From an optimization exercise on the open Yosys and OpenROAD flow, aimed at small area and a short achievable clock period; shortcuts taken in it are not production practice.
Where RTL was checked, it was by simulation tests only, not by an equivalence proof against the original.
Not every run is shown, and edits may drop behaviour that the tests do not exercise.
The RTL of runs 17 to 22, 26 and 27 was laid out without a check of its function.
The clock cells of runs 8 to 27 come from the design's own scripts or RTL, not from TritonCTS.
The clock port is modelled as an ideal driver, which makes a skipped or thinned clock tree look cheaper than it is; a real chip needs a root buffer or a tree.

**config.mk**
```make
export PLATFORM = sky130hd
export DESIGN_NAME = mul16_top
export DESIGN_NICKNAME = mul16_top
export VERILOG_FILES = /design/flow/design.v
export SDC_FILE = /design/flow/constraint.sdc
export NUM_CORES = 4
export LEC_CHECK = 0
export CAP_MARGIN = 20
export CORE_MARGIN = 2
export CORE_UTILIZATION = 40
export SLEW_MARGIN = 20
export SYNTH_HIERARCHICAL = 1
```
**run.sh**
```bash
#!/bin/bash
# synth_recipe.tcl (not shown) runs the flow's synth.tcl, then flattens the netlist and writes it again
# the make line also repeats each setting of config.mk as NAME=value (left out here)
make -C /OpenROAD-flow-scripts/flow DESIGN_CONFIG=/design/flow/config.mk WORK_HOME=/design/flow/orfs CLKGATE_MAP_FILE= SYNTH_SCRIPT=/design/flow/synth_recipe.tcl finish
```
**constraint.sdc**
```tcl
create_clock -name core_clock -period 22.0 [get_ports {clk}]
set_input_delay 4.4000 -clock core_clock [delete_from_list [all_inputs] [get_ports {clk}]]
set_output_delay 4.4000 -clock core_clock [all_outputs]
set_load 0.01 [all_outputs]
```
**design.v**
```verilog
module mul16_top(
    input clk,
    input [15:0] a,
    input [15:0] b,
    output reg [31:0] res
);
    reg [15:0] a_r, b_r;
    wire [31:0] p;
    multiplier u_mul(.a(a_r), .b(b_r), .res(p));
    always @(posedge clk) begin
        a_r <= a;
        b_r <= b;
        res <= p;
    end
endmodule

module multiplier(
    input [15:0] a,
    input [15:0] b,
    output [31:0] res
);
  wire pp1;
  wire pp2;
  wire pp3;
  wire pp4;
  wire pp5;
  wire pp6;
  wire pp7;
  wire pp8;
  wire pp9;
  wire pp10;
  wire pp11;
  wire pp12;
  wire pp13;
  wire pp14;
  wire pp15;
  wire pp16;
  wire pp17;
  wire pp18;
  wire pp19;
  wire pp20;
  wire pp21;
  wire pp22;
  wire pp23;
  wire pp24;
  wire pp25;
  wire pp26;
  wire pp27;
  wire pp28;
  wire pp29;
  wire pp30;
  wire pp31;
  wire pp32;
  wire pp33;
  wire pp34;
  wire pp35;
  wire pp36;
  wire pp37;
  wire pp38;
  wire pp39;
  wire pp40;
  wire pp41;
  wire pp42;
  wire pp43;
  wire pp44;
  wire pp45;
  wire pp46;
  wire pp47;
  wire pp48;
  wire pp49;
  wire pp50;
  wire pp51;
  wire pp52;
  wire pp53;
  wire pp54;
  wire pp55;
  wire pp56;
  wire pp57;
  wire pp58;
  wire pp59;
  wire pp60;
  wire pp61;
  wire pp62;
  wire pp63;
  wire pp64;
  wire pp65;
  wire pp66;
  wire pp67;
  wire pp68;
  wire pp69;
  wire pp70;
  wire pp71;
  wire pp72;
  wire pp73;
  wire pp74;
  wire pp75;
  wire pp76;
  wire pp77;
  wire pp78;
  wire pp79;
  wire pp80;
  wire pp81;
  wire pp82;
  wire pp83;
  wire pp84;
  wire pp85;
  wire pp86;
  wire pp87;
  wire pp88;
  wire pp89;
  wire pp90;
  wire pp91;
  wire pp92;
  wire pp93;
  wire pp94;
  wire pp95;
  wire pp96;
  wire pp97;
  wire pp98;
  wire pp99;
  wire pp100;
  wire pp101;
  wire pp102;
  wire pp103;
  wire pp104;
  wire pp105;
  wire pp106;
  wire pp107;
  wire pp108;
  wire pp109;
  wire pp110;
  wire pp111;
  wire pp112;
  wire pp113;
  wire pp114;
  wire pp115;
  wire pp116;
  wire pp117;
  wire pp118;
  wire pp119;
  wire pp120;
  wire pp121;
  wire pp122;
  wire pp123;
  wire pp124;
  wire pp125;
  wire pp126;
  wire pp127;
  wire pp128;
  wire pp129;
  wire pp130;
  wire pp131;
  wire pp132;
  wire pp133;
  wire pp134;
  wire pp135;
  wire pp136;
  wire pp137;
  wire pp138;
  wire pp139;
  wire pp140;
  wire pp141;
  wire pp142;
  wire pp143;
  wire pp144;
  wire pp145;
  wire pp146;
  wire pp147;
  wire pp148;
  wire pp149;
  wire pp150;
  wire pp151;
  wire pp152;
  wire pp153;
  wire pp154;
  wire pp155;
  wire pp156;
  wire pp157;
  wire pp158;
  wire pp159;
  wire pp160;
  wire pp161;
  wire pp162;
  wire pp163;
  wire pp164;
  wire pp165;
  wire pp166;
  wire pp167;
  wire pp168;
  wire pp169;
  wire pp170;
  wire pp171;
  wire pp172;
  wire pp173;
  wire pp174;
  wire pp175;
  wire pp176;
  wire pp177;
  wire pp178;
  wire pp179;
  wire pp180;
  wire pp181;
  wire pp182;
  wire pp183;
  wire pp184;
  wire pp185;
  wire pp186;
  wire pp187;
  wire pp188;
  wire pp189;
  wire pp190;
  wire pp191;
  wire pp192;
  wire pp193;
  wire pp194;
  wire pp195;
  wire pp196;
  wire pp197;
  wire pp198;
  wire pp199;
  wire pp200;
  wire pp201;
  wire pp202;
  wire pp203;
  wire pp204;
  wire pp205;
  wire pp206;
  wire pp207;
  wire pp208;
  wire pp209;
  wire pp210;
  wire pp211;
  wire pp212;
  wire pp213;
  wire pp214;
  wire pp215;
  wire pp216;
  wire pp217;
  wire pp218;
  wire pp219;
  wire pp220;
  wire pp221;
  wire pp222;
  wire pp223;
  wire pp224;
  wire pp225;
  wire pp226;
  wire pp227;
  wire pp228;
  wire pp229;
  wire pp230;
  wire pp231;
  wire pp232;
  wire pp233;
  wire pp234;
  wire pp235;
  wire pp236;
  wire pp237;
  wire pp238;
  wire pp239;
  wire pp240;
  wire pp241;
  wire pp242;
  wire pp243;
  wire pp244;
  wire pp245;
  wire pp246;
  wire pp247;
  wire pp248;
  wire pp249;
  wire pp250;
  wire pp251;
  wire pp252;
  wire pp253;
  wire pp254;
  wire pp255;
  wire pp256;
  wire s257;
  wire c258;
  wire s259;
  wire c260;
  wire s261;
  wire c262;
  wire s263;
  wire c264;
  wire s265;
  wire c266;
  wire s267;
  wire c268;
  wire s269;
  wire c270;
  wire s271;
  wire c272;
  wire s273;
  wire c274;
  wire s275;
  wire c276;
  wire s277;
  wire c278;
  wire s279;
  wire c280;
  wire s281;
  wire c282;
  wire s283;
  wire c284;
  wire s285;
  wire c286;
  wire s287;
  wire c288;
  wire s289;
  wire c290;
  wire s291;
  wire c292;
  wire s293;
  wire c294;
  wire s295;
  wire c296;
  wire s297;
  wire c298;
  wire s299;
  wire c300;
  wire s301;
  wire c302;
  wire s303;
  wire c304;
  wire s305;
  wire c306;
  wire s307;
  wire c308;
  wire s309;
  wire c310;
  wire s311;
  wire c312;
  wire s313;
  wire c314;
  wire s315;
  wire c316;
  wire s317;
  wire c318;
  wire s319;
  wire c320;
  wire s321;
  wire c322;
  wire s323;
  wire c324;
  wire s325;
  wire c326;
  wire s327;
  wire c328;
  wire s329;
  wire c330;
  wire s331;
  wire c332;
  wire s333;
  wire c334;
  wire s335;
  wire c336;
  wire s337;
  wire c338;
  wire s339;
  wire c340;
  wire s341;
  wire c342;
  wire s343;
  wire c344;
  wire s345;
  wire c346;
  wire s347;
  wire c348;
  wire s349;
  wire c350;
  wire s351;
  wire c352;
  wire s353;
  wire c354;
  wire s355;
  wire c356;
  wire s357;
  wire c358;
  wire s359;
  wire c360;
  wire s361;
  wire c362;
  wire s363;
  wire c364;
  wire s365;
  wire c366;
  wire s367;
  wire c368;
  wire s369;
  wire c370;
  wire s371;
  wire c372;
  wire s373;
  wire c374;
  wire s375;
  wire c376;
  wire s377;
  wire c378;
  wire s379;
  wire c380;
  wire s381;
  wire c382;
  wire s383;
  wire c384;
  wire s385;
  wire c386;
  wire s387;
  wire c388;
  wire s389;
  wire c390;
  wire s391;
  wire c392;
  wire s393;
  wire c394;
  wire s395;
  wire c396;
  wire s397;
  wire c398;
  wire s399;
  wire c400;
  wire s401;
  wire c402;
  wire s403;
  wire c404;
  wire s405;
  wire c406;
  wire s407;
  wire c408;
  wire s409;
  wire c410;
  wire s411;
  wire c412;
  wire s413;
  wire c414;
  wire s415;
  wire c416;
  wire s417;
  wire c418;
  wire s419;
  wire c420;
  wire s421;
  wire c422;
  wire s423;
  wire c424;
  wire s425;
  wire c426;
  wire s427;
  wire c428;
  wire s429;
  wire c430;
  wire s431;
  wire c432;
  wire s433;
  wire c434;
  wire s435;
  wire c436;
  wire s437;
  wire c438;
  wire s439;
  wire c440;
  wire s441;
  wire c442;
  wire s443;
  wire c444;
  wire s445;
  wire c446;
  wire s447;
  wire c448;
  wire s449;
  wire c450;
  wire s451;
  wire c452;
  wire s453;
  wire c454;
  wire s455;
  wire c456;
  wire s457;
  wire c458;
  wire s459;
  wire c460;
  wire s461;
  wire c462;
  wire s463;
  wire c464;
  wire s465;
  wire c466;
  wire s467;
  wire c468;
  wire s469;
  wire c470;
  wire s471;
  wire c472;
  wire s473;
  wire c474;
  wire s475;
  wire c476;
  wire s477;
  wire c478;
  wire s479;
  wire c480;
  wire s481;
  wire c482;
  wire s483;
  wire c484;
  wire s485;
  wire c486;
  wire s487;
  wire c488;
  wire s489;
  wire c490;
  wire s491;
  wire c492;
  wire s493;
  wire c494;
  wire s495;
  wire c496;
  wire s497;
  wire c498;
  wire s499;
  wire c500;
  wire s501;
  wire c502;
  wire s503;
  wire c504;
  wire s505;
  wire c506;
  wire s507;
  wire c508;
  wire s509;
  wire c510;
  wire s511;
  wire c512;
  wire s513;
  wire c514;
  wire s515;
  wire c516;
  wire s517;
  wire c518;
  wire s519;
  wire c520;
  wire s521;
  wire c522;
  wire s523;
  wire c524;
  wire s525;
  wire c526;
  wire s527;
  wire c528;
  wire s529;
  wire c530;
  wire s531;
  wire c532;
  wire s533;
  wire c534;
  wire s535;
  wire c536;
  wire s537;
  wire c538;
  wire s539;
  wire c540;
  wire s541;
  wire c542;
  wire s543;
  wire c544;
  wire s545;
  wire c546;
  wire s547;
  wire c548;
  wire s549;
  wire c550;
  wire s551;
  wire c552;
  wire s553;
  wire c554;
  wire s555;
  wire c556;
  wire s557;
  wire c558;
  wire s559;
  wire c560;
  wire s561;
  wire c562;
  wire s563;
  wire c564;
  wire s565;
  wire c566;
  wire s567;
  wire c568;
  wire s569;
  wire c570;
  wire s571;
  wire c572;
  wire s573;
  wire c574;
  wire s575;
  wire c576;
  wire s577;
  wire c578;
  wire s579;
  wire c580;
  wire s581;
  wire c582;
  wire s583;
  wire c584;
  wire s585;
  wire c586;
  wire s587;
  wire c588;
  wire s589;
  wire c590;
  wire s591;
  wire c592;
  wire s593;
  wire c594;
  wire s595;
  wire c596;
  wire s597;
  wire c598;
  wire s599;
  wire c600;
  wire s601;
  wire c602;
  wire s603;
  wire c604;
  wire s605;
  wire c606;
  wire s607;
  wire c608;
  wire s609;
  wire c610;
  wire s611;
  wire c612;
  wire s613;
  wire c614;
  wire s615;
  wire c616;
  wire s617;
  wire c618;
  wire s619;
  wire c620;
  wire s621;
  wire c622;
  wire s623;
  wire c624;
  wire s625;
  wire c626;
  wire s627;
  wire c628;
  wire s629;
  wire c630;
  wire s631;
  wire c632;
  wire s633;
  wire c634;
  wire s635;
  wire c636;
  wire s637;
  wire c638;
  wire s639;
  wire c640;
  wire s641;
  wire c642;
  wire s643;
  wire c644;
  wire s645;
  wire c646;
  wire s647;
  wire c648;
  wire s649;
  wire c650;
  wire s651;
  wire c652;
  wire s653;
  wire c654;
  wire s655;
  wire c656;
  wire s657;
  wire c658;
  wire s659;
  wire c660;
  wire s661;
  wire c662;
  wire s663;
  wire c664;
  wire s665;
  wire c666;
  wire s667;
  wire c668;
  wire s669;
  wire c670;
  wire s671;
  wire c672;
  wire s673;
  wire c674;
  wire s675;
  wire c676;
  wire g677;
  wire p678;
  wire g679;
  wire p680;
  wire g681;
  wire p682;
  wire g683;
  wire p684;
  wire g685;
  wire p686;
  wire g687;
  wire p688;
  wire g689;
  wire p690;
  wire g691;
  wire p692;
  wire g693;
  wire p694;
  wire g695;
  wire p696;
  wire g697;
  wire p698;
  wire g699;
  wire p700;
  wire g701;
  wire p702;
  wire g703;
  wire p704;
  wire g705;
  wire p706;
  wire g707;
  wire p708;
  wire g709;
  wire p710;
  wire g711;
  wire p712;
  wire g713;
  wire p714;
  wire g715;
  wire p716;
  wire g717;
  wire p718;
  wire g719;
  wire p720;
  wire g721;
  wire p722;
  wire g723;
  wire p724;
  wire g725;
  wire p726;
  wire g727;
  wire p728;
  wire g729;
  wire p730;
  wire g731;
  wire p732;
  wire g733;
  wire p734;
  wire g735;
  wire p736;
  wire g737;
  wire p738;
  wire g739;
  wire p740;
  wire g741;
  wire G742;
  wire P743;
  wire G744;
  wire P745;
  wire G746;
  wire P747;
  wire G748;
  wire P749;
  wire G750;
  wire P751;
  wire G752;
  wire P753;
  wire G754;
  wire P755;
  wire G756;
  wire P757;
  wire G758;
  wire P759;
  wire G760;
  wire P761;
  wire G762;
  wire P763;
  wire G764;
  wire P765;
  wire G766;
  wire P767;
  wire G768;
  wire P769;
  wire G770;
  wire P771;
  wire G772;
  wire P773;
  wire G774;
  wire P775;
  wire G776;
  wire P777;
  wire G778;
  wire P779;
  wire G780;
  wire P781;
  wire G782;
  wire P783;
  wire G784;
  wire P785;
  wire G786;
  wire P787;
  wire G788;
  wire P789;
  wire G790;
  wire P791;
  wire G792;
  wire P793;
  wire G794;
  wire P795;
  wire G796;
  wire P797;
  wire G798;
  wire P799;
  wire G800;
  wire P801;
  wire G802;
  wire P803;
  wire G804;
  wire P805;
  wire G806;
  wire P807;
  wire G808;
  wire P809;
  wire G810;
  wire P811;
  wire G812;
  wire P813;
  wire G814;
  wire P815;
  wire G816;
  wire P817;
  wire G818;
  wire P819;
  wire G820;
  wire P821;
  wire G822;
  wire P823;
  wire G824;
  wire P825;
  wire G826;
  wire P827;
  wire G828;
  wire P829;
  wire G830;
  wire P831;
  wire G832;
  wire P833;
  wire G834;
  wire P835;
  wire G836;
  wire P837;
  wire G838;
  wire P839;
  wire G840;
  wire P841;
  wire G842;
  wire P843;
  wire G844;
  wire P845;
  wire G846;
  wire P847;
  wire G848;
  wire P849;
  wire G850;
  wire P851;
  wire G852;
  wire P853;
  wire G854;
  wire P855;
  wire G856;
  wire P857;
  wire G858;
  wire P859;
  wire G860;
  wire P861;
  wire G862;
  wire P863;
  wire G864;
  wire P865;
  wire G866;
  wire P867;
  wire G868;
  wire P869;
  wire G870;
  wire P871;
  wire G872;
  wire P873;
  wire G874;
  wire P875;
  wire G876;
  wire P877;
  wire G878;
  wire P879;
  wire G880;
  wire P881;
  wire G882;
  wire P883;
  wire G884;
  wire P885;
  wire G886;
  wire P887;
  wire G888;
  wire P889;
  wire G890;
  wire P891;
  wire G892;
  wire P893;
  wire G894;
  wire P895;
  wire G896;
  wire P897;
  wire G898;
  wire P899;
  wire G900;
  wire P901;
  wire G902;
  wire P903;
  wire G904;
  wire P905;
  wire G906;
  wire P907;
  wire G908;
  wire P909;
  wire G910;
  wire P911;
  wire G912;
  wire P913;
  wire G914;
  wire P915;
  wire G916;
  wire P917;
  wire G918;
  wire P919;
  wire G920;
  wire P921;
  wire G922;
  wire P923;
  wire G924;
  wire P925;
  wire G926;
  wire P927;
  wire G928;
  wire P929;
  wire G930;
  wire P931;
  wire G932;
  wire P933;
  wire G934;
  wire P935;
  wire G936;
  wire P937;
  wire G938;
  wire P939;
  wire G940;
  wire P941;
  wire G942;
  wire P943;
  wire G944;
  wire P945;
  wire G946;
  wire P947;
  wire G948;
  wire P949;
  wire G950;
  wire P951;
  wire G952;
  wire P953;
  wire G954;
  wire P955;
  wire G956;
  wire P957;
  wire G958;
  wire P959;
  wire G960;
  wire P961;
  wire G962;
  wire P963;
  wire G964;
  wire P965;
  wire G966;
  wire P967;
  wire G968;
  wire P969;
  wire G970;
  wire P971;
  wire G972;
  wire P973;
  wire G974;
  wire P975;
  wire G976;
  wire P977;
  wire G978;
  wire P979;
  wire G980;
  wire P981;
  wire G982;
  wire P983;
  wire G984;
  wire P985;
  wire G986;
  wire P987;
  wire G988;
  wire P989;
  wire G990;
  wire P991;
  wire G992;
  wire P993;
  wire G994;
  wire P995;
  wire G996;
  wire P997;
  wire G998;
  wire P999;
  assign pp1 = ~(a[0] & b[0]);
  assign pp2 = ~(a[1] & b[0]);
  assign pp3 = ~(a[2] & b[0]);
  assign pp4 = ~(a[3] & b[0]);
  assign pp5 = ~(a[4] & b[0]);
  assign pp6 = ~(a[5] & b[0]);
  assign pp7 = ~(a[6] & b[0]);
  assign pp8 = ~(a[7] & b[0]);
  assign pp9 = ~(a[8] & b[0]);
  assign pp10 = ~(a[9] & b[0]);
  assign pp11 = ~(a[10] & b[0]);
  assign pp12 = ~(a[11] & b[0]);
  assign pp13 = ~(a[12] & b[0]);
  assign pp14 = ~(a[13] & b[0]);
  assign pp15 = ~(a[14] & b[0]);
  assign pp16 = ~(a[15] & b[0]);
  assign pp17 = ~(a[0] & b[1]);
  assign pp18 = ~(a[1] & b[1]);
  assign pp19 = ~(a[2] & b[1]);
  assign pp20 = ~(a[3] & b[1]);
  assign pp21 = ~(a[4] & b[1]);
  assign pp22 = ~(a[5] & b[1]);
  assign pp23 = ~(a[6] & b[1]);
  assign pp24 = ~(a[7] & b[1]);
  assign pp25 = ~(a[8] & b[1]);
  assign pp26 = ~(a[9] & b[1]);
  assign pp27 = ~(a[10] & b[1]);
  assign pp28 = ~(a[11] & b[1]);
  assign pp29 = ~(a[12] & b[1]);
  assign pp30 = ~(a[13] & b[1]);
  assign pp31 = ~(a[14] & b[1]);
  assign pp32 = ~(a[15] & b[1]);
  assign pp33 = ~(a[0] & b[2]);
  assign pp34 = ~(a[1] & b[2]);
  assign pp35 = ~(a[2] & b[2]);
  assign pp36 = ~(a[3] & b[2]);
  assign pp37 = ~(a[4] & b[2]);
  assign pp38 = ~(a[5] & b[2]);
  assign pp39 = ~(a[6] & b[2]);
  assign pp40 = ~(a[7] & b[2]);
  assign pp41 = ~(a[8] & b[2]);
  assign pp42 = ~(a[9] & b[2]);
  assign pp43 = ~(a[10] & b[2]);
  assign pp44 = ~(a[11] & b[2]);
  assign pp45 = ~(a[12] & b[2]);
  assign pp46 = ~(a[13] & b[2]);
  assign pp47 = ~(a[14] & b[2]);
  assign pp48 = ~(a[15] & b[2]);
  assign pp49 = ~(a[0] & b[3]);
  assign pp50 = ~(a[1] & b[3]);
  assign pp51 = ~(a[2] & b[3]);
  assign pp52 = ~(a[3] & b[3]);
  assign pp53 = ~(a[4] & b[3]);
  assign pp54 = ~(a[5] & b[3]);
  assign pp55 = ~(a[6] & b[3]);
  assign pp56 = ~(a[7] & b[3]);
  assign pp57 = ~(a[8] & b[3]);
  assign pp58 = ~(a[9] & b[3]);
  assign pp59 = ~(a[10] & b[3]);
  assign pp60 = ~(a[11] & b[3]);
  assign pp61 = ~(a[12] & b[3]);
  assign pp62 = ~(a[13] & b[3]);
  assign pp63 = ~(a[14] & b[3]);
  assign pp64 = ~(a[15] & b[3]);
  assign pp65 = ~(a[0] & b[4]);
  assign pp66 = ~(a[1] & b[4]);
  assign pp67 = ~(a[2] & b[4]);
  assign pp68 = ~(a[3] & b[4]);
  assign pp69 = ~(a[4] & b[4]);
  assign pp70 = ~(a[5] & b[4]);
  assign pp71 = ~(a[6] & b[4]);
  assign pp72 = ~(a[7] & b[4]);
  assign pp73 = ~(a[8] & b[4]);
  assign pp74 = ~(a[9] & b[4]);
  assign pp75 = ~(a[10] & b[4]);
  assign pp76 = ~(a[11] & b[4]);
  assign pp77 = ~(a[12] & b[4]);
  assign pp78 = ~(a[13] & b[4]);
  assign pp79 = ~(a[14] & b[4]);
  assign pp80 = ~(a[15] & b[4]);
  assign pp81 = ~(a[0] & b[5]);
  assign pp82 = ~(a[1] & b[5]);
  assign pp83 = ~(a[2] & b[5]);
  assign pp84 = ~(a[3] & b[5]);
  assign pp85 = ~(a[4] & b[5]);
  assign pp86 = ~(a[5] & b[5]);
  assign pp87 = ~(a[6] & b[5]);
  assign pp88 = ~(a[7] & b[5]);
  assign pp89 = ~(a[8] & b[5]);
  assign pp90 = ~(a[9] & b[5]);
  assign pp91 = ~(a[10] & b[5]);
  assign pp92 = ~(a[11] & b[5]);
  assign pp93 = ~(a[12] & b[5]);
  assign pp94 = ~(a[13] & b[5]);
  assign pp95 = ~(a[14] & b[5]);
  assign pp96 = ~(a[15] & b[5]);
  assign pp97 = ~(a[0] & b[6]);
  assign pp98 = ~(a[1] & b[6]);
  assign pp99 = ~(a[2] & b[6]);
  assign pp100 = ~(a[3] & b[6]);
  assign pp101 = ~(a[4] & b[6]);
  assign pp102 = ~(a[5] & b[6]);
  assign pp103 = ~(a[6] & b[6]);
  assign pp104 = ~(a[7] & b[6]);
  assign pp105 = ~(a[8] & b[6]);
  assign pp106 = ~(a[9] & b[6]);
  assign pp107 = ~(a[10] & b[6]);
  assign pp108 = ~(a[11] & b[6]);
  assign pp109 = ~(a[12] & b[6]);
  assign pp110 = ~(a[13] & b[6]);
  assign pp111 = ~(a[14] & b[6]);
  assign pp112 = ~(a[15] & b[6]);
  assign pp113 = ~(a[0] & b[7]);
  assign pp114 = ~(a[1] & b[7]);
  assign pp115 = ~(a[2] & b[7]);
  assign pp116 = ~(a[3] & b[7]);
  assign pp117 = ~(a[4] & b[7]);
  assign pp118 = ~(a[5] & b[7]);
  assign pp119 = ~(a[6] & b[7]);
  assign pp120 = ~(a[7] & b[7]);
  assign pp121 = ~(a[8] & b[7]);
  assign pp122 = ~(a[9] & b[7]);
  assign pp123 = ~(a[10] & b[7]);
  assign pp124 = ~(a[11] & b[7]);
  assign pp125 = ~(a[12] & b[7]);
  assign pp126 = ~(a[13] & b[7]);
  assign pp127 = ~(a[14] & b[7]);
  assign pp128 = ~(a[15] & b[7]);
  assign pp129 = ~(a[0] & b[8]);
  assign pp130 = ~(a[1] & b[8]);
  assign pp131 = ~(a[2] & b[8]);
  assign pp132 = ~(a[3] & b[8]);
  assign pp133 = ~(a[4] & b[8]);
  assign pp134 = ~(a[5] & b[8]);
  assign pp135 = ~(a[6] & b[8]);
  assign pp136 = ~(a[7] & b[8]);
  assign pp137 = ~(a[8] & b[8]);
  assign pp138 = ~(a[9] & b[8]);
  assign pp139 = ~(a[10] & b[8]);
  assign pp140 = ~(a[11] & b[8]);
  assign pp141 = ~(a[12] & b[8]);
  assign pp142 = ~(a[13] & b[8]);
  assign pp143 = ~(a[14] & b[8]);
  assign pp144 = ~(a[15] & b[8]);
  assign pp145 = ~(a[0] & b[9]);
  assign pp146 = ~(a[1] & b[9]);
  assign pp147 = ~(a[2] & b[9]);
  assign pp148 = ~(a[3] & b[9]);
  assign pp149 = ~(a[4] & b[9]);
  assign pp150 = ~(a[5] & b[9]);
  assign pp151 = ~(a[6] & b[9]);
  assign pp152 = ~(a[7] & b[9]);
  assign pp153 = ~(a[8] & b[9]);
  assign pp154 = ~(a[9] & b[9]);
  assign pp155 = ~(a[10] & b[9]);
  assign pp156 = ~(a[11] & b[9]);
  assign pp157 = ~(a[12] & b[9]);
  assign pp158 = ~(a[13] & b[9]);
  assign pp159 = ~(a[14] & b[9]);
  assign pp160 = ~(a[15] & b[9]);
  assign pp161 = ~(a[0] & b[10]);
  assign pp162 = ~(a[1] & b[10]);
  assign pp163 = ~(a[2] & b[10]);
  assign pp164 = ~(a[3] & b[10]);
  assign pp165 = ~(a[4] & b[10]);
  assign pp166 = ~(a[5] & b[10]);
  assign pp167 = ~(a[6] & b[10]);
  assign pp168 = ~(a[7] & b[10]);
  assign pp169 = ~(a[8] & b[10]);
  assign pp170 = ~(a[9] & b[10]);
  assign pp171 = ~(a[10] & b[10]);
  assign pp172 = ~(a[11] & b[10]);
  assign pp173 = ~(a[12] & b[10]);
  assign pp174 = ~(a[13] & b[10]);
  assign pp175 = ~(a[14] & b[10]);
  assign pp176 = ~(a[15] & b[10]);
  assign pp177 = ~(a[0] & b[11]);
  assign pp178 = ~(a[1] & b[11]);
  assign pp179 = ~(a[2] & b[11]);
  assign pp180 = ~(a[3] & b[11]);
  assign pp181 = ~(a[4] & b[11]);
  assign pp182 = ~(a[5] & b[11]);
  assign pp183 = ~(a[6] & b[11]);
  assign pp184 = ~(a[7] & b[11]);
  assign pp185 = ~(a[8] & b[11]);
  assign pp186 = ~(a[9] & b[11]);
  assign pp187 = ~(a[10] & b[11]);
  assign pp188 = ~(a[11] & b[11]);
  assign pp189 = ~(a[12] & b[11]);
  assign pp190 = ~(a[13] & b[11]);
  assign pp191 = ~(a[14] & b[11]);
  assign pp192 = ~(a[15] & b[11]);
  assign pp193 = ~(a[0] & b[12]);
  assign pp194 = ~(a[1] & b[12]);
  assign pp195 = ~(a[2] & b[12]);
  assign pp196 = ~(a[3] & b[12]);
  assign pp197 = ~(a[4] & b[12]);
  assign pp198 = ~(a[5] & b[12]);
  assign pp199 = ~(a[6] & b[12]);
  assign pp200 = ~(a[7] & b[12]);
  assign pp201 = ~(a[8] & b[12]);
  assign pp202 = ~(a[9] & b[12]);
  assign pp203 = ~(a[10] & b[12]);
  assign pp204 = ~(a[11] & b[12]);
  assign pp205 = ~(a[12] & b[12]);
  assign pp206 = ~(a[13] & b[12]);
  assign pp207 = ~(a[14] & b[12]);
  assign pp208 = ~(a[15] & b[12]);
  assign pp209 = ~(a[0] & b[13]);
  assign pp210 = ~(a[1] & b[13]);
  assign pp211 = ~(a[2] & b[13]);
  assign pp212 = ~(a[3] & b[13]);
  assign pp213 = ~(a[4] & b[13]);
  assign pp214 = ~(a[5] & b[13]);
  assign pp215 = ~(a[6] & b[13]);
  assign pp216 = ~(a[7] & b[13]);
  assign pp217 = ~(a[8] & b[13]);
  assign pp218 = ~(a[9] & b[13]);
  assign pp219 = ~(a[10] & b[13]);
  assign pp220 = ~(a[11] & b[13]);
  assign pp221 = ~(a[12] & b[13]);
  assign pp222 = ~(a[13] & b[13]);
  assign pp223 = ~(a[14] & b[13]);
  assign pp224 = ~(a[15] & b[13]);
  assign pp225 = ~(a[0] & b[14]);
  assign pp226 = ~(a[1] & b[14]);
  assign pp227 = ~(a[2] & b[14]);
  assign pp228 = ~(a[3] & b[14]);
  assign pp229 = ~(a[4] & b[14]);
  assign pp230 = ~(a[5] & b[14]);
  assign pp231 = ~(a[6] & b[14]);
  assign pp232 = ~(a[7] & b[14]);
  assign pp233 = ~(a[8] & b[14]);
  assign pp234 = ~(a[9] & b[14]);
  assign pp235 = ~(a[10] & b[14]);
  assign pp236 = ~(a[11] & b[14]);
  assign pp237 = ~(a[12] & b[14]);
  assign pp238 = ~(a[13] & b[14]);
  assign pp239 = ~(a[14] & b[14]);
  assign pp240 = ~(a[15] & b[14]);
  assign pp241 = ~(a[0] & b[15]);
  assign pp242 = ~(a[1] & b[15]);
  assign pp243 = ~(a[2] & b[15]);
  assign pp244 = ~(a[3] & b[15]);
  assign pp245 = ~(a[4] & b[15]);
  assign pp246 = ~(a[5] & b[15]);
  assign pp247 = ~(a[6] & b[15]);
  assign pp248 = ~(a[7] & b[15]);
  assign pp249 = ~(a[8] & b[15]);
  assign pp250 = ~(a[9] & b[15]);
  assign pp251 = ~(a[10] & b[15]);
  assign pp252 = ~(a[11] & b[15]);
  assign pp253 = ~(a[12] & b[15]);
  assign pp254 = ~(a[13] & b[15]);
  assign pp255 = ~(a[14] & b[15]);
  assign pp256 = ~(a[15] & b[15]);
  mul_fa u_s257 (.a(pp104), .b(pp119), .ci(1'b1), .s(s257), .co(c258));
  mul_fa u_s259 (.a(pp105), .b(pp120), .ci(pp135), .s(s259), .co(c260));
  mul_fa u_s261 (.a(pp15), .b(pp150), .ci(1'b1), .s(s261), .co(c262));
  mul_fa u_s263 (.a(pp106), .b(pp121), .ci(pp136), .s(s263), .co(c264));
  mul_fa u_s265 (.a(pp151), .b(pp16), .ci(pp166), .s(s265), .co(c266));
  mul_fa u_s267 (.a(pp181), .b(pp196), .ci(1'b1), .s(s267), .co(c268));
  mul_fa u_s269 (.a(pp107), .b(pp122), .ci(pp137), .s(s269), .co(c270));
  mul_fa u_s271 (.a(pp152), .b(pp167), .ci(pp182), .s(s271), .co(c272));
  mul_fa u_s273 (.a(pp197), .b(pp212), .ci(1'b1), .s(s273), .co(c274));
  mul_fa u_s275 (.a(pp108), .b(pp123), .ci(pp138), .s(s275), .co(c276));
  mul_fa u_s277 (.a(pp153), .b(pp168), .ci(pp183), .s(s277), .co(c278));
  mul_fa u_s279 (.a(pp109), .b(pp124), .ci(pp139), .s(s279), .co(c280));
  mul_fa u_s281 (.a(pp10), .b(pp100), .ci(1'b1), .s(s281), .co(c282));
  mul_fa u_s283 (.a(pp101), .b(pp11), .ci(pp116), .s(s283), .co(c284));
  mul_fa u_s285 (.a(pp131), .b(pp146), .ci(1'b1), .s(s285), .co(c286));
  mul_fa u_s287 (.a(pp102), .b(pp117), .ci(pp12), .s(s287), .co(c288));
  mul_fa u_s289 (.a(pp132), .b(pp147), .ci(pp162), .s(s289), .co(c290));
  mul_fa u_s291 (.a(pp177), .b(pp27), .ci(1'b1), .s(s291), .co(c292));
  mul_fa u_s293 (.a(pp103), .b(pp118), .ci(pp13), .s(s293), .co(c294));
  mul_fa u_s295 (.a(pp133), .b(pp148), .ci(pp163), .s(s295), .co(c296));
  mul_fa u_s297 (.a(pp178), .b(pp193), .ci(pp28), .s(s297), .co(c298));
  mul_fa u_s299 (.a(pp43), .b(pp58), .ci(1'b1), .s(s299), .co(c300));
  mul_fa u_s301 (.a(pp134), .b(pp14), .ci(pp149), .s(s301), .co(c302));
  mul_fa u_s303 (.a(pp164), .b(pp179), .ci(pp194), .s(s303), .co(c304));
  mul_fa u_s305 (.a(pp209), .b(pp29), .ci(pp44), .s(s305), .co(c306));
  mul_fa u_s307 (.a(pp59), .b(pp74), .ci(pp89), .s(s307), .co(c308));
  mul_fa u_s309 (.a(pp165), .b(pp180), .ci(pp195), .s(s309), .co(c310));
  mul_fa u_s311 (.a(pp210), .b(pp225), .ci(pp30), .s(s311), .co(c312));
  mul_fa u_s313 (.a(pp45), .b(pp60), .ci(pp75), .s(s313), .co(c314));
  mul_fa u_s315 (.a(pp90), .b(c258), .ci(s261), .s(s315), .co(c316));
  mul_fa u_s317 (.a(pp211), .b(pp226), .ci(pp241), .s(s317), .co(c318));
  mul_fa u_s319 (.a(pp31), .b(pp46), .ci(pp61), .s(s319), .co(c320));
  mul_fa u_s321 (.a(pp76), .b(pp91), .ci(c262), .s(s321), .co(c322));
  mul_fa u_s323 (.a(s267), .b(c260), .ci(s263), .s(s323), .co(c324));
  mul_fa u_s325 (.a(pp227), .b(pp242), .ci(pp32), .s(s325), .co(c326));
  mul_fa u_s327 (.a(pp47), .b(pp62), .ci(pp77), .s(s327), .co(c328));
  mul_fa u_s329 (.a(pp92), .b(c268), .ci(s273), .s(s329), .co(c330));
  mul_fa u_s331 (.a(c264), .b(c266), .ci(s269), .s(s331), .co(c332));
  mul_fa u_s333 (.a(pp198), .b(pp213), .ci(pp228), .s(s333), .co(c334));
  mul_fa u_s335 (.a(pp243), .b(pp48), .ci(pp63), .s(s335), .co(c336));
  mul_fa u_s337 (.a(pp78), .b(pp93), .ci(c274), .s(s337), .co(c338));
  mul_fa u_s339 (.a(c270), .b(c272), .ci(s275), .s(s339), .co(c340));
  mul_fa u_s341 (.a(pp154), .b(pp169), .ci(pp184), .s(s341), .co(c342));
  mul_fa u_s343 (.a(pp199), .b(pp214), .ci(pp229), .s(s343), .co(c344));
  mul_fa u_s345 (.a(pp244), .b(pp64), .ci(pp79), .s(s345), .co(c346));
  mul_fa u_s347 (.a(pp94), .b(c276), .ci(c278), .s(s347), .co(c348));
  mul_fa u_s349 (.a(pp110), .b(pp125), .ci(pp140), .s(s349), .co(c350));
  mul_fa u_s351 (.a(pp155), .b(pp170), .ci(pp185), .s(s351), .co(c352));
  mul_fa u_s353 (.a(pp200), .b(pp215), .ci(pp230), .s(s353), .co(c354));
  mul_fa u_s355 (.a(pp245), .b(pp80), .ci(pp95), .s(s355), .co(c356));
  mul_fa u_s357 (.a(pp111), .b(pp126), .ci(pp141), .s(s357), .co(c358));
  mul_fa u_s359 (.a(pp156), .b(pp171), .ci(pp186), .s(s359), .co(c360));
  mul_fa u_s361 (.a(pp201), .b(pp216), .ci(pp231), .s(s361), .co(c362));
  mul_fa u_s363 (.a(pp112), .b(pp127), .ci(pp142), .s(s363), .co(c364));
  mul_fa u_s365 (.a(pp157), .b(pp172), .ci(pp187), .s(s365), .co(c366));
  mul_fa u_s367 (.a(pp128), .b(pp143), .ci(pp158), .s(s367), .co(c368));
  mul_fa u_s369 (.a(pp22), .b(pp37), .ci(1'b1), .s(s369), .co(c370));
  mul_fa u_s371 (.a(pp113), .b(pp23), .ci(pp38), .s(s371), .co(c372));
  mul_fa u_s373 (.a(pp53), .b(pp68), .ci(1'b1), .s(s373), .co(c374));
  mul_fa u_s375 (.a(pp114), .b(pp129), .ci(pp24), .s(s375), .co(c376));
  mul_fa u_s377 (.a(pp39), .b(pp54), .ci(pp69), .s(s377), .co(c378));
  mul_fa u_s379 (.a(pp84), .b(pp9), .ci(1'b1), .s(s379), .co(c380));
  mul_fa u_s381 (.a(pp115), .b(pp130), .ci(pp145), .s(s381), .co(c382));
  mul_fa u_s383 (.a(pp25), .b(pp40), .ci(pp55), .s(s383), .co(c384));
  mul_fa u_s385 (.a(pp70), .b(pp85), .ci(s281), .s(s385), .co(c386));
  mul_fa u_s387 (.a(pp161), .b(pp26), .ci(pp41), .s(s387), .co(c388));
  mul_fa u_s389 (.a(pp56), .b(pp71), .ci(pp86), .s(s389), .co(c390));
  mul_fa u_s391 (.a(c282), .b(s285), .ci(s283), .s(s391), .co(c392));
  mul_fa u_s393 (.a(pp42), .b(pp57), .ci(pp72), .s(s393), .co(c394));
  mul_fa u_s395 (.a(pp87), .b(c286), .ci(s291), .s(s395), .co(c396));
  mul_fa u_s397 (.a(c284), .b(s287), .ci(s289), .s(s397), .co(c398));
  mul_fa u_s399 (.a(pp73), .b(pp88), .ci(c292), .s(s399), .co(c400));
  mul_fa u_s401 (.a(s299), .b(c288), .ci(c290), .s(s401), .co(c402));
  mul_fa u_s403 (.a(s293), .b(s295), .ci(s297), .s(s403), .co(c404));
  mul_fa u_s405 (.a(c300), .b(s257), .ci(c294), .s(s405), .co(c406));
  mul_fa u_s407 (.a(c296), .b(c298), .ci(s301), .s(s407), .co(c408));
  mul_fa u_s409 (.a(s303), .b(s305), .ci(s307), .s(s409), .co(c410));
  mul_fa u_s411 (.a(c302), .b(c304), .ci(c306), .s(s411), .co(c412));
  mul_fa u_s413 (.a(c308), .b(s259), .ci(s309), .s(s413), .co(c414));
  mul_fa u_s415 (.a(s311), .b(s313), .ci(s315), .s(s415), .co(c416));
  mul_fa u_s417 (.a(c310), .b(c312), .ci(c314), .s(s417), .co(c418));
  mul_fa u_s419 (.a(s265), .b(s317), .ci(s319), .s(s419), .co(c420));
  mul_fa u_s421 (.a(s321), .b(c316), .ci(s323), .s(s421), .co(c422));
  mul_fa u_s423 (.a(c318), .b(c320), .ci(s271), .s(s423), .co(c424));
  mul_fa u_s425 (.a(s325), .b(s327), .ci(c322), .s(s425), .co(c426));
  mul_fa u_s427 (.a(s329), .b(c324), .ci(s331), .s(s427), .co(c428));
  mul_fa u_s429 (.a(c326), .b(c328), .ci(s277), .s(s429), .co(c430));
  mul_fa u_s431 (.a(s333), .b(s335), .ci(s337), .s(s431), .co(c432));
  mul_fa u_s433 (.a(c330), .b(c332), .ci(s339), .s(s433), .co(c434));
  mul_fa u_s435 (.a(c334), .b(c336), .ci(s279), .s(s435), .co(c436));
  mul_fa u_s437 (.a(s341), .b(s343), .ci(s345), .s(s437), .co(c438));
  mul_fa u_s439 (.a(c338), .b(c340), .ci(s347), .s(s439), .co(c440));
  mul_fa u_s441 (.a(c280), .b(c342), .ci(c344), .s(s441), .co(c442));
  mul_fa u_s443 (.a(c346), .b(s349), .ci(s351), .s(s443), .co(c444));
  mul_fa u_s445 (.a(s353), .b(s355), .ci(c348), .s(s445), .co(c446));
  mul_fa u_s447 (.a(pp246), .b(pp96), .ci(c350), .s(s447), .co(c448));
  mul_fa u_s449 (.a(c352), .b(c354), .ci(c356), .s(s449), .co(c450));
  mul_fa u_s451 (.a(s357), .b(s359), .ci(s361), .s(s451), .co(c452));
  mul_fa u_s453 (.a(pp202), .b(pp217), .ci(pp232), .s(s453), .co(c454));
  mul_fa u_s455 (.a(pp247), .b(c358), .ci(c360), .s(s455), .co(c456));
  mul_fa u_s457 (.a(c362), .b(s363), .ci(s365), .s(s457), .co(c458));
  mul_fa u_s459 (.a(pp173), .b(pp188), .ci(pp203), .s(s459), .co(c460));
  mul_fa u_s461 (.a(pp218), .b(pp233), .ci(pp248), .s(s461), .co(c462));
  mul_fa u_s463 (.a(c364), .b(c366), .ci(s367), .s(s463), .co(c464));
  mul_fa u_s465 (.a(pp144), .b(pp159), .ci(pp174), .s(s465), .co(c466));
  mul_fa u_s467 (.a(pp189), .b(pp204), .ci(pp219), .s(s467), .co(c468));
  mul_fa u_s469 (.a(pp234), .b(pp249), .ci(c368), .s(s469), .co(c470));
  mul_fa u_s471 (.a(pp160), .b(pp175), .ci(pp190), .s(s471), .co(c472));
  mul_fa u_s473 (.a(pp205), .b(pp220), .ci(pp235), .s(s473), .co(c474));
  mul_fa u_s475 (.a(pp176), .b(pp191), .ci(pp206), .s(s475), .co(c476));
  mul_fa u_s477 (.a(pp20), .b(pp35), .ci(1'b1), .s(s477), .co(c478));
  mul_fa u_s479 (.a(pp21), .b(pp36), .ci(pp51), .s(s479), .co(c480));
  mul_fa u_s481 (.a(pp6), .b(pp66), .ci(1'b1), .s(s481), .co(c482));
  mul_fa u_s483 (.a(pp52), .b(pp67), .ci(pp7), .s(s483), .co(c484));
  mul_fa u_s485 (.a(pp82), .b(pp97), .ci(s369), .s(s485), .co(c486));
  mul_fa u_s487 (.a(pp8), .b(pp83), .ci(pp98), .s(s487), .co(c488));
  mul_fa u_s489 (.a(c370), .b(s373), .ci(s371), .s(s489), .co(c490));
  mul_fa u_s491 (.a(pp99), .b(c374), .ci(s379), .s(s491), .co(c492));
  mul_fa u_s493 (.a(c372), .b(s375), .ci(s377), .s(s493), .co(c494));
  mul_fa u_s495 (.a(c380), .b(c376), .ci(c378), .s(s495), .co(c496));
  mul_fa u_s497 (.a(s381), .b(s383), .ci(s385), .s(s497), .co(c498));
  mul_fa u_s499 (.a(c382), .b(c384), .ci(s387), .s(s499), .co(c500));
  mul_fa u_s501 (.a(s389), .b(c386), .ci(s391), .s(s501), .co(c502));
  mul_fa u_s503 (.a(c388), .b(c390), .ci(s393), .s(s503), .co(c504));
  mul_fa u_s505 (.a(s395), .b(c392), .ci(s397), .s(s505), .co(c506));
  mul_fa u_s507 (.a(c394), .b(s399), .ci(c396), .s(s507), .co(c508));
  mul_fa u_s509 (.a(c398), .b(s401), .ci(s403), .s(s509), .co(c510));
  mul_fa u_s511 (.a(c400), .b(c402), .ci(s405), .s(s511), .co(c512));
  mul_fa u_s513 (.a(c404), .b(s407), .ci(s409), .s(s513), .co(c514));
  mul_fa u_s515 (.a(c406), .b(c408), .ci(c410), .s(s515), .co(c516));
  mul_fa u_s517 (.a(s411), .b(s413), .ci(s415), .s(s517), .co(c518));
  mul_fa u_s519 (.a(c412), .b(c414), .ci(s417), .s(s519), .co(c520));
  mul_fa u_s521 (.a(s419), .b(c416), .ci(s421), .s(s521), .co(c522));
  mul_fa u_s523 (.a(c418), .b(c420), .ci(s423), .s(s523), .co(c524));
  mul_fa u_s525 (.a(s425), .b(c422), .ci(s427), .s(s525), .co(c526));
  mul_fa u_s527 (.a(c424), .b(s429), .ci(c426), .s(s527), .co(c528));
  mul_fa u_s529 (.a(s431), .b(c428), .ci(s433), .s(s529), .co(c530));
  mul_fa u_s531 (.a(c430), .b(s435), .ci(s437), .s(s531), .co(c532));
  mul_fa u_s533 (.a(c432), .b(c434), .ci(s439), .s(s533), .co(c534));
  mul_fa u_s535 (.a(c436), .b(c438), .ci(s441), .s(s535), .co(c536));
  mul_fa u_s537 (.a(s443), .b(c440), .ci(s445), .s(s537), .co(c538));
  mul_fa u_s539 (.a(c442), .b(s447), .ci(c444), .s(s539), .co(c540));
  mul_fa u_s541 (.a(s449), .b(s451), .ci(c446), .s(s541), .co(c542));
  mul_fa u_s543 (.a(s453), .b(c448), .ci(c450), .s(s543), .co(c544));
  mul_fa u_s545 (.a(c452), .b(s455), .ci(s457), .s(s545), .co(c546));
  mul_fa u_s547 (.a(c454), .b(s459), .ci(s461), .s(s547), .co(c548));
  mul_fa u_s549 (.a(c456), .b(c458), .ci(s463), .s(s549), .co(c550));
  mul_fa u_s551 (.a(c460), .b(c462), .ci(s465), .s(s551), .co(c552));
  mul_fa u_s553 (.a(s467), .b(c464), .ci(s469), .s(s553), .co(c554));
  mul_fa u_s555 (.a(pp250), .b(c466), .ci(c468), .s(s555), .co(c556));
  mul_fa u_s557 (.a(s471), .b(s473), .ci(c470), .s(s557), .co(c558));
  mul_fa u_s559 (.a(pp221), .b(pp236), .ci(pp251), .s(s559), .co(c560));
  mul_fa u_s561 (.a(c472), .b(c474), .ci(s475), .s(s561), .co(c562));
  mul_fa u_s563 (.a(pp192), .b(pp207), .ci(pp222), .s(s563), .co(c564));
  mul_fa u_s565 (.a(pp237), .b(pp252), .ci(c476), .s(s565), .co(c566));
  mul_fa u_s567 (.a(pp208), .b(pp223), .ci(pp238), .s(s567), .co(c568));
  mul_fa u_s569 (.a(pp19), .b(pp34), .ci(1'b1), .s(s569), .co(c570));
  mul_fa u_s571 (.a(pp5), .b(pp50), .ci(pp65), .s(s571), .co(c572));
  mul_fa u_s573 (.a(pp81), .b(c478), .ci(s481), .s(s573), .co(c574));
  mul_fa u_s575 (.a(c482), .b(c480), .ci(s483), .s(s575), .co(c576));
  mul_fa u_s577 (.a(c484), .b(s487), .ci(c486), .s(s577), .co(c578));
  mul_fa u_s579 (.a(c488), .b(s491), .ci(c490), .s(s579), .co(c580));
  mul_fa u_s581 (.a(c492), .b(c494), .ci(s495), .s(s581), .co(c582));
  mul_fa u_s583 (.a(c496), .b(s499), .ci(c498), .s(s583), .co(c584));
  mul_fa u_s585 (.a(c500), .b(s503), .ci(c502), .s(s585), .co(c586));
  mul_fa u_s587 (.a(c504), .b(s507), .ci(c506), .s(s587), .co(c588));
  mul_fa u_s589 (.a(c508), .b(c510), .ci(s511), .s(s589), .co(c590));
  mul_fa u_s591 (.a(c512), .b(c514), .ci(s515), .s(s591), .co(c592));
  mul_fa u_s593 (.a(c516), .b(s519), .ci(c518), .s(s593), .co(c594));
  mul_fa u_s595 (.a(c520), .b(s523), .ci(c522), .s(s595), .co(c596));
  mul_fa u_s597 (.a(c524), .b(s527), .ci(c526), .s(s597), .co(c598));
  mul_fa u_s599 (.a(s531), .b(c528), .ci(c530), .s(s599), .co(c600));
  mul_fa u_s601 (.a(c532), .b(s535), .ci(c534), .s(s601), .co(c602));
  mul_fa u_s603 (.a(c536), .b(s539), .ci(s541), .s(s603), .co(c604));
  mul_fa u_s605 (.a(c540), .b(s543), .ci(s545), .s(s605), .co(c606));
  mul_fa u_s607 (.a(s547), .b(c544), .ci(c546), .s(s607), .co(c608));
  mul_fa u_s609 (.a(c548), .b(s551), .ci(c550), .s(s609), .co(c610));
  mul_fa u_s611 (.a(c552), .b(s555), .ci(s557), .s(s611), .co(c612));
  mul_fa u_s613 (.a(s559), .b(c556), .ci(s561), .s(s613), .co(c614));
  mul_fa u_s615 (.a(c560), .b(s563), .ci(c562), .s(s615), .co(c616));
  mul_fa u_s617 (.a(pp253), .b(c564), .ci(s567), .s(s617), .co(c618));
  mul_fa u_s619 (.a(pp224), .b(pp239), .ci(pp254), .s(s619), .co(c620));
  mul_fa u_s621 (.a(pp18), .b(pp3), .ci(1'b1), .s(s621), .co(c622));
  mul_fa u_s623 (.a(pp4), .b(pp49), .ci(s569), .s(s623), .co(c624));
  mul_fa u_s625 (.a(c570), .b(s477), .ci(s571), .s(s625), .co(c626));
  mul_fa u_s627 (.a(c572), .b(s479), .ci(s573), .s(s627), .co(c628));
  mul_fa u_s629 (.a(c574), .b(s485), .ci(s575), .s(s629), .co(c630));
  mul_fa u_s631 (.a(c576), .b(s489), .ci(s577), .s(s631), .co(c632));
  mul_fa u_s633 (.a(s493), .b(c578), .ci(s579), .s(s633), .co(c634));
  mul_fa u_s635 (.a(s497), .b(c580), .ci(s581), .s(s635), .co(c636));
  mul_fa u_s637 (.a(c582), .b(s501), .ci(s583), .s(s637), .co(c638));
  mul_fa u_s639 (.a(s505), .b(c584), .ci(s585), .s(s639), .co(c640));
  mul_fa u_s641 (.a(s509), .b(c586), .ci(s587), .s(s641), .co(c642));
  mul_fa u_s643 (.a(s513), .b(c588), .ci(s589), .s(s643), .co(c644));
  mul_fa u_s645 (.a(s517), .b(c590), .ci(s591), .s(s645), .co(c646));
  mul_fa u_s647 (.a(c592), .b(s521), .ci(s593), .s(s647), .co(c648));
  mul_fa u_s649 (.a(s525), .b(c594), .ci(s595), .s(s649), .co(c650));
  mul_fa u_s651 (.a(s529), .b(c596), .ci(s597), .s(s651), .co(c652));
  mul_fa u_s653 (.a(s533), .b(c598), .ci(s599), .s(s653), .co(c654));
  mul_fa u_s655 (.a(s537), .b(c600), .ci(s601), .s(s655), .co(c656));
  mul_fa u_s657 (.a(c538), .b(c602), .ci(s603), .s(s657), .co(c658));
  mul_fa u_s659 (.a(c542), .b(s605), .ci(c604), .s(s659), .co(c660));
  mul_fa u_s661 (.a(s549), .b(c606), .ci(s607), .s(s661), .co(c662));
  mul_fa u_s663 (.a(s553), .b(c608), .ci(s609), .s(s663), .co(c664));
  mul_fa u_s665 (.a(c554), .b(s611), .ci(c610), .s(s665), .co(c666));
  mul_fa u_s667 (.a(c558), .b(s613), .ci(c612), .s(s667), .co(c668));
  mul_fa u_s669 (.a(s565), .b(c614), .ci(s615), .s(s669), .co(c670));
  mul_fa u_s671 (.a(c566), .b(s617), .ci(c616), .s(s671), .co(c672));
  mul_fa u_s673 (.a(c568), .b(s619), .ci(c618), .s(s673), .co(c674));
  mul_fa u_s675 (.a(pp240), .b(pp255), .ci(c620), .s(s675), .co(c676));
  assign g677 = pp1 & 1'b1;
  assign p678 = pp1 ^ 1'b1;
  assign g679 = pp17 & pp2;
  assign p680 = pp17 ^ pp2;
  assign g681 = pp33 & s621;
  assign p682 = pp33 ^ s621;
  assign g683 = c622 & s623;
  assign p684 = c622 ^ s623;
  assign g685 = c624 & s625;
  assign p686 = c624 ^ s625;
  assign g687 = c626 & s627;
  assign p688 = c626 ^ s627;
  assign g689 = c628 & s629;
  assign p690 = c628 ^ s629;
  assign g691 = c630 & s631;
  assign p692 = c630 ^ s631;
  assign g693 = c632 & s633;
  assign p694 = c632 ^ s633;
  assign g695 = c634 & s635;
  assign p696 = c634 ^ s635;
  assign g697 = c636 & s637;
  assign p698 = c636 ^ s637;
  assign g699 = c638 & s639;
  assign p700 = c638 ^ s639;
  assign g701 = c640 & s641;
  assign p702 = c640 ^ s641;
  assign g703 = c642 & s643;
  assign p704 = c642 ^ s643;
  assign g705 = c644 & s645;
  assign p706 = c644 ^ s645;
  assign g707 = c646 & s647;
  assign p708 = c646 ^ s647;
  assign g709 = c648 & s649;
  assign p710 = c648 ^ s649;
  assign g711 = c650 & s651;
  assign p712 = c650 ^ s651;
  assign g713 = c652 & s653;
  assign p714 = c652 ^ s653;
  assign g715 = c654 & s655;
  assign p716 = c654 ^ s655;
  assign g717 = c656 & s657;
  assign p718 = c656 ^ s657;
  assign g719 = s659 & c658;
  assign p720 = s659 ^ c658;
  assign g721 = s661 & c660;
  assign p722 = s661 ^ c660;
  assign g723 = c662 & s663;
  assign p724 = c662 ^ s663;
  assign g725 = c664 & s665;
  assign p726 = c664 ^ s665;
  assign g727 = s667 & c666;
  assign p728 = s667 ^ c666;
  assign g729 = s669 & c668;
  assign p730 = s669 ^ c668;
  assign g731 = s671 & c670;
  assign p732 = s671 ^ c670;
  assign g733 = s673 & c672;
  assign p734 = s673 ^ c672;
  assign g735 = s675 & c674;
  assign p736 = s675 ^ c674;
  assign g737 = pp256 & c676;
  assign p738 = pp256 ^ c676;
  assign g739 = 1'b1 & 1'b1;
  assign p740 = 1'b1 ^ 1'b1;
  assign g741 = g677 | (p678 & 1'b1);
  assign G742 = g679 | (p680 & g741);
  assign P743 = p680 & p678;
  assign G744 = g681 | (p682 & g679);
  assign P745 = p682 & p680;
  assign G746 = g683 | (p684 & g681);
  assign P747 = p684 & p682;
  assign G748 = g685 | (p686 & g683);
  assign P749 = p686 & p684;
  assign G750 = g687 | (p688 & g685);
  assign P751 = p688 & p686;
  assign G752 = g689 | (p690 & g687);
  assign P753 = p690 & p688;
  assign G754 = g691 | (p692 & g689);
  assign P755 = p692 & p690;
  assign G756 = g693 | (p694 & g691);
  assign P757 = p694 & p692;
  assign G758 = g695 | (p696 & g693);
  assign P759 = p696 & p694;
  assign G760 = g697 | (p698 & g695);
  assign P761 = p698 & p696;
  assign G762 = g699 | (p700 & g697);
  assign P763 = p700 & p698;
  assign G764 = g701 | (p702 & g699);
  assign P765 = p702 & p700;
  assign G766 = g703 | (p704 & g701);
  assign P767 = p704 & p702;
  assign G768 = g705 | (p706 & g703);
  assign P769 = p706 & p704;
  assign G770 = g707 | (p708 & g705);
  assign P771 = p708 & p706;
  assign G772 = g709 | (p710 & g707);
  assign P773 = p710 & p708;
  assign G774 = g711 | (p712 & g709);
  assign P775 = p712 & p710;
  assign G776 = g713 | (p714 & g711);
  assign P777 = p714 & p712;
  assign G778 = g715 | (p716 & g713);
  assign P779 = p716 & p714;
  assign G780 = g717 | (p718 & g715);
  assign P781 = p718 & p716;
  assign G782 = g719 | (p720 & g717);
  assign P783 = p720 & p718;
  assign G784 = g721 | (p722 & g719);
  assign P785 = p722 & p720;
  assign G786 = g723 | (p724 & g721);
  assign P787 = p724 & p722;
  assign G788 = g725 | (p726 & g723);
  assign P789 = p726 & p724;
  assign G790 = g727 | (p728 & g725);
  assign P791 = p728 & p726;
  assign G792 = g729 | (p730 & g727);
  assign P793 = p730 & p728;
  assign G794 = g731 | (p732 & g729);
  assign P795 = p732 & p730;
  assign G796 = g733 | (p734 & g731);
  assign P797 = p734 & p732;
  assign G798 = g735 | (p736 & g733);
  assign P799 = p736 & p734;
  assign G800 = g737 | (p738 & g735);
  assign P801 = p738 & p736;
  assign G802 = g739 | (p740 & g737);
  assign P803 = p740 & p738;
  assign G804 = G744 | (P745 & g741);
  assign P805 = P745 & p678;
  assign G806 = G746 | (P747 & G742);
  assign P807 = P747 & P743;
  assign G808 = G748 | (P749 & G744);
  assign P809 = P749 & P745;
  assign G810 = G750 | (P751 & G746);
  assign P811 = P751 & P747;
  assign G812 = G752 | (P753 & G748);
  assign P813 = P753 & P749;
  assign G814 = G754 | (P755 & G750);
  assign P815 = P755 & P751;
  assign G816 = G756 | (P757 & G752);
  assign P817 = P757 & P753;
  assign G818 = G758 | (P759 & G754);
  assign P819 = P759 & P755;
  assign G820 = G760 | (P761 & G756);
  assign P821 = P761 & P757;
  assign G822 = G762 | (P763 & G758);
  assign P823 = P763 & P759;
  assign G824 = G764 | (P765 & G760);
  assign P825 = P765 & P761;
  assign G826 = G766 | (P767 & G762);
  assign P827 = P767 & P763;
  assign G828 = G768 | (P769 & G764);
  assign P829 = P769 & P765;
  assign G830 = G770 | (P771 & G766);
  assign P831 = P771 & P767;
  assign G832 = G772 | (P773 & G768);
  assign P833 = P773 & P769;
  assign G834 = G774 | (P775 & G770);
  assign P835 = P775 & P771;
  assign G836 = G776 | (P777 & G772);
  assign P837 = P777 & P773;
  assign G838 = G778 | (P779 & G774);
  assign P839 = P779 & P775;
  assign G840 = G780 | (P781 & G776);
  assign P841 = P781 & P777;
  assign G842 = G782 | (P783 & G778);
  assign P843 = P783 & P779;
  assign G844 = G784 | (P785 & G780);
  assign P845 = P785 & P781;
  assign G846 = G786 | (P787 & G782);
  assign P847 = P787 & P783;
  assign G848 = G788 | (P789 & G784);
  assign P849 = P789 & P785;
  assign G850 = G790 | (P791 & G786);
  assign P851 = P791 & P787;
  assign G852 = G792 | (P793 & G788);
  assign P853 = P793 & P789;
  assign G854 = G794 | (P795 & G790);
  assign P855 = P795 & P791;
  assign G856 = G796 | (P797 & G792);
  assign P857 = P797 & P793;
  assign G858 = G798 | (P799 & G794);
  assign P859 = P799 & P795;
  assign G860 = G800 | (P801 & G796);
  assign P861 = P801 & P797;
  assign G862 = G802 | (P803 & G798);
  assign P863 = P803 & P799;
  assign G864 = G808 | (P809 & g741);
  assign P865 = P809 & p678;
  assign G866 = G810 | (P811 & G742);
  assign P867 = P811 & P743;
  assign G868 = G812 | (P813 & G804);
  assign P869 = P813 & P805;
  assign G870 = G814 | (P815 & G806);
  assign P871 = P815 & P807;
  assign G872 = G816 | (P817 & G808);
  assign P873 = P817 & P809;
  assign G874 = G818 | (P819 & G810);
  assign P875 = P819 & P811;
  assign G876 = G820 | (P821 & G812);
  assign P877 = P821 & P813;
  assign G878 = G822 | (P823 & G814);
  assign P879 = P823 & P815;
  assign G880 = G824 | (P825 & G816);
  assign P881 = P825 & P817;
  assign G882 = G826 | (P827 & G818);
  assign P883 = P827 & P819;
  assign G884 = G828 | (P829 & G820);
  assign P885 = P829 & P821;
  assign G886 = G830 | (P831 & G822);
  assign P887 = P831 & P823;
  assign G888 = G832 | (P833 & G824);
  assign P889 = P833 & P825;
  assign G890 = G834 | (P835 & G826);
  assign P891 = P835 & P827;
  assign G892 = G836 | (P837 & G828);
  assign P893 = P837 & P829;
  assign G894 = G838 | (P839 & G830);
  assign P895 = P839 & P831;
  assign G896 = G840 | (P841 & G832);
  assign P897 = P841 & P833;
  assign G898 = G842 | (P843 & G834);
  assign P899 = P843 & P835;
  assign G900 = G844 | (P845 & G836);
  assign P901 = P845 & P837;
  assign G902 = G846 | (P847 & G838);
  assign P903 = P847 & P839;
  assign G904 = G848 | (P849 & G840);
  assign P905 = P849 & P841;
  assign G906 = G850 | (P851 & G842);
  assign P907 = P851 & P843;
  assign G908 = G852 | (P853 & G844);
  assign P909 = P853 & P845;
  assign G910 = G854 | (P855 & G846);
  assign P911 = P855 & P847;
  assign G912 = G856 | (P857 & G848);
  assign P913 = P857 & P849;
  assign G914 = G858 | (P859 & G850);
  assign P915 = P859 & P851;
  assign G916 = G860 | (P861 & G852);
  assign P917 = P861 & P853;
  assign G918 = G862 | (P863 & G854);
  assign P919 = P863 & P855;
  assign G920 = G872 | (P873 & g741);
  assign P921 = P873 & p678;
  assign G922 = G874 | (P875 & G742);
  assign P923 = P875 & P743;
  assign G924 = G876 | (P877 & G804);
  assign P925 = P877 & P805;
  assign G926 = G878 | (P879 & G806);
  assign P927 = P879 & P807;
  assign G928 = G880 | (P881 & G864);
  assign P929 = P881 & P865;
  assign G930 = G882 | (P883 & G866);
  assign P931 = P883 & P867;
  assign G932 = G884 | (P885 & G868);
  assign P933 = P885 & P869;
  assign G934 = G886 | (P887 & G870);
  assign P935 = P887 & P871;
  assign G936 = G888 | (P889 & G872);
  assign P937 = P889 & P873;
  assign G938 = G890 | (P891 & G874);
  assign P939 = P891 & P875;
  assign G940 = G892 | (P893 & G876);
  assign P941 = P893 & P877;
  assign G942 = G894 | (P895 & G878);
  assign P943 = P895 & P879;
  assign G944 = G896 | (P897 & G880);
  assign P945 = P897 & P881;
  assign G946 = G898 | (P899 & G882);
  assign P947 = P899 & P883;
  assign G948 = G900 | (P901 & G884);
  assign P949 = P901 & P885;
  assign G950 = G902 | (P903 & G886);
  assign P951 = P903 & P887;
  assign G952 = G904 | (P905 & G888);
  assign P953 = P905 & P889;
  assign G954 = G906 | (P907 & G890);
  assign P955 = P907 & P891;
  assign G956 = G908 | (P909 & G892);
  assign P957 = P909 & P893;
  assign G958 = G910 | (P911 & G894);
  assign P959 = P911 & P895;
  assign G960 = G912 | (P913 & G896);
  assign P961 = P913 & P897;
  assign G962 = G914 | (P915 & G898);
  assign P963 = P915 & P899;
  assign G964 = G916 | (P917 & G900);
  assign P965 = P917 & P901;
  assign G966 = G918 | (P919 & G902);
  assign P967 = P919 & P903;
  assign G968 = G936 | (P937 & g741);
  assign P969 = P937 & p678;
  assign G970 = G938 | (P939 & G742);
  assign P971 = P939 & P743;
  assign G972 = G940 | (P941 & G804);
  assign P973 = P941 & P805;
  assign G974 = G942 | (P943 & G806);
  assign P975 = P943 & P807;
  assign G976 = G944 | (P945 & G864);
  assign P977 = P945 & P865;
  assign G978 = G946 | (P947 & G866);
  assign P979 = P947 & P867;
  assign G980 = G948 | (P949 & G868);
  assign P981 = P949 & P869;
  assign G982 = G950 | (P951 & G870);
  assign P983 = P951 & P871;
  assign G984 = G952 | (P953 & G920);
  assign P985 = P953 & P921;
  assign G986 = G954 | (P955 & G922);
  assign P987 = P955 & P923;
  assign G988 = G956 | (P957 & G924);
  assign P989 = P957 & P925;
  assign G990 = G958 | (P959 & G926);
  assign P991 = P959 & P927;
  assign G992 = G960 | (P961 & G928);
  assign P993 = P961 & P929;
  assign G994 = G962 | (P963 & G930);
  assign P995 = P963 & P931;
  assign G996 = G964 | (P965 & G932);
  assign P997 = P965 & P933;
  assign G998 = G966 | (P967 & G934);
  assign P999 = P967 & P935;
  assign res[0] = ~(p678 ^ 1'b1);
  assign res[1] = ~(p680 ^ g741);
  assign res[2] = ~(p682 ^ G742);
  assign res[3] = ~(p684 ^ G804);
  assign res[4] = ~(p686 ^ G806);
  assign res[5] = ~(p688 ^ G864);
  assign res[6] = ~(p690 ^ G866);
  assign res[7] = ~(p692 ^ G868);
  assign res[8] = ~(p694 ^ G870);
  assign res[9] = ~(p696 ^ G920);
  assign res[10] = ~(p698 ^ G922);
  assign res[11] = ~(p700 ^ G924);
  assign res[12] = ~(p702 ^ G926);
  assign res[13] = ~(p704 ^ G928);
  assign res[14] = ~(p706 ^ G930);
  assign res[15] = ~(p708 ^ G932);
  assign res[16] = ~(p710 ^ G934);
  assign res[17] = ~(p712 ^ G968);
  assign res[18] = ~(p714 ^ G970);
  assign res[19] = ~(p716 ^ G972);
  assign res[20] = ~(p718 ^ G974);
  assign res[21] = ~(p720 ^ G976);
  assign res[22] = ~(p722 ^ G978);
  assign res[23] = ~(p724 ^ G980);
  assign res[24] = ~(p726 ^ G982);
  assign res[25] = ~(p728 ^ G984);
  assign res[26] = ~(p730 ^ G986);
  assign res[27] = ~(p732 ^ G988);
  assign res[28] = ~(p734 ^ G990);
  assign res[29] = ~(p736 ^ G992);
  assign res[30] = ~(p738 ^ G994);
  assign res[31] = ~(p740 ^ G996);
endmodule
module mul_fa(input a, input b, input ci, output s, output co);
  assign s = a ^ b ^ ci;
  assign co = (a & b) | (a & ci) | (b & ci);
endmodule
```
### Metal layers overlaid, run 1

Scale: 3 px per um.
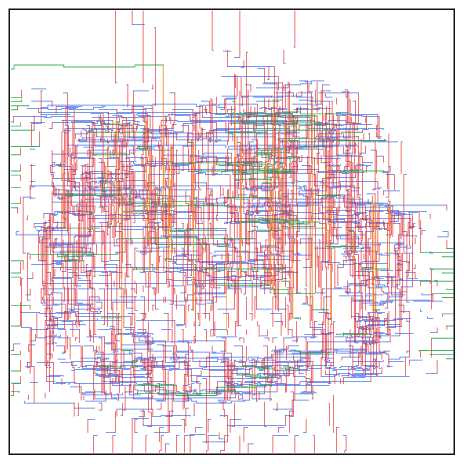
legend:
  orange:
    layer: met4
    wire_length: 976 um
  green:
    layer: met3
    wire_length: 1340 um
  blue:
    layer: met1
    wire_length: 8150 um
  red:
    layer: met2
    wire_length: 10500 um
via count: 6010
total track usage: 20.2%
final wirelength: 20900 um

### Cell placement, run 1

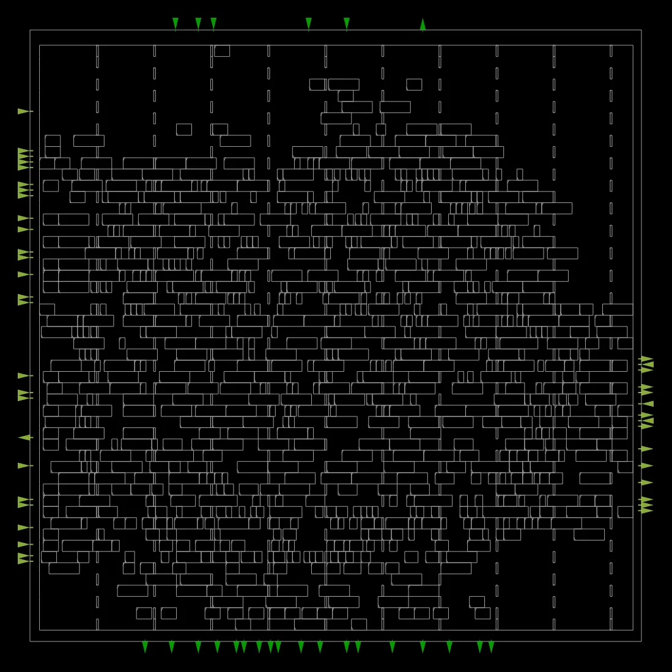
final core occ: 46.0%
core box area: 20300 um^2

### Nets reached from selected ports, run 1

Scale: 3 px per um.
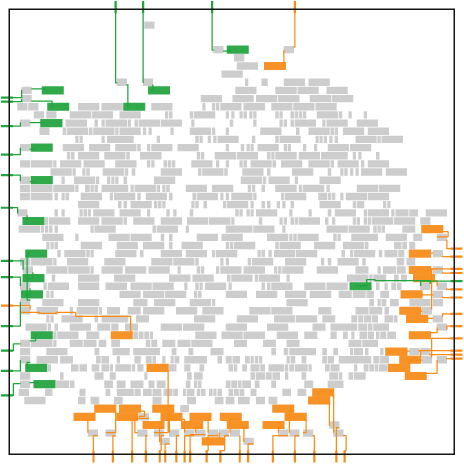
legend:
  green:
    port: b
    bits: 16
    direction: input
    edge: 12 west, 3 north, 1 east
    end_cells: 16
    buffers: 16
    wire: 244 um
  orange:
    port: res
    bits: 32
    direction: output
    edge: 18 south, 12 east, 1 north, 1 west
    end_cells: 32
    buffers: 32
    wire: 474 um
Boundary Pins: 65
PortBufs: 64

==> key figures, run 1 <==
Cells and area
  – Area of the multi-input gates: 6760 um^2
  – Layout non-clock buf frac: 6.94%
  – Inverters: 5
  – Cell class ranked first by area: multi-input combinational cells
  – Most common cell after layout, fill and taps aside: nand2_1
  – Ant. Diodes: 0
  – Sequential cell area: 1280 um^2
  – Most frequent cells in the layout: nand2_1 (275), fa_1 (210), dfxtp_1 (64), clkdlybuf4s50_1 (64), ha_1 (31)

Setup path
  – Setup CP Type: flip-flop to flip-flop
  – Slowest-stage cell, CP: dfxtp_1
  – Critical path depth in cells: 15
  – Worst R2R Path Depth: 15
  – CP arrival: 5950 ps
  – Reg2reg start: a_r[4]$_DFF_P_

Clocking
  – Hold-fix buffers, CTS: 0
  – Sink Count: 64
  – Clock transition at path regs: 60 ps

GRT
  – Largest net degree at the start of global routing: 17

Min path
  – Worst Hold Depth: 1
  – Worst Min Path Start: b_r[0]$_DFF_P_

Routing
  – Routed wl met3: 1340 um
  – Metal2 WL: 10500 um
  – 1st-pass router iterations: 6

Logic synthesis
  – Async S/R FF share, synth: 0%
  – Sequential share of the synthesized area: 15.5%
  – Avg Cell Area, Syn: 10.3 um^2
  – Post-synthesis xor/xnor area fraction: 2.96%
  – Area leader, netlist: fa_1

Placement
  – Area post-placement: 9050 um^2
  – DP Worst Slack: 16360 ps

Timing
  – WHS: 804 ps
  – Max-slew violations: 0
  – Final Hold Vio Count: 0

Floorplanning
  – Num rows: 52

Status
  – Outcome: timing/DRC/antenna clean
--- run 2 (diff from run 1) ---
==> flow/run.sh (new file) <==
#!/bin/bash
# Own layout flow: the standard ORFS flow (standard.sh), with
#  - port buffers of a small, fast buffer cell instead of the default delay buffer,
#  - clock tree built from one buffer type and without dummy loads.
# Every tool's output goes to standard.log here; ORFS keeps per-step logs in orfs/logs.
set -euo pipefail
cd "$(dirname "$0")/.."
export BUFFER_PORTS_ARGS="-buffer_cell sky130_fd_sc_hd__buf_1"
export CTS_ARGS="-sink_clustering_enable -repair_clock_nets -dont_use_dummy_load -buf_list sky130_fd_sc_hd__clkbuf_8"
bash standard.sh > standard.log 2>&1
==> standard.sh (new file) <==
#!/bin/bash
# synth_recipe.tcl (not shown) runs the flow's synth.tcl, then flattens the netlist and writes it again
# the make line also repeats each setting of config.mk as NAME=value (left out here)
make -C /OpenROAD-flow-scripts/flow DESIGN_CONFIG=/design/flow/config.mk WORK_HOME=/design/flow/orfs CLKGATE_MAP_FILE= SYNTH_SCRIPT=/design/flow/synth_recipe.tcl "${@:-finish}"
removed: run.sh
==> key figures, run 2 <==
Status
  – Outcome: timing/DRC/antenna clean

Setup path
  – Setup CP Type: flip-flop to flip-flop
  – Reg2reg start: a_r[9]$_DFF_P_
  – Worst R2R Path Depth: 15 (unchanged)
  – CP max stage delay: 830 ps
  – Worst EP required: 22310 ps
  – Slowest-stage cell, CP: dfxtp_1
  – CP arrival: 6060 ps (+110 ps)
  – Critical path depth in cells: 15 (unchanged)

Placement
  – Area post-placement: 8650 um^2 (-4.4%)
  – DP Worst Slack: 16310 ps (-49.3 ps)
  – PortBufs: 64 (unchanged)

Floorplanning
  – Core box area: 20300 um^2 (unchanged)
  – Num rows: 52 (unchanged)
  – Boundary Pins: 65 (unchanged)

Logic synthesis
  – Avg Cell Area, Syn: 10.3 um^2 (unchanged)
  – Sequential share of the synthesized area: 15.5% (unchanged)
  – Async S/R FF share, synth: 0% (unchanged)
  – Post-synthesis xor/xnor area fraction: 2.96% (unchanged)
  – Area leader, netlist: fa_1

Cells and area
  – Layout non-clock buf frac: 2.82% (-4.1 points)
  – Inverters: 5 (unchanged)
  – Most frequent cells in the layout: nand2_1 (275), fa_1 (210), dfxtp_1 (64), buf_1 (64), ha_1 (31)
  – Ant. Diodes: 0 (unchanged)
  – Cell class ranked first by area: multi-input combinational cells
  – Final core occ: 43.2% (-2.8 points)
  – Most common cell after layout, fill and taps aside: nand2_1
  – Sequential cell area: 1280 um^2 (unchanged)

Clocking
  – Clock transition at path regs: 80 ps (+20 ps)
  – Hold-fix buffers, CTS: 0 (unchanged)

Timing
  – Max-slew violations: 0 (unchanged)
  – Final Hold Vio Count: 0 (unchanged)
  – Worst setup margin: 16260 ps
  – WHS: 816 ps (+12.3 ps)
  – RSZ-0062 raised after global routing: false

Min path
  – Worst Min Path Start: b_r[0]$_DFF_P_
  – Worst Hold Depth: 1 (unchanged)

Routing
  – Via count: 5955 (-0.92%)
  – 1st-pass router iterations: 7 (+1)
  – Final wirelength: 21000 um (+0.11%)
  – Routed wl met3: 1030 um (-23%)
  – Metal2 WL: 10700 um (+2.5%)

GRT
  – Largest net degree at the start of global routing: 17 (unchanged)
  – Total track usage: 20.0% (-0.24 points)
### Sequential cells coloured by netlist name, run 2

Scale: 4 px per um. Other sequential cells in the stronger grey, the rest of the logic in the fainter grey.
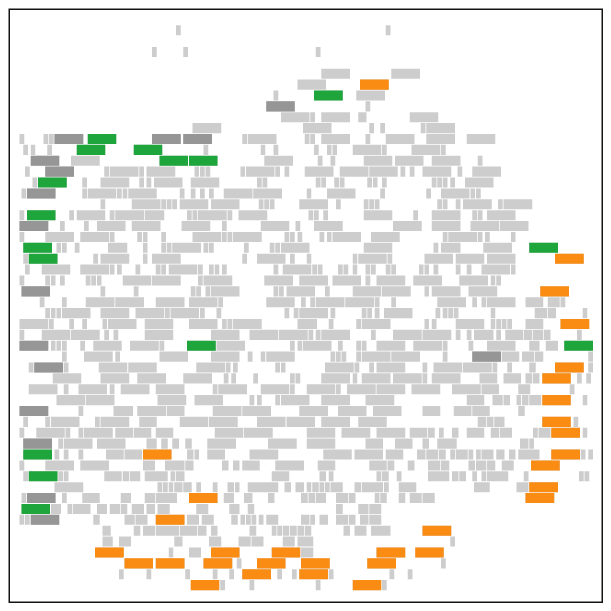
legend:
  green:
    netlist_name: a_r
    flops: 16
  orange:
    netlist_name: res
    flops: 32

### Layout detail, run 2

Window x 24 to 49, y 98 to 123 um. Cells in grey, sequential cells in the stronger grey; small squares are vias.
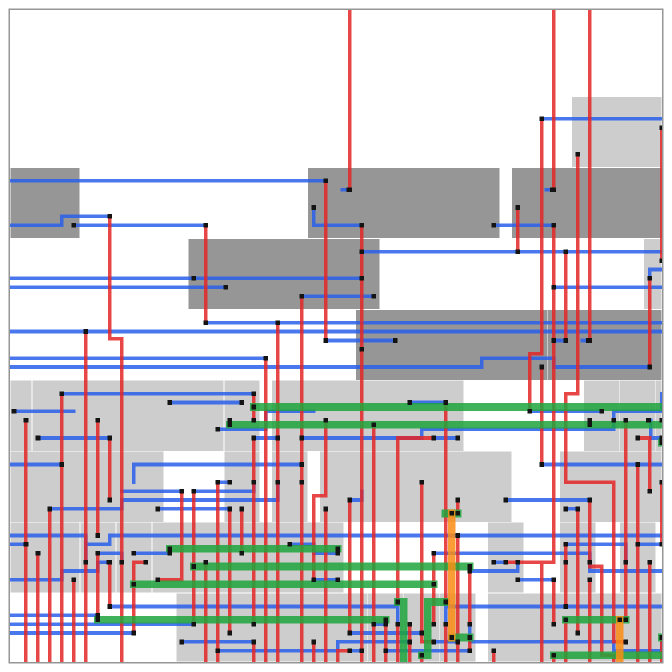
legend:
  orange:
    layer: met4
  blue:
    layer: met1
  green:
    layer: met3
  red:
    layer: met2
netlist names of flops here include: a_r (3), b_r (2)
cells with their middle in the window: 28
sequential cells in the window: 5
most frequent: nand2_1 (15), fa_1 (8), dfxtp_1 (5)

--- run 3 (diff from run 2) ---
==> flow/run.sh (replaced) <==
#!/bin/bash
# Own layout flow: the standard ORFS flow (standard.sh), with
#  - port buffers of a small, fast buffer cell instead of the default delay buffer,
#  - clock tree built from one buffer type and without dummy loads.
#  - timing repair aiming for setup slack above a margin, so that the design is sized for
#    the period it can reach rather than left at minimum size by the loose clock.
# Every tool's output goes to standard.log here; ORFS keeps per-step logs in orfs/logs.
set -euo pipefail
cd "$(dirname "$0")/.."
export BUFFER_PORTS_ARGS="-buffer_cell sky130_fd_sc_hd__buf_1"
export CTS_ARGS="-sink_clustering_enable -repair_clock_nets -dont_use_dummy_load -buf_list sky130_fd_sc_hd__clkbuf_8"
export SETUP_SLACK_MARGIN=16.4
bash standard.sh > standard.log 2>&1
==> key figures, run 3 <==
Timing
  – Slew Limit Headroom: 44.0%
  – Max-slew violations: 0 (unchanged)
  – RSZ-0062 raised after global routing: true
  – Achievable Freq: 0.185 GHz
  – Final Hold Vio Count: 0 (unchanged)

Routing
  – Via count: 5929 (-0.44%)
  – Antenna Nets Post-Route: 0
  – 1st-pass router iterations: 6 (-1)
  – Routed wl met3: 1020 um (-1.2%)
  – Metal2 WL: 10600 um (-0.91%)
  – Final wirelength: 21000 um (+0.25%)

Setup path
  – CP max stage delay: 600 ps (-230 ps)
  – Reg2reg start: a_r[10]$_DFF_P_
  – Critical path depth in cells: 15 (unchanged)
  – Slowest-stage cell, CP: dfxtp_2
  – Setup CP Type: flip-flop to flip-flop
  – CP arrival: 5710 ps (-350 ps)
  – Worst R2R Path Depth: 15 (unchanged)
  – Worst EP required: 22310 ps (about the same)

GRT
  – Met1 Usage GRT: 26.7%
  – Grt ovf: 0
  – Largest net degree at the start of global routing: 17 (unchanged)
  – First-pass GRT wire length: 33200 um

Cells and area
  – Largest Register: res
  – Most frequent cells in the layout: nand2_1 (275), fa_1 (210), buf_1 (64)
  – Layout non-clock buf frac: 2.81% (-0.014 points)
  – Cell class ranked first by area: multi-input combinational cells
  – Inverters: 5 (unchanged)
  – Final core occ: 43.4% (+0.21 points)
  – Sequential cell area: 1320 um^2 (+3.3%)

Status
  – Outcome: timing/DRC/antenna clean

Placement
  – PortBufs: 64 (unchanged)
  – DP Worst Slack: 16310 ps (unchanged)

Min path
  – Worst Hold Depth: 1 (unchanged)
  – Worst Min Path Start: b_r[0]$_DFF_P_

Logic synthesis
  – Async S/R FF share, synth: 0% (unchanged)
  – Avg Cell Area, Syn: 10.3 um^2 (unchanged)
  – Area leader, netlist: fa_1
  – Top post-synthesis cells by area: fa_1 (51%), dfxtp_1 (15%), nand2_1 (12%)

Clocking
  – Clock transition at path regs: 70 ps (about the same)

Floorplanning
  – Die footprint: 21900 um^2
  – Num rows: 52 (unchanged)
  – Boundary Pins: 65 (unchanged)
### Clock tree after CTS, run 3

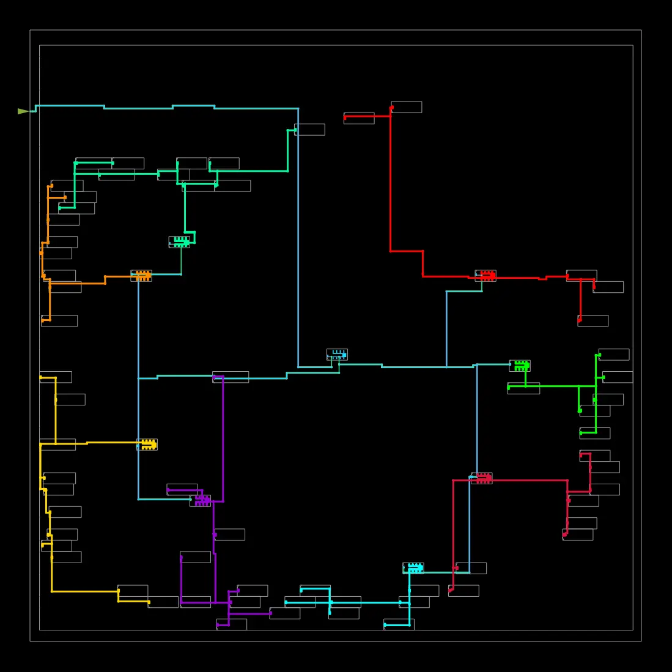
seq_cells: 64
clock buffer count from CTS: 9
Root Driver: clkbuf_8
CTS H-tree depth: 3
Sink Count: 64

### Metal layers overlaid, run 3

Scale: 3 px per um.
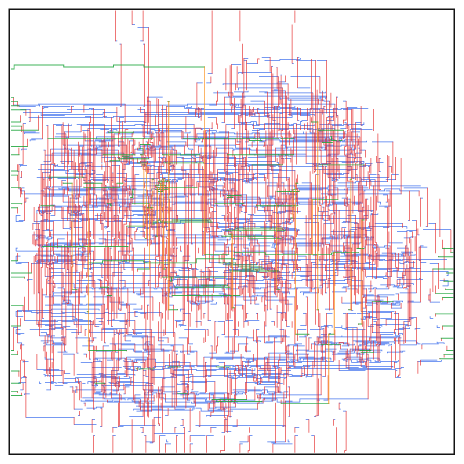
legend:
  green:
    layer: met3
    wire_length: 1020 um
  red:
    layer: met2
    wire_length: 10600 um
  blue:
    layer: met1
    wire_length: 8670 um
  orange:
    layer: met4
    wire_length: 685 um

--- run 4 (diff from run 3) ---
--- a/flow/run.sh
+++ b/flow/run.sh
@@ -9,5 +9,5 @@
 cd "$(dirname "$0")/.."
 export BUFFER_PORTS_ARGS="-buffer_cell sky130_fd_sc_hd__buf_1"
 export CTS_ARGS="-sink_clustering_enable -repair_clock_nets -dont_use_dummy_load -buf_list sky130_fd_sc_hd__clkbuf_8"
-export SETUP_SLACK_MARGIN=16.4
+export SETUP_SLACK_MARGIN=16.7
 bash standard.sh > standard.log 2>&1
==> key figures, run 4 <==
GRT
  – GR peak layer: met2
  – Largest net degree at the start of global routing: 17 (unchanged)
  – Met1 Usage GRT: 25.5% (-1.2 points)
  – Grt ovf: 0 (unchanged)
  – First-pass GRT wire length: 33500 um (+0.91%)

Cells and area
  – Inverters: 5 (unchanged)
  – Cell class ranked first by area: multi-input combinational cells
  – Sequential cell area: 1370 um^2 (+3.8%)
  – Largest Register: res
  – Layout non-clock buf frac: 5.34% (+2.5 points)
  – Most frequent cells in the layout: nand2_1 (275), fa_1 (210), buf_1 (63)
  – Seq_cells: 64 (unchanged)
  – # fillers: 1974

Floorplanning
  – Num rows: 52 (unchanged)
  – Die footprint: 21900 um^2 (unchanged)
  – Boundary Pins: 65 (unchanged)

Timing
  – Final Hold Vio Count: 0 (unchanged)
  – Worst-margin pin slew: 542 ps
  – Achievable Freq: 0.191 GHz (+3.0%)
  – RSZ-0062 raised after global routing: true
  – Slew Limit Headroom: 63.8% (+20 points)
  – Max-slew violations: 0 (unchanged)

Setup path
  – Worst R2R Path Depth: 15 (unchanged)
  – Reg2reg start: b_r[11]$_DFF_P_
  – CP max stage delay: 320 ps (-280 ps)
  – Slowest-stage cell, CP: dfxtp_1
  – CP arrival: 840 ps (-4870 ps)
  – Critical path depth in cells: 1 (-14)
  – Setup CP Type: flip-flop to output pin
  – Worst EP required: 17600 ps (-4710 ps)

Placement
  – PortBufs: 64 (unchanged)
  – DP Worst Slack: 16340 ps (+28.1 ps)
  – Area post-placement: 8650 um^2

Routing
  – Metal2 WL: 11000 um (+2.9%)
  – Drt via density: 5.36
  – 1st-pass router iterations: 7 (+1)
  – Final wirelength: 21500 um (+2.0%)
  – Via count: 6033 (+1.8%)
  – Max layer used: met4

Clocking
  – Resized Gates After CTS: 36
  – Clock Tree Buf Depth: 2
  – CTS H-tree depth: 3 (unchanged)
  – Root Driver: clkbuf_8
  – Clock buffer count from CTS: 9 (unchanged)
  – Clock transition at path regs: 70 ps (about the same)
  – TritonCTS clock tree: built
  – Clk latency of the worst-skew pair: 380 ps

Status
  – Outcome: timing/DRC/antenna clean

Min path
  – Worst Min Path Start: a_r[0]$_DFF_P_
  – Worst Hold Depth: 1 (unchanged)

Logic synthesis
  – Top post-synthesis cells by area: fa_1 (51%), dfxtp_1 (15%), nand2_1 (12%)
  – Area leader, netlist: fa_1
  – Avg Cell Area, Syn: 10.3 um^2 (unchanged)
  – Async S/R FF share, synth: 0% (unchanged)
### Sequential cells coloured by netlist name, run 4

Scale: 4 px per um. Other sequential cells in the stronger grey, the rest of the logic in the fainter grey.
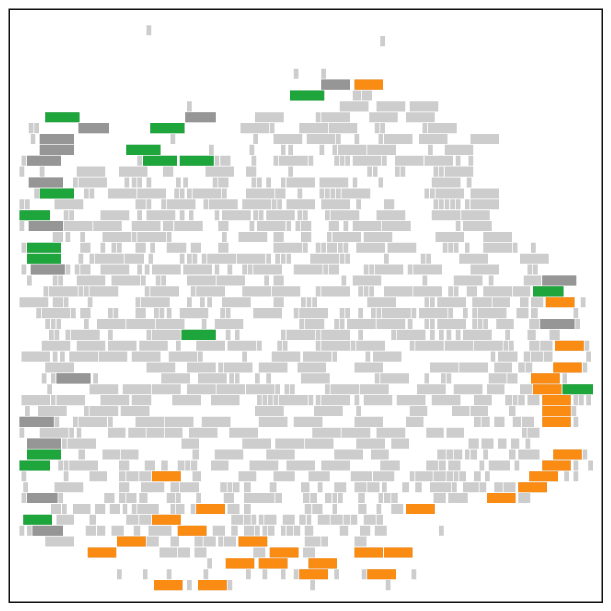
legend:
  orange:
    netlist_name: res
    flops: 32
  green:
    netlist_name: a_r
    flops: 16
not coloured: 16
final core occ: 44.9%
Seq/total area: 15.1%

### Clock tree after CTS, run 4

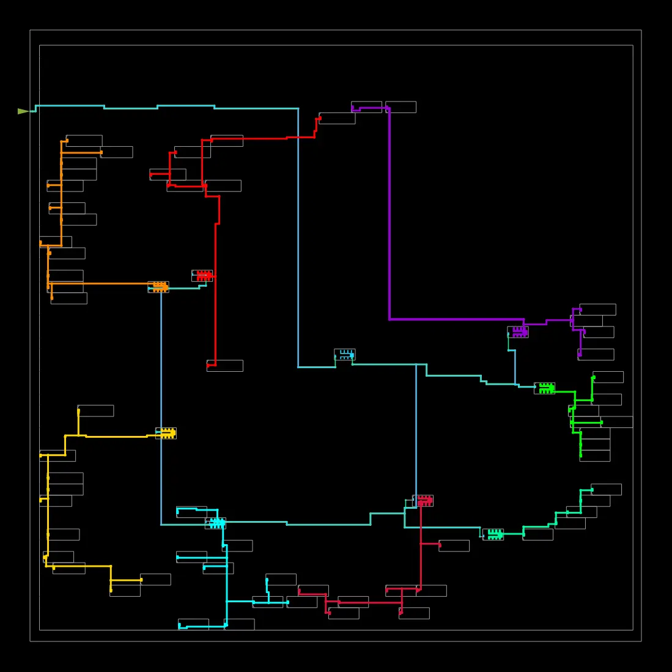

--- run 5 (diff from run 4) ---
--- a/design.v
+++ b/design.v
@@ -1274,28 +1274,36 @@
   assign pp254 = ~(a[13] & b[15]);
   assign pp255 = ~(a[14] & b[15]);
   assign pp256 = ~(a[15] & b[15]);
-  mul_fa u_s257 (.a(pp104), .b(pp119), .ci(1'b1), .s(s257), .co(c258));
+  mul_xnor u_s257 (.a(pp104), .b(pp119), .y(s257));
+  mul_or u_c258 (.a(pp104), .b(pp119), .y(c258));
   mul_fa u_s259 (.a(pp105), .b(pp120), .ci(pp135), .s(s259), .co(c260));
-  mul_fa u_s261 (.a(pp15), .b(pp150), .ci(1'b1), .s(s261), .co(c262));
+  mul_xnor u_s261 (.a(pp15), .b(pp150), .y(s261));
+  mul_or u_c262 (.a(pp15), .b(pp150), .y(c262));
   mul_fa u_s263 (.a(pp106), .b(pp121), .ci(pp136), .s(s263), .co(c264));
   mul_fa u_s265 (.a(pp151), .b(pp16), .ci(pp166), .s(s265), .co(c266));
-  mul_fa u_s267 (.a(pp181), .b(pp196), .ci(1'b1), .s(s267), .co(c268));
+  mul_xnor u_s267 (.a(pp181), .b(pp196), .y(s267));
+  mul_or u_c268 (.a(pp181), .b(pp196), .y(c268));
   mul_fa u_s269 (.a(pp107), .b(pp122), .ci(pp137), .s(s269), .co(c270));
   mul_fa u_s271 (.a(pp152), .b(pp167), .ci(pp182), .s(s271), .co(c272));
-  mul_fa u_s273 (.a(pp197), .b(pp212), .ci(1'b1), .s(s273), .co(c274));
+  mul_xnor u_s273 (.a(pp197), .b(pp212), .y(s273));
+  mul_or u_c274 (.a(pp197), .b(pp212), .y(c274));
   mul_fa u_s275 (.a(pp108), .b(pp123), .ci(pp138), .s(s275), .co(c276));
   mul_fa u_s277 (.a(pp153), .b(pp168), .ci(pp183), .s(s277), .co(c278));
   mul_fa u_s279 (.a(pp109), .b(pp124), .ci(pp139), .s(s279), .co(c280));
-  mul_fa u_s281 (.a(pp10), .b(pp100), .ci(1'b1), .s(s281), .co(c282));
+  mul_xnor u_s281 (.a(pp10), .b(pp100), .y(s281));
+  mul_or u_c282 (.a(pp10), .b(pp100), .y(c282));
   mul_fa u_s283 (.a(pp101), .b(pp11), .ci(pp116), .s(s283), .co(c284));
-  mul_fa u_s285 (.a(pp131), .b(pp146), .ci(1'b1), .s(s285), .co(c286));
+  mul_xnor u_s285 (.a(pp131), .b(pp146), .y(s285));
+  mul_or u_c286 (.a(pp131), .b(pp146), .y(c286));
   mul_fa u_s287 (.a(pp102), .b(pp117), .ci(pp12), .s(s287), .co(c288));
   mul_fa u_s289 (.a(pp132), .b(pp147), .ci(pp162), .s(s289), .co(c290));
-  mul_fa u_s291 (.a(pp177), .b(pp27), .ci(1'b1), .s(s291), .co(c292));
+  mul_xnor u_s291 (.a(pp177), .b(pp27), .y(s291));
+  mul_or u_c292 (.a(pp177), .b(pp27), .y(c292));
   mul_fa u_s293 (.a(pp103), .b(pp118), .ci(pp13), .s(s293), .co(c294));
   mul_fa u_s295 (.a(pp133), .b(pp148), .ci(pp163), .s(s295), .co(c296));
   mul_fa u_s297 (.a(pp178), .b(pp193), .ci(pp28), .s(s297), .co(c298));
-  mul_fa u_s299 (.a(pp43), .b(pp58), .ci(1'b1), .s(s299), .co(c300));
+  mul_xnor u_s299 (.a(pp43), .b(pp58), .y(s299));
+  mul_or u_c300 (.a(pp43), .b(pp58), .y(c300));
   mul_fa u_s301 (.a(pp134), .b(pp14), .ci(pp149), .s(s301), .co(c302));
   mul_fa u_s303 (.a(pp164), .b(pp179), .ci(pp194), .s(s303), .co(c304));
   mul_fa u_s305 (.a(pp209), .b(pp29), .ci(pp44), .s(s305), .co(c306));
@@ -1330,12 +1338,15 @@
   mul_fa u_s363 (.a(pp112), .b(pp127), .ci(pp142), .s(s363), .co(c364));
   mul_fa u_s365 (.a(pp157), .b(pp172), .ci(pp187), .s(s365), .co(c366));
   mul_fa u_s367 (.a(pp128), .b(pp143), .ci(pp158), .s(s367), .co(c368));
-  mul_fa u_s369 (.a(pp22), .b(pp37), .ci(1'b1), .s(s369), .co(c370));
+  mul_xnor u_s369 (.a(pp22), .b(pp37), .y(s369));
+  mul_or u_c370 (.a(pp22), .b(pp37), .y(c370));
   mul_fa u_s371 (.a(pp113), .b(pp23), .ci(pp38), .s(s371), .co(c372));
-  mul_fa u_s373 (.a(pp53), .b(pp68), .ci(1'b1), .s(s373), .co(c374));
+  mul_xnor u_s373 (.a(pp53), .b(pp68), .y(s373));
+  mul_or u_c374 (.a(pp53), .b(pp68), .y(c374));
   mul_fa u_s375 (.a(pp114), .b(pp129), .ci(pp24), .s(s375), .co(c376));
   mul_fa u_s377 (.a(pp39), .b(pp54), .ci(pp69), .s(s377), .co(c378));
-  mul_fa u_s379 (.a(pp84), .b(pp9), .ci(1'b1), .s(s379), .co(c380));
+  mul_xnor u_s379 (.a(pp84), .b(pp9), .y(s379));
+  mul_or u_c380 (.a(pp84), .b(pp9), .y(c380));
   mul_fa u_s381 (.a(pp115), .b(pp130), .ci(pp145), .s(s381), .co(c382));
   mul_fa u_s383 (.a(pp25), .b(pp40), .ci(pp55), .s(s383), .co(c384));
   mul_fa u_s385 (.a(pp70), .b(pp85), .ci(s281), .s(s385), .co(c386));
@@ -1384,9 +1395,11 @@
   mul_fa u_s471 (.a(pp160), .b(pp175), .ci(pp190), .s(s471), .co(c472));
   mul_fa u_s473 (.a(pp205), .b(pp220), .ci(pp235), .s(s473), .co(c474));
   mul_fa u_s475 (.a(pp176), .b(pp191), .ci(pp206), .s(s475), .co(c476));
-  mul_fa u_s477 (.a(pp20), .b(pp35), .ci(1'b1), .s(s477), .co(c478));
+  mul_xnor u_s477 (.a(pp20), .b(pp35), .y(s477));
+  mul_or u_c478 (.a(pp20), .b(pp35), .y(c478));
   mul_fa u_s479 (.a(pp21), .b(pp36), .ci(pp51), .s(s479), .co(c480));
-  mul_fa u_s481 (.a(pp6), .b(pp66), .ci(1'b1), .s(s481), .co(c482));
+  mul_xnor u_s481 (.a(pp6), .b(pp66), .y(s481));
+  mul_or u_c482 (.a(pp6), .b(pp66), .y(c482));
   mul_fa u_s483 (.a(pp52), .b(pp67), .ci(pp7), .s(s483), .co(c484));
   mul_fa u_s485 (.a(pp82), .b(pp97), .ci(s369), .s(s485), .co(c486));
   mul_fa u_s487 (.a(pp8), .b(pp83), .ci(pp98), .s(s487), .co(c488));
@@ -1430,7 +1443,8 @@
   mul_fa u_s563 (.a(pp192), .b(pp207), .ci(pp222), .s(s563), .co(c564));
   mul_fa u_s565 (.a(pp237), .b(pp252), .ci(c476), .s(s565), .co(c566));
   mul_fa u_s567 (.a(pp208), .b(pp223), .ci(pp238), .s(s567), .co(c568));
-  mul_fa u_s569 (.a(pp19), .b(pp34), .ci(1'b1), .s(s569), .co(c570));
+  mul_xnor u_s569 (.a(pp19), .b(pp34), .y(s569));
+  mul_or u_c570 (.a(pp19), .b(pp34), .y(c570));
   mul_fa u_s571 (.a(pp5), .b(pp50), .ci(pp65), .s(s571), .co(c572));
   mul_fa u_s573 (.a(pp81), .b(c478), .ci(s481), .s(s573), .co(c574));
   mul_fa u_s575 (.a(c482), .b(c480), .ci(s483), .s(s575), .co(c576));
@@ -1456,7 +1470,8 @@
   mul_fa u_s615 (.a(c560), .b(s563), .ci(c562), .s(s615), .co(c616));
   mul_fa u_s617 (.a(pp253), .b(c564), .ci(s567), .s(s617), .co(c618));
   mul_fa u_s619 (.a(pp224), .b(pp239), .ci(pp254), .s(s619), .co(c620));
-  mul_fa u_s621 (.a(pp18), .b(pp3), .ci(1'b1), .s(s621), .co(c622));
+  mul_xnor u_s621 (.a(pp18), .b(pp3), .y(s621));
+  mul_or u_c622 (.a(pp18), .b(pp3), .y(c622));
   mul_fa u_s623 (.a(pp4), .b(pp49), .ci(s569), .s(s623), .co(c624));
   mul_fa u_s625 (.a(c570), .b(s477), .ci(s571), .s(s625), .co(c626));
   mul_fa u_s627 (.a(c572), .b(s479), .ci(s573), .s(s627), .co(c628));
@@ -1844,3 +1859,9 @@
   assign s = a ^ b ^ ci;
   assign co = (a & b) | (a & ci) | (b & ci);
 endmodule
+module mul_xnor(input a, input b, output y);
+  assign y = ~(a ^ b);
+endmodule
+module mul_or(input a, input b, output y);
+  assign y = a | b;
+endmodule
--- a/flow/run.sh
+++ b/flow/run.sh
@@ -9,5 +9,5 @@
 cd "$(dirname "$0")/.."
 export BUFFER_PORTS_ARGS="-buffer_cell sky130_fd_sc_hd__buf_1"
 export CTS_ARGS="-sink_clustering_enable -repair_clock_nets -dont_use_dummy_load -buf_list sky130_fd_sc_hd__clkbuf_8"
-export SETUP_SLACK_MARGIN=16.7
+export SETUP_SLACK_MARGIN=16.85
 bash standard.sh > standard.log 2>&1
==> key figures, run 5 <==
Floorplanning
  – Num rows: 52 (unchanged)
  – Boundary Pins: 65 (unchanged)

Logic synthesis
  – Avg Cell Area, Syn: 10.0 um^2 (-2.6%)
  – Top post-synthesis cells by area: fa_1 (48%), dfxtp_1 (16%), nand2_1 (13%)
  – Async S/R FF share, synth: 0% (unchanged)
  – Area leader, netlist: fa_1

Min path
  – Worst Hold Depth: 1 (unchanged)
  – Worst Min Path Start: b_r[0]$_DFF_P_

Timing
  – Achievable Freq: 0.192 GHz (+0.49%)
  – Final Hold Vio Count: 0 (unchanged)
  – Worst-margin pin slew: 543 ps (+0.814 ps)
  – RSZ-0062 raised after global routing: true
  – Slew Limit Headroom: 63.8% (about the same)

Clocking
  – Clock transition at path regs: 70 ps (about the same)
  – Clock buffer count from CTS: 9 (unchanged)
  – TritonCTS clock tree: built
  – Clk latency of the worst-skew pair: 370 ps (about the same)
  – Clock Tree Buf Depth: 2 (unchanged)

Cells and area
  – Inverters: 5 (unchanged)
  – Most frequent cells in the layout: nand2_1 (275), fa_1 (193), buf_4 (33)
  – Largest Register: res
  – Seq_cells: 64 (unchanged)
  – Cell class ranked first by area: multi-input combinational cells
  – # fillers: 1975 (+0.051%)
  – Seq/total area: 14.9% (-0.12 points)
  – Final core occ: 45.7% (+0.73 points)

Setup path
  – Critical path depth in cells: 1 (unchanged)
  – Slowest-stage cell, CP: dfxtp_2
  – Worst R2R Path Depth: 16 (+1)
  – CP arrival: 820 ps (-20 ps)
  – Worst EP required: 17600 ps (about the same)
  – CP max stage delay: 340 ps (+20 ps)
  – Setup CP Type: flip-flop to output pin

Routing
  – Metal2 WL: 11100 um (+1.5%)
  – Drt via density: 5.39 (+0.51%)
  – Via count: 6096 (+1.0%)
  – 1st-pass router iterations: 6 (-1)

GRT
  – Largest net degree at the start of global routing: 17 (unchanged)
  – Grt ovf: 0 (unchanged)
  – GR peak layer: met2

Status
  – Outcome: timing/DRC/antenna clean

Placement
  – PortBufs: 64 (unchanged)
### Nets reached from selected ports, run 5

Scale: 3 px per um.
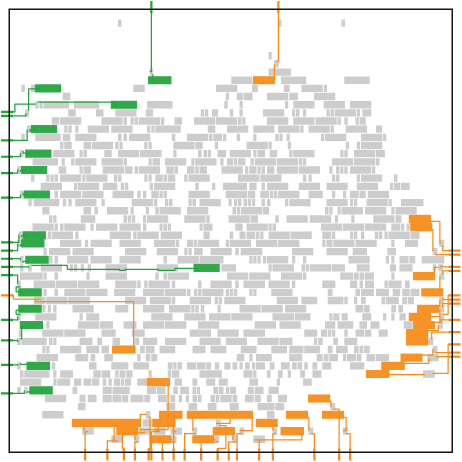
legend:
  orange:
    port: res
    bits: 32
    direction: output
    edge: 18 south, 12 east, 1 north, 1 west
    end_cells: 32
    buffers: 32
    wire: 499 um
  green:
    port: b
    bits: 16
    direction: input
    edge: 15 west, 1 north
    end_cells: 16
    buffers: 16
    wire: 232 um

### Layout detail, run 5

Window x 24 to 49, y 98 to 123 um. Cells in grey, sequential cells in the stronger grey; small squares are vias.
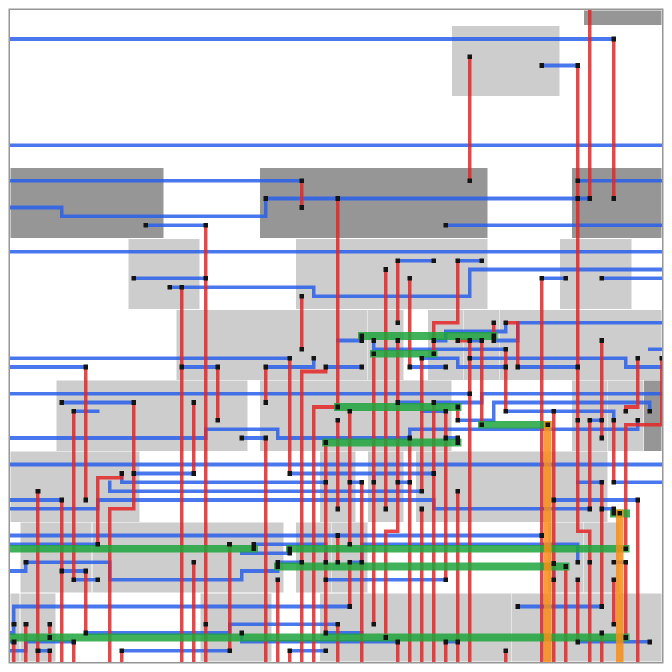
legend:
  red:
    layer: met2
  orange:
    layer: met4
  blue:
    layer: met1
  green:
    layer: met3
cells with their middle in the window: 29
most frequent: nand2_1 (12), fa_1 (10), buf_4 (4)
netlist names of flops here include: a_r (1), b_r (1)
sequential cells in the window: 2

--- run 6 (diff from run 5) ---
--- a/flow/run.sh
+++ b/flow/run.sh
@@ -9,5 +9,5 @@
 cd "$(dirname "$0")/.."
 export BUFFER_PORTS_ARGS="-buffer_cell sky130_fd_sc_hd__buf_1"
 export CTS_ARGS="-sink_clustering_enable -repair_clock_nets -dont_use_dummy_load -buf_list sky130_fd_sc_hd__clkbuf_8"
-export SETUP_SLACK_MARGIN=16.85
+export SETUP_SLACK_MARGIN=16.7
 bash standard.sh > standard.log 2>&1
==> key figures, run 6 <==
Timing
  – Final Hold Vio Count: 0 (unchanged)
  – Achievable Freq: 0.190 GHz (-0.61%)
  – Slew Limit Headroom: 63.2% (-0.60 points)
  – RSZ-0062 raised after global routing: true
  – Worst-margin pin slew: 552 ps (+8.94 ps)

Setup path
  – Slowest-stage cell, CP: dfxtp_1
  – Worst R2R Path Depth: 16 (unchanged)
  – CP arrival: 850 ps (+30 ps)
  – Worst EP required: 17600 ps (about the same)
  – CP max stage delay: 320 ps (-20 ps)
  – Setup CP Type: flip-flop to output pin
  – Critical path depth in cells: 1 (unchanged)

Placement
  – PortBufs: 64 (unchanged)

Cells and area
  – Inverters: 5 (unchanged)
  – Seq_cells: 64 (unchanged)
  – Cell class ranked first by area: multi-input combinational cells
  – Clock network share of area: 1.38%
  – # fillers: 1943 (-1.6%)
  – Largest Register: res
  – Most frequent cells in the layout: nand2_1 (275), fa_1 (195), buf_1 (63)
  – Final core occ: 44.6% (-1.1 points)

Clocking
  – Clock buffer count from CTS: 9 (unchanged)
  – Clk latency of the worst-skew pair: 380 ps (about the same)
  – Clock Tree Buf Depth: 2 (unchanged)
  – Clock transition at path regs: 70 ps (about the same)

GRT
  – Grt ovf: 0 (unchanged)
  – Largest net degree at the start of global routing: 17 (unchanged)
  – GR peak layer: met2

Routing
  – Max layer used: met4
  – Drt via density: 5.35 (-0.56%)
  – Via count: 6035 (-1.0%)
  – 1st-pass router iterations: 5 (-1)
  – Metal2 WL: 11000 um (-0.81%)

Min path
  – Worst Min Path Start: b_r[0]$_DFF_P_
  – Worst Hold Depth: 1 (unchanged)

Logic synthesis
  – Avg Cell Area, Syn: 10.0 um^2 (unchanged)
  – Top post-synthesis cells by area: fa_1 (48%), dfxtp_1 (16%), nand2_1 (13%)
  – Async S/R FF share, synth: 0% (unchanged)
  – Area leader, netlist: fa_1

Floorplanning
  – Num rows: 52 (unchanged)
  – Boundary Pins: 65 (unchanged)

Status
  – Outcome: timing/DRC/antenna clean
### Metal layers overlaid, run 6

Scale: 3 px per um.
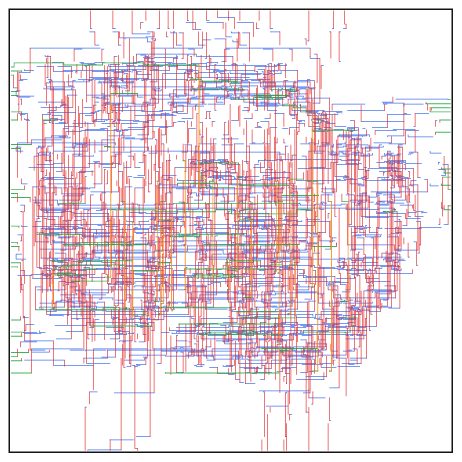
legend:
  green:
    layer: met3
    wire_length: 1140 um
  red:
    layer: met2
    wire_length: 11000 um
  blue:
    layer: met1
    wire_length: 8320 um
  orange:
    layer: met4
    wire_length: 838 um

### Clock tree after CTS, run 6

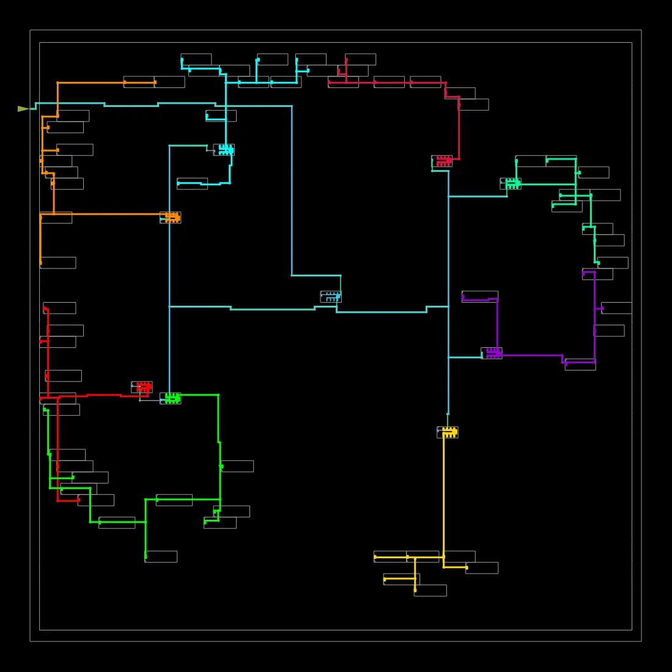

--- run 7 (diff from run 6) ---
--- a/config.mk
+++ b/config.mk
@@ -7,6 +7,6 @@
 export LEC_CHECK = 0
 export CAP_MARGIN = 20
 export CORE_MARGIN = 2
-export CORE_UTILIZATION = 40
+export CORE_UTILIZATION = 55
 export SLEW_MARGIN = 20
 export SYNTH_HIERARCHICAL = 1
==> key figures, run 7 <==
Clocking
  – Clock buffer count from CTS: 9 (unchanged)
  – Clk latency of the worst-skew pair: 370 ps (about the same)
  – Root Driver: clkbuf_8
  – Clock Tree Buf Depth: 2 (unchanged)
  – Resized Gates After CTS: 29
  – Clock transition at path regs: 80 ps (about the same)

Cells and area
  – Final core occ: 60.2% (+16 points)
  – Largest Register: res
  – Most frequent cells in the layout: nand2_1 (275), fa_1 (195), buf_1 (64)
  – Cell class ranked first by area: multi-input combinational cells
  – # fillers: 1283 (-34%)
  – Nonclk buf count: 82
  – Seq_cells: 64 (unchanged)
  – Clock network share of area: 1.42% (+0.038 points)
  – Inverters: 5 (unchanged)

Routing
  – Metal2 WL: 10800 um (-1.7%)
  – Max layer used: met4
  – Via count: 6086 (+0.85%)
  – M1 WL: 8200 um
  – Drt via density: 5.93 (+11%)

Status
  – Outcome: timing/DRC/antenna clean

GRT
  – Largest net degree at the start of global routing: 17 (unchanged)
  – Grt ovf: 0 (unchanged)
  – GR peak layer: met2
  – Global-route met2 utilization: 47.2%

Setup path
  – Family with the most delay on the worst path: flip-flops
  – Worst EP required: 17600 ps (about the same)
  – Setup CP Type: flip-flop to output pin
  – Critical path depth in cells: 1 (unchanged)
  – Setup crit end: res[26]
  – Slowest-stage cell, CP: dfxtp_1
  – CP arrival: 850 ps (about the same)
  – Worst R2R Path Depth: 13 (-3)
  – CP max stage delay: 320 ps (about the same)

Min path
  – Worst Hold Depth: 1 (unchanged)
  – Worst Min Path Start: b_r[0]$_DFF_P_

Logic synthesis
  – Top post-synthesis cells by area: fa_1 (48%), dfxtp_1 (16%), nand2_1 (13%)
  – Async S/R FF share, synth: 0% (unchanged)
  – Sequential share of the synthesized area: 15.6%
  – Area leader, netlist: fa_1
  – Avg Cell Area, Syn: 10.0 um^2 (unchanged)

Timing
  – Final Hold Vio Count: 0 (unchanged)
  – RSZ-0062 raised after global routing: false
  – Worst Skew: 29.3 ps
  – Worst-margin pin slew: 487 ps (-64.9 ps)
  – Achievable Freq: 0.191 GHz (about the same)
  – Slew Limit Headroom: 67.5% (+4.3 points)

Floorplanning
  – Boundary Pins: 65 (unchanged)
  – Num rows: 44 (-15%)

Placement
  – PortBufs: 64 (unchanged)
### Metal layers overlaid, run 7

Scale: 4 px per um.
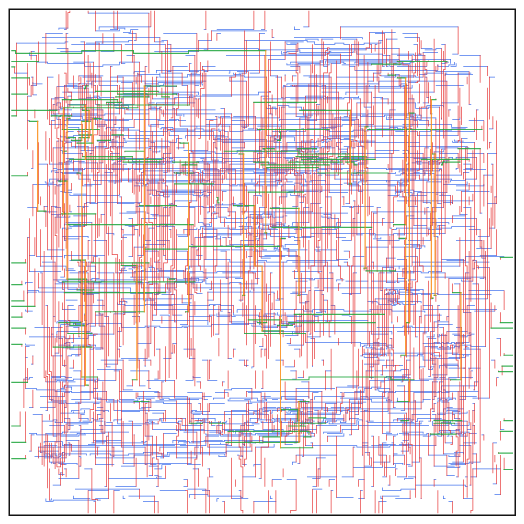
legend:
  green:
    layer: met3
    wire_length: 1190 um
  red:
    layer: met2
    wire_length: 10800 um
  orange:
    layer: met4
    wire_length: 802 um
  blue:
    layer: met1
    wire_length: 8200 um

### Layout detail, run 7

Window x 19 to 44, y 82 to 107 um. Cells in grey, sequential cells in the stronger grey; small squares are vias.
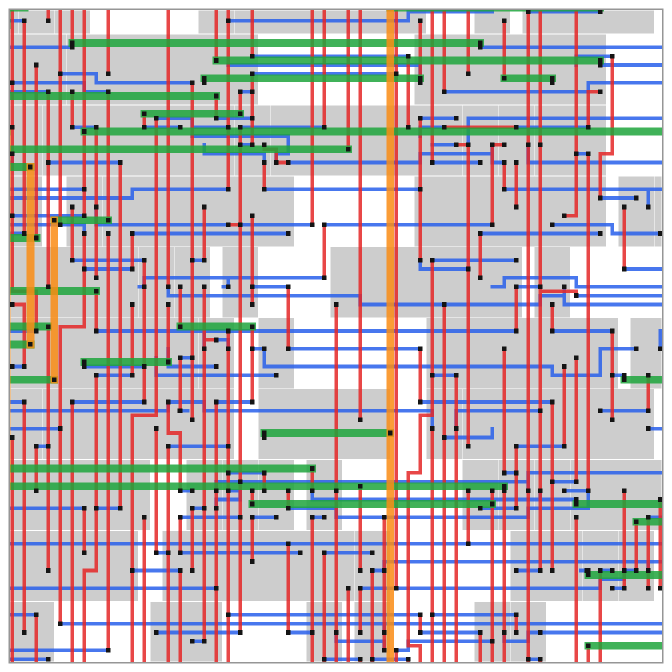
legend:
  green:
    layer: met3
  blue:
    layer: met1
  orange:
    layer: met4
  red:
    layer: met2
sequential cells in the window: 0
most frequent: nand2_1 (27), fa_1 (15), buf_4 (3)
cells with their middle in the window: 46

--- run 8 (diff from run 7) ---
==> flow/run.sh (replaced) <==
#!/bin/bash
# Own layout flow: the standard ORFS flow (standard.sh), with
#  - port buffers of a small, fast buffer cell instead of the default delay buffer;
#  - the clock tree rebuilt after CTS as one level of four buffers driven by the clock
#    port (flatten_clock.tcl), which shortens the clock's insertion delay for all
#    registers alike;
#  - timing repair aiming for setup slack above a margin, so that the design is sized for
#    the period it can reach rather than left at minimum size by the loose clock.
# make's output goes to standard.log here; ORFS keeps each step's log in orfs/logs.
set -euo pipefail
cd "$(dirname "$0")/.."
export BUFFER_PORTS_ARGS="-buffer_cell sky130_fd_sc_hd__buf_1"
export CTS_ARGS="-sink_clustering_enable -repair_clock_nets -dont_use_dummy_load -buf_list sky130_fd_sc_hd__clkbuf_8"
export POST_CTS_TCL="$PWD/flow/flatten_clock.tcl"
export SETUP_SLACK_MARGIN=16.9
bash standard.sh > standard.log 2>&1
==> flow/flatten_clock.tcl (new file) <==
# Rebuild the clock tree that CTS made as a single level: the clock port drives
# NLEAF clock buffers directly, each driving the registers of one region of the
# core. This removes the root buffer level and so the clock's insertion delay
# (it does not skew registers against each other: all go through one buffer).
set nleaf 4
set bufcell sky130_fd_sc_hd__clkbuf_16
set block [ord::get_db_block]
set clknet [$block findNet clk]
# every register clock pin (sink) of the tree, and every clock-tree buffer
set sinks {}
set bufs {}
set todo [list $clknet]
while {[llength $todo]} {
  set net [lindex $todo 0]
  set todo [lrange $todo 1 end]
  foreach it [$net getITerms] {
    if {![$it isInputSignal] && [$it getIoType] ne "INPUT"} { continue }
    set inst [$it getInst]
    set m [[$inst getMaster] getName]
    if {[string match "sky130_fd_sc_hd__clkbuf*" $m] || [string match "sky130_fd_sc_hd__clkinv*" $m] || [string match "sky130_fd_sc_hd__buf*" $m]} {
      if {[lsearch -exact $bufs $inst] < 0} {
        lappend bufs $inst
        foreach o [$inst getITerms] {
          if {[$o isOutputSignal]} { lappend todo [$o getNet] }
        }
      }
    } else {
      lappend sinks $it
    }
  }
}
puts "flatten_clock: [llength $sinks] sinks, [llength $bufs] buffers"
# split the sinks into nleaf groups: halves by x, then each half by y
proc loc {it} {
  set b [[$it getInst] getBBox]
  return [list [expr {([$b xMin] + [$b xMax]) / 2}] [expr {([$b yMin] + [$b yMax]) / 2}]]
}
proc split_by {items idx} {
  set s [lsort -real -index 1 [lmap it $items {list $it [lindex [loc $it] $idx]}]]
  set n [expr {[llength $s] / 2}]
  return [list [lmap p [lrange $s 0 [expr {$n - 1}]] {lindex $p 0}] [lmap p [lrange $s $n end] {lindex $p 0}]]
}
set groups {}
foreach half [split_by $sinks 0] {
  foreach q [split_by $half 1] { lappend groups $q }
}
# remove the old tree
foreach inst $bufs {
  foreach o [$inst getITerms] {
    if {[$o isOutputSignal]} {
      set n [$o getNet]
      foreach it [$n getITerms] { $it disconnect }
      odb::dbNet_destroy $n
    }
  }
  odb::dbInst_destroy $inst
}
# one buffer per group, at the group's centre
set master [[ord::get_db] findMaster $bufcell]
set k 0
foreach g $groups {
  set sx 0; set sy 0
  foreach it $g { lassign [loc $it] x y; incr sx $x; incr sy $y }
  set cx [expr {$sx / [llength $g]}]; set cy [expr {$sy / [llength $g]}]
  set inst [odb::dbInst_create $block $master "clkbuf_leaf_$k"]
  set net [odb::dbNet_create $block "clknet_leaf_$k"]
  $net setSigType CLOCK
  [$inst findITerm A] connect $clknet
  [$inst findITerm X] connect $net
  foreach it $g { $it connect $net }
  $inst setLocation $cx $cy
  $inst setPlacementStatus PLACED
  puts "flatten_clock: clkbuf_leaf_$k drives [llength $g] sinks"
  incr k
}
detailed_placement
estimate_parasitics -placement
# size the design again for the new clock tree
repair_timing_helper
detailed_placement
check_placement -verbose
==> key figures, run 8 <==
Status
  – Outcome: timing/DRC/antenna clean

Setup path
  – Setup CP Type: flip-flop to output pin
  – Family with the most delay on the worst path: flip-flops
  – CP max stage delay: 330 ps (about the same)
  – Slowest-stage cell, CP: dfxtp_1
  – Worst R2R Path Depth: 13 (unchanged)
  – Worst EP required: 17600 ps (about the same)
  – Critical path depth in cells: 1 (unchanged)
  – CP arrival: 610 ps (-240 ps)
  – Crit. End Element: output pin

GRT
  – Grt ovf: 0 (unchanged)
  – GR peak layer: met2
  – Global-route met2 utilization: 50.1% (+2.9 points)

Routing
  – M1 WL: 8600 um (+4.9%)
  – Metal2 WL: 11700 um (+7.5%)
  – Max layer used: met4
  – Via count: 6130 (+0.72%)

Logic synthesis
  – Area leader, netlist: fa_1
  – Avg Cell Area, Syn: 10.0 um^2 (unchanged)
  – Top post-synthesis cells by area: fa_1 (48%), dfxtp_1 (16%), nand2_1 (13%)
  – Sequential share of the synthesized area: 15.6% (unchanged)
  – Async S/R FF share, synth: 0% (unchanged)

Cells and area
  – Largest Register: res
  – Final core occ: 62.7% (+2.5 points)
  – Inverters: 5 (unchanged)
  – Seq_cells: 64 (unchanged)
  – Most frequent cells in the layout: nand2_1 (274), fa_1 (194), buf_4 (38)

Placement
  – Placed cells: 1000
  – PortBufs: 64 (unchanged)

Timing
  – RSZ-0062 raised after global routing: true
  – Worst-margin pin slew: 499 ps (+12.7 ps)
  – Worst Skew: 25.8 ps (-3.54 ps)
  – Slew Limit Headroom: 66.6% (-0.85 points)

Floorplanning
  – Num rows: 44 (unchanged)
  – Boundary Pins: 65 (unchanged)

Clocking
  – Clock transition at path regs: 100 ps (+20 ps)
  – Clk latency of the worst-skew pair: 160 ps (-210 ps)

Min path
  – Worst Hold Depth: 1 (unchanged)
### Layout detail, run 8

Window x 19 to 44, y 82 to 107 um. Cells in grey, sequential cells in the stronger grey; small squares are vias.
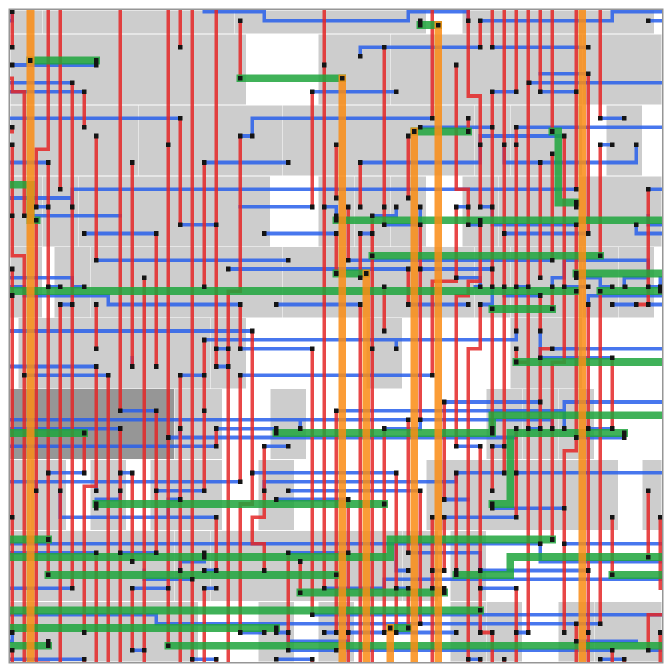
legend:
  green:
    layer: met3
  red:
    layer: met2
  orange:
    layer: met4
  blue:
    layer: met1
most frequent: nand2_1 (29), fa_1 (12), buf_4 (5)
sequential cells in the window: 1
netlist names of flops here include: a_r (1)
cells with their middle in the window: 50

### Cell placement, run 8

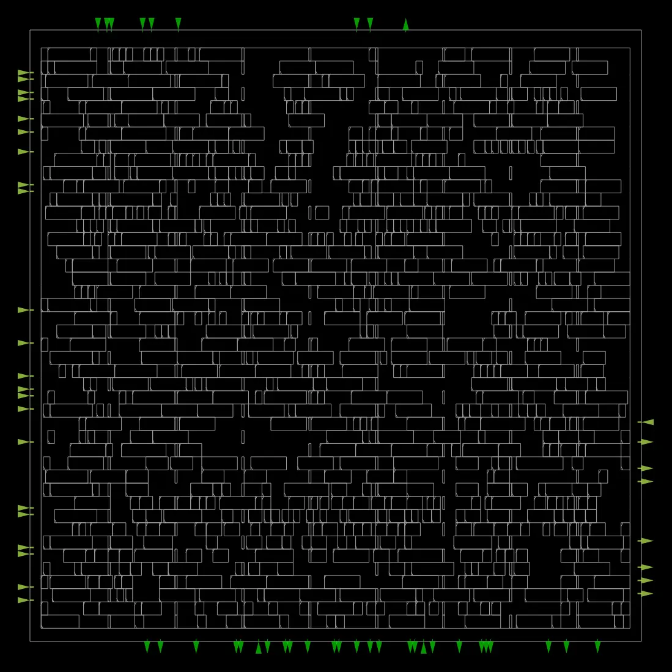
# fillers: 1230
Seq/total area: 15.3%
num tapcells: 184

--- run 9 (diff from run 8) ---
--- a/flow/run.sh
+++ b/flow/run.sh
@@ -12,5 +12,5 @@
 export BUFFER_PORTS_ARGS="-buffer_cell sky130_fd_sc_hd__buf_1"
 export CTS_ARGS="-sink_clustering_enable -repair_clock_nets -dont_use_dummy_load -buf_list sky130_fd_sc_hd__clkbuf_8"
 export POST_CTS_TCL="$PWD/flow/flatten_clock.tcl"
-export SETUP_SLACK_MARGIN=16.9
+export SETUP_SLACK_MARGIN=17.0
 bash standard.sh > standard.log 2>&1
==> key figures, run 9 <==
Status
  – Outcome: timing/DRC/antenna clean

Logic synthesis
  – Sequential share of the synthesized area: 15.6% (unchanged)
  – Async S/R FF share, synth: 0% (unchanged)
  – Top post-synthesis cells by area: fa_1 (48%), dfxtp_1 (16%), nand2_1 (13%)
  – Area leader, netlist: fa_1
  – FF+latch count, synth: 64
  – Avg Cell Area, Syn: 10.0 um^2 (unchanged)

Cells and area
  – Largest Register: res
  – Seq_cells: 64 (unchanged)
  – Inverters: 5 (unchanged)

Setup path
  – Critical path depth in cells: 1 (unchanged)
  – CP max stage delay: 340 ps (about the same)
  – CP arrival: 610 ps (about the same)
  – Family with the most delay on the worst path: flip-flops
  – Worst R2R Path Depth: 15 (+2)
  – Slowest-stage cell, CP: dfxtp_2
  – Setup CP Type: flip-flop to output pin
  – Crit. End Element: output pin

Floorplanning
  – Boundary Pins: 65 (unchanged)
  – Num tapcells: 184 (unchanged)
  – Die height: 126 um

GRT
  – GR peak layer: met2
  – Global-route met2 utilization: 49.3% (-0.79 points)
  – Grt ovf: 0 (unchanged)
  – First-pass GRT wire length: 33800 um

Clocking
  – Clock transition at path regs: 100 ps (about the same)
  – Clk latency of the worst-skew pair: 160 ps (about the same)

Routing
  – Max layer used: met4
  – M1 WL: 8550 um (-0.56%)
  – Via count: 6098 (-0.52%)

Timing
  – Slew Limit Headroom: 67.3% (+0.67 points)
  – RSZ-0062 raised after global routing: true
  – Fin Setup TNS: 0 ps

Placement
  – PortBufs: 64 (unchanged)

Min path
  – Hold endpoint: res[0]$_DFF_P_
  – Worst Hold Depth: 1 (unchanged)
### Metal layers overlaid, run 9

Scale: 4 px per um.
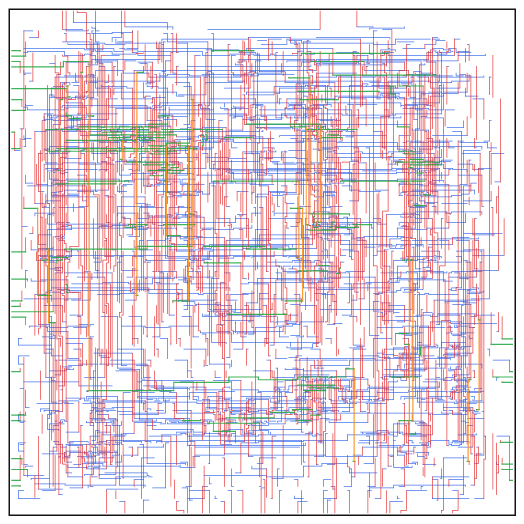
legend:
  blue:
    layer: met1
    wire_length: 8550 um
  orange:
    layer: met4
    wire_length: 642 um
  green:
    layer: met3
    wire_length: 1030 um
  red:
    layer: met2
    wire_length: 11700 um

### Cell placement, run 9

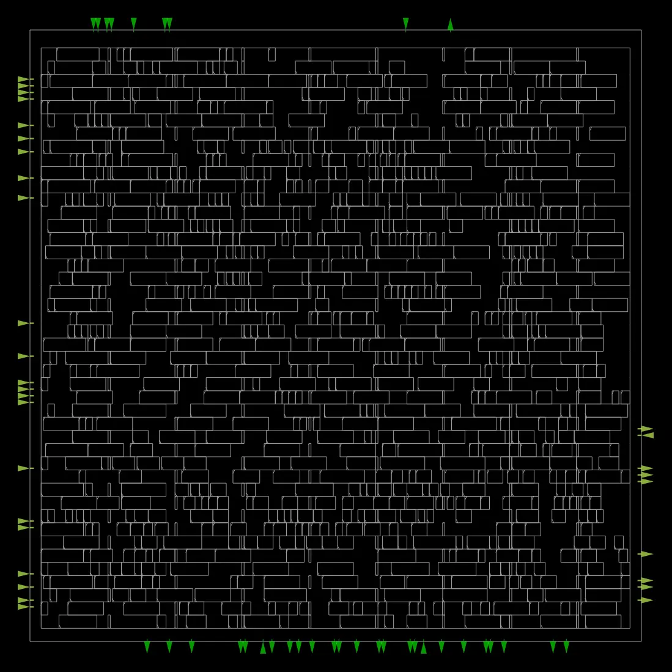
final core occ: 63.3%
core box area: 14500 um^2
Post-Layout Cell Count: 1047
# fillers: 1237
Seq/total area: 15.2%

--- run 10 (diff from run 9) ---
==> flow/run.sh (replaced) <==
#!/bin/bash
# Own layout flow: the standard ORFS flow (standard.sh), with
#  - port buffers of a small, fast buffer cell instead of the default delay buffer;
#  - the clock tree rebuilt after CTS as one level of four buffers driven by the clock
#    port (flatten_clock_core.tcl), which shortens the clock's insertion delay for all
#    registers alike;
#  - after that, and after global routing, timing repair aiming for setup slack above a
#    margin, so that the design is sized for the period it can reach rather than left at
#    minimum size by the loose clock.
# make's output goes to standard.log here; ORFS keeps each step's log in orfs/logs.
set -euo pipefail
cd "$(dirname "$0")/.."
export FLOW_DIR_OWN="$PWD/flow"
export FLOW_SETUP_MARGIN=16.95
export BUFFER_PORTS_ARGS="-buffer_cell sky130_fd_sc_hd__buf_1"
export CTS_ARGS="-sink_clustering_enable -repair_clock_nets -dont_use_dummy_load -buf_list sky130_fd_sc_hd__clkbuf_8"
export POST_CTS_TCL="$PWD/flow/flatten_clock_post.tcl"
export PRE_GLOBAL_ROUTE_TCL="$PWD/flow/grt_margin.tcl"
bash standard.sh > standard.log 2>&1
==> flow/flatten_clock_core.tcl (new file) <==
# Rebuild the clock tree that CTS made as a single level: the clock port drives
# NLEAF clock buffers directly, each driving the registers of one region of the
# core. This removes the root buffer level and so the clock's insertion delay
# (it does not skew registers against each other: all go through one buffer).
set nleaf 4
set bufcell sky130_fd_sc_hd__clkbuf_16
set block [ord::get_db_block]
set clknet [$block findNet clk]
# every register clock pin (sink) of the tree, and every clock-tree buffer
set sinks {}
set bufs {}
set todo [list $clknet]
while {[llength $todo]} {
  set net [lindex $todo 0]
  set todo [lrange $todo 1 end]
  foreach it [$net getITerms] {
    if {![$it isInputSignal] && [$it getIoType] ne "INPUT"} { continue }
    set inst [$it getInst]
    set m [[$inst getMaster] getName]
    if {[string match "sky130_fd_sc_hd__clkbuf*" $m] || [string match "sky130_fd_sc_hd__clkinv*" $m] || [string match "sky130_fd_sc_hd__buf*" $m]} {
      if {[lsearch -exact $bufs $inst] < 0} {
        lappend bufs $inst
        foreach o [$inst getITerms] {
          if {[$o isOutputSignal]} { lappend todo [$o getNet] }
        }
      }
    } else {
      lappend sinks $it
    }
  }
}
puts "flatten_clock: [llength $sinks] sinks, [llength $bufs] buffers"
# split the sinks into nleaf groups: halves by x, then each half by y
proc loc {it} {
  set b [[$it getInst] getBBox]
  return [list [expr {([$b xMin] + [$b xMax]) / 2}] [expr {([$b yMin] + [$b yMax]) / 2}]]
}
proc split_by {items idx} {
  set s [lsort -real -index 1 [lmap it $items {list $it [lindex [loc $it] $idx]}]]
  set n [expr {[llength $s] / 2}]
  return [list [lmap p [lrange $s 0 [expr {$n - 1}]] {lindex $p 0}] [lmap p [lrange $s $n end] {lindex $p 0}]]
}
set groups {}
foreach half [split_by $sinks 0] {
  foreach q [split_by $half 1] { lappend groups $q }
}
# remove the old tree
foreach inst $bufs {
  foreach o [$inst getITerms] {
    if {[$o isOutputSignal]} {
      set n [$o getNet]
      foreach it [$n getITerms] { $it disconnect }
      odb::dbNet_destroy $n
    }
  }
  odb::dbInst_destroy $inst
}
# one buffer per group, at the group's centre
set master [[ord::get_db] findMaster $bufcell]
set k 0
foreach g $groups {
  set sx 0; set sy 0
  foreach it $g { lassign [loc $it] x y; incr sx $x; incr sy $y }
  set cx [expr {$sx / [llength $g]}]; set cy [expr {$sy / [llength $g]}]
  set inst [odb::dbInst_create $block $master "clkbuf_leaf_$k"]
  set net [odb::dbNet_create $block "clknet_leaf_$k"]
  $net setSigType CLOCK
  [$inst findITerm A] connect $clknet
  [$inst findITerm X] connect $net
  foreach it $g { $it connect $net }
  $inst setLocation $cx $cy
  $inst setPlacementStatus PLACED
  puts "flatten_clock: clkbuf_leaf_$k drives [llength $g] sinks"
  incr k
}
==> flow/flatten_clock_post.tcl (new file) <==
source $::env(FLOW_DIR_OWN)/flatten_clock_core.tcl
detailed_placement
estimate_parasitics -placement
# size the design for the period it can reach: repair setup against a margin
set ::env(SETUP_SLACK_MARGIN) $::env(FLOW_SETUP_MARGIN)
repair_timing_helper
detailed_placement
check_placement -verbose
==> flow/grt_margin.tcl (new file) <==
# the global-route stage's timing repair uses the same setup margin as after CTS
set ::env(SETUP_SLACK_MARGIN) $::env(FLOW_SETUP_MARGIN)
removed: flow/flatten_clock.tcl
==> key figures, run 10 <==
Cells and area
  – Post-Layout Cell Count: 1055 (+0.76%)
  – Seq_cells: 64 (unchanged)
  – Largest Register: res
  – Final core occ: 63.2% (-0.11 points)
  – Inverters: 5 (unchanged)
  – Seq/total area: 15.1% (-0.041 points)
  – # fillers: 1192 (-3.6%)

Routing
  – Max layer used: met4
  – Via count: 6269 (+2.8%)
  – M1 WL: 8680 um (+1.5%)

Logic synthesis
  – FF+latch count, synth: 64 (unchanged)
  – Async S/R FF share, synth: 0% (unchanged)
  – Avg Cell Area, Syn: 10.0 um^2 (unchanged)
  – Sequential share of the synthesized area: 15.6% (unchanged)
  – Area leader, netlist: fa_1

Timing
  – Slew Limit Headroom: 63.1% (-4.2 points)
  – Fin Setup TNS: 0 ps (unchanged)
  – RSZ-0062 raised after global routing: true

Setup path
  – CP arrival: 630 ps (+20 ps)
  – Slowest-stage cell, CP: dfxtp_1
  – Family with the most delay on the worst path: flip-flops
  – Critical path depth in cells: 1 (unchanged)
  – CP max stage delay: 320 ps (-20 ps)
  – Setup CP Type: flip-flop to output pin
  – Crit. End Element: output pin

Floorplanning
  – Num tapcells: 184 (unchanged)
  – Boundary Pins: 65 (unchanged)
  – Die height: 126 um (unchanged)
  – Core box area: 14500 um^2 (unchanged)

Placement
  – PortBufs: 64 (unchanged)

Min path
  – Hold endpoint: res[0]$_DFF_P_

Clocking
  – Clk latency of the worst-skew pair: 160 ps (about the same)

Status
  – Outcome: timing/DRC/antenna clean

GRT
  – Grt ovf: 0 (unchanged)
  – First-pass GRT wire length: 35600 um (+5.3%)
### Sequential cells coloured by netlist name, run 10

Scale: 4 px per um. Other sequential cells in the stronger grey, the rest of the logic in the fainter grey.
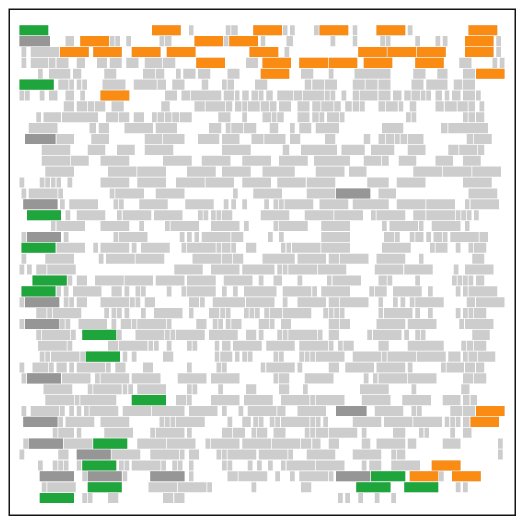
legend:
  orange:
    netlist_name: res
    flops: 32
    where: all over the die
  green:
    netlist_name: a_r
    flops: 16
    where: all over the die

### Layout detail, run 10

Window x 19 to 44, y 82 to 107 um. Cells in grey, sequential cells in the stronger grey; small squares are vias.
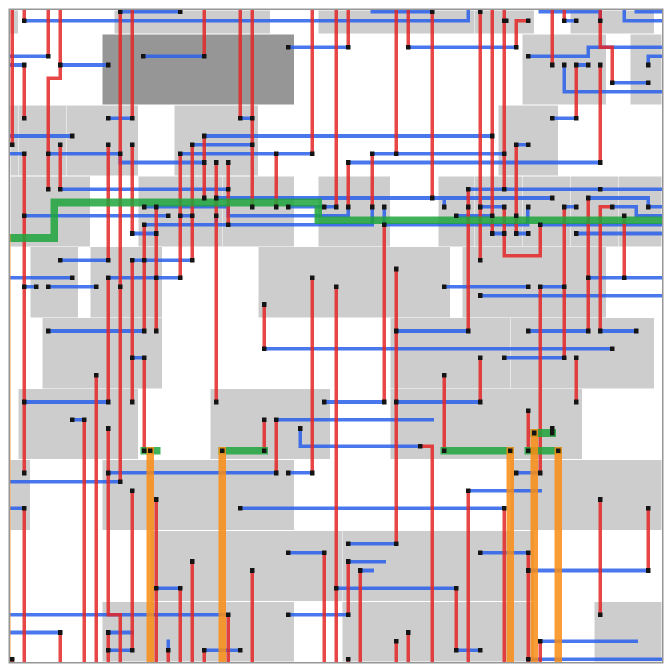
legend:
  green:
    layer: met3
  red:
    layer: met2
  orange:
    layer: met4
  blue:
    layer: met1
most frequent: fa_1 (8), ha_1 (4), a21oi_1 (3)
sequential cells in the window: 1
netlist names of flops here include: res (1)
cells with their middle in the window: 31

--- run 11 (diff from run 10) ---
--- a/flow/run.sh
+++ b/flow/run.sh
@@ -11,7 +11,7 @@
 set -euo pipefail
 cd "$(dirname "$0")/.."
 export FLOW_DIR_OWN="$PWD/flow"
-export FLOW_SETUP_MARGIN=16.95
+export FLOW_SETUP_MARGIN=0
 export BUFFER_PORTS_ARGS="-buffer_cell sky130_fd_sc_hd__buf_1"
 export CTS_ARGS="-sink_clustering_enable -repair_clock_nets -dont_use_dummy_load -buf_list sky130_fd_sc_hd__clkbuf_8"
 export POST_CTS_TCL="$PWD/flow/flatten_clock_post.tcl"
==> key figures, run 11 <==
Timing
  – Slew Limit Headroom: 41.1% (-22 points)
  – Fin Setup TNS: 0 ps (unchanged)
  – Final Hold Vio Count: 0
  – Final Cycle Share: 26.2%

Logic synthesis
  – Adder-Cell Fraction of Synth Area: 52.3%
  – Async S/R FF share, synth: 0% (unchanged)
  – Avg Cell Area, Syn: 10.0 um^2 (unchanged)
  – FF+latch count, synth: 64 (unchanged)
  – Area leader, netlist: fa_1

Floorplanning
  – Die height: 126 um (unchanged)
  – Boundary Pins: 65 (unchanged)
  – Num tapcells: 184 (unchanged)
  – Core box area: 14500 um^2 (unchanged)

GRT
  – First-pass GRT wire length: 34800 um (-2.3%)
  – Grt ovf: 0 (unchanged)

Status
  – Outcome: timing/DRC/antenna clean

Placement
  – PortBufs: 64 (unchanged)

Setup path
  – Family with the most delay on the worst path: adder cells
  – CP max stage delay: 850 ps (+530 ps)
  – CP arrival: 5830 ps (+5200 ps)
  – Setup CP Type: flip-flop to flip-flop
  – Most used cell, CP: fa_1
  – Critical path depth in cells: 15 (+14)

Clocking
  – Clk latency of the worst-skew pair: 150 ps (about the same)

Cells and area
  – Max reg flops: 32
  – Largest Register: res
  – Seq_cells: 64 (unchanged)
  – Post-Layout Cell Count: 1005 (-4.7%)
  – Seq/total area: 15.1% (-0.073 points)
  – Final core occ: 58.5% (-4.7 points)

Min path
  – Hold endpoint: res[0]$_DFF_P_

Routing
  – M1 WL: 8260 um (-4.8%)
  – Max layer used: met4
### Metal layers overlaid, run 11

Scale: 4 px per um.
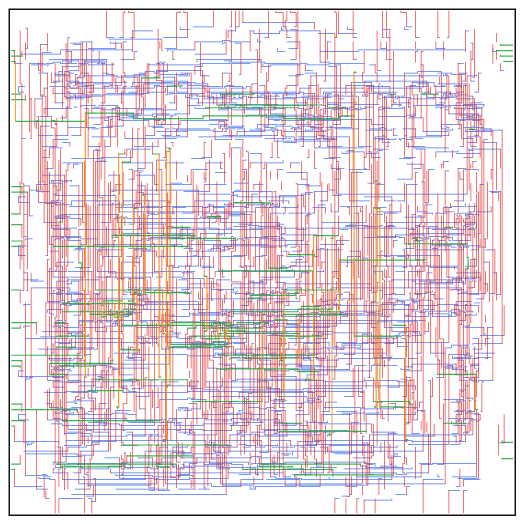
legend:
  blue:
    layer: met1
    wire_length: 8260 um
  red:
    layer: met2
    wire_length: 11200 um
  green:
    layer: met3
    wire_length: 1200 um
  orange:
    layer: met4
    wire_length: 846 um
Wirelength per Cell: 21.4 um
via count: 6055
final wirelength: 21500 um
total track usage: 28.6%

### Layout detail, run 11

Window x 19 to 44, y 82 to 107 um. Cells in grey, sequential cells in the stronger grey; small squares are vias.
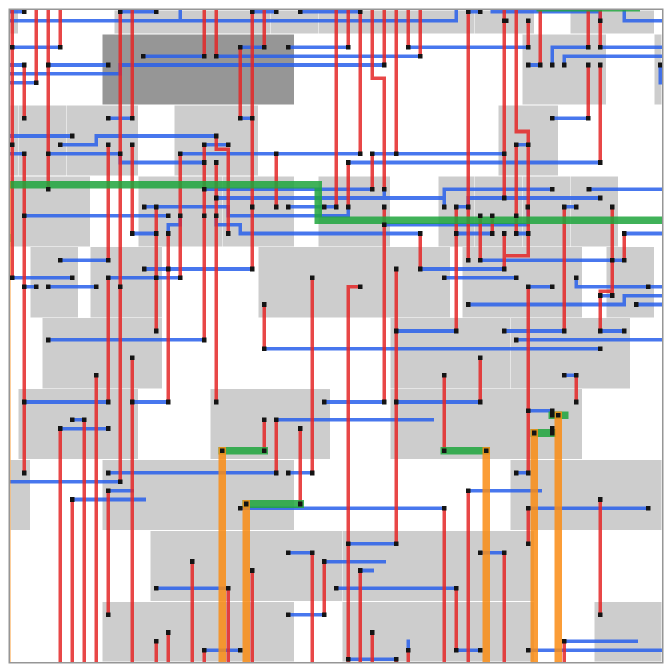
legend:
  orange:
    layer: met4
  red:
    layer: met2
  blue:
    layer: met1
  green:
    layer: met3
sequential cells in the window: 1
cells with their middle in the window: 30
netlist names of flops here include: res (1)
most frequent: fa_1 (8), ha_1 (6), a21oi_1 (4)

--- run 12 (diff from run 11) ---
--- a/flow/run.sh
+++ b/flow/run.sh
@@ -11,7 +11,7 @@
 set -euo pipefail
 cd "$(dirname "$0")/.."
 export FLOW_DIR_OWN="$PWD/flow"
-export FLOW_SETUP_MARGIN=0
+export FLOW_SETUP_MARGIN=16.85
 export BUFFER_PORTS_ARGS="-buffer_cell sky130_fd_sc_hd__buf_1"
 export CTS_ARGS="-sink_clustering_enable -repair_clock_nets -dont_use_dummy_load -buf_list sky130_fd_sc_hd__clkbuf_8"
 export POST_CTS_TCL="$PWD/flow/flatten_clock_post.tcl"
==> key figures, run 12 <==
Status
  – Outcome: timing/DRC/antenna clean

Setup path
  – Most used cell, CP: fa_1
  – Setup CP Type: flip-flop to flip-flop
  – Setup crit end: res[27]$_DFF_P_
  – CP arrival: 5140 ps (-690 ps)
  – Critical path depth in cells: 15 (unchanged)
  – Family with the most delay on the worst path: adder cells
  – CP max stage delay: 540 ps (-310 ps)

Timing
  – Fin Setup TNS: 0 ps (unchanged)
  – Final Hold Vio Count: 0 (unchanged)
  – Final Cycle Share: 23.0% (-3.2 points)
  – Worst setup margin: 16930 ps
  – Final setup viols: 0
  – Slew Limit Headroom: 60.0% (+19 points)
  – Achievable Freq: 0.197 GHz

Routing
  – Wirelength per Cell: 21.1 um (-1.0%)
  – Final wirelength: 22000 um (+2.4%)
  – Drt via density: 6.00
  – Via count: 6238 (+3.0%)
  – M1 WL: 8360 um (+1.2%)
  – Max layer used: met4

Floorplanning
  – Num tapcells: 184 (unchanged)
  – Die height: 126 um (unchanged)
  – Boundary Pins: 65 (unchanged)
  – Core box area: 14500 um^2 (unchanged)
  – Die footprint: 15900 um^2

Logic synthesis
  – Area leader, netlist: fa_1
  – FF+latch count, synth: 64 (unchanged)
  – Async S/R FF share, synth: 0% (unchanged)
  – Post-Synth Simple-Gate Area: 16.9%
  – Synth cell types: 47
  – Adder-Cell Fraction of Synth Area: 52.3% (unchanged)
  – Avg Cell Area, Syn: 10.0 um^2 (unchanged)

Cells and area
  – Comb_multi_in: 683
  – Largest Register: res
  – Layout Nets: 1117
  – Max reg flops: 32 (unchanged)
  – Cell class ranked first by area: multi-input combinational cells
  – Inverters: 5
  – Post-Layout Cell Count: 1040 (+3.5%)
  – Area grow syn2layout: 8.64%
  – Seq_cells: 64 (unchanged)
  – Most frequent cells in the layout: nand2_1 (274), fa_1 (195), buf_1 (64)

GRT
  – First-pass GRT wire length: 35000 um (+0.63%)
  – M3 GR Usage: 3.57%
  – Total track usage: 28.7% (+0.11 points)
  – Grt ovf: 0 (unchanged)

Clocking
  – Clock transition at path regs: 90 ps
  – Clk latency of the worst-skew pair: 160 ps (about the same)

Placement
  – DP Worst Slack: 16360 ps
  – PortBufs: 64 (unchanged)
  – Area post-placement: 8410 um^2

Min path
  – Worst Hold Depth: 1
  – Worst hold-check path type: flip-flop to flip-flop
  – Hold endpoint: res[0]$_DFF_P_

Run
  – Reported max-cap violation count: 0
### Cell placement, run 12

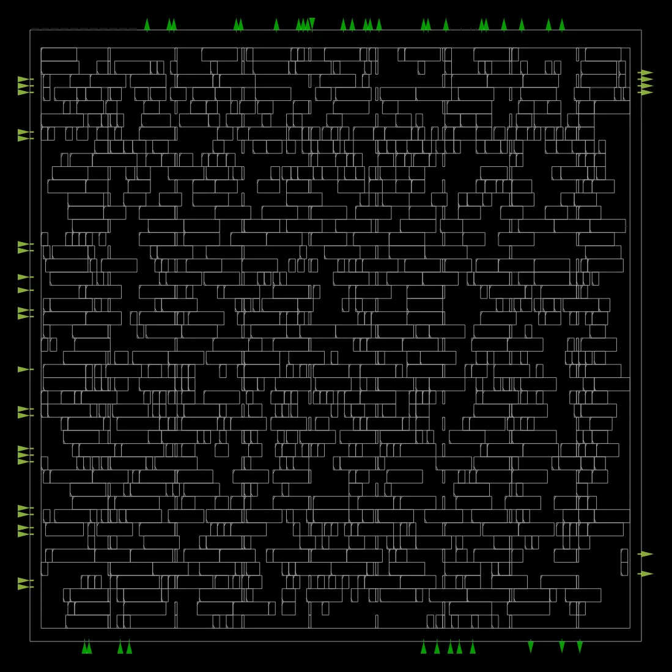
final core occ: 61.3%
Seq/total area: 15.5%
num rows: 44

### Layout detail, run 12

Window x 19 to 44, y 82 to 107 um. Cells in grey, sequential cells in the stronger grey; small squares are vias.
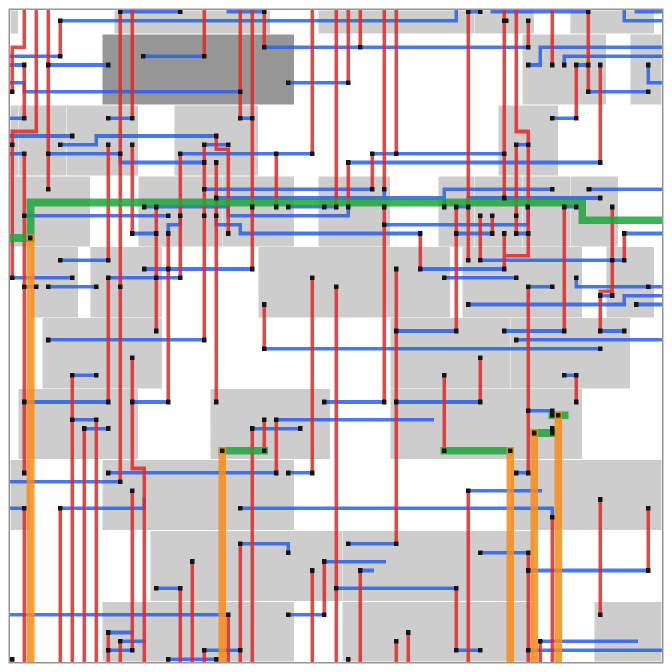
legend:
  red:
    layer: met2
  orange:
    layer: met4
  blue:
    layer: met1
  green:
    layer: met3
most frequent: fa_1 (8), ha_1 (6), a21oi_1 (4)
cells with their middle in the window: 31
sequential cells in the window: 1
netlist names of flops here include: res (1)

--- run 13 (diff from run 12) ---
--- a/flow/run.sh
+++ b/flow/run.sh
@@ -11,7 +11,8 @@
 set -euo pipefail
 cd "$(dirname "$0")/.."
 export FLOW_DIR_OWN="$PWD/flow"
-export FLOW_SETUP_MARGIN=16.85
+export FLOW_SETUP_MARGIN=0
+export FLOW_IN_REG_CELL=sky130_fd_sc_hd__dfxtp_4
 export BUFFER_PORTS_ARGS="-buffer_cell sky130_fd_sc_hd__buf_1"
 export CTS_ARGS="-sink_clustering_enable -repair_clock_nets -dont_use_dummy_load -buf_list sky130_fd_sc_hd__clkbuf_8"
 export POST_CTS_TCL="$PWD/flow/flatten_clock_post.tcl"
--- a/flow/flatten_clock_post.tcl
+++ b/flow/flatten_clock_post.tcl
@@ -1,4 +1,9 @@
 source $::env(FLOW_DIR_OWN)/flatten_clock_core.tcl
+if {[info exists ::env(FLOW_IN_REG_CELL)] && $::env(FLOW_IN_REG_CELL) ne ""} {
+  foreach inst [get_cells {a_r* b_r*}] {
+    replace_cell $inst $::env(FLOW_IN_REG_CELL)
+  }
+}
 detailed_placement
 estimate_parasitics -placement
 # size the design for the period it can reach: repair setup against a margin
==> key figures, run 13 <==
Status
  – Outcome: timing/DRC/antenna clean

Timing
  – Worst setup margin: 16690 ps (-240 ps)
  – Final Cycle Share: 24.1% (+1.1 points)
  – Achievable Freq: 0.188 GHz (-4.5%)

Cells and area
  – Final core occ: 59.4% (-1.9 points)
  – Seq/total area: 16.2% (+0.75 points)
  – Layout Nets: 1082 (-3.1%)
  – Max reg flops: 32 (unchanged)
  – Post-Layout Cell Count: 1005 (-3.4%)
  – Comb_multi_in: 683 (unchanged)
  – Most frequent cells in the layout: nand2_1 (275), fa_1 (195), buf_1 (64)

Routing
  – Final wirelength: 21400 um (-2.5%)
  – Wirelength per Cell: 21.3 um (+0.90%)
  – Drt via density: 5.98 (-0.33%)
  – Via count: 6008 (-3.7%)
  – Max layer used: met4

Logic synthesis
  – Area leader, netlist: fa_1
  – Async S/R FF share, synth: 0% (unchanged)
  – Adder-Cell Fraction of Synth Area: 52.3% (unchanged)
  – FF+latch count, synth: 64 (unchanged)

GRT
  – First-pass GRT wire length: 34700 um (-0.81%)
  – M3 GR Usage: 3.74% (+0.17 points)
  – Total track usage: 28.6% (-0.17 points)

Setup path
  – Setup crit end: res[27]$_DFF_P_
  – Critical path depth in cells: 15 (unchanged)
  – Family with the most delay on the worst path: adder cells
  – Setup CP Type: flip-flop to flip-flop
  – CP arrival: 5380 ps (+240 ps)

Clocking
  – Clk latency of the worst-skew pair: 150 ps (about the same)

Floorplanning
  – Num rows: 44 (unchanged)
  – Num tapcells: 184 (unchanged)
  – Die footprint: 15900 um^2 (unchanged)
  – Core box area: 14500 um^2 (unchanged)

Placement
  – PortBufs: 64 (unchanged)

Min path
  – Hold endpoint: res[0]$_DFF_P_
### Sequential cells coloured by netlist name, run 13

Scale: 4 px per um. Other sequential cells in the stronger grey, the rest of the logic in the fainter grey.
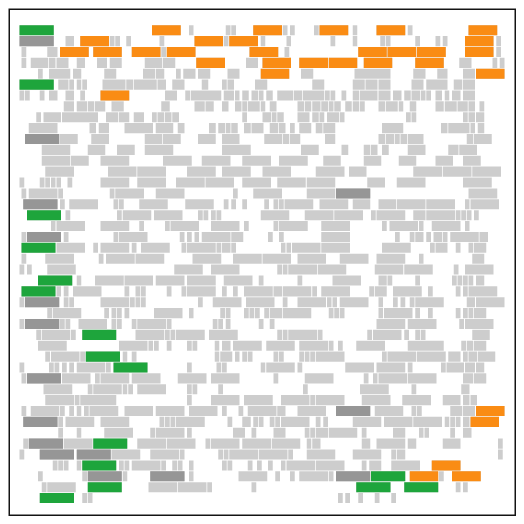
legend:
  orange:
    netlist_name: res
    flops: 32
    where: all over the die
  green:
    netlist_name: a_r
    flops: 16
    where: all over the die

### Nets reached from selected ports, run 13

Scale: 4 px per um.
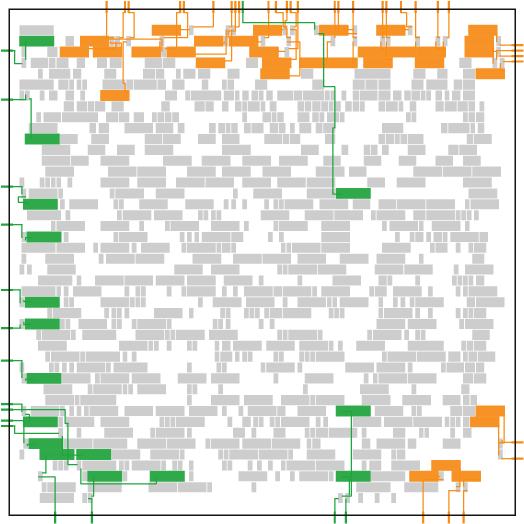
legend:
  green:
    port: b
    bits: 16
    direction: input
    edge: 11 west, 4 south, 1 north
    end_cells: 16
    buffers: 16
    wire: 299 um
  orange:
    port: res
    bits: 32
    direction: output
    edge: 23 north, 6 east, 3 south
    end_cells: 32
    buffers: 32
    wire: 412 um

--- run 14 (diff from run 13) ---
--- a/flow/run.sh
+++ b/flow/run.sh
@@ -11,7 +11,7 @@
 set -euo pipefail
 cd "$(dirname "$0")/.."
 export FLOW_DIR_OWN="$PWD/flow"
-export FLOW_SETUP_MARGIN=0
+export FLOW_SETUP_MARGIN=16.95
 export FLOW_IN_REG_CELL=sky130_fd_sc_hd__dfxtp_4
 export BUFFER_PORTS_ARGS="-buffer_cell sky130_fd_sc_hd__buf_1"
 export CTS_ARGS="-sink_clustering_enable -repair_clock_nets -dont_use_dummy_load -buf_list sky130_fd_sc_hd__clkbuf_8"
==> key figures, run 14 <==
Cells and area
  – Post-Layout Cell Count: 1056 (+5.1%)
  – Final core occ: 63.3% (+3.9 points)
  – Comb_multi_in: 683 (unchanged)

Floorplanning
  – Core box area: 14500 um^2 (unchanged)
  – Num tapcells: 184 (unchanged)
  – Num rows: 44 (unchanged)

Status
  – Outcome: timing/DRC/antenna clean

Setup path
  – Setup CP Type: flip-flop to output pin
  – Setup crit end: res[19]
  – Critical path depth in cells: 1 (-14)
  – CP arrival: 630 ps (-4750 ps)
  – Family with the most delay on the worst path: flip-flops

Logic synthesis
  – Area leader, netlist: fa_1
  – Async S/R FF share, synth: 0% (unchanged)
  – Adder-Cell Fraction of Synth Area: 52.3% (unchanged)
  – FF+latch count, synth: 64 (unchanged)

GRT
  – First-pass GRT wire length: 35500 um (+2.3%)
  – Total track usage: 29.2% (+0.61 points)
  – M3 GR Usage: 4.12% (+0.38 points)

Routing
  – Via count: 6261 (+4.2%)
  – Max layer used: met4
  – Drt via density: 5.93 (-0.82%)

Timing
  – Worst setup margin: 16970 ps (+284 ps)
  – Final Cycle Share: 22.8% (-1.3 points)

Min path
  – Hold endpoint: res[0]$_DFF_P_
### Sequential cells coloured by netlist name, run 14

Scale: 4 px per um. Other sequential cells in the stronger grey, the rest of the logic in the fainter grey.
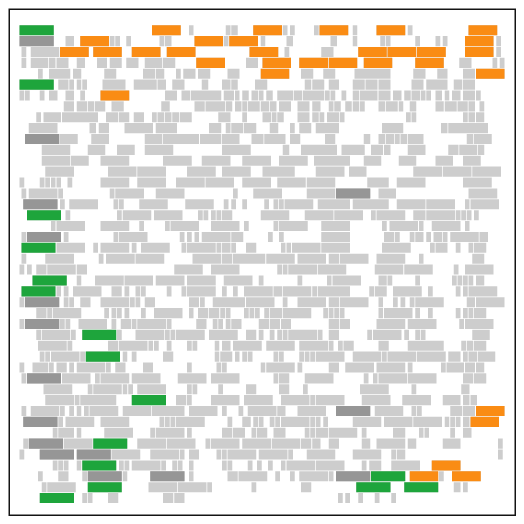
legend:
  orange:
    netlist_name: res
    flops: 32
    where: all over the die
  green:
    netlist_name: a_r
    flops: 16
    where: all over the die
sequential cell area: 1400 um^2
Seq/total area: 15.2%

### Layout detail, run 14

Window x 19 to 44, y 82 to 107 um. Cells in grey, sequential cells in the stronger grey; small squares are vias.
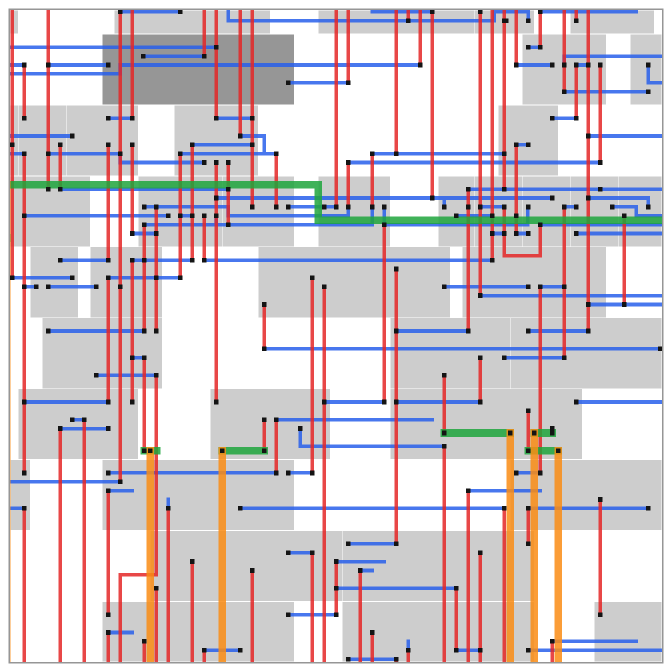
legend:
  green:
    layer: met3
  orange:
    layer: met4
  red:
    layer: met2
  blue:
    layer: met1
netlist names of flops here include: res (1)
sequential cells in the window: 1
cells with their middle in the window: 31
most frequent: fa_1 (8), ha_1 (4), a21oi_1 (3)

--- run 15 (diff from run 14) ---
--- a/flow/run.sh
+++ b/flow/run.sh
@@ -11,7 +11,7 @@
 set -euo pipefail
 cd "$(dirname "$0")/.."
 export FLOW_DIR_OWN="$PWD/flow"
-export FLOW_SETUP_MARGIN=16.95
+export FLOW_SETUP_MARGIN=16.85
 export FLOW_IN_REG_CELL=sky130_fd_sc_hd__dfxtp_4
 export BUFFER_PORTS_ARGS="-buffer_cell sky130_fd_sc_hd__buf_1"
 export CTS_ARGS="-sink_clustering_enable -repair_clock_nets -dont_use_dummy_load -buf_list sky130_fd_sc_hd__clkbuf_8"
==> key figures, run 15 <==
Status
  – Outcome: timing/DRC/antenna clean

Cells and area
  – Sequential cell area: 1400 um^2 (unchanged)
  – Inverters: 5
  – Most common cell after layout, fill and taps aside: nand2_1
  – Post-Layout Cell Count: 1036 (-1.9%)
  – Comb_multi_in: 683 (unchanged)
  – Seq_cells: 64
  – Most frequent cells in the layout: nand2_1 (274), fa_1 (195), buf_1 (64)
  – Max reg flops: 32

Logic synthesis
  – Synth cell types: 47
  – Top post-synthesis cells by area: fa_1 (48%), dfxtp_1 (16%), nand2_1 (13%)
  – Async S/R FF share, synth: 0% (unchanged)
  – Area leader, netlist: fa_1
  – Compound-cell area share of the yosys netlist: 6.99%
  – Adder-Cell Fraction of Synth Area: 52.3% (unchanged)
  – Post-Synthesis Cells: 820
  – Yosys top cell area share: 47.6%
  – FF+latch count, synth: 64 (unchanged)

Routing
  – Starting DRT DRC Count: 408
  – Wirelength per Cell: 21.1 um
  – Via count: 6186 (-1.2%)
  – Drt via density: 5.97 (+0.71%)
  – Max layer used: met4

GRT
  – Total track usage: 28.7% (-0.47 points)
  – Largest net degree at the start of global routing: 17
  – GR peak layer: met2
  – M3 GR Usage: 3.82% (-0.30 points)
  – First-pass GRT wire length: 34900 um (-1.6%)

Clocking
  – Clock transition at path regs: 90 ps
  – Clk latency of the worst-skew pair: 160 ps

Timing
  – Worst setup margin: 16960 ps (-13.8 ps)
  – Final Cycle Share: 22.9% (+0.063 points)
  – Slew Limit Headroom: 60.1%
  – Fin Setup TNS: 0 ps

Setup path
  – Worst R2R Path Depth: 15
  – Family with the most delay on the worst path: adder cells
  – CP arrival: 5110 ps (+4480 ps)
  – Setup crit end: res[27]$_DFF_P_
  – Setup CP Type: flip-flop to flip-flop
  – Critical path depth in cells: 15 (+14)
  – Reg2reg start: b_r[10]$_DFF_P_
  – CP max stage delay: 540 ps

Placement
  – Placed cells: 1001
  – PortBufs: 64

Floorplanning
  – Die height: 126 um
  – Core box area: 14500 um^2 (unchanged)
  – Num rows: 44 (unchanged)
  – Num tapcells: 184 (unchanged)
  – Boundary Pins: 65

Min path
  – Worst hold-check path type: flip-flop to flip-flop
  – Hold endpoint: res[0]$_DFF_P_
### Sequential cells coloured by netlist name, run 15

Scale: 4 px per um. Other sequential cells in the stronger grey, the rest of the logic in the fainter grey.
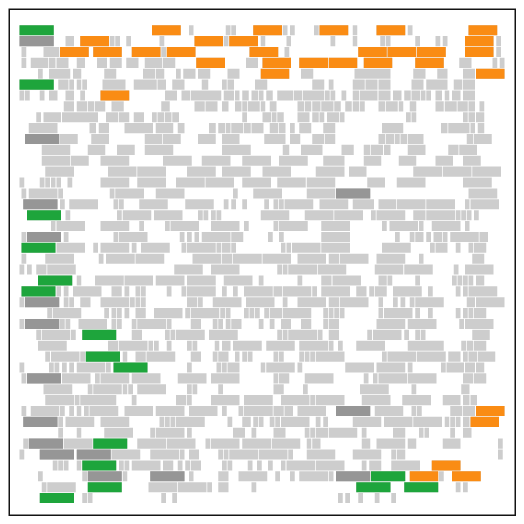
legend:
  green:
    netlist_name: a_r
    flops: 16
    where: all over the die
  orange:
    netlist_name: res
    flops: 32
    where: all over the die
not coloured: 16
final core occ: 61.3%
Seq/total area: 15.7%

### Nets reached from selected ports, run 15

Scale: 4 px per um.
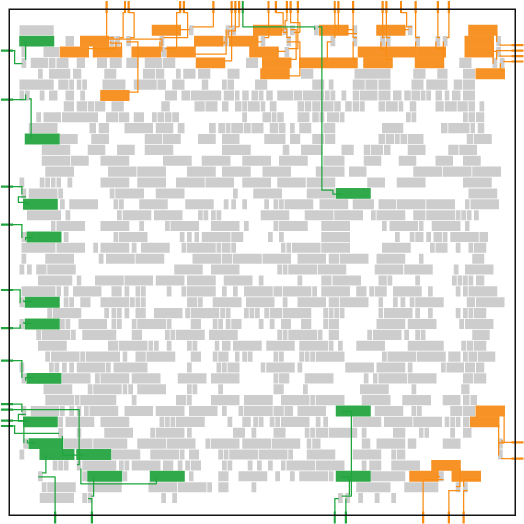
legend:
  green:
    port: b
    bits: 16
    direction: input
    edge: 11 west, 4 south, 1 north
    end_cells: 16
    buffers: 16
    wire: 305 um
  orange:
    port: res
    bits: 32
    direction: output
    edge: 23 north, 6 east, 3 south
    end_cells: 32
    buffers: 32
    wire: 420 um

--- run 16 (diff from run 15) ---
--- a/flow/run.sh
+++ b/flow/run.sh
@@ -11,8 +11,8 @@
 set -euo pipefail
 cd "$(dirname "$0")/.."
 export FLOW_DIR_OWN="$PWD/flow"
-export FLOW_SETUP_MARGIN=16.85
-export FLOW_IN_REG_CELL=sky130_fd_sc_hd__dfxtp_4
+export FLOW_SETUP_MARGIN=0
+export FLOW_IN_REG_CELL=sky130_fd_sc_hd__dfxtp_2
 export BUFFER_PORTS_ARGS="-buffer_cell sky130_fd_sc_hd__buf_1"
 export CTS_ARGS="-sink_clustering_enable -repair_clock_nets -dont_use_dummy_load -buf_list sky130_fd_sc_hd__clkbuf_8"
 export POST_CTS_TCL="$PWD/flow/flatten_clock_post.tcl"
==> key figures, run 16 <==
Status
  – Outcome: timing/DRC/antenna clean

GRT
  – M3 GR Usage: 3.61% (-0.21 points)
  – Largest net degree at the start of global routing: 17 (unchanged)
  – First-pass GRT wire length: 34800 um (-0.37%)
  – Total track usage: 28.6% (-0.080 points)

Floorplanning
  – Num tapcells: 184 (unchanged)
  – Die height: 126 um (unchanged)
  – Boundary Pins: 65 (unchanged)
  – Num rows: 44 (unchanged)

Routing
  – Starting DRT DRC Count: 342 (-16%)
  – Via count: 5994 (-3.1%)

Setup path
  – Setup crit end: res[27]$_DFF_P_
  – CP arrival: 5510 ps (+400 ps)
  – Critical path depth in cells: 15 (unchanged)
  – CP max stage delay: 590 ps (+50 ps)
  – Reg2reg start: b_r[6]$_DFF_P_
  – Worst R2R Path Depth: 15 (unchanged)
  – Family with the most delay on the worst path: adder cells
  – Setup CP Type: flip-flop to flip-flop

Clocking
  – Clk latency of the worst-skew pair: 160 ps (about the same)

Timing
  – Slew Limit Headroom: 60.3% (+0.19 points)
  – Worst setup margin: 16550 ps (-409 ps)
  – Final Cycle Share: 24.8% (+1.9 points)

Min path
  – Worst hold-check path type: flip-flop to flip-flop

Logic synthesis
  – Synth cell types: 47 (unchanged)
  – FF+latch count, synth: 64 (unchanged)
  – Compound-cell area share of the yosys netlist: 6.99% (unchanged)
  – Yosys top cell area share: 47.6% (unchanged)
  – Async S/R FF share, synth: 0% (unchanged)

Cells and area
  – Seq_cells: 64 (unchanged)
  – Sequential cell area: 1320 um^2 (-5.7%)
  – Most frequent cells in the layout: nand2_1 (275), fa_1 (195), buf_1 (64)
  – Final core occ: 58.8% (-2.5 points)
  – Post-Layout Cell Count: 1005 (-3.0%)
  – Comb_multi_in: 683 (unchanged)
  – Max reg flops: 32 (unchanged)
  – Seq/total area: 15.5% (-0.26 points)

Placement
  – PortBufs: 64 (unchanged)
  – Placed cells: 1001 (unchanged)
### Layout detail, run 16

Window x 19 to 44, y 82 to 107 um. Cells in grey, sequential cells in the stronger grey; small squares are vias.
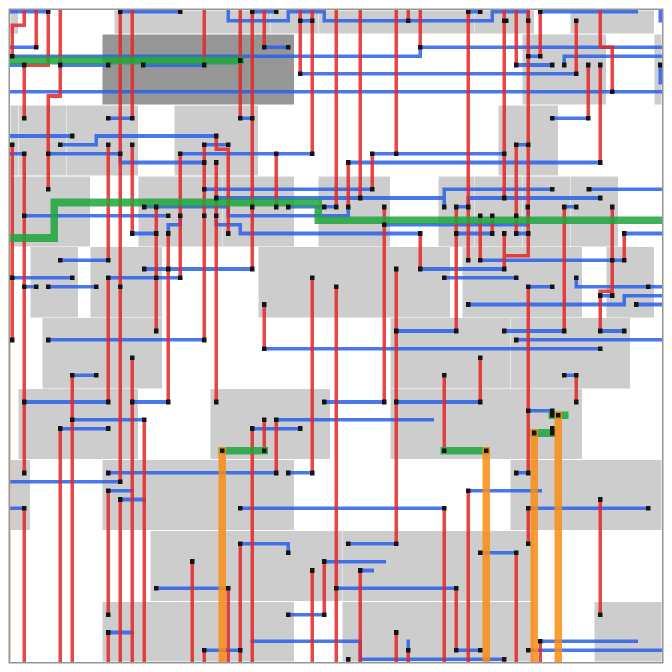
legend:
  red:
    layer: met2
  orange:
    layer: met4
  green:
    layer: met3
  blue:
    layer: met1
sequential cells in the window: 1
most frequent: fa_1 (8), ha_1 (6), a21oi_1 (4)
cells with their middle in the window: 30
netlist names of flops here include: res (1)

### Nets reached from selected ports, run 16

Scale: 4 px per um.
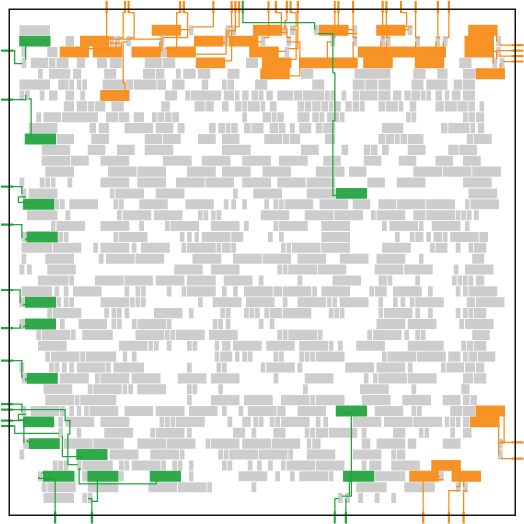
legend:
  orange:
    port: res
    bits: 32
    direction: output
    edge: 23 north, 6 east, 3 south
    end_cells: 32
    buffers: 32
    wire: 414 um
  green:
    port: b
    bits: 16
    direction: input
    edge: 11 west, 4 south, 1 north
    end_cells: 16
    buffers: 16
    wire: 301 um

--- run 17 (diff from run 16) ---
--- a/design.v
+++ b/design.v
@@ -1501,66 +1501,66 @@
   mul_fa u_s675 (.a(pp240), .b(pp255), .ci(c620), .s(s675), .co(c676));
   assign g677 = pp1 & 1'b1;
   assign p678 = pp1 ^ 1'b1;
-  assign g679 = pp17 & pp2;
-  assign p680 = pp17 ^ pp2;
-  assign g681 = pp33 & s621;
-  assign p682 = pp33 ^ s621;
-  assign g683 = c622 & s623;
-  assign p684 = c622 ^ s623;
-  assign g685 = c624 & s625;
-  assign p686 = c624 ^ s625;
-  assign g687 = c626 & s627;
-  assign p688 = c626 ^ s627;
-  assign g689 = c628 & s629;
-  assign p690 = c628 ^ s629;
-  assign g691 = c630 & s631;
-  assign p692 = c630 ^ s631;
-  assign g693 = c632 & s633;
-  assign p694 = c632 ^ s633;
-  assign g695 = c634 & s635;
-  assign p696 = c634 ^ s635;
-  assign g697 = c636 & s637;
-  assign p698 = c636 ^ s637;
-  assign g699 = c638 & s639;
-  assign p700 = c638 ^ s639;
-  assign g701 = c640 & s641;
-  assign p702 = c640 ^ s641;
-  assign g703 = c642 & s643;
-  assign p704 = c642 ^ s643;
-  assign g705 = c644 & s645;
-  assign p706 = c644 ^ s645;
-  assign g707 = c646 & s647;
-  assign p708 = c646 ^ s647;
-  assign g709 = c648 & s649;
-  assign p710 = c648 ^ s649;
-  assign g711 = c650 & s651;
-  assign p712 = c650 ^ s651;
-  assign g713 = c652 & s653;
-  assign p714 = c652 ^ s653;
-  assign g715 = c654 & s655;
-  assign p716 = c654 ^ s655;
-  assign g717 = c656 & s657;
-  assign p718 = c656 ^ s657;
-  assign g719 = s659 & c658;
-  assign p720 = s659 ^ c658;
-  assign g721 = s661 & c660;
-  assign p722 = s661 ^ c660;
-  assign g723 = c662 & s663;
-  assign p724 = c662 ^ s663;
-  assign g725 = c664 & s665;
-  assign p726 = c664 ^ s665;
-  assign g727 = s667 & c666;
-  assign p728 = s667 ^ c666;
-  assign g729 = s669 & c668;
-  assign p730 = s669 ^ c668;
-  assign g731 = s671 & c670;
-  assign p732 = s671 ^ c670;
-  assign g733 = s673 & c672;
-  assign p734 = s673 ^ c672;
-  assign g735 = s675 & c674;
-  assign p736 = s675 ^ c674;
-  assign g737 = pp256 & c676;
-  assign p738 = pp256 ^ c676;
+  mul_and u_g679 (.a(pp17), .b(pp2), .y(g679));
+  mul_xor u_p680 (.a(pp17), .b(pp2), .y(p680));
+  mul_and u_g681 (.a(pp33), .b(s621), .y(g681));
+  mul_xor u_p682 (.a(pp33), .b(s621), .y(p682));
+  mul_and u_g683 (.a(c622), .b(s623), .y(g683));
+  mul_xor u_p684 (.a(c622), .b(s623), .y(p684));
+  mul_and u_g685 (.a(c624), .b(s625), .y(g685));
+  mul_xor u_p686 (.a(c624), .b(s625), .y(p686));
+  mul_and u_g687 (.a(c626), .b(s627), .y(g687));
+  mul_xor u_p688 (.a(c626), .b(s627), .y(p688));
+  mul_and u_g689 (.a(c628), .b(s629), .y(g689));
+  mul_xor u_p690 (.a(c628), .b(s629), .y(p690));
+  mul_and u_g691 (.a(c630), .b(s631), .y(g691));
+  mul_xor u_p692 (.a(c630), .b(s631), .y(p692));
+  mul_and u_g693 (.a(c632), .b(s633), .y(g693));
+  mul_xor u_p694 (.a(c632), .b(s633), .y(p694));
+  mul_and u_g695 (.a(c634), .b(s635), .y(g695));
+  mul_xor u_p696 (.a(c634), .b(s635), .y(p696));
+  mul_and u_g697 (.a(c636), .b(s637), .y(g697));
+  mul_xor u_p698 (.a(c636), .b(s637), .y(p698));
+  mul_and u_g699 (.a(c638), .b(s639), .y(g699));
+  mul_xor u_p700 (.a(c638), .b(s639), .y(p700));
+  mul_and u_g701 (.a(c640), .b(s641), .y(g701));
+  mul_xor u_p702 (.a(c640), .b(s641), .y(p702));
+  mul_and u_g703 (.a(c642), .b(s643), .y(g703));
+  mul_xor u_p704 (.a(c642), .b(s643), .y(p704));
+  mul_and u_g705 (.a(c644), .b(s645), .y(g705));
+  mul_xor u_p706 (.a(c644), .b(s645), .y(p706));
+  mul_and u_g707 (.a(c646), .b(s647), .y(g707));
+  mul_xor u_p708 (.a(c646), .b(s647), .y(p708));
+  mul_and u_g709 (.a(c648), .b(s649), .y(g709));
+  mul_xor u_p710 (.a(c648), .b(s649), .y(p710));
+  mul_and u_g711 (.a(c650), .b(s651), .y(g711));
+  mul_xor u_p712 (.a(c650), .b(s651), .y(p712));
+  mul_and u_g713 (.a(c652), .b(s653), .y(g713));
+  mul_xor u_p714 (.a(c652), .b(s653), .y(p714));
+  mul_and u_g715 (.a(c654), .b(s655), .y(g715));
+  mul_xor u_p716 (.a(c654), .b(s655), .y(p716));
+  mul_and u_g717 (.a(c656), .b(s657), .y(g717));
+  mul_xor u_p718 (.a(c656), .b(s657), .y(p718));
+  mul_and u_g719 (.a(s659), .b(c658), .y(g719));
+  mul_xor u_p720 (.a(s659), .b(c658), .y(p720));
+  mul_and u_g721 (.a(s661), .b(c660), .y(g721));
+  mul_xor u_p722 (.a(s661), .b(c660), .y(p722));
+  mul_and u_g723 (.a(c662), .b(s663), .y(g723));
+  mul_xor u_p724 (.a(c662), .b(s663), .y(p724));
+  mul_and u_g725 (.a(c664), .b(s665), .y(g725));
+  mul_xor u_p726 (.a(c664), .b(s665), .y(p726));
+  mul_and u_g727 (.a(s667), .b(c666), .y(g727));
+  mul_xor u_p728 (.a(s667), .b(c666), .y(p728));
+  mul_and u_g729 (.a(s669), .b(c668), .y(g729));
+  mul_xor u_p730 (.a(s669), .b(c668), .y(p730));
+  mul_and u_g731 (.a(s671), .b(c670), .y(g731));
+  mul_xor u_p732 (.a(s671), .b(c670), .y(p732));
+  mul_and u_g733 (.a(s673), .b(c672), .y(g733));
+  mul_xor u_p734 (.a(s673), .b(c672), .y(p734));
+  mul_and u_g735 (.a(s675), .b(c674), .y(g735));
+  mul_xor u_p736 (.a(s675), .b(c674), .y(p736));
+  mul_and u_g737 (.a(pp256), .b(c676), .y(g737));
+  mul_xor u_p738 (.a(pp256), .b(c676), .y(p738));
   assign g739 = 1'b1 & 1'b1;
   assign p740 = 1'b1 ^ 1'b1;
   assign g741 = g677 | (p678 & 1'b1);
@@ -1859,6 +1859,12 @@
   assign s = a ^ b ^ ci;
   assign co = (a & b) | (a & ci) | (b & ci);
 endmodule
+module mul_and(input a, input b, output y);
+  assign y = a & b;
+endmodule
+module mul_xor(input a, input b, output y);
+  assign y = a ^ b;
+endmodule
 module mul_xnor(input a, input b, output y);
   assign y = ~(a ^ b);
 endmodule
--- a/flow/run.sh
+++ b/flow/run.sh
@@ -12,7 +12,6 @@
 cd "$(dirname "$0")/.."
 export FLOW_DIR_OWN="$PWD/flow"
 export FLOW_SETUP_MARGIN=0
-export FLOW_IN_REG_CELL=sky130_fd_sc_hd__dfxtp_2
 export BUFFER_PORTS_ARGS="-buffer_cell sky130_fd_sc_hd__buf_1"
 export CTS_ARGS="-sink_clustering_enable -repair_clock_nets -dont_use_dummy_load -buf_list sky130_fd_sc_hd__clkbuf_8"
 export POST_CTS_TCL="$PWD/flow/flatten_clock_post.tcl"
==> flow/flatten_clock_post.tcl (replaced) <==
source $::env(FLOW_DIR_OWN)/flatten_clock_core.tcl
detailed_placement
estimate_parasitics -placement
# size the design for the period it can reach: repair setup against a margin
set ::env(SETUP_SLACK_MARGIN) $::env(FLOW_SETUP_MARGIN)
repair_timing_helper
detailed_placement
check_placement -verbose
==> key figures, run 17 <==
Setup path
  – Setup CP Type: flip-flop to flip-flop
  – CP max stage delay: 800 ps (+210 ps)
  – Setup crit end: res[24]$_DFF_P_

Status
  – Outcome: timing/DRC/antenna clean

Min path
  – Worst hold-check path type: flip-flop to flip-flop

Logic synthesis
  – Yosys top cell area share: 46.6% (-0.99 points)
  – Compound-cell area share of the yosys netlist: 7.62% (+0.63 points)
  – Synth cell types: 53 (+13%)
  – Async S/R FF share, synth: 0% (unchanged)

Timing
  – Final Cycle Share: 26.4% (+1.6 points)
  – Worst setup margin: 16190 ps (-360 ps)
  – Slew Limit Headroom: 37.5% (-23 points)

Cells and area
  – Max reg flops: 32 (unchanged)
  – Post-Layout Cell Count: 1069 (+6.4%)
  – Most frequent cells in the layout: nand2_1 (285), fa_1 (195), dfxtp_1 (64), buf_1 (64), xor2_1 (42)
  – Seq_cells: 64 (unchanged)

Placement
  – PortBufs: 64 (unchanged)

Floorplanning
  – Boundary Pins: 65 (unchanged)
  – Num rows: 45 (+2.3%)
  – Die height: 127 um (+1.0%)

GRT
  – M3 GR Usage: 5.19% (+1.6 points)

Routing
  – Via count: 6433 (+7.3%)
  – Starting DRT DRC Count: 464 (+36%)

Clocking
  – Clk latency of the worst-skew pair: 150 ps (about the same)
### Sequential cells coloured by netlist name, run 17

Scale: 4 px per um. Other sequential cells in the stronger grey, the rest of the logic in the fainter grey.
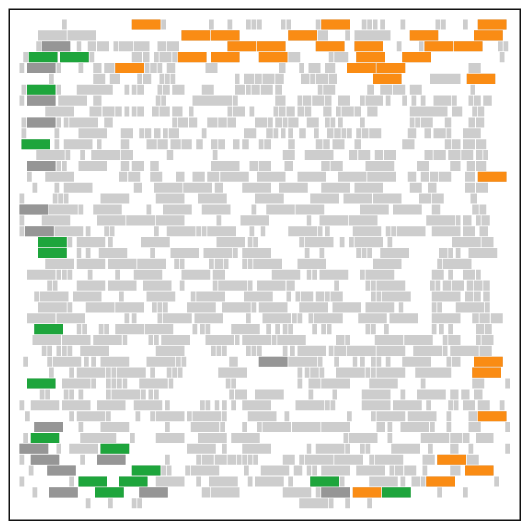
legend:
  orange:
    netlist_name: res
    flops: 32
  green:
    netlist_name: a_r
    flops: 16
not coloured: 16
final core occ: 57.8%
sequential cell area: 1280 um^2

### Metal layers overlaid, run 17

Scale: 4 px per um.
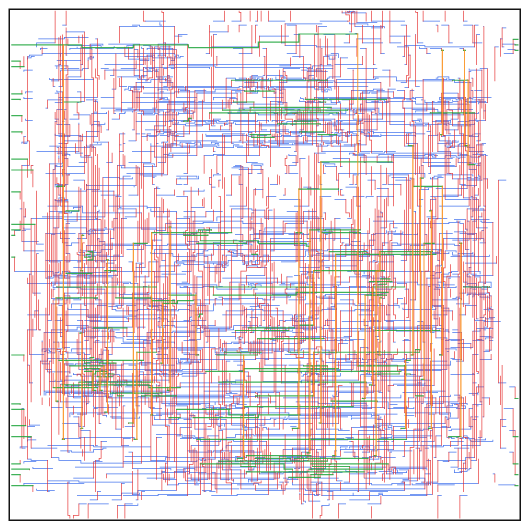
legend:
  orange:
    layer: met4
    wire_length: 1230 um
  red:
    layer: met2
    wire_length: 11200 um
  blue:
    layer: met1
    wire_length: 8770 um
  green:
    layer: met3
    wire_length: 1520 um

--- run 18: outline of the changes from run 17 ---
design.v: 1873 -> 1694 lines; modules unchanged: 4
  multiplier: edited, 1841 -> 1647 lines
  mul_a21oi: new, 3 lines
  mul_inv: new, 3 lines
  mul_nand2: new, 3 lines
  mul_nor2: new, 3 lines
  mul_o21ai: new, 3 lines
  mul_xnor2: new, 3 lines
  mul_xor2: new, 3 lines
  removed: mul_and, mul_xor
==> module mul_a21oi as of run 18 <==
module mul_a21oi(input a, input b, input c, output y);
  assign y = ~((a & b) | c);
endmodule
==> module mul_nor2 as of run 18 <==
module mul_nor2(input a, input b, output y);
  assign y = ~(a | b);
endmodule
==> module mul_o21ai as of run 18 <==
module mul_o21ai(input a, input b, input c, output y);
  assign y = ~((a | b) & c);
endmodule
==> module mul_nand2 as of run 18 <==
module mul_nand2(input a, input b, output y);
  assign y = ~(a & b);
endmodule
==> module mul_inv as of run 18 <==
module mul_inv(input a, output y);
  assign y = ~a;
endmodule
==> module mul_xor2 as of run 18 <==
module mul_xor2(input a, input b, output y);
  assign y = a ^ b;
endmodule
==> module mul_xnor2 as of run 18 <==
module mul_xnor2(input a, input b, output y);
  assign y = ~(a ^ b);
endmodule
--- a/flow/run.sh
+++ b/flow/run.sh
@@ -13,4 +13,5 @@
 export FLOW_DIR_OWN="$PWD/flow"
 export FLOW_SETUP_MARGIN=0
+export FLOW_IN_REG_CELL=sky130_fd_sc_hd__dfxtp_4
 export BUFFER_PORTS_ARGS="-buffer_cell sky130_fd_sc_hd__buf_1"
 export CTS_ARGS="-sink_clustering_enable -repair_clock_nets -dont_use_dummy_load -buf_list sky130_fd_sc_hd__clkbuf_8"
--- a/flow/flatten_clock_post.tcl
+++ b/flow/flatten_clock_post.tcl
@@ -1,3 +1,8 @@
 source $::env(FLOW_DIR_OWN)/flatten_clock_core.tcl
+if {[info exists ::env(FLOW_IN_REG_CELL)] && $::env(FLOW_IN_REG_CELL) ne ""} {
+  foreach inst [get_cells {a_r* b_r*}] {
+    replace_cell $inst $::env(FLOW_IN_REG_CELL)
+  }
+}
 detailed_placement
 estimate_parasitics -placement
==> key figures, run 18 <==
Cells and area
  – Post-Layout Cell Count: 1050 (-1.8%)
  – Sequential cell area: 1400 um^2 (+9.4%)
  – Final core occ: 55.2% (-2.6 points)
  – Most frequent cells in the layout: nand2_1 (297), fa_1 (195), buf_1 (64)
  – Max reg flops: 32 (unchanged)
  – Seq_cells: 64 (unchanged)

Min path
  – Worst Hold Depth: 2
  – Worst hold-check path type: flip-flop to flip-flop

Status
  – Outcome: timing/DRC/antenna clean

Routing
  – Starting DRT DRC Count: 332 (-28%)
  – Via count: 5858 (-8.9%)

Setup path
  – Setup crit end: res[19]
  – Setup CP Type: flip-flop to output pin
  – CP max stage delay: 360 ps (-440 ps)

Logic synthesis
  – YS warnings: 7
  – Synth cell types: 15 (-72%)
  – Yosys top cell area share: 44.8% (-1.8 points)
  – Async S/R FF share, synth: 0% (unchanged)

Floorplanning
  – Die height: 130 um (+1.9%)

GRT
  – M3 GR Usage: 5.33% (+0.14 points)
  – Total track usage: 28.1%

Timing
  – Worst setup margin: 16930 ps (+735 ps)
  – Slew Limit Headroom: 62.3% (+25 points)
  – Final Cycle Share: 23.1% (-3.3 points)

Clocking
  – Clk latency of the worst-skew pair: 150 ps (about the same)
### Layout detail, run 18

Window x 20 to 45, y 85 to 110 um. Cells in grey, sequential cells in the stronger grey; small squares are vias.
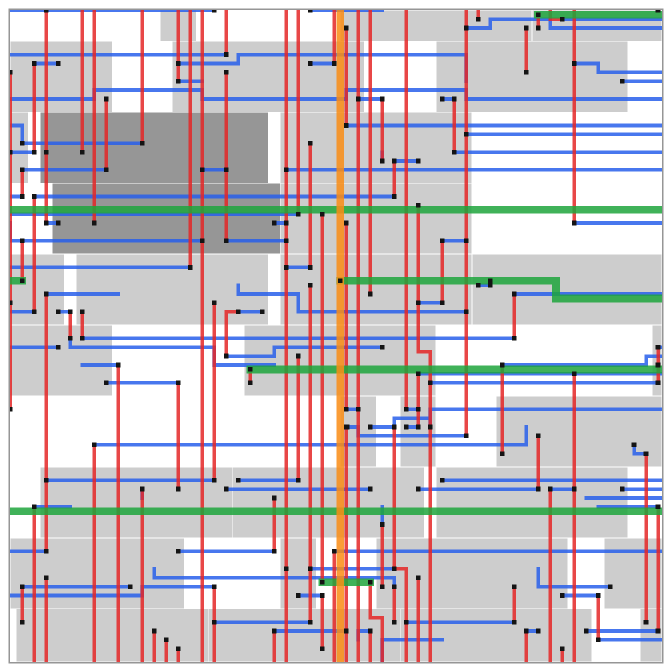
legend:
  orange:
    layer: met4
  red:
    layer: met2
  green:
    layer: met3
  blue:
    layer: met1
sequential cells in the window: 2
netlist names of flops here include: a_r (1), b_r (1)
cells with their middle in the window: 25
most frequent: fa_1 (18), nand2_1 (4), dfxtp_4 (2)

### Cell placement, run 18

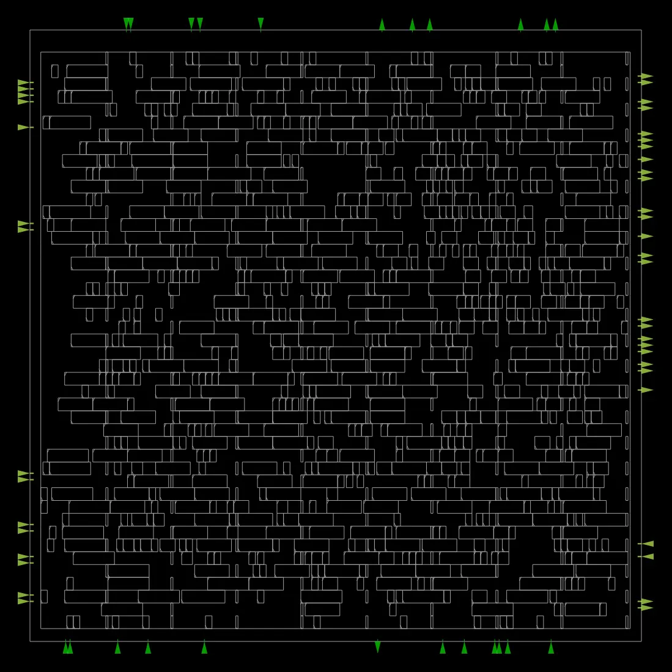
num rows: 45
# fillers: 1435

--- run 19 (diff from run 18) ---
--- a/flow/run.sh
+++ b/flow/run.sh
@@ -11,7 +11,7 @@
 set -euo pipefail
 cd "$(dirname "$0")/.."
 export FLOW_DIR_OWN="$PWD/flow"
-export FLOW_SETUP_MARGIN=0
+export FLOW_SETUP_MARGIN=16.95
 export FLOW_IN_REG_CELL=sky130_fd_sc_hd__dfxtp_4
 export BUFFER_PORTS_ARGS="-buffer_cell sky130_fd_sc_hd__buf_1"
 export CTS_ARGS="-sink_clustering_enable -repair_clock_nets -dont_use_dummy_load -buf_list sky130_fd_sc_hd__clkbuf_8"
==> key figures, run 19 <==
Setup path
  – Family with the most delay on the worst path: flip-flops
  – CP max stage delay: 320 ps (-40 ps)
  – Setup CP Type: flip-flop to output pin
  – Setup crit end: res[20]

Cells and area
  – Seq_cells: 64 (unchanged)
  – Sequential cell area: 1400 um^2 (+0.18%)
  – Max reg flops: 32 (unchanged)
  – Most frequent cells in the layout: nand2_1 (297), fa_1 (195), buf_1 (58)

Timing
  – Final Cycle Share: 22.8% (-0.24 points)

GRT
  – M3 GR Usage: 5.33% (unchanged)
  – Total track usage: 28.1% (unchanged)

Logic synthesis
  – Synth cell types: 15 (unchanged)
  – YS warnings: 7 (unchanged)
  – Async S/R FF share, synth: 0% (unchanged)
  – Top_reg_cell synth: dfxtp_1
  – Yosys top cell area share: 44.8% (unchanged)

Min path
  – Worst Min Path Start: a_r[0]$_DFF_P_
  – Worst Hold Depth: 2 (unchanged)
  – Worst hold-check path type: flip-flop to flip-flop

Floorplanning
  – Die height: 130 um (unchanged)
  – Num rows: 45 (unchanged)

Clocking
  – Clk latency of the worst-skew pair: 150 ps (about the same)

Routing
  – Via count: 6022 (+2.8%)
  – Starting DRT DRC Count: 348 (+4.8%)
  – Drt via density: 5.55

Status
  – Outcome: timing/DRC/antenna clean

Placement
  – DP HPWL: 16300 um
### Cell placement, run 19

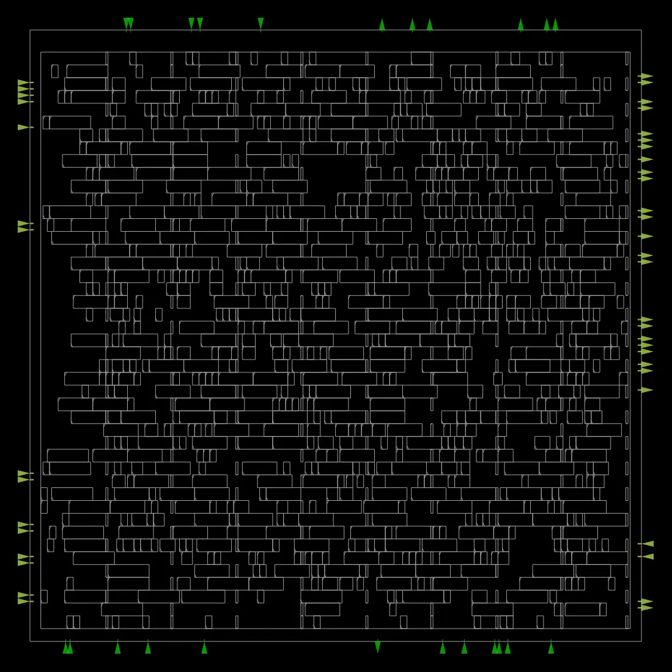
final core occ: 57.6%
Post-Layout Cell Count: 1085

### Layout detail, run 19

Window x 20 to 45, y 85 to 110 um. Cells in grey, sequential cells in the stronger grey; small squares are vias.
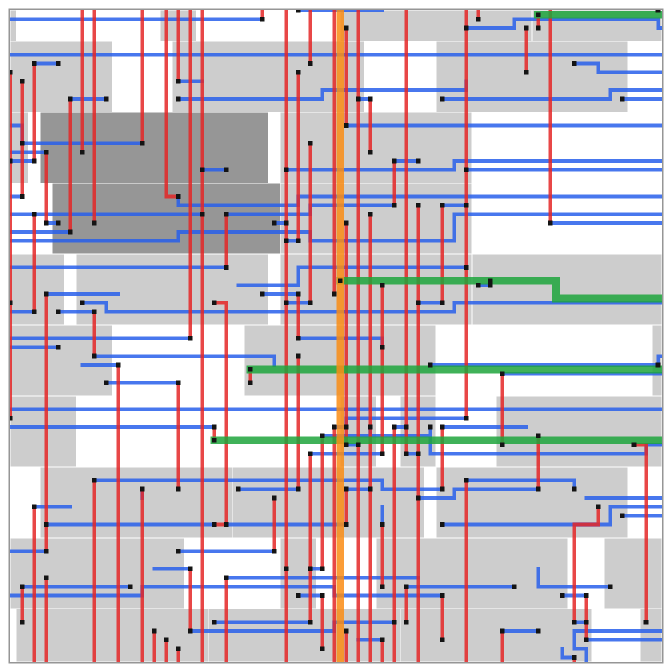
legend:
  orange:
    layer: met4
  blue:
    layer: met1
  red:
    layer: met2
  green:
    layer: met3
most frequent: fa_1 (18), nand2_1 (4), dfxtp_4 (2)
cells with their middle in the window: 25
sequential cells in the window: 2
netlist names of flops here include: a_r (1), b_r (1)

--- run 20 (diff from run 19) ---
--- a/flow/run.sh
+++ b/flow/run.sh
@@ -11,7 +11,7 @@
 set -euo pipefail
 cd "$(dirname "$0")/.."
 export FLOW_DIR_OWN="$PWD/flow"
-export FLOW_SETUP_MARGIN=16.95
+export FLOW_SETUP_MARGIN=16.9
 export FLOW_IN_REG_CELL=sky130_fd_sc_hd__dfxtp_4
 export BUFFER_PORTS_ARGS="-buffer_cell sky130_fd_sc_hd__buf_1"
 export CTS_ARGS="-sink_clustering_enable -repair_clock_nets -dont_use_dummy_load -buf_list sky130_fd_sc_hd__clkbuf_8"
==> key figures, run 20 <==
Floorplanning
  – Initial Utilization: 56.8%
  – Die height: 130 um (unchanged)
  – Num rows: 45 (unchanged)
  – Die footprint: 16900 um^2
  – Core box area: 15300 um^2
  – Boundary Pins: 65
  – Die width: 130 um

Routing
  – Drt via density: 5.58 (+0.47%)
  – Starting DRT DRC Count: 336 (-3.4%)
  – Max layer used: met4

Timing
  – WHS: 628 ps
  – Final setup viols: 0
  – Final Hold Vio Count: 0
  – Final Cycle Share: 22.9% (+0.11 points)

Setup path
  – Setup CP Type: flip-flop to output pin
  – Setup crit end: res[21]
  – R2R Path End: res[29]$_DFF_P_
  – Slowest-stage cell, CP: dfxtp_1
  – CP max stage delay: 340 ps (+20 ps)
  – Family with the most delay on the worst path: flip-flops

Clocking
  – Clk latency of the worst-skew pair: 150 ps (about the same)

Cells and area
  – Inverters: 15
  – Post-Layout Cell Count: 1081 (-0.37%)
  – Seq_cells: 64 (unchanged)
  – Max reg flops: 32 (unchanged)
  – Biggest regs: res (32), a_r (16), b_r (16)
  – Most frequent cells in the layout: nand2_1 (297), fa_1 (195), buf_1 (63)
  – Most common cell after layout, fill and taps aside: nand2_1

GRT
  – M3 GR Usage: 5.33% (unchanged)
  – First-pass GRT wire length: 34900 um
  – Initial antenna violation count: 0
  – Total track usage: 28.1% (unchanged)
  – Largest net degree at the start of global routing: 17

Placement
  – DP HPWL: 16300 um (unchanged)
  – DP Worst Slack: 16550 ps
  – Routability cong.: 0.908

Logic synthesis
  – YS warnings: 7 (unchanged)
  – Yosys top cell area share: 44.8% (unchanged)
  – Top_reg_cell synth: dfxtp_1
  – Synth cell types: 15 (unchanged)
  – Post-Synth Simple-Gate Area: 15.7%
  – Post-Syn Area: 8710 um^2
  – Async S/R FF share, synth: 0% (unchanged)

Status
  – Outcome: timing/DRC/antenna clean

Min path
  – Worst Min Path Start: a_r[0]$_DFF_P_
  – Worst Hold Depth: 2 (unchanged)
  – Worst hold-check path type: flip-flop to flip-flop
### Metal layers overlaid, run 20

Scale: 4 px per um.
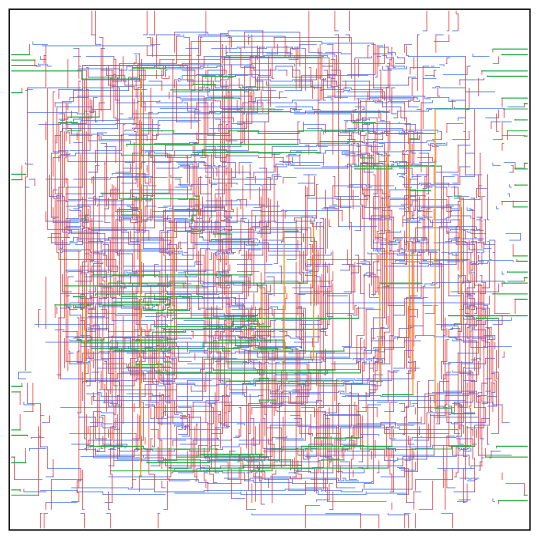
legend:
  red:
    layer: met2
    wire_length: 10600 um
  green:
    layer: met3
    wire_length: 1870 um
  blue:
    layer: met1
    wire_length: 9180 um
  orange:
    layer: met4
    wire_length: 489 um
via count: 6028
final wirelength: 22100 um
Wirelength per Cell: 20.4 um

### Sequential cells coloured by netlist name, run 20

Scale: 4 px per um. Other sequential cells in the stronger grey, the rest of the logic in the fainter grey.
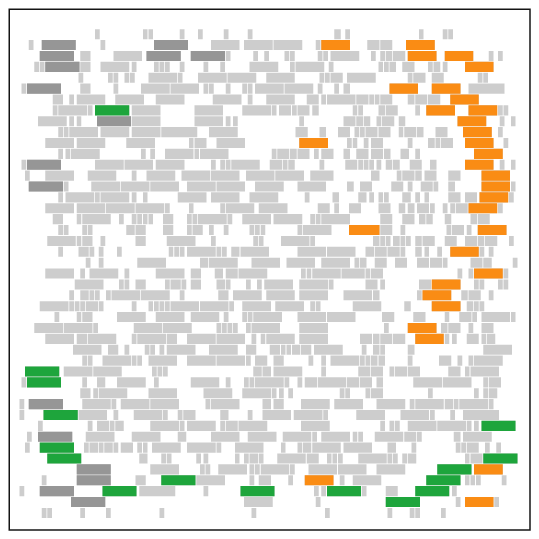
legend:
  green:
    netlist_name: a_r
    flops: 16
  orange:
    netlist_name: res
    flops: 32
not coloured: 16
Seq/total area: 16.0%
final core occ: 57.2%
sequential cell area: 1400 um^2

--- run 21 (diff from run 20) ---
--- a/design.v
+++ b/design.v
@@ -1178,35 +1178,35 @@
   assign pp255 = ~(a[14] & b[15]);
   assign pp256 = ~(a[15] & b[15]);
   mul_xnor u_s257 (.a(pp104), .b(pp119), .y(s257));
-  mul_or u_c258 (.a(pp104), .b(pp119), .y(c258));
+  mul_nand4 u_c258 (.a(a[7]), .b(b[6]), .c(a[6]), .d(b[7]), .y(c258));
   mul_fa u_s259 (.a(pp105), .b(pp120), .ci(pp135), .s(s259), .co(c260));
   mul_xnor u_s261 (.a(pp15), .b(pp150), .y(s261));
-  mul_or u_c262 (.a(pp15), .b(pp150), .y(c262));
+  mul_nand4 u_c262 (.a(a[14]), .b(b[0]), .c(a[5]), .d(b[9]), .y(c262));
   mul_fa u_s263 (.a(pp106), .b(pp121), .ci(pp136), .s(s263), .co(c264));
   mul_fa u_s265 (.a(pp151), .b(pp16), .ci(pp166), .s(s265), .co(c266));
   mul_xnor u_s267 (.a(pp181), .b(pp196), .y(s267));
-  mul_or u_c268 (.a(pp181), .b(pp196), .y(c268));
+  mul_nand4 u_c268 (.a(a[4]), .b(b[11]), .c(a[3]), .d(b[12]), .y(c268));
   mul_fa u_s269 (.a(pp107), .b(pp122), .ci(pp137), .s(s269), .co(c270));
   mul_fa u_s271 (.a(pp152), .b(pp167), .ci(pp182), .s(s271), .co(c272));
   mul_xnor u_s273 (.a(pp197), .b(pp212), .y(s273));
-  mul_or u_c274 (.a(pp197), .b(pp212), .y(c274));
+  mul_nand4 u_c274 (.a(a[4]), .b(b[12]), .c(a[3]), .d(b[13]), .y(c274));
   mul_fa u_s275 (.a(pp108), .b(pp123), .ci(pp138), .s(s275), .co(c276));
   mul_fa u_s277 (.a(pp153), .b(pp168), .ci(pp183), .s(s277), .co(c278));
   mul_fa u_s279 (.a(pp109), .b(pp124), .ci(pp139), .s(s279), .co(c280));
   mul_xnor u_s281 (.a(pp10), .b(pp100), .y(s281));
-  mul_or u_c282 (.a(pp10), .b(pp100), .y(c282));
+  mul_nand4 u_c282 (.a(a[9]), .b(b[0]), .c(a[3]), .d(b[6]), .y(c282));
   mul_fa u_s283 (.a(pp101), .b(pp11), .ci(pp116), .s(s283), .co(c284));
   mul_xnor u_s285 (.a(pp131), .b(pp146), .y(s285));
-  mul_or u_c286 (.a(pp131), .b(pp146), .y(c286));
+  mul_nand4 u_c286 (.a(a[2]), .b(b[8]), .c(a[1]), .d(b[9]), .y(c286));
   mul_fa u_s287 (.a(pp102), .b(pp117), .ci(pp12), .s(s287), .co(c288));
   mul_fa u_s289 (.a(pp132), .b(pp147), .ci(pp162), .s(s289), .co(c290));
   mul_xnor u_s291 (.a(pp177), .b(pp27), .y(s291));
-  mul_or u_c292 (.a(pp177), .b(pp27), .y(c292));
+  mul_nand4 u_c292 (.a(a[0]), .b(b[11]), .c(a[10]), .d(b[1]), .y(c292));
   mul_fa u_s293 (.a(pp103), .b(pp118), .ci(pp13), .s(s293), .co(c294));
   mul_fa u_s295 (.a(pp133), .b(pp148), .ci(pp163), .s(s295), .co(c296));
   mul_fa u_s297 (.a(pp178), .b(pp193), .ci(pp28), .s(s297), .co(c298));
   mul_xnor u_s299 (.a(pp43), .b(pp58), .y(s299));
-  mul_or u_c300 (.a(pp43), .b(pp58), .y(c300));
+  mul_nand4 u_c300 (.a(a[10]), .b(b[2]), .c(a[9]), .d(b[3]), .y(c300));
   mul_fa u_s301 (.a(pp134), .b(pp14), .ci(pp149), .s(s301), .co(c302));
   mul_fa u_s303 (.a(pp164), .b(pp179), .ci(pp194), .s(s303), .co(c304));
   mul_fa u_s305 (.a(pp209), .b(pp29), .ci(pp44), .s(s305), .co(c306));
@@ -1242,14 +1242,14 @@
   mul_fa u_s365 (.a(pp157), .b(pp172), .ci(pp187), .s(s365), .co(c366));
   mul_fa u_s367 (.a(pp128), .b(pp143), .ci(pp158), .s(s367), .co(c368));
   mul_xnor u_s369 (.a(pp22), .b(pp37), .y(s369));
-  mul_or u_c370 (.a(pp22), .b(pp37), .y(c370));
+  mul_nand4 u_c370 (.a(a[5]), .b(b[1]), .c(a[4]), .d(b[2]), .y(c370));
   mul_fa u_s371 (.a(pp113), .b(pp23), .ci(pp38), .s(s371), .co(c372));
   mul_xnor u_s373 (.a(pp53), .b(pp68), .y(s373));
-  mul_or u_c374 (.a(pp53), .b(pp68), .y(c374));
+  mul_nand4 u_c374 (.a(a[4]), .b(b[3]), .c(a[3]), .d(b[4]), .y(c374));
   mul_fa u_s375 (.a(pp114), .b(pp129), .ci(pp24), .s(s375), .co(c376));
   mul_fa u_s377 (.a(pp39), .b(pp54), .ci(pp69), .s(s377), .co(c378));
   mul_xnor u_s379 (.a(pp84), .b(pp9), .y(s379));
-  mul_or u_c380 (.a(pp84), .b(pp9), .y(c380));
+  mul_nand4 u_c380 (.a(a[3]), .b(b[5]), .c(a[8]), .d(b[0]), .y(c380));
   mul_fa u_s381 (.a(pp115), .b(pp130), .ci(pp145), .s(s381), .co(c382));
   mul_fa u_s383 (.a(pp25), .b(pp40), .ci(pp55), .s(s383), .co(c384));
   mul_fa u_s385 (.a(pp70), .b(pp85), .ci(s281), .s(s385), .co(c386));
@@ -1299,10 +1299,10 @@
   mul_fa u_s473 (.a(pp205), .b(pp220), .ci(pp235), .s(s473), .co(c474));
   mul_fa u_s475 (.a(pp176), .b(pp191), .ci(pp206), .s(s475), .co(c476));
   mul_xnor u_s477 (.a(pp20), .b(pp35), .y(s477));
-  mul_or u_c478 (.a(pp20), .b(pp35), .y(c478));
+  mul_nand4 u_c478 (.a(a[3]), .b(b[1]), .c(a[2]), .d(b[2]), .y(c478));
   mul_fa u_s479 (.a(pp21), .b(pp36), .ci(pp51), .s(s479), .co(c480));
   mul_xnor u_s481 (.a(pp6), .b(pp66), .y(s481));
-  mul_or u_c482 (.a(pp6), .b(pp66), .y(c482));
+  mul_nand4 u_c482 (.a(a[5]), .b(b[0]), .c(a[1]), .d(b[4]), .y(c482));
   mul_fa u_s483 (.a(pp52), .b(pp67), .ci(pp7), .s(s483), .co(c484));
   mul_fa u_s485 (.a(pp82), .b(pp97), .ci(s369), .s(s485), .co(c486));
   mul_fa u_s487 (.a(pp8), .b(pp83), .ci(pp98), .s(s487), .co(c488));
@@ -1347,7 +1347,7 @@
   mul_fa u_s565 (.a(pp237), .b(pp252), .ci(c476), .s(s565), .co(c566));
   mul_fa u_s567 (.a(pp208), .b(pp223), .ci(pp238), .s(s567), .co(c568));
   mul_xnor u_s569 (.a(pp19), .b(pp34), .y(s569));
-  mul_or u_c570 (.a(pp19), .b(pp34), .y(c570));
+  mul_nand4 u_c570 (.a(a[2]), .b(b[1]), .c(a[1]), .d(b[2]), .y(c570));
   mul_fa u_s571 (.a(pp5), .b(pp50), .ci(pp65), .s(s571), .co(c572));
   mul_fa u_s573 (.a(pp81), .b(c478), .ci(s481), .s(s573), .co(c574));
   mul_fa u_s575 (.a(c482), .b(c480), .ci(s483), .s(s575), .co(c576));
@@ -1374,7 +1374,7 @@
   mul_fa u_s617 (.a(pp253), .b(c564), .ci(s567), .s(s617), .co(c618));
   mul_fa u_s619 (.a(pp224), .b(pp239), .ci(pp254), .s(s619), .co(c620));
   mul_xnor u_s621 (.a(pp18), .b(pp3), .y(s621));
-  mul_or u_c622 (.a(pp18), .b(pp3), .y(c622));
+  mul_nand4 u_c622 (.a(a[1]), .b(b[1]), .c(a[2]), .d(b[0]), .y(c622));
   mul_fa u_s623 (.a(pp4), .b(pp49), .ci(s569), .s(s623), .co(c624));
   mul_fa u_s625 (.a(c570), .b(s477), .ci(s571), .s(s625), .co(c626));
   mul_fa u_s627 (.a(c572), .b(s479), .ci(s573), .s(s627), .co(c628));
@@ -1692,3 +1692,6 @@
 module mul_or(input a, input b, output y);
   assign y = a | b;
 endmodule
+module mul_nand4(input a, input b, input c, input d, output y);
+  assign y = ~(a & b & c & d);
+endmodule
--- a/flow/run.sh
+++ b/flow/run.sh
@@ -11,7 +11,7 @@
 set -euo pipefail
 cd "$(dirname "$0")/.."
 export FLOW_DIR_OWN="$PWD/flow"
-export FLOW_SETUP_MARGIN=16.9
+export FLOW_SETUP_MARGIN=0
 export FLOW_IN_REG_CELL=sky130_fd_sc_hd__dfxtp_4
 export BUFFER_PORTS_ARGS="-buffer_cell sky130_fd_sc_hd__buf_1"
 export CTS_ARGS="-sink_clustering_enable -repair_clock_nets -dont_use_dummy_load -buf_list sky130_fd_sc_hd__clkbuf_8"
==> key figures, run 21 <==
Status
  – Outcome: timing/DRC/antenna clean

Min path
  – Worst Min Path Start: a_r[0]$_DFF_P_
  – Worst Hold Depth: 2 (unchanged)
  – Worst hold-check path type: flip-flop to flip-flop

Logic synthesis
  – Post-Synth Simple-Gate Area: 15.7% (unchanged)
  – Top_reg_cell synth: dfxtp_1
  – Synth cell types: 15 (unchanged)
  – YS warnings: 7 (unchanged)
  – Async S/R FF share, synth: 0% (unchanged)
  – Yosys top cell area share: 44.8% (unchanged)
  – Post-Syn Area: 8710 um^2 (unchanged)

Routing
  – Starting DRT DRC Count: 432 (+29%)
  – Drt via density: 5.57 (-0.17%)
  – Post-route DRC: 0
  – Max layer used: met4
  – Wirelength per Cell: 20.3 um (-0.67%)
  – Via count: 5851 (-2.9%)

Cells and area
  – Largest Register: res
  – Most frequent cells in the layout: nand2_1 (297), fa_1 (195), buf_1 (64)
  – Layout Nets: 1070
  – Max reg flops: 32 (unchanged)
  – Sequential cell area: 1400 um^2 (about the same)
  – Inverters: 15 (unchanged)

GRT
  – Total track usage: 27.3% (-0.83 points)
  – Initial antenna violation count: 0 (unchanged)
  – First-pass GRT wire length: 34200 um (-2.1%)
  – M3 GR Usage: 6.89% (+1.6 points)

Timing
  – Final Hold Vio Count: 0 (unchanged)
  – Final setup viols: 0 (unchanged)
  – Worst Skew: 19.5 ps
  – Final Cycle Share: 23.6% (+0.63 points)

Setup path
  – Family with the most delay on the worst path: adder cells
  – R2R Path End: res[21]$_DFF_P_
  – Worst R2R Path Depth: 16
  – Setup CP Type: flip-flop to flip-flop
  – Worst setup path startpoint: a_r[10]$_DFF_P_
  – CP arrival: 5230 ps
  – Setup crit end: res[21]$_DFF_P_
  – Slowest-stage cell, CP: fa_1

Floorplanning
  – Boundary Pins: 65 (unchanged)
  – Die width: 130 um (unchanged)
  – Core box area: 15300 um^2 (unchanged)
  – Die height: 130 um (unchanged)
  – Num rows: 45 (unchanged)
  – Die footprint: 16900 um^2 (unchanged)

Clocking
  – Clk latency of the worst-skew pair: 150 ps (about the same)

Placement
  – DP HPWL: 15900 um (-2.2%)
  – DP Worst Slack: 16420 ps (-129 ps)
### Nets reached from selected ports, run 21

Scale: 4 px per um.
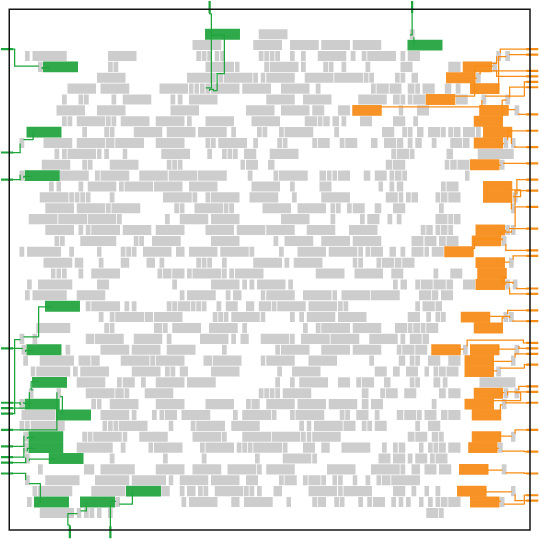
legend:
  orange:
    port: res
    bits: 32
    direction: output
    edge: east
    end_cells: 32
    buffers: 32
    wire: 356 um
  green:
    port: b
    bits: 16
    direction: input
    edge: 12 west, 2 north, 2 south
    end_cells: 16
    buffers: 16
    wire: 224 um

### Cell placement, run 21

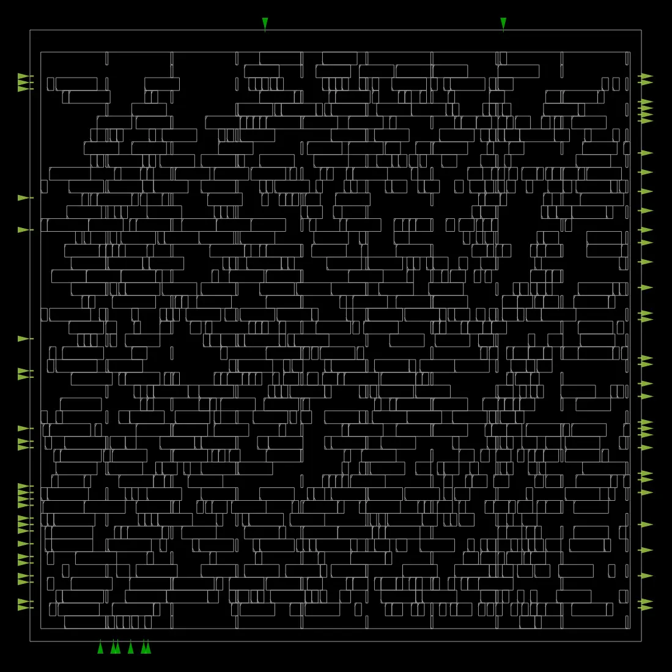
final core occ: 55.3%
Post-Layout Cell Count: 1051
num tapcells: 211
# fillers: 1405

--- run 22 (diff from run 21) ---
--- a/design.v
+++ b/design.v
@@ -872,55 +872,6 @@
   wire n851;
   wire n852;
   wire n853;
-  wire n854;
-  wire n855;
-  wire n856;
-  wire n857;
-  wire n858;
-  wire n859;
-  wire n860;
-  wire n861;
-  wire n862;
-  wire n863;
-  wire n864;
-  wire n865;
-  wire n866;
-  wire n867;
-  wire n868;
-  wire n869;
-  wire n870;
-  wire n871;
-  wire n872;
-  wire n873;
-  wire n874;
-  wire n875;
-  wire n876;
-  wire n877;
-  wire n878;
-  wire n879;
-  wire n880;
-  wire n881;
-  wire n882;
-  wire n883;
-  wire n884;
-  wire n885;
-  wire n886;
-  wire n887;
-  wire n888;
-  wire n889;
-  wire n890;
-  wire n891;
-  wire n892;
-  wire n893;
-  wire n894;
-  wire n895;
-  wire n896;
-  wire n897;
-  wire n898;
-  wire n899;
-  wire n900;
-  wire n901;
-  wire n902;
   assign pp1 = ~(a[0] & b[0]);
   assign pp2 = ~(a[1] & b[0]);
   assign pp3 = ~(a[2] & b[0]);
@@ -1495,171 +1446,122 @@
   mul_nor2 u_n767 (.a(n734), .b(n732), .y(n767));
   mul_o21ai u_n768 (.a(n734), .b(n731), .c(n733), .y(n768));
   mul_a21oi u_n769 (.a(n741), .b(n740), .c(n742), .y(n769));
-  mul_nand2 u_n770 (.a(n743), .b(n741), .y(n770));
-  mul_a21oi u_n771 (.a(n743), .b(n742), .c(n744), .y(n771));
-  mul_nand2 u_n772 (.a(n745), .b(n743), .y(n772));
-  mul_a21oi u_n773 (.a(n745), .b(n744), .c(n746), .y(n773));
-  mul_nand2 u_n774 (.a(n747), .b(n745), .y(n774));
-  mul_a21oi u_n775 (.a(n747), .b(n746), .c(n748), .y(n775));
-  mul_nand2 u_n776 (.a(n749), .b(n747), .y(n776));
-  mul_a21oi u_n777 (.a(n749), .b(n748), .c(n750), .y(n777));
-  mul_nand2 u_n778 (.a(n751), .b(n749), .y(n778));
-  mul_a21oi u_n779 (.a(n751), .b(n750), .c(n752), .y(n779));
-  mul_nand2 u_n780 (.a(n753), .b(n751), .y(n780));
-  mul_a21oi u_n781 (.a(n753), .b(n752), .c(n754), .y(n781));
-  mul_nand2 u_n782 (.a(n755), .b(n753), .y(n782));
-  mul_a21oi u_n783 (.a(n755), .b(n754), .c(n756), .y(n783));
-  mul_nand2 u_n784 (.a(n757), .b(n755), .y(n784));
-  mul_a21oi u_n785 (.a(n757), .b(n756), .c(n758), .y(n785));
-  mul_nand2 u_n786 (.a(n759), .b(n757), .y(n786));
-  mul_a21oi u_n787 (.a(n759), .b(n758), .c(n760), .y(n787));
-  mul_nand2 u_n788 (.a(n761), .b(n759), .y(n788));
-  mul_a21oi u_n789 (.a(n761), .b(n760), .c(n762), .y(n789));
-  mul_nand2 u_n790 (.a(n763), .b(n761), .y(n790));
-  mul_a21oi u_n791 (.a(n763), .b(n762), .c(n764), .y(n791));
-  mul_nand2 u_n792 (.a(n765), .b(n763), .y(n792));
-  mul_a21oi u_n793 (.a(n765), .b(n764), .c(n766), .y(n793));
-  mul_nand2 u_n794 (.a(n767), .b(n765), .y(n794));
-  mul_a21oi u_n795 (.a(n767), .b(n766), .c(n768), .y(n795));
-  mul_inv u_n796 (.a(n740), .y(n796));
-  mul_o21ai u_n797 (.a(n770), .b(n796), .c(n771), .y(n797));
-  mul_o21ai u_n798 (.a(n772), .b(n769), .c(n773), .y(n798));
-  mul_nor2 u_n799 (.a(n774), .b(n770), .y(n799));
-  mul_o21ai u_n800 (.a(n774), .b(n771), .c(n775), .y(n800));
-  mul_nor2 u_n801 (.a(n776), .b(n772), .y(n801));
-  mul_o21ai u_n802 (.a(n776), .b(n773), .c(n777), .y(n802));
-  mul_nor2 u_n803 (.a(n778), .b(n774), .y(n803));
-  mul_o21ai u_n804 (.a(n778), .b(n775), .c(n779), .y(n804));
-  mul_nor2 u_n805 (.a(n780), .b(n776), .y(n805));
-  mul_o21ai u_n806 (.a(n780), .b(n777), .c(n781), .y(n806));
-  mul_nor2 u_n807 (.a(n782), .b(n778), .y(n807));
-  mul_o21ai u_n808 (.a(n782), .b(n779), .c(n783), .y(n808));
-  mul_nor2 u_n809 (.a(n784), .b(n780), .y(n809));
-  mul_o21ai u_n810 (.a(n784), .b(n781), .c(n785), .y(n810));
-  mul_nor2 u_n811 (.a(n786), .b(n782), .y(n811));
-  mul_o21ai u_n812 (.a(n786), .b(n783), .c(n787), .y(n812));
-  mul_nor2 u_n813 (.a(n788), .b(n784), .y(n813));
-  mul_o21ai u_n814 (.a(n788), .b(n785), .c(n789), .y(n814));
-  mul_nor2 u_n815 (.a(n790), .b(n786), .y(n815));
-  mul_o21ai u_n816 (.a(n790), .b(n787), .c(n791), .y(n816));
-  mul_nor2 u_n817 (.a(n792), .b(n788), .y(n817));
-  mul_o21ai u_n818 (.a(n792), .b(n789), .c(n793), .y(n818));
-  mul_nor2 u_n819 (.a(n794), .b(n790), .y(n819));
-  mul_o21ai u_n820 (.a(n794), .b(n791), .c(n795), .y(n820));
-  mul_a21oi u_n821 (.a(n799), .b(n740), .c(n800), .y(n821));
-  mul_inv u_n822 (.a(n769), .y(n822));
-  mul_a21oi u_n823 (.a(n801), .b(n822), .c(n802), .y(n823));
-  mul_a21oi u_n824 (.a(n803), .b(n797), .c(n804), .y(n824));
-  mul_a21oi u_n825 (.a(n805), .b(n798), .c(n806), .y(n825));
-  mul_nand2 u_n826 (.a(n807), .b(n799), .y(n826));
-  mul_a21oi u_n827 (.a(n807), .b(n800), .c(n808), .y(n827));
-  mul_nand2 u_n828 (.a(n809), .b(n801), .y(n828));
-  mul_a21oi u_n829 (.a(n809), .b(n802), .c(n810), .y(n829));
-  mul_nand2 u_n830 (.a(n811), .b(n803), .y(n830));
-  mul_a21oi u_n831 (.a(n811), .b(n804), .c(n812), .y(n831));
-  mul_nand2 u_n832 (.a(n813), .b(n805), .y(n832));
-  mul_a21oi u_n833 (.a(n813), .b(n806), .c(n814), .y(n833));
-  mul_nand2 u_n834 (.a(n815), .b(n807), .y(n834));
-  mul_a21oi u_n835 (.a(n815), .b(n808), .c(n816), .y(n835));
-  mul_nand2 u_n836 (.a(n817), .b(n809), .y(n836));
-  mul_a21oi u_n837 (.a(n817), .b(n810), .c(n818), .y(n837));
-  mul_nand2 u_n838 (.a(n819), .b(n811), .y(n838));
-  mul_a21oi u_n839 (.a(n819), .b(n812), .c(n820), .y(n839));
-  mul_o21ai u_n840 (.a(n826), .b(n796), .c(n827), .y(n840));
-  mul_o21ai u_n841 (.a(n828), .b(n769), .c(n829), .y(n841));
-  mul_inv u_n842 (.a(n797), .y(n842));
-  mul_o21ai u_n843 (.a(n830), .b(n842), .c(n831), .y(n843));
-  mul_inv u_n844 (.a(n798), .y(n844));
-  mul_o21ai u_n845 (.a(n832), .b(n844), .c(n833), .y(n845));
-  mul_o21ai u_n846 (.a(n834), .b(n821), .c(n835), .y(n846));
-  mul_o21ai u_n847 (.a(n836), .b(n823), .c(n837), .y(n847));
-  mul_o21ai u_n848 (.a(n838), .b(n824), .c(n839), .y(n848));
-  mul_o21ai u_n849 (.a(n680), .b(n796), .c(n679), .y(n849));
-  mul_o21ai u_n850 (.a(n684), .b(n769), .c(n683), .y(n850));
-  mul_o21ai u_n851 (.a(n688), .b(n842), .c(n687), .y(n851));
-  mul_o21ai u_n852 (.a(n692), .b(n844), .c(n691), .y(n852));
-  mul_o21ai u_n853 (.a(n696), .b(n821), .c(n695), .y(n853));
-  mul_o21ai u_n854 (.a(n700), .b(n823), .c(n699), .y(n854));
-  mul_o21ai u_n855 (.a(n704), .b(n824), .c(n703), .y(n855));
-  mul_o21ai u_n856 (.a(n708), .b(n825), .c(n707), .y(n856));
-  mul_inv u_n857 (.a(n840), .y(n857));
-  mul_o21ai u_n858 (.a(n712), .b(n857), .c(n711), .y(n858));
-  mul_inv u_n859 (.a(n841), .y(n859));
-  mul_o21ai u_n860 (.a(n716), .b(n859), .c(n715), .y(n860));
-  mul_inv u_n861 (.a(n843), .y(n861));
-  mul_o21ai u_n862 (.a(n720), .b(n861), .c(n719), .y(n862));
-  mul_inv u_n863 (.a(n845), .y(n863));
-  mul_o21ai u_n864 (.a(n724), .b(n863), .c(n723), .y(n864));
-  mul_inv u_n865 (.a(n846), .y(n865));
-  mul_o21ai u_n866 (.a(n728), .b(n865), .c(n727), .y(n866));
-  mul_inv u_n867 (.a(n847), .y(n867));
-  mul_o21ai u_n868 (.a(n732), .b(n867), .c(n731), .y(n868));
-  mul_inv u_n869 (.a(n848), .y(n869));
-  mul_o21ai u_n870 (.a(n736), .b(n869), .c(n735), .y(n870));
-  mul_inv u_n871 (.a(pp1), .y(n871));
-  assign res[0] = n871;
-  mul_xor2 u_n872 (.a(n678), .b(n738), .y(n872));
-  assign res[1] = n872;
-  mul_xor2 u_n873 (.a(n680), .b(n740), .y(n873));
-  assign res[2] = n873;
-  mul_xor2 u_n874 (.a(n682), .b(n849), .y(n874));
-  assign res[3] = n874;
-  mul_xor2 u_n875 (.a(n684), .b(n822), .y(n875));
-  assign res[4] = n875;
-  mul_xor2 u_n876 (.a(n686), .b(n850), .y(n876));
-  assign res[5] = n876;
-  mul_xor2 u_n877 (.a(n688), .b(n797), .y(n877));
-  assign res[6] = n877;
-  mul_xor2 u_n878 (.a(n690), .b(n851), .y(n878));
-  assign res[7] = n878;
-  mul_xor2 u_n879 (.a(n692), .b(n798), .y(n879));
-  assign res[8] = n879;
-  mul_xor2 u_n880 (.a(n694), .b(n852), .y(n880));
-  assign res[9] = n880;
-  mul_xnor2 u_n881 (.a(n696), .b(n821), .y(n881));
-  assign res[10] = n881;
-  mul_xor2 u_n882 (.a(n698), .b(n853), .y(n882));
-  assign res[11] = n882;
-  mul_xnor2 u_n883 (.a(n700), .b(n823), .y(n883));
-  assign res[12] = n883;
-  mul_xor2 u_n884 (.a(n702), .b(n854), .y(n884));
-  assign res[13] = n884;
-  mul_xnor2 u_n885 (.a(n704), .b(n824), .y(n885));
-  assign res[14] = n885;
-  mul_xor2 u_n886 (.a(n706), .b(n855), .y(n886));
-  assign res[15] = n886;
-  mul_xnor2 u_n887 (.a(n708), .b(n825), .y(n887));
-  assign res[16] = n887;
-  mul_xor2 u_n888 (.a(n710), .b(n856), .y(n888));
-  assign res[17] = n888;
-  mul_xor2 u_n889 (.a(n712), .b(n840), .y(n889));
-  assign res[18] = n889;
-  mul_xor2 u_n890 (.a(n714), .b(n858), .y(n890));
-  assign res[19] = n890;
-  mul_xor2 u_n891 (.a(n716), .b(n841), .y(n891));
-  assign res[20] = n891;
-  mul_xor2 u_n892 (.a(n718), .b(n860), .y(n892));
-  assign res[21] = n892;
-  mul_xor2 u_n893 (.a(n720), .b(n843), .y(n893));
-  assign res[22] = n893;
-  mul_xor2 u_n894 (.a(n722), .b(n862), .y(n894));
-  assign res[23] = n894;
-  mul_xor2 u_n895 (.a(n724), .b(n845), .y(n895));
-  assign res[24] = n895;
-  mul_xor2 u_n896 (.a(n726), .b(n864), .y(n896));
-  assign res[25] = n896;
-  mul_xor2 u_n897 (.a(n728), .b(n846), .y(n897));
-  assign res[26] = n897;
-  mul_xor2 u_n898 (.a(n730), .b(n866), .y(n898));
-  assign res[27] = n898;
-  mul_xor2 u_n899 (.a(n732), .b(n847), .y(n899));
-  assign res[28] = n899;
-  mul_xor2 u_n900 (.a(n734), .b(n868), .y(n900));
-  assign res[29] = n900;
-  mul_xor2 u_n901 (.a(n736), .b(n848), .y(n901));
-  assign res[30] = n901;
-  mul_inv u_n902 (.a(n870), .y(n902));
-  assign res[31] = n902;
+  mul_nand2 u_n770 (.a(n745), .b(n743), .y(n770));
+  mul_a21oi u_n771 (.a(n745), .b(n744), .c(n746), .y(n771));
+  mul_nand2 u_n772 (.a(n749), .b(n747), .y(n772));
+  mul_a21oi u_n773 (.a(n749), .b(n748), .c(n750), .y(n773));
+  mul_nand2 u_n774 (.a(n753), .b(n751), .y(n774));
+  mul_a21oi u_n775 (.a(n753), .b(n752), .c(n754), .y(n775));
+  mul_nand2 u_n776 (.a(n757), .b(n755), .y(n776));
+  mul_a21oi u_n777 (.a(n757), .b(n756), .c(n758), .y(n777));
+  mul_nand2 u_n778 (.a(n761), .b(n759), .y(n778));
+  mul_a21oi u_n779 (.a(n761), .b(n760), .c(n762), .y(n779));
+  mul_nand2 u_n780 (.a(n765), .b(n763), .y(n780));
+  mul_a21oi u_n781 (.a(n765), .b(n764), .c(n766), .y(n781));
+  mul_o21ai u_n782 (.a(n770), .b(n769), .c(n771), .y(n782));
+  mul_nor2 u_n783 (.a(n774), .b(n772), .y(n783));
+  mul_o21ai u_n784 (.a(n774), .b(n773), .c(n775), .y(n784));
+  mul_nor2 u_n785 (.a(n778), .b(n776), .y(n785));
+  mul_o21ai u_n786 (.a(n778), .b(n777), .c(n779), .y(n786));
+  mul_a21oi u_n787 (.a(n783), .b(n782), .c(n784), .y(n787));
+  mul_inv u_n788 (.a(n787), .y(n788));
+  mul_a21oi u_n789 (.a(n785), .b(n788), .c(n786), .y(n789));
+  mul_inv u_n790 (.a(n782), .y(n790));
+  mul_o21ai u_n791 (.a(n772), .b(n790), .c(n773), .y(n791));
+  mul_o21ai u_n792 (.a(n776), .b(n787), .c(n777), .y(n792));
+  mul_o21ai u_n793 (.a(n780), .b(n789), .c(n781), .y(n793));
+  mul_inv u_n794 (.a(n769), .y(n794));
+  mul_a21oi u_n795 (.a(n743), .b(n794), .c(n744), .y(n795));
+  mul_a21oi u_n796 (.a(n747), .b(n782), .c(n748), .y(n796));
+  mul_a21oi u_n797 (.a(n751), .b(n791), .c(n752), .y(n797));
+  mul_a21oi u_n798 (.a(n755), .b(n788), .c(n756), .y(n798));
+  mul_a21oi u_n799 (.a(n759), .b(n792), .c(n760), .y(n799));
+  mul_inv u_n800 (.a(n789), .y(n800));
+  mul_a21oi u_n801 (.a(n763), .b(n800), .c(n764), .y(n801));
+  mul_a21oi u_n802 (.a(n767), .b(n793), .c(n768), .y(n802));
+  mul_inv u_n803 (.a(n740), .y(n803));
+  mul_o21ai u_n804 (.a(n680), .b(n803), .c(n679), .y(n804));
+  mul_o21ai u_n805 (.a(n684), .b(n769), .c(n683), .y(n805));
+  mul_o21ai u_n806 (.a(n688), .b(n795), .c(n687), .y(n806));
+  mul_o21ai u_n807 (.a(n692), .b(n790), .c(n691), .y(n807));
+  mul_o21ai u_n808 (.a(n696), .b(n796), .c(n695), .y(n808));
+  mul_inv u_n809 (.a(n791), .y(n809));
+  mul_o21ai u_n810 (.a(n700), .b(n809), .c(n699), .y(n810));
+  mul_o21ai u_n811 (.a(n704), .b(n797), .c(n703), .y(n811));
+  mul_o21ai u_n812 (.a(n708), .b(n787), .c(n707), .y(n812));
+  mul_o21ai u_n813 (.a(n712), .b(n798), .c(n711), .y(n813));
+  mul_inv u_n814 (.a(n792), .y(n814));
+  mul_o21ai u_n815 (.a(n716), .b(n814), .c(n715), .y(n815));
+  mul_o21ai u_n816 (.a(n720), .b(n799), .c(n719), .y(n816));
+  mul_o21ai u_n817 (.a(n724), .b(n789), .c(n723), .y(n817));
+  mul_o21ai u_n818 (.a(n728), .b(n801), .c(n727), .y(n818));
+  mul_inv u_n819 (.a(n793), .y(n819));
+  mul_o21ai u_n820 (.a(n732), .b(n819), .c(n731), .y(n820));
+  mul_o21ai u_n821 (.a(n736), .b(n802), .c(n735), .y(n821));
+  mul_inv u_n822 (.a(pp1), .y(n822));
+  assign res[0] = n822;
+  mul_xor2 u_n823 (.a(n678), .b(n738), .y(n823));
+  assign res[1] = n823;
+  mul_xor2 u_n824 (.a(n680), .b(n740), .y(n824));
+  assign res[2] = n824;
+  mul_xor2 u_n825 (.a(n682), .b(n804), .y(n825));
+  assign res[3] = n825;
+  mul_xor2 u_n826 (.a(n684), .b(n794), .y(n826));
+  assign res[4] = n826;
+  mul_xor2 u_n827 (.a(n686), .b(n805), .y(n827));
+  assign res[5] = n827;
+  mul_xnor2 u_n828 (.a(n688), .b(n795), .y(n828));
+  assign res[6] = n828;
+  mul_xor2 u_n829 (.a(n690), .b(n806), .y(n829));
+  assign res[7] = n829;
+  mul_xor2 u_n830 (.a(n692), .b(n782), .y(n830));
+  assign res[8] = n830;
+  mul_xor2 u_n831 (.a(n694), .b(n807), .y(n831));
+  assign res[9] = n831;
+  mul_xnor2 u_n832 (.a(n696), .b(n796), .y(n832));
+  assign res[10] = n832;
+  mul_xor2 u_n833 (.a(n698), .b(n808), .y(n833));
+  assign res[11] = n833;
+  mul_xor2 u_n834 (.a(n700), .b(n791), .y(n834));
+  assign res[12] = n834;
+  mul_xor2 u_n835 (.a(n702), .b(n810), .y(n835));
+  assign res[13] = n835;
+  mul_xnor2 u_n836 (.a(n704), .b(n797), .y(n836));
+  assign res[14] = n836;
+  mul_xor2 u_n837 (.a(n706), .b(n811), .y(n837));
+  assign res[15] = n837;
+  mul_xor2 u_n838 (.a(n708), .b(n788), .y(n838));
+  assign res[16] = n838;
+  mul_xor2 u_n839 (.a(n710), .b(n812), .y(n839));
+  assign res[17] = n839;
+  mul_xnor2 u_n840 (.a(n712), .b(n798), .y(n840));
+  assign res[18] = n840;
+  mul_xor2 u_n841 (.a(n714), .b(n813), .y(n841));
+  assign res[19] = n841;
+  mul_xor2 u_n842 (.a(n716), .b(n792), .y(n842));
+  assign res[20] = n842;
+  mul_xor2 u_n843 (.a(n718), .b(n815), .y(n843));
+  assign res[21] = n843;
+  mul_xnor2 u_n844 (.a(n720), .b(n799), .y(n844));
+  assign res[22] = n844;
+  mul_xor2 u_n845 (.a(n722), .b(n816), .y(n845));
+  assign res[23] = n845;
+  mul_xor2 u_n846 (.a(n724), .b(n800), .y(n846));
+  assign res[24] = n846;
+  mul_xor2 u_n847 (.a(n726), .b(n817), .y(n847));
+  assign res[25] = n847;
+  mul_xnor2 u_n848 (.a(n728), .b(n801), .y(n848));
+  assign res[26] = n848;
+  mul_xor2 u_n849 (.a(n730), .b(n818), .y(n849));
+  assign res[27] = n849;
+  mul_xor2 u_n850 (.a(n732), .b(n793), .y(n850));
+  assign res[28] = n850;
+  mul_xor2 u_n851 (.a(n734), .b(n820), .y(n851));
+  assign res[29] = n851;
+  mul_xnor2 u_n852 (.a(n736), .b(n802), .y(n852));
+  assign res[30] = n852;
+  mul_inv u_n853 (.a(n821), .y(n853));
+  assign res[31] = n853;
 endmodule
 module mul_fa(input a, input b, input ci, output s, output co);
   assign s = a ^ b ^ ci;
==> key figures, run 22 <==
Floorplanning
  – Boundary Pins: 65 (unchanged)
  – Die width: 128 um (-1.3%)
  – Core box area: 15100 um^2 (-1.1%)
  – Num tapcells: 188 (-11%)
  – Die height: 128 um (-1.3%)
  – Die footprint: 16400 um^2 (-2.7%)

Setup path
  – CP arrival: 5220 ps (about the same)
  – Worst setup path startpoint: b_r[9]$_DFF_P_
  – Setup CP Type: flip-flop to flip-flop
  – R2R Path End: res[27]$_DFF_P_
  – Family with the most delay on the worst path: adder cells
  – Setup crit end: res[27]$_DFF_P_
  – Slowest-stage cell, CP: fa_1
  – Worst R2R Path Depth: 16 (unchanged)

Cells and area
  – Max reg flops: 32 (unchanged)
  – Sequential cell area: 1400 um^2 (unchanged)
  – Inverters: 12 (-3)
  – Post-Layout Cell Count: 982 (-6.6%)
  – Layout Nets: 1024 (-4.3%)
  – Most frequent cells in the layout: nand2_1 (282), fa_1 (195), buf_1 (64)

Min path
  – Worst hold-check path type: flip-flop to flip-flop
  – Worst Hold Depth: 2 (unchanged)
  – Worst Min Path Start: b_r[0]$_DFF_P_

Timing
  – Final setup viols: 0 (unchanged)
  – Final Hold Vio Count: 0 (unchanged)
  – Final Cycle Share: 23.7% (+0.13 points)

Logic synthesis
  – Synth cell types: 15 (unchanged)
  – Async S/R FF share, synth: 0% (unchanged)
  – YS warnings: 7 (unchanged)
  – Post-Synth Simple-Gate Area: 15.1% (-0.55 points)
  – Top_reg_cell synth: dfxtp_1
  – Post-Syn Area: 8470 um^2 (-2.8%)

Routing
  – Max layer used: met4
  – Drt via density: 5.63 (+1.1%)
  – Post-route DRC: 0 (unchanged)

Clocking
  – Clk latency of the worst-skew pair: 150 ps (about the same)

GRT
  – Initial antenna violation count: 0 (unchanged)
  – Total track usage: 25.4% (-1.9 points)
  – M3 GR Usage: 4.76% (-2.1 points)
  – First-pass GRT wire length: 31600 um (-7.5%)

Status
  – Outcome: timing/DRC/antenna clean

Placement
  – DP HPWL: 14300 um (-10%)
### Cell placement, run 22

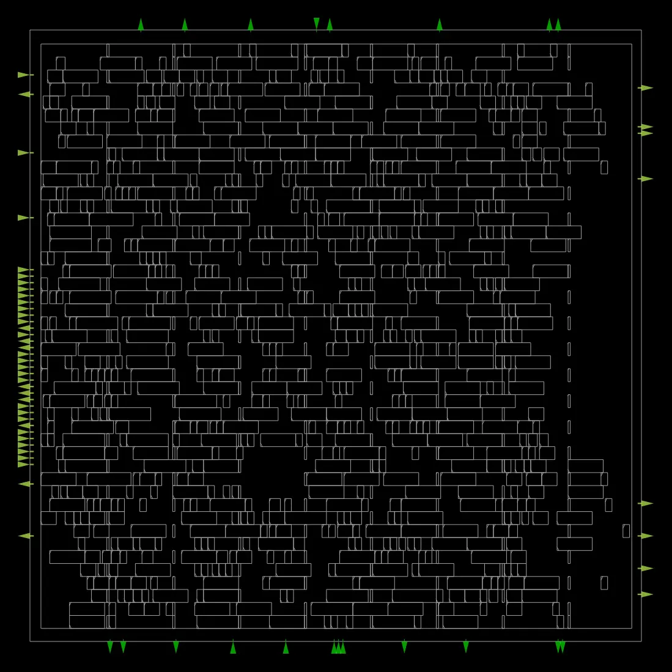
Seq/total area: 17.1%
# fillers: 1344
final core occ: 54.2%

### Nets reached from selected ports, run 22

Scale: 4 px per um.
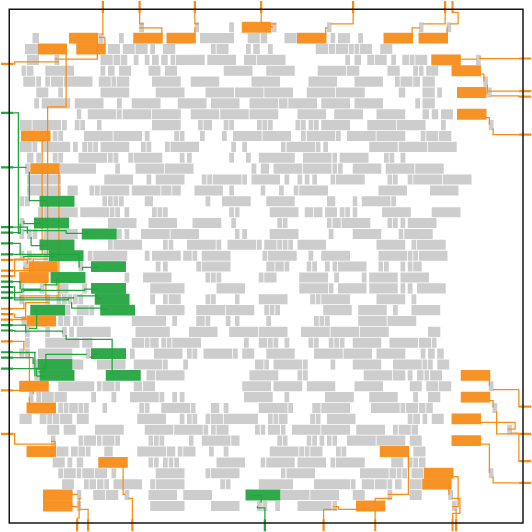
legend:
  orange:
    port: res
    bits: 32
    direction: output
    edge: 10 west, 8 east, 7 south, 7 north
    end_cells: 32
    buffers: 32
    wire: 559 um
  green:
    port: b
    bits: 16
    direction: input
    edge: 15 west, 1 south
    end_cells: 16
    buffers: 16
    wire: 314 um

--- run 23 (diff from run 22) ---
--- a/design.v
+++ b/design.v
@@ -1129,35 +1129,35 @@
   assign pp255 = ~(a[14] & b[15]);
   assign pp256 = ~(a[15] & b[15]);
   mul_xnor u_s257 (.a(pp104), .b(pp119), .y(s257));
-  mul_nand4 u_c258 (.a(a[7]), .b(b[6]), .c(a[6]), .d(b[7]), .y(c258));
+  mul_or u_c258 (.a(pp104), .b(pp119), .y(c258));
   mul_fa u_s259 (.a(pp105), .b(pp120), .ci(pp135), .s(s259), .co(c260));
   mul_xnor u_s261 (.a(pp15), .b(pp150), .y(s261));
-  mul_nand4 u_c262 (.a(a[14]), .b(b[0]), .c(a[5]), .d(b[9]), .y(c262));
+  mul_or u_c262 (.a(pp15), .b(pp150), .y(c262));
   mul_fa u_s263 (.a(pp106), .b(pp121), .ci(pp136), .s(s263), .co(c264));
   mul_fa u_s265 (.a(pp151), .b(pp16), .ci(pp166), .s(s265), .co(c266));
   mul_xnor u_s267 (.a(pp181), .b(pp196), .y(s267));
-  mul_nand4 u_c268 (.a(a[4]), .b(b[11]), .c(a[3]), .d(b[12]), .y(c268));
+  mul_or u_c268 (.a(pp181), .b(pp196), .y(c268));
   mul_fa u_s269 (.a(pp107), .b(pp122), .ci(pp137), .s(s269), .co(c270));
   mul_fa u_s271 (.a(pp152), .b(pp167), .ci(pp182), .s(s271), .co(c272));
   mul_xnor u_s273 (.a(pp197), .b(pp212), .y(s273));
-  mul_nand4 u_c274 (.a(a[4]), .b(b[12]), .c(a[3]), .d(b[13]), .y(c274));
+  mul_or u_c274 (.a(pp197), .b(pp212), .y(c274));
   mul_fa u_s275 (.a(pp108), .b(pp123), .ci(pp138), .s(s275), .co(c276));
   mul_fa u_s277 (.a(pp153), .b(pp168), .ci(pp183), .s(s277), .co(c278));
   mul_fa u_s279 (.a(pp109), .b(pp124), .ci(pp139), .s(s279), .co(c280));
   mul_xnor u_s281 (.a(pp10), .b(pp100), .y(s281));
-  mul_nand4 u_c282 (.a(a[9]), .b(b[0]), .c(a[3]), .d(b[6]), .y(c282));
+  mul_or u_c282 (.a(pp10), .b(pp100), .y(c282));
   mul_fa u_s283 (.a(pp101), .b(pp11), .ci(pp116), .s(s283), .co(c284));
   mul_xnor u_s285 (.a(pp131), .b(pp146), .y(s285));
-  mul_nand4 u_c286 (.a(a[2]), .b(b[8]), .c(a[1]), .d(b[9]), .y(c286));
+  mul_or u_c286 (.a(pp131), .b(pp146), .y(c286));
   mul_fa u_s287 (.a(pp102), .b(pp117), .ci(pp12), .s(s287), .co(c288));
   mul_fa u_s289 (.a(pp132), .b(pp147), .ci(pp162), .s(s289), .co(c290));
   mul_xnor u_s291 (.a(pp177), .b(pp27), .y(s291));
-  mul_nand4 u_c292 (.a(a[0]), .b(b[11]), .c(a[10]), .d(b[1]), .y(c292));
+  mul_or u_c292 (.a(pp177), .b(pp27), .y(c292));
   mul_fa u_s293 (.a(pp103), .b(pp118), .ci(pp13), .s(s293), .co(c294));
   mul_fa u_s295 (.a(pp133), .b(pp148), .ci(pp163), .s(s295), .co(c296));
   mul_fa u_s297 (.a(pp178), .b(pp193), .ci(pp28), .s(s297), .co(c298));
   mul_xnor u_s299 (.a(pp43), .b(pp58), .y(s299));
-  mul_nand4 u_c300 (.a(a[10]), .b(b[2]), .c(a[9]), .d(b[3]), .y(c300));
+  mul_or u_c300 (.a(pp43), .b(pp58), .y(c300));
   mul_fa u_s301 (.a(pp134), .b(pp14), .ci(pp149), .s(s301), .co(c302));
   mul_fa u_s303 (.a(pp164), .b(pp179), .ci(pp194), .s(s303), .co(c304));
   mul_fa u_s305 (.a(pp209), .b(pp29), .ci(pp44), .s(s305), .co(c306));
@@ -1193,14 +1193,14 @@
   mul_fa u_s365 (.a(pp157), .b(pp172), .ci(pp187), .s(s365), .co(c366));
   mul_fa u_s367 (.a(pp128), .b(pp143), .ci(pp158), .s(s367), .co(c368));
   mul_xnor u_s369 (.a(pp22), .b(pp37), .y(s369));
-  mul_nand4 u_c370 (.a(a[5]), .b(b[1]), .c(a[4]), .d(b[2]), .y(c370));
+  mul_or u_c370 (.a(pp22), .b(pp37), .y(c370));
   mul_fa u_s371 (.a(pp113), .b(pp23), .ci(pp38), .s(s371), .co(c372));
   mul_xnor u_s373 (.a(pp53), .b(pp68), .y(s373));
-  mul_nand4 u_c374 (.a(a[4]), .b(b[3]), .c(a[3]), .d(b[4]), .y(c374));
+  mul_or u_c374 (.a(pp53), .b(pp68), .y(c374));
   mul_fa u_s375 (.a(pp114), .b(pp129), .ci(pp24), .s(s375), .co(c376));
   mul_fa u_s377 (.a(pp39), .b(pp54), .ci(pp69), .s(s377), .co(c378));
   mul_xnor u_s379 (.a(pp84), .b(pp9), .y(s379));
-  mul_nand4 u_c380 (.a(a[3]), .b(b[5]), .c(a[8]), .d(b[0]), .y(c380));
+  mul_or u_c380 (.a(pp84), .b(pp9), .y(c380));
   mul_fa u_s381 (.a(pp115), .b(pp130), .ci(pp145), .s(s381), .co(c382));
   mul_fa u_s383 (.a(pp25), .b(pp40), .ci(pp55), .s(s383), .co(c384));
   mul_fa u_s385 (.a(pp70), .b(pp85), .ci(s281), .s(s385), .co(c386));
@@ -1250,10 +1250,10 @@
   mul_fa u_s473 (.a(pp205), .b(pp220), .ci(pp235), .s(s473), .co(c474));
   mul_fa u_s475 (.a(pp176), .b(pp191), .ci(pp206), .s(s475), .co(c476));
   mul_xnor u_s477 (.a(pp20), .b(pp35), .y(s477));
-  mul_nand4 u_c478 (.a(a[3]), .b(b[1]), .c(a[2]), .d(b[2]), .y(c478));
+  mul_or u_c478 (.a(pp20), .b(pp35), .y(c478));
   mul_fa u_s479 (.a(pp21), .b(pp36), .ci(pp51), .s(s479), .co(c480));
   mul_xnor u_s481 (.a(pp6), .b(pp66), .y(s481));
-  mul_nand4 u_c482 (.a(a[5]), .b(b[0]), .c(a[1]), .d(b[4]), .y(c482));
+  mul_or u_c482 (.a(pp6), .b(pp66), .y(c482));
   mul_fa u_s483 (.a(pp52), .b(pp67), .ci(pp7), .s(s483), .co(c484));
   mul_fa u_s485 (.a(pp82), .b(pp97), .ci(s369), .s(s485), .co(c486));
   mul_fa u_s487 (.a(pp8), .b(pp83), .ci(pp98), .s(s487), .co(c488));
@@ -1298,7 +1298,7 @@
   mul_fa u_s565 (.a(pp237), .b(pp252), .ci(c476), .s(s565), .co(c566));
   mul_fa u_s567 (.a(pp208), .b(pp223), .ci(pp238), .s(s567), .co(c568));
   mul_xnor u_s569 (.a(pp19), .b(pp34), .y(s569));
-  mul_nand4 u_c570 (.a(a[2]), .b(b[1]), .c(a[1]), .d(b[2]), .y(c570));
+  mul_or u_c570 (.a(pp19), .b(pp34), .y(c570));
   mul_fa u_s571 (.a(pp5), .b(pp50), .ci(pp65), .s(s571), .co(c572));
   mul_fa u_s573 (.a(pp81), .b(c478), .ci(s481), .s(s573), .co(c574));
   mul_fa u_s575 (.a(c482), .b(c480), .ci(s483), .s(s575), .co(c576));
@@ -1325,7 +1325,7 @@
   mul_fa u_s617 (.a(pp253), .b(c564), .ci(s567), .s(s617), .co(c618));
   mul_fa u_s619 (.a(pp224), .b(pp239), .ci(pp254), .s(s619), .co(c620));
   mul_xnor u_s621 (.a(pp18), .b(pp3), .y(s621));
-  mul_nand4 u_c622 (.a(a[1]), .b(b[1]), .c(a[2]), .d(b[0]), .y(c622));
+  mul_or u_c622 (.a(pp18), .b(pp3), .y(c622));
   mul_fa u_s623 (.a(pp4), .b(pp49), .ci(s569), .s(s623), .co(c624));
   mul_fa u_s625 (.a(c570), .b(s477), .ci(s571), .s(s625), .co(c626));
   mul_fa u_s627 (.a(c572), .b(s479), .ci(s573), .s(s627), .co(c628));
@@ -1594,6 +1594,3 @@
 module mul_or(input a, input b, output y);
   assign y = a | b;
 endmodule
-module mul_nand4(input a, input b, input c, input d, output y);
-  assign y = ~(a & b & c & d);
-endmodule
--- a/flow/run.sh
+++ b/flow/run.sh
@@ -11,7 +11,7 @@
 set -euo pipefail
 cd "$(dirname "$0")/.."
 export FLOW_DIR_OWN="$PWD/flow"
-export FLOW_SETUP_MARGIN=0
+export FLOW_SETUP_MARGIN=16.9
 export FLOW_IN_REG_CELL=sky130_fd_sc_hd__dfxtp_4
 export BUFFER_PORTS_ARGS="-buffer_cell sky130_fd_sc_hd__buf_1"
 export CTS_ARGS="-sink_clustering_enable -repair_clock_nets -dont_use_dummy_load -buf_list sky130_fd_sc_hd__clkbuf_8"
==> key figures, run 23 <==
Timing
  – WHS: 629 ps
  – Final setup viols: 0 (unchanged)
  – Worst-margin pin slew: 667 ps
  – Fin Setup TNS: 0 ps
  – Final Cycle Share: 22.9% (-0.79 points)
  – Final Hold Vio Count: 0 (unchanged)

GRT
  – Total track usage: 24.9% (-0.53 points)
  – First-pass GRT wire length: 31000 um (-1.8%)
  – Initial antenna violation count: 0 (unchanged)
  – M3 GR Usage: 4.67% (-0.083 points)

Cells and area
  – Most frequent cells in the layout: nand2_1 (282), fa_1 (194), buf_1 (64)
  – Max reg flops: 32 (unchanged)
  – Inverters: 12 (unchanged)
  – Final core occ: 57.7% (+3.5 points)
  – Post-Layout Cell Count: 1038 (+5.7%)
  – Layout Nets: 1080 (+5.5%)
  – Area of the multi-input gates: 6240 um^2
  – # fillers: 1327 (-1.3%)

Floorplanning
  – Initial Utilization: 55.9%
  – Die height: 128 um (unchanged)
  – Boundary Pins: 65 (unchanged)
  – Num tapcells: 188 (unchanged)
  – Die footprint: 16400 um^2 (unchanged)
  – Core box area: 15100 um^2 (unchanged)
  – Die width: 128 um (unchanged)

Setup path
  – Worst R2R Path Depth: 18 (+2)
  – Setup crit end: res[27]
  – Slowest-stage cell, CP: dfxtp_1
  – R2R Path End: res[23]$_DFF_P_
  – Setup CP Type: flip-flop to output pin
  – CP arrival: 640 ps (-4580 ps)
  – Family with the most delay on the worst path: flip-flops
  – Crit. End Element: output pin

Logic synthesis
  – Post-Synthesis Cells: 818
  – Largest family of logic cells by synthesized area: adder cells
  – Compound-cell area share of the yosys netlist: 3.78%
  – Top_reg_cell synth: dfxtp_1
  – Adder-Cell Fraction of Synth Area: 46.1%
  – YS warnings: 7 (unchanged)
  – Post-Syn Area: 8470 um^2 (unchanged)
  – Synth cell types: 15 (unchanged)
  – Async S/R FF share, synth: 0% (unchanged)

Routing
  – Max layer used: met4
  – Post-route DRC: 0 (unchanged)
  – Drt via density: 5.53 (-1.8%)

Min path
  – Worst Hold Depth: 2 (unchanged)
  – Worst hold-check path type: flip-flop to flip-flop

Clocking
  – Clk latency of the worst-skew pair: 150 ps (about the same)

Status
  – Outcome: timing/DRC/antenna clean
### Nets reached from selected ports, run 23

Scale: 4 px per um.
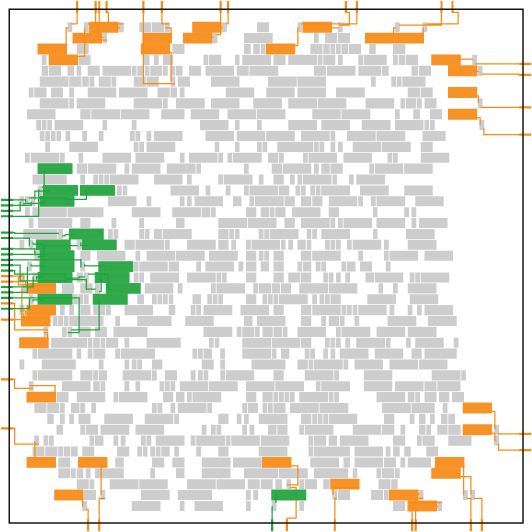
legend:
  orange:
    port: res
    bits: 32
    direction: output
    edge: 12 north, 8 south, 6 west, 6 east
    end_cells: 32
    buffers: 32
    wire: 439 um
  green:
    port: b
    bits: 16
    direction: input
    edge: 15 west, 1 south
    end_cells: 16
    buffers: 16
    wire: 285 um

### Layout detail, run 23

Window x 20 to 45, y 84 to 109 um. Cells in grey, sequential cells in the stronger grey; small squares are vias.
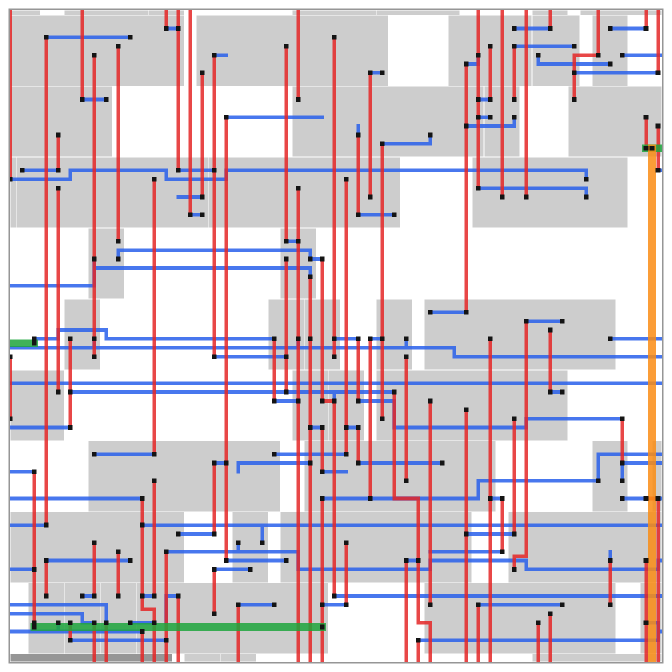
legend:
  green:
    layer: met3
  red:
    layer: met2
  blue:
    layer: met1
  orange:
    layer: met4
cells with their middle in the window: 34
most frequent: nand2_1 (16), fa_1 (15)
sequential cells in the window: 0

--- run 24 (diff from run 23) ---
--- a/flow/run.sh
+++ b/flow/run.sh
@@ -11,7 +11,7 @@
 set -euo pipefail
 cd "$(dirname "$0")/.."
 export FLOW_DIR_OWN="$PWD/flow"
-export FLOW_SETUP_MARGIN=16.9
+export FLOW_SETUP_MARGIN=16.8
 export FLOW_IN_REG_CELL=sky130_fd_sc_hd__dfxtp_4
 export BUFFER_PORTS_ARGS="-buffer_cell sky130_fd_sc_hd__buf_1"
 export CTS_ARGS="-sink_clustering_enable -repair_clock_nets -dont_use_dummy_load -buf_list sky130_fd_sc_hd__clkbuf_8"
==> key figures, run 24 <==
Setup path
  – Slowest-stage cell, CP: dfxtp_1
  – CP arrival: 640 ps (about the same)
  – Setup CP Type: flip-flop to output pin
  – R2R Path End: res[29]$_DFF_P_
  – Worst R2R Path Depth: 19 (+1)

Min path
  – Worst hold-check path type: flip-flop to flip-flop
  – Worst Hold Depth: 2 (unchanged)

Logic synthesis
  – Synth cell types: 15 (unchanged)
  – Largest family of logic cells by synthesized area: adder cells

Routing
  – Drt via density: 5.49 (-0.61%)
  – Max layer used: met4

Cells and area
  – Most frequent cells in the layout: nand2_1 (282), fa_1 (193), buf_1 (64)
  – Layout Nets: 1056 (-2.2%)
  – Post-Layout Cell Count: 1014 (-2.3%)
  – Inverters: 12 (unchanged)

Floorplanning
  – Die height: 128 um (unchanged)
  – Die footprint: 16400 um^2 (unchanged)
  – Boundary Pins: 65 (unchanged)
  – Num tapcells: 188 (unchanged)

Timing
  – Worst-margin pin slew: 661 ps (-5.14 ps)
  – Final Hold Vio Count: 0 (unchanged)

GRT
  – First-pass GRT wire length: 31000 um (about the same)

Status
  – Outcome: timing/DRC/antenna clean

Clocking
  – Clk latency of the worst-skew pair: 150 ps (about the same)
### Sequential cells coloured by netlist name, run 24

Scale: 4 px per um. Other sequential cells in the stronger grey, the rest of the logic in the fainter grey.
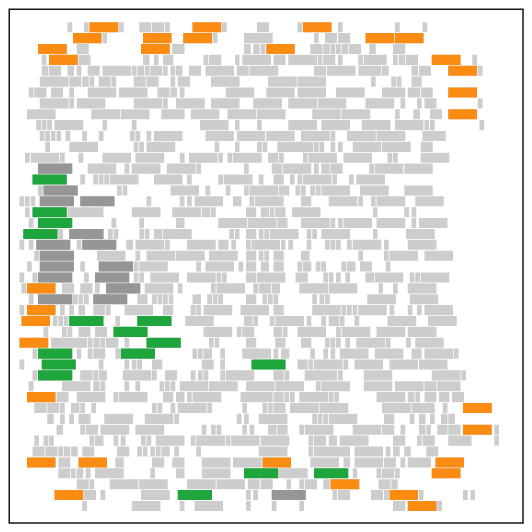
legend:
  orange:
    netlist_name: res
    flops: 32
    where: all over the die
  green:
    netlist_name: a_r
    flops: 16
not coloured: 16
Seq/total area: 16.4%
final core occ: 56.3%

### Nets reached from selected ports, run 24

Scale: 4 px per um.
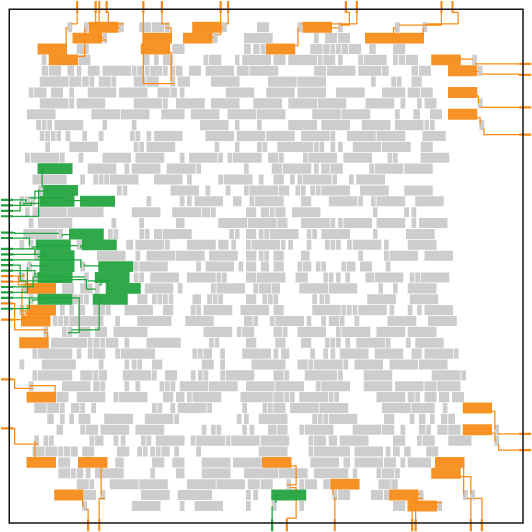
legend:
  green:
    port: b
    bits: 16
    direction: input
    edge: 15 west, 1 south
    end_cells: 16
    buffers: 16
    wire: 279 um
  orange:
    port: res
    bits: 32
    direction: output
    edge: 12 north, 8 south, 6 west, 6 east
    end_cells: 32
    buffers: 32
    wire: 437 um

--- run 25 (diff from run 24) ---
--- a/flow/run.sh
+++ b/flow/run.sh
@@ -11,7 +11,7 @@
 set -euo pipefail
 cd "$(dirname "$0")/.."
 export FLOW_DIR_OWN="$PWD/flow"
-export FLOW_SETUP_MARGIN=16.8
+export FLOW_SETUP_MARGIN=0
 export FLOW_IN_REG_CELL=sky130_fd_sc_hd__dfxtp_4
 export BUFFER_PORTS_ARGS="-buffer_cell sky130_fd_sc_hd__buf_1"
 export CTS_ARGS="-sink_clustering_enable -repair_clock_nets -dont_use_dummy_load -buf_list sky130_fd_sc_hd__clkbuf_8"
==> key figures, run 25 <==
Status
  – Outcome: timing/DRC/antenna clean

Logic synthesis
  – Compound-cell area share of the yosys netlist: 3.78%
  – Async S/R FF share, synth: 0%
  – Largest family of logic cells by synthesized area: adder cells
  – Avg Cell Area, Syn: 10.3 um^2
  – Sequential share of the synthesized area: 15.1%
  – Synth cell types: 15 (unchanged)
  – Top_reg_cell synth: dfxtp_1

Timing
  – Worst-margin pin slew: 675 ps (+13.4 ps)
  – Achievable Freq: 0.190 GHz
  – Fin Setup TNS: 0 ps
  – Worst Skew: 18.7 ps
  – Final Hold Vio Count: 0 (unchanged)
  – RSZ-0062 raised after global routing: false

Floorplanning
  – Die footprint: 16400 um^2 (unchanged)
  – Num tapcells: 188 (unchanged)
  – Boundary Pins: 65 (unchanged)
  – Die height: 128 um (unchanged)

Cells and area
  – Final core occ: 54.0% (-2.3 points)
  – Layout Nets: 1020 (-3.4%)
  – Inverters: 12 (unchanged)
  – Fraction of area in multi-input gates: 75.3%
  – Most frequent cells in the layout: nand2_1 (282), fa_1 (195), buf_1 (64)
  – Most common cell after layout, fill and taps aside: nand2_1

Min path
  – Hold endpoint: res[0]$_DFF_P_
  – Worst hold-check path type: flip-flop to flip-flop
  – Worst Hold Depth: 2 (unchanged)
  – Worst Min Path Start: a_r[0]$_DFF_P_

Clocking
  – Clk latency of the worst-skew pair: 150 ps (about the same)

Setup path
  – Setup CP Type: flip-flop to flip-flop
  – Slowest-stage cell, CP: fa_1
  – Worst R2R Path Depth: 18 (-1)
  – CP arrival: 5300 ps (+4660 ps)
  – CP Launch Type: flip-flop
  – R2R Path End: res[27]$_DFF_P_

Routing
  – Drt via density: 5.50 (+0.24%)
  – Max layer used: met4
  – Antenna Nets Post-Route: 0
  – Metal2 WL: 8930 um
  – Wirelength per Cell: 19.0 um

Placement
  – Routability cong.: 0.839
  – PortBufs: 64

GRT
  – First-pass GRT wire length: 31000 um (unchanged)
  – Total track usage: 24.9%
### Cell placement, run 25

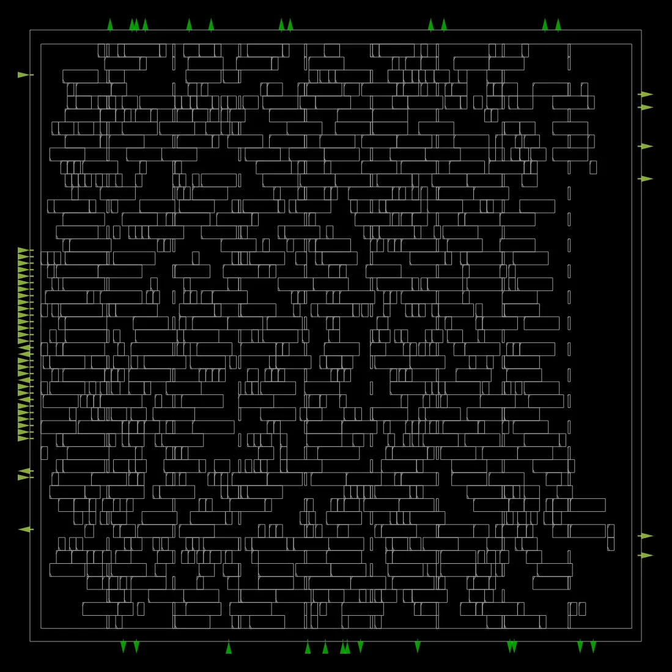
core box area: 15100 um^2
Post-Layout Cell Count: 978
Seq/total area: 17.1%

### Metal layers overlaid, run 25

Scale: 4 px per um.
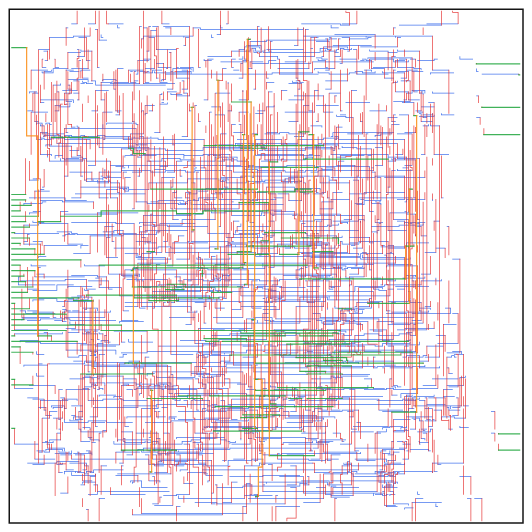
legend:
  green:
    layer: met3
    wire_length: 1320 um
  orange:
    layer: met4
    wire_length: 693 um
  blue:
    layer: met1
    wire_length: 7650 um
  red:
    layer: met2
    wire_length: 8930 um

==> run 26: too many edits to list; what changed since run 25 <==
design.v: 1596 -> 1599 lines; modules unchanged: 11
  multiplier: edited, 1549 -> 1549 lines
  mul_nand4: new, 3 lines
==> module mul_nand4 as of run 26 <==
module mul_nand4(input a, input b, input c, input d, output y);
  assign y = ~(a & b & c & d);
endmodule
--- a/flow/run.sh
+++ b/flow/run.sh
@@ -14,4 +14,5 @@
 export FLOW_SETUP_MARGIN=0
 export FLOW_IN_REG_CELL=sky130_fd_sc_hd__dfxtp_4
+export FLOW_CLK_LEAF_CELL=sky130_fd_sc_hd__clkbuf_8
 export BUFFER_PORTS_ARGS="-buffer_cell sky130_fd_sc_hd__buf_1"
 export CTS_ARGS="-sink_clustering_enable -repair_clock_nets -dont_use_dummy_load -buf_list sky130_fd_sc_hd__clkbuf_8"
--- a/flow/flatten_clock_core.tcl
+++ b/flow/flatten_clock_core.tcl
@@ -5,4 +5,5 @@
 set nleaf 4
 set bufcell sky130_fd_sc_hd__clkbuf_16
+if {[info exists ::env(FLOW_CLK_LEAF_CELL)] && $::env(FLOW_CLK_LEAF_CELL) ne ""} { set bufcell $::env(FLOW_CLK_LEAF_CELL) }
 set block [ord::get_db_block]
 set clknet [$block findNet clk]
--- a/flow/flatten_clock_post.tcl
+++ b/flow/flatten_clock_post.tcl
@@ -3,4 +3,15 @@
   foreach inst [get_cells {a_r* b_r*}] {
     replace_cell $inst $::env(FLOW_IN_REG_CELL)
+  }
+}
+# optionally a stronger cell for the buffers that drive the output ports
+if {[info exists ::env(FLOW_OUT_BUF_CELL)] && $::env(FLOW_OUT_BUF_CELL) ne ""} {
+  foreach bt [[ord::get_db_block] getBTerms] {
+    if {[$bt getIoType] ne "OUTPUT"} { continue }
+    foreach it [[$bt getNet] getITerms] {
+      if {[$it isOutputSignal]} {
+        replace_cell [get_cells [[$it getInst] getName]] $::env(FLOW_OUT_BUF_CELL)
+      }
+    }
   }
 }
==> key figures, run 26 <==
Cells and area
  – Most frequent cells in the layout: nand2_1 (282), fa_1 (195), buf_1 (64)
  – Layout Nets: 1024 (+0.39%)
  – Inverters: 12 (unchanged)
  – Fraction of area in multi-input gates: 75.4% (+0.14 points)

Logic synthesis
  – Compound-cell area share of the yosys netlist: 3.78% (unchanged)
  – Sequential share of the synthesized area: 15.1% (unchanged)
  – Largest family of logic cells by synthesized area: adder cells
  – Avg Cell Area, Syn: 10.3 um^2 (unchanged)
  – Synth cell types: 15 (unchanged)

Min path
  – Worst Min Path Start: a_r[0]$_DFF_P_
  – Hold endpoint: res[0]$_DFF_P_
  – Worst hold-check path type: flip-flop to flip-flop

Timing
  – Worst-margin pin slew: 759 ps (+84.3 ps)
  – Final Hold Vio Count: 0 (unchanged)
  – Worst Skew: 29.5 ps (+10.8 ps)
  – Fin Setup TNS: 0 ps (unchanged)
  – RSZ-0062 raised after global routing: false

Floorplanning
  – Die footprint: 16400 um^2 (unchanged)
  – Boundary Pins: 65 (unchanged)

Setup path
  – R2R Path End: res[27]$_DFF_P_
  – CP Launch Type: flip-flop
  – Slowest-stage cell, CP: fa_1

Routing
  – Max layer used: met4
  – Antenna Nets Post-Route: 0 (unchanged)

GRT
  – Total track usage: 25.5% (+0.60 points)
  – First-pass GRT wire length: 31700 um (+2.3%)

Placement
  – Routability cong.: 0.927 (+11%)

Clocking
  – Clk latency of the worst-skew pair: 180 ps (+30 ps)

Status
  – Outcome: timing/DRC/antenna clean
### Cell placement, run 26

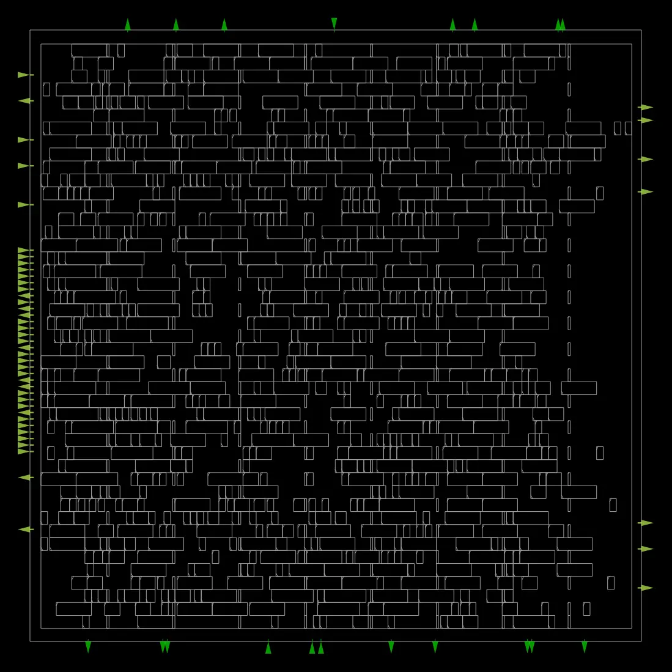
num tapcells: 188
# fillers: 1356
Post-Layout Cell Count: 982
final core occ: 53.9%
Seq/total area: 17.2%

### Layout detail, run 26

Window x 20 to 45, y 84 to 109 um. Cells in grey, sequential cells in the stronger grey; small squares are vias.
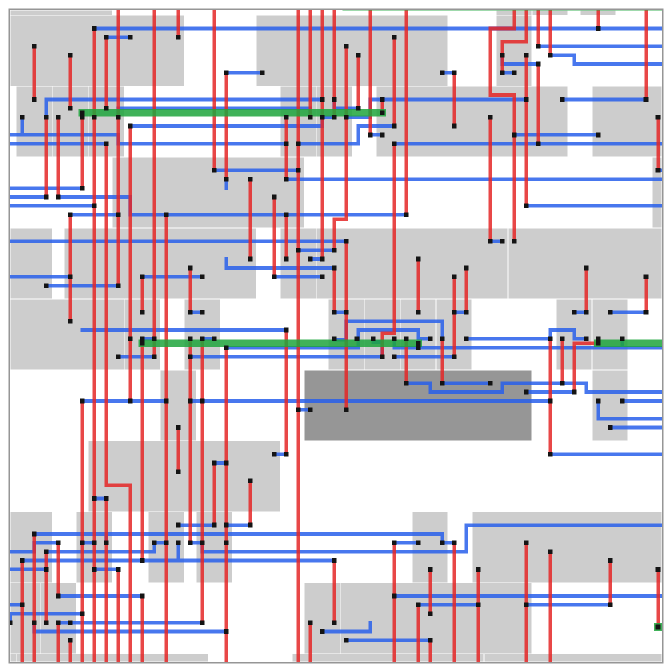
legend:
  blue:
    layer: met1
  green:
    layer: met3
  red:
    layer: met2
cells with their middle in the window: 36
netlist names of flops here include: b_r (1)
most frequent: nand2_1 (24), fa_1 (11), dfxtp_4 (1)
sequential cells in the window: 1

--- run 27 (diff from run 26) ---
--- a/flow/run.sh
+++ b/flow/run.sh
@@ -11,7 +11,8 @@
 set -euo pipefail
 cd "$(dirname "$0")/.."
 export FLOW_DIR_OWN="$PWD/flow"
-export FLOW_SETUP_MARGIN=0
+export FLOW_SETUP_MARGIN=16.93
+export SETUP_MOVE_SEQUENCE=sizeup,swap
 export FLOW_IN_REG_CELL=sky130_fd_sc_hd__dfxtp_4
 export FLOW_CLK_LEAF_CELL=sky130_fd_sc_hd__clkbuf_8
 export BUFFER_PORTS_ARGS="-buffer_cell sky130_fd_sc_hd__buf_1"
--- a/config.mk
+++ b/config.mk
@@ -7,6 +7,6 @@
 export LEC_CHECK = 0
 export CAP_MARGIN = 20
 export CORE_MARGIN = 2
-export CORE_UTILIZATION = 55
+export CORE_UTILIZATION = 60
 export SLEW_MARGIN = 20
 export SYNTH_HIERARCHICAL = 1
==> key figures, run 27 <==
Status
  – Outcome: timing/DRC/antenna clean

Setup path
  – Setup crit end: res[19]
  – Worst R2R Path Depth: 16
  – CP Launch Type: flip-flop
  – R2R Path End: res[27]$_DFF_P_
  – CP arrival: 630 ps
  – Slowest-stage cell, CP: dfxtp_2

Routing
  – Drt via density: 5.70
  – Max layer used: met4
  – Final wirelength: 19500 um
  – Via count: 5556

Logic synthesis
  – Avg Cell Area, Syn: 10.3 um^2 (unchanged)
  – Largest family of logic cells by synthesized area: adder cells
  – Synth cell types: 15 (unchanged)
  – Post-Syn Area: 8470 um^2
  – Compound-cell area share of the yosys netlist: 3.78% (unchanged)
  – Sequential share of the synthesized area: 15.1% (unchanged)
  – Post-synth EDFFs: 0

Cells and area
  – Most frequent cells in the layout: nand2_1 (270), fa_1 (180), buf_1 (48)
  – Layout Nets: 1025 (+0.098%)
  – Fraction of area in multi-input gates: 75.8% (+0.40 points)
  – # fillers: 1176 (-13%)
  – Seq/total area: 16.6% (-0.54 points)
  – Post-Layout Cell Count: 975 (-0.71%)
  – Ant. Diodes: 0
  – Final core occ: 61.1% (+7.2 points)
  – Largest Register: res
  – Share of layout cells above drive strength 1: 16.7%
  – Most common cell after layout, fill and taps aside: nand2_1
  – Inverters: 12 (unchanged)

Timing
  – Worst Skew: 26.7 ps (-2.79 ps)
  – Worst-margin pin slew: 691 ps (-68.2 ps)
  – RSZ-0062 raised after global routing: true
  – WHS: 652 ps
  – Final Hold Vio Count: 0 (unchanged)
  – Fin Setup TNS: 0 ps (unchanged)

Min path
  – Hold endpoint: res[0]$_DFF_P_
  – Worst Min Path Start: b_r[0]$_DFF_P_
  – Worst hold-check path type: flip-flop to flip-flop

Floorplanning
  – Die footprint: 15100 um^2 (-8.1%)
  – Die width: 123 um
  – Num rows: 43
  – Boundary Pins: 65 (unchanged)
  – Num tapcells: 180 (-4.3%)

GRT
  – Total track usage: 27.6% (+2.2 points)
  – First-pass GRT wire length: 31000 um (-2.1%)
  – Global-route met2 utilization: 42.8%

Clocking
  – Clk latency of the worst-skew pair: 170 ps (about the same)

Placement
  – Routability cong.: 0.911 (-1.7%)
### Nets reached from selected ports, run 27

Scale: 4 px per um.
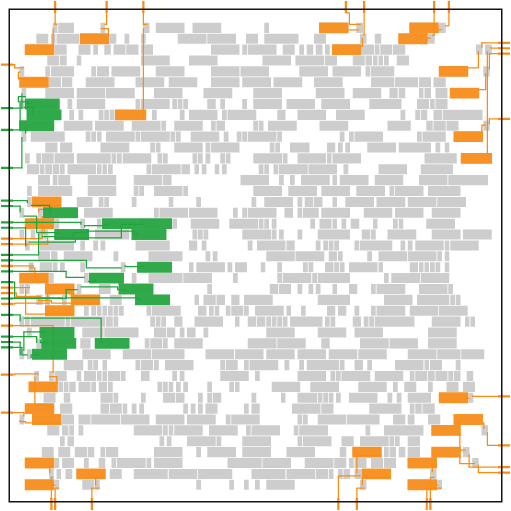
legend:
  green:
    port: b
    bits: 16
    direction: input
    edge: west
    end_cells: 16
    buffers: 16
    wire: 356 um
  orange:
    port: res
    bits: 32
    direction: output
    edge: 10 west, 8 east, 7 south, 7 north
    end_cells: 32
    buffers: 32
    wire: 441 um

### Layout detail, run 27

Window x 18 to 43, y 80 to 105 um. Cells in grey, sequential cells in the stronger grey; small squares are vias.
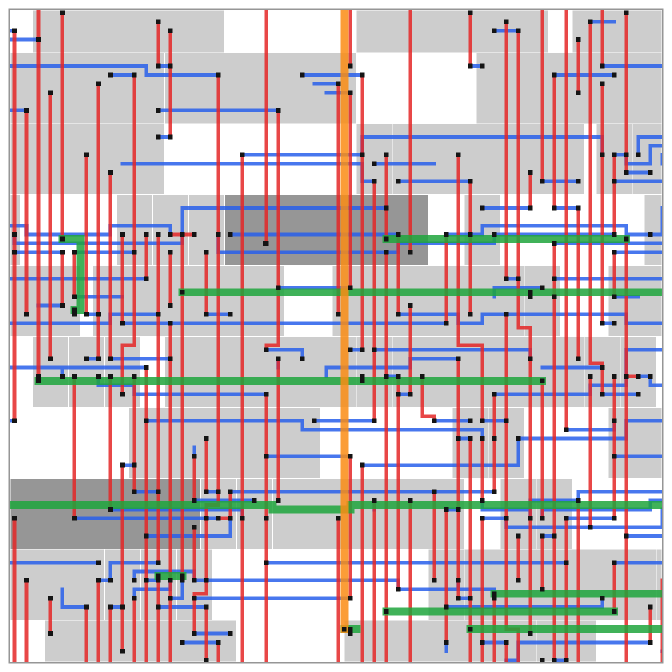
legend:
  blue:
    layer: met1
  green:
    layer: met3
  orange:
    layer: met4
  red:
    layer: met2
cells with their middle in the window: 43
netlist names of flops here include: a_r (1), res (1)
sequential cells in the window: 2
most frequent: nand2_1 (24), fa_1 (16)

## port drivers added, routing unchanged
Ports are ideal in the flow. The routed layouts listed here were re-timed in OpenROAD.
Step 1 sets driving cells, clkbuf_16 on the clock port and buf_2 on the other inputs (assumed; they add their load-dependent delay and slew).
Step 2 times the ports against the registers' clock, not the clock port: input delays grow and output delays shrink by t, the midpoint of the rising clock arrivals with the driver on.
a / b / c = ideal / step 1 / step 2; a / b = the first two.
run | t (ns) | setup WS [ns] | worst register clock-pin slew, ns
run 1 | 0.387 | 16.333 / 16.319 / 16.333 | 0.06 / 0.06
run 2 | 0.409 | 16.258 / 16.258 / 16.258 | 0.08 / 0.08
run 3 | 0.407 | 16.601 / 16.601 / 16.601 | 0.08 / 0.08
run 4 | 0.404 | 16.756 / 16.716 / 16.866 | 0.08 / 0.08
run 5 | 0.402 | 16.782 / 16.740 / 16.993 | 0.08 / 0.08
run 6 | 0.407 | 16.750 / 16.709 / 16.853 | 0.08 / 0.08
run 7 | 0.396 | 16.754 / 16.716 / 16.837 | 0.08 / 0.08
run 8 | 0.233 | 16.990 / 16.905 / 17.031 | 0.10 / 0.10
run 9 | 0.235 | 16.989 / 16.903 / 17.125 | 0.10 / 0.10
run 10 | 0.241 | 16.971 / 16.876 / 17.033 | 0.09 / 0.09
run 11 | 0.241 | 16.235 / 16.235 / 16.235 | 0.09 / 0.09
run 12 | 0.241 | 16.931 / 16.871 / 16.931 | 0.09 / 0.09
run 13 | 0.241 | 16.690 / 16.690 / 16.690 | 0.09 / 0.09
run 14 | 0.240 | 16.974 / 16.878 / 17.018 | 0.09 / 0.09
run 15 | 0.240 | 16.961 / 16.872 / 16.961 | 0.09 / 0.09
run 16 | 0.241 | 16.552 / 16.552 / 16.552 | 0.09 / 0.09
run 17 | 0.243 | 16.191 / 16.191 / 16.191 | 0.09 / 0.09
run 18 | 0.247 | 16.927 / 16.822 / 16.932 | 0.09 / 0.09
run 19 | 0.246 | 16.980 / 16.876 / 17.122 | 0.09 / 0.09
run 20 | 0.245 | 16.956 / 16.852 / 17.098 | 0.09 / 0.09
run 21 | 0.235 | 16.818 / 16.818 / 16.818 | 0.08 / 0.08
run 22 | 0.231 | 16.790 / 16.790 / 16.790 | 0.08 / 0.08
run 23 | 0.231 | 16.964 / 16.874 / 17.030 | 0.09 / 0.09
run 24 | 0.230 | 16.963 / 16.875 / 16.994 | 0.09 / 0.09
run 25 | 0.229 | 16.732 / 16.732 / 16.732 | 0.08 / 0.08
run 26 | 0.234 | 16.751 / 16.751 / 16.751 | 0.12 / 0.12
run 27 | 0.232 | 16.965 / 16.893 / 16.984 | 0.12 / 0.12
After both steps every run listed still meets setup and hold.
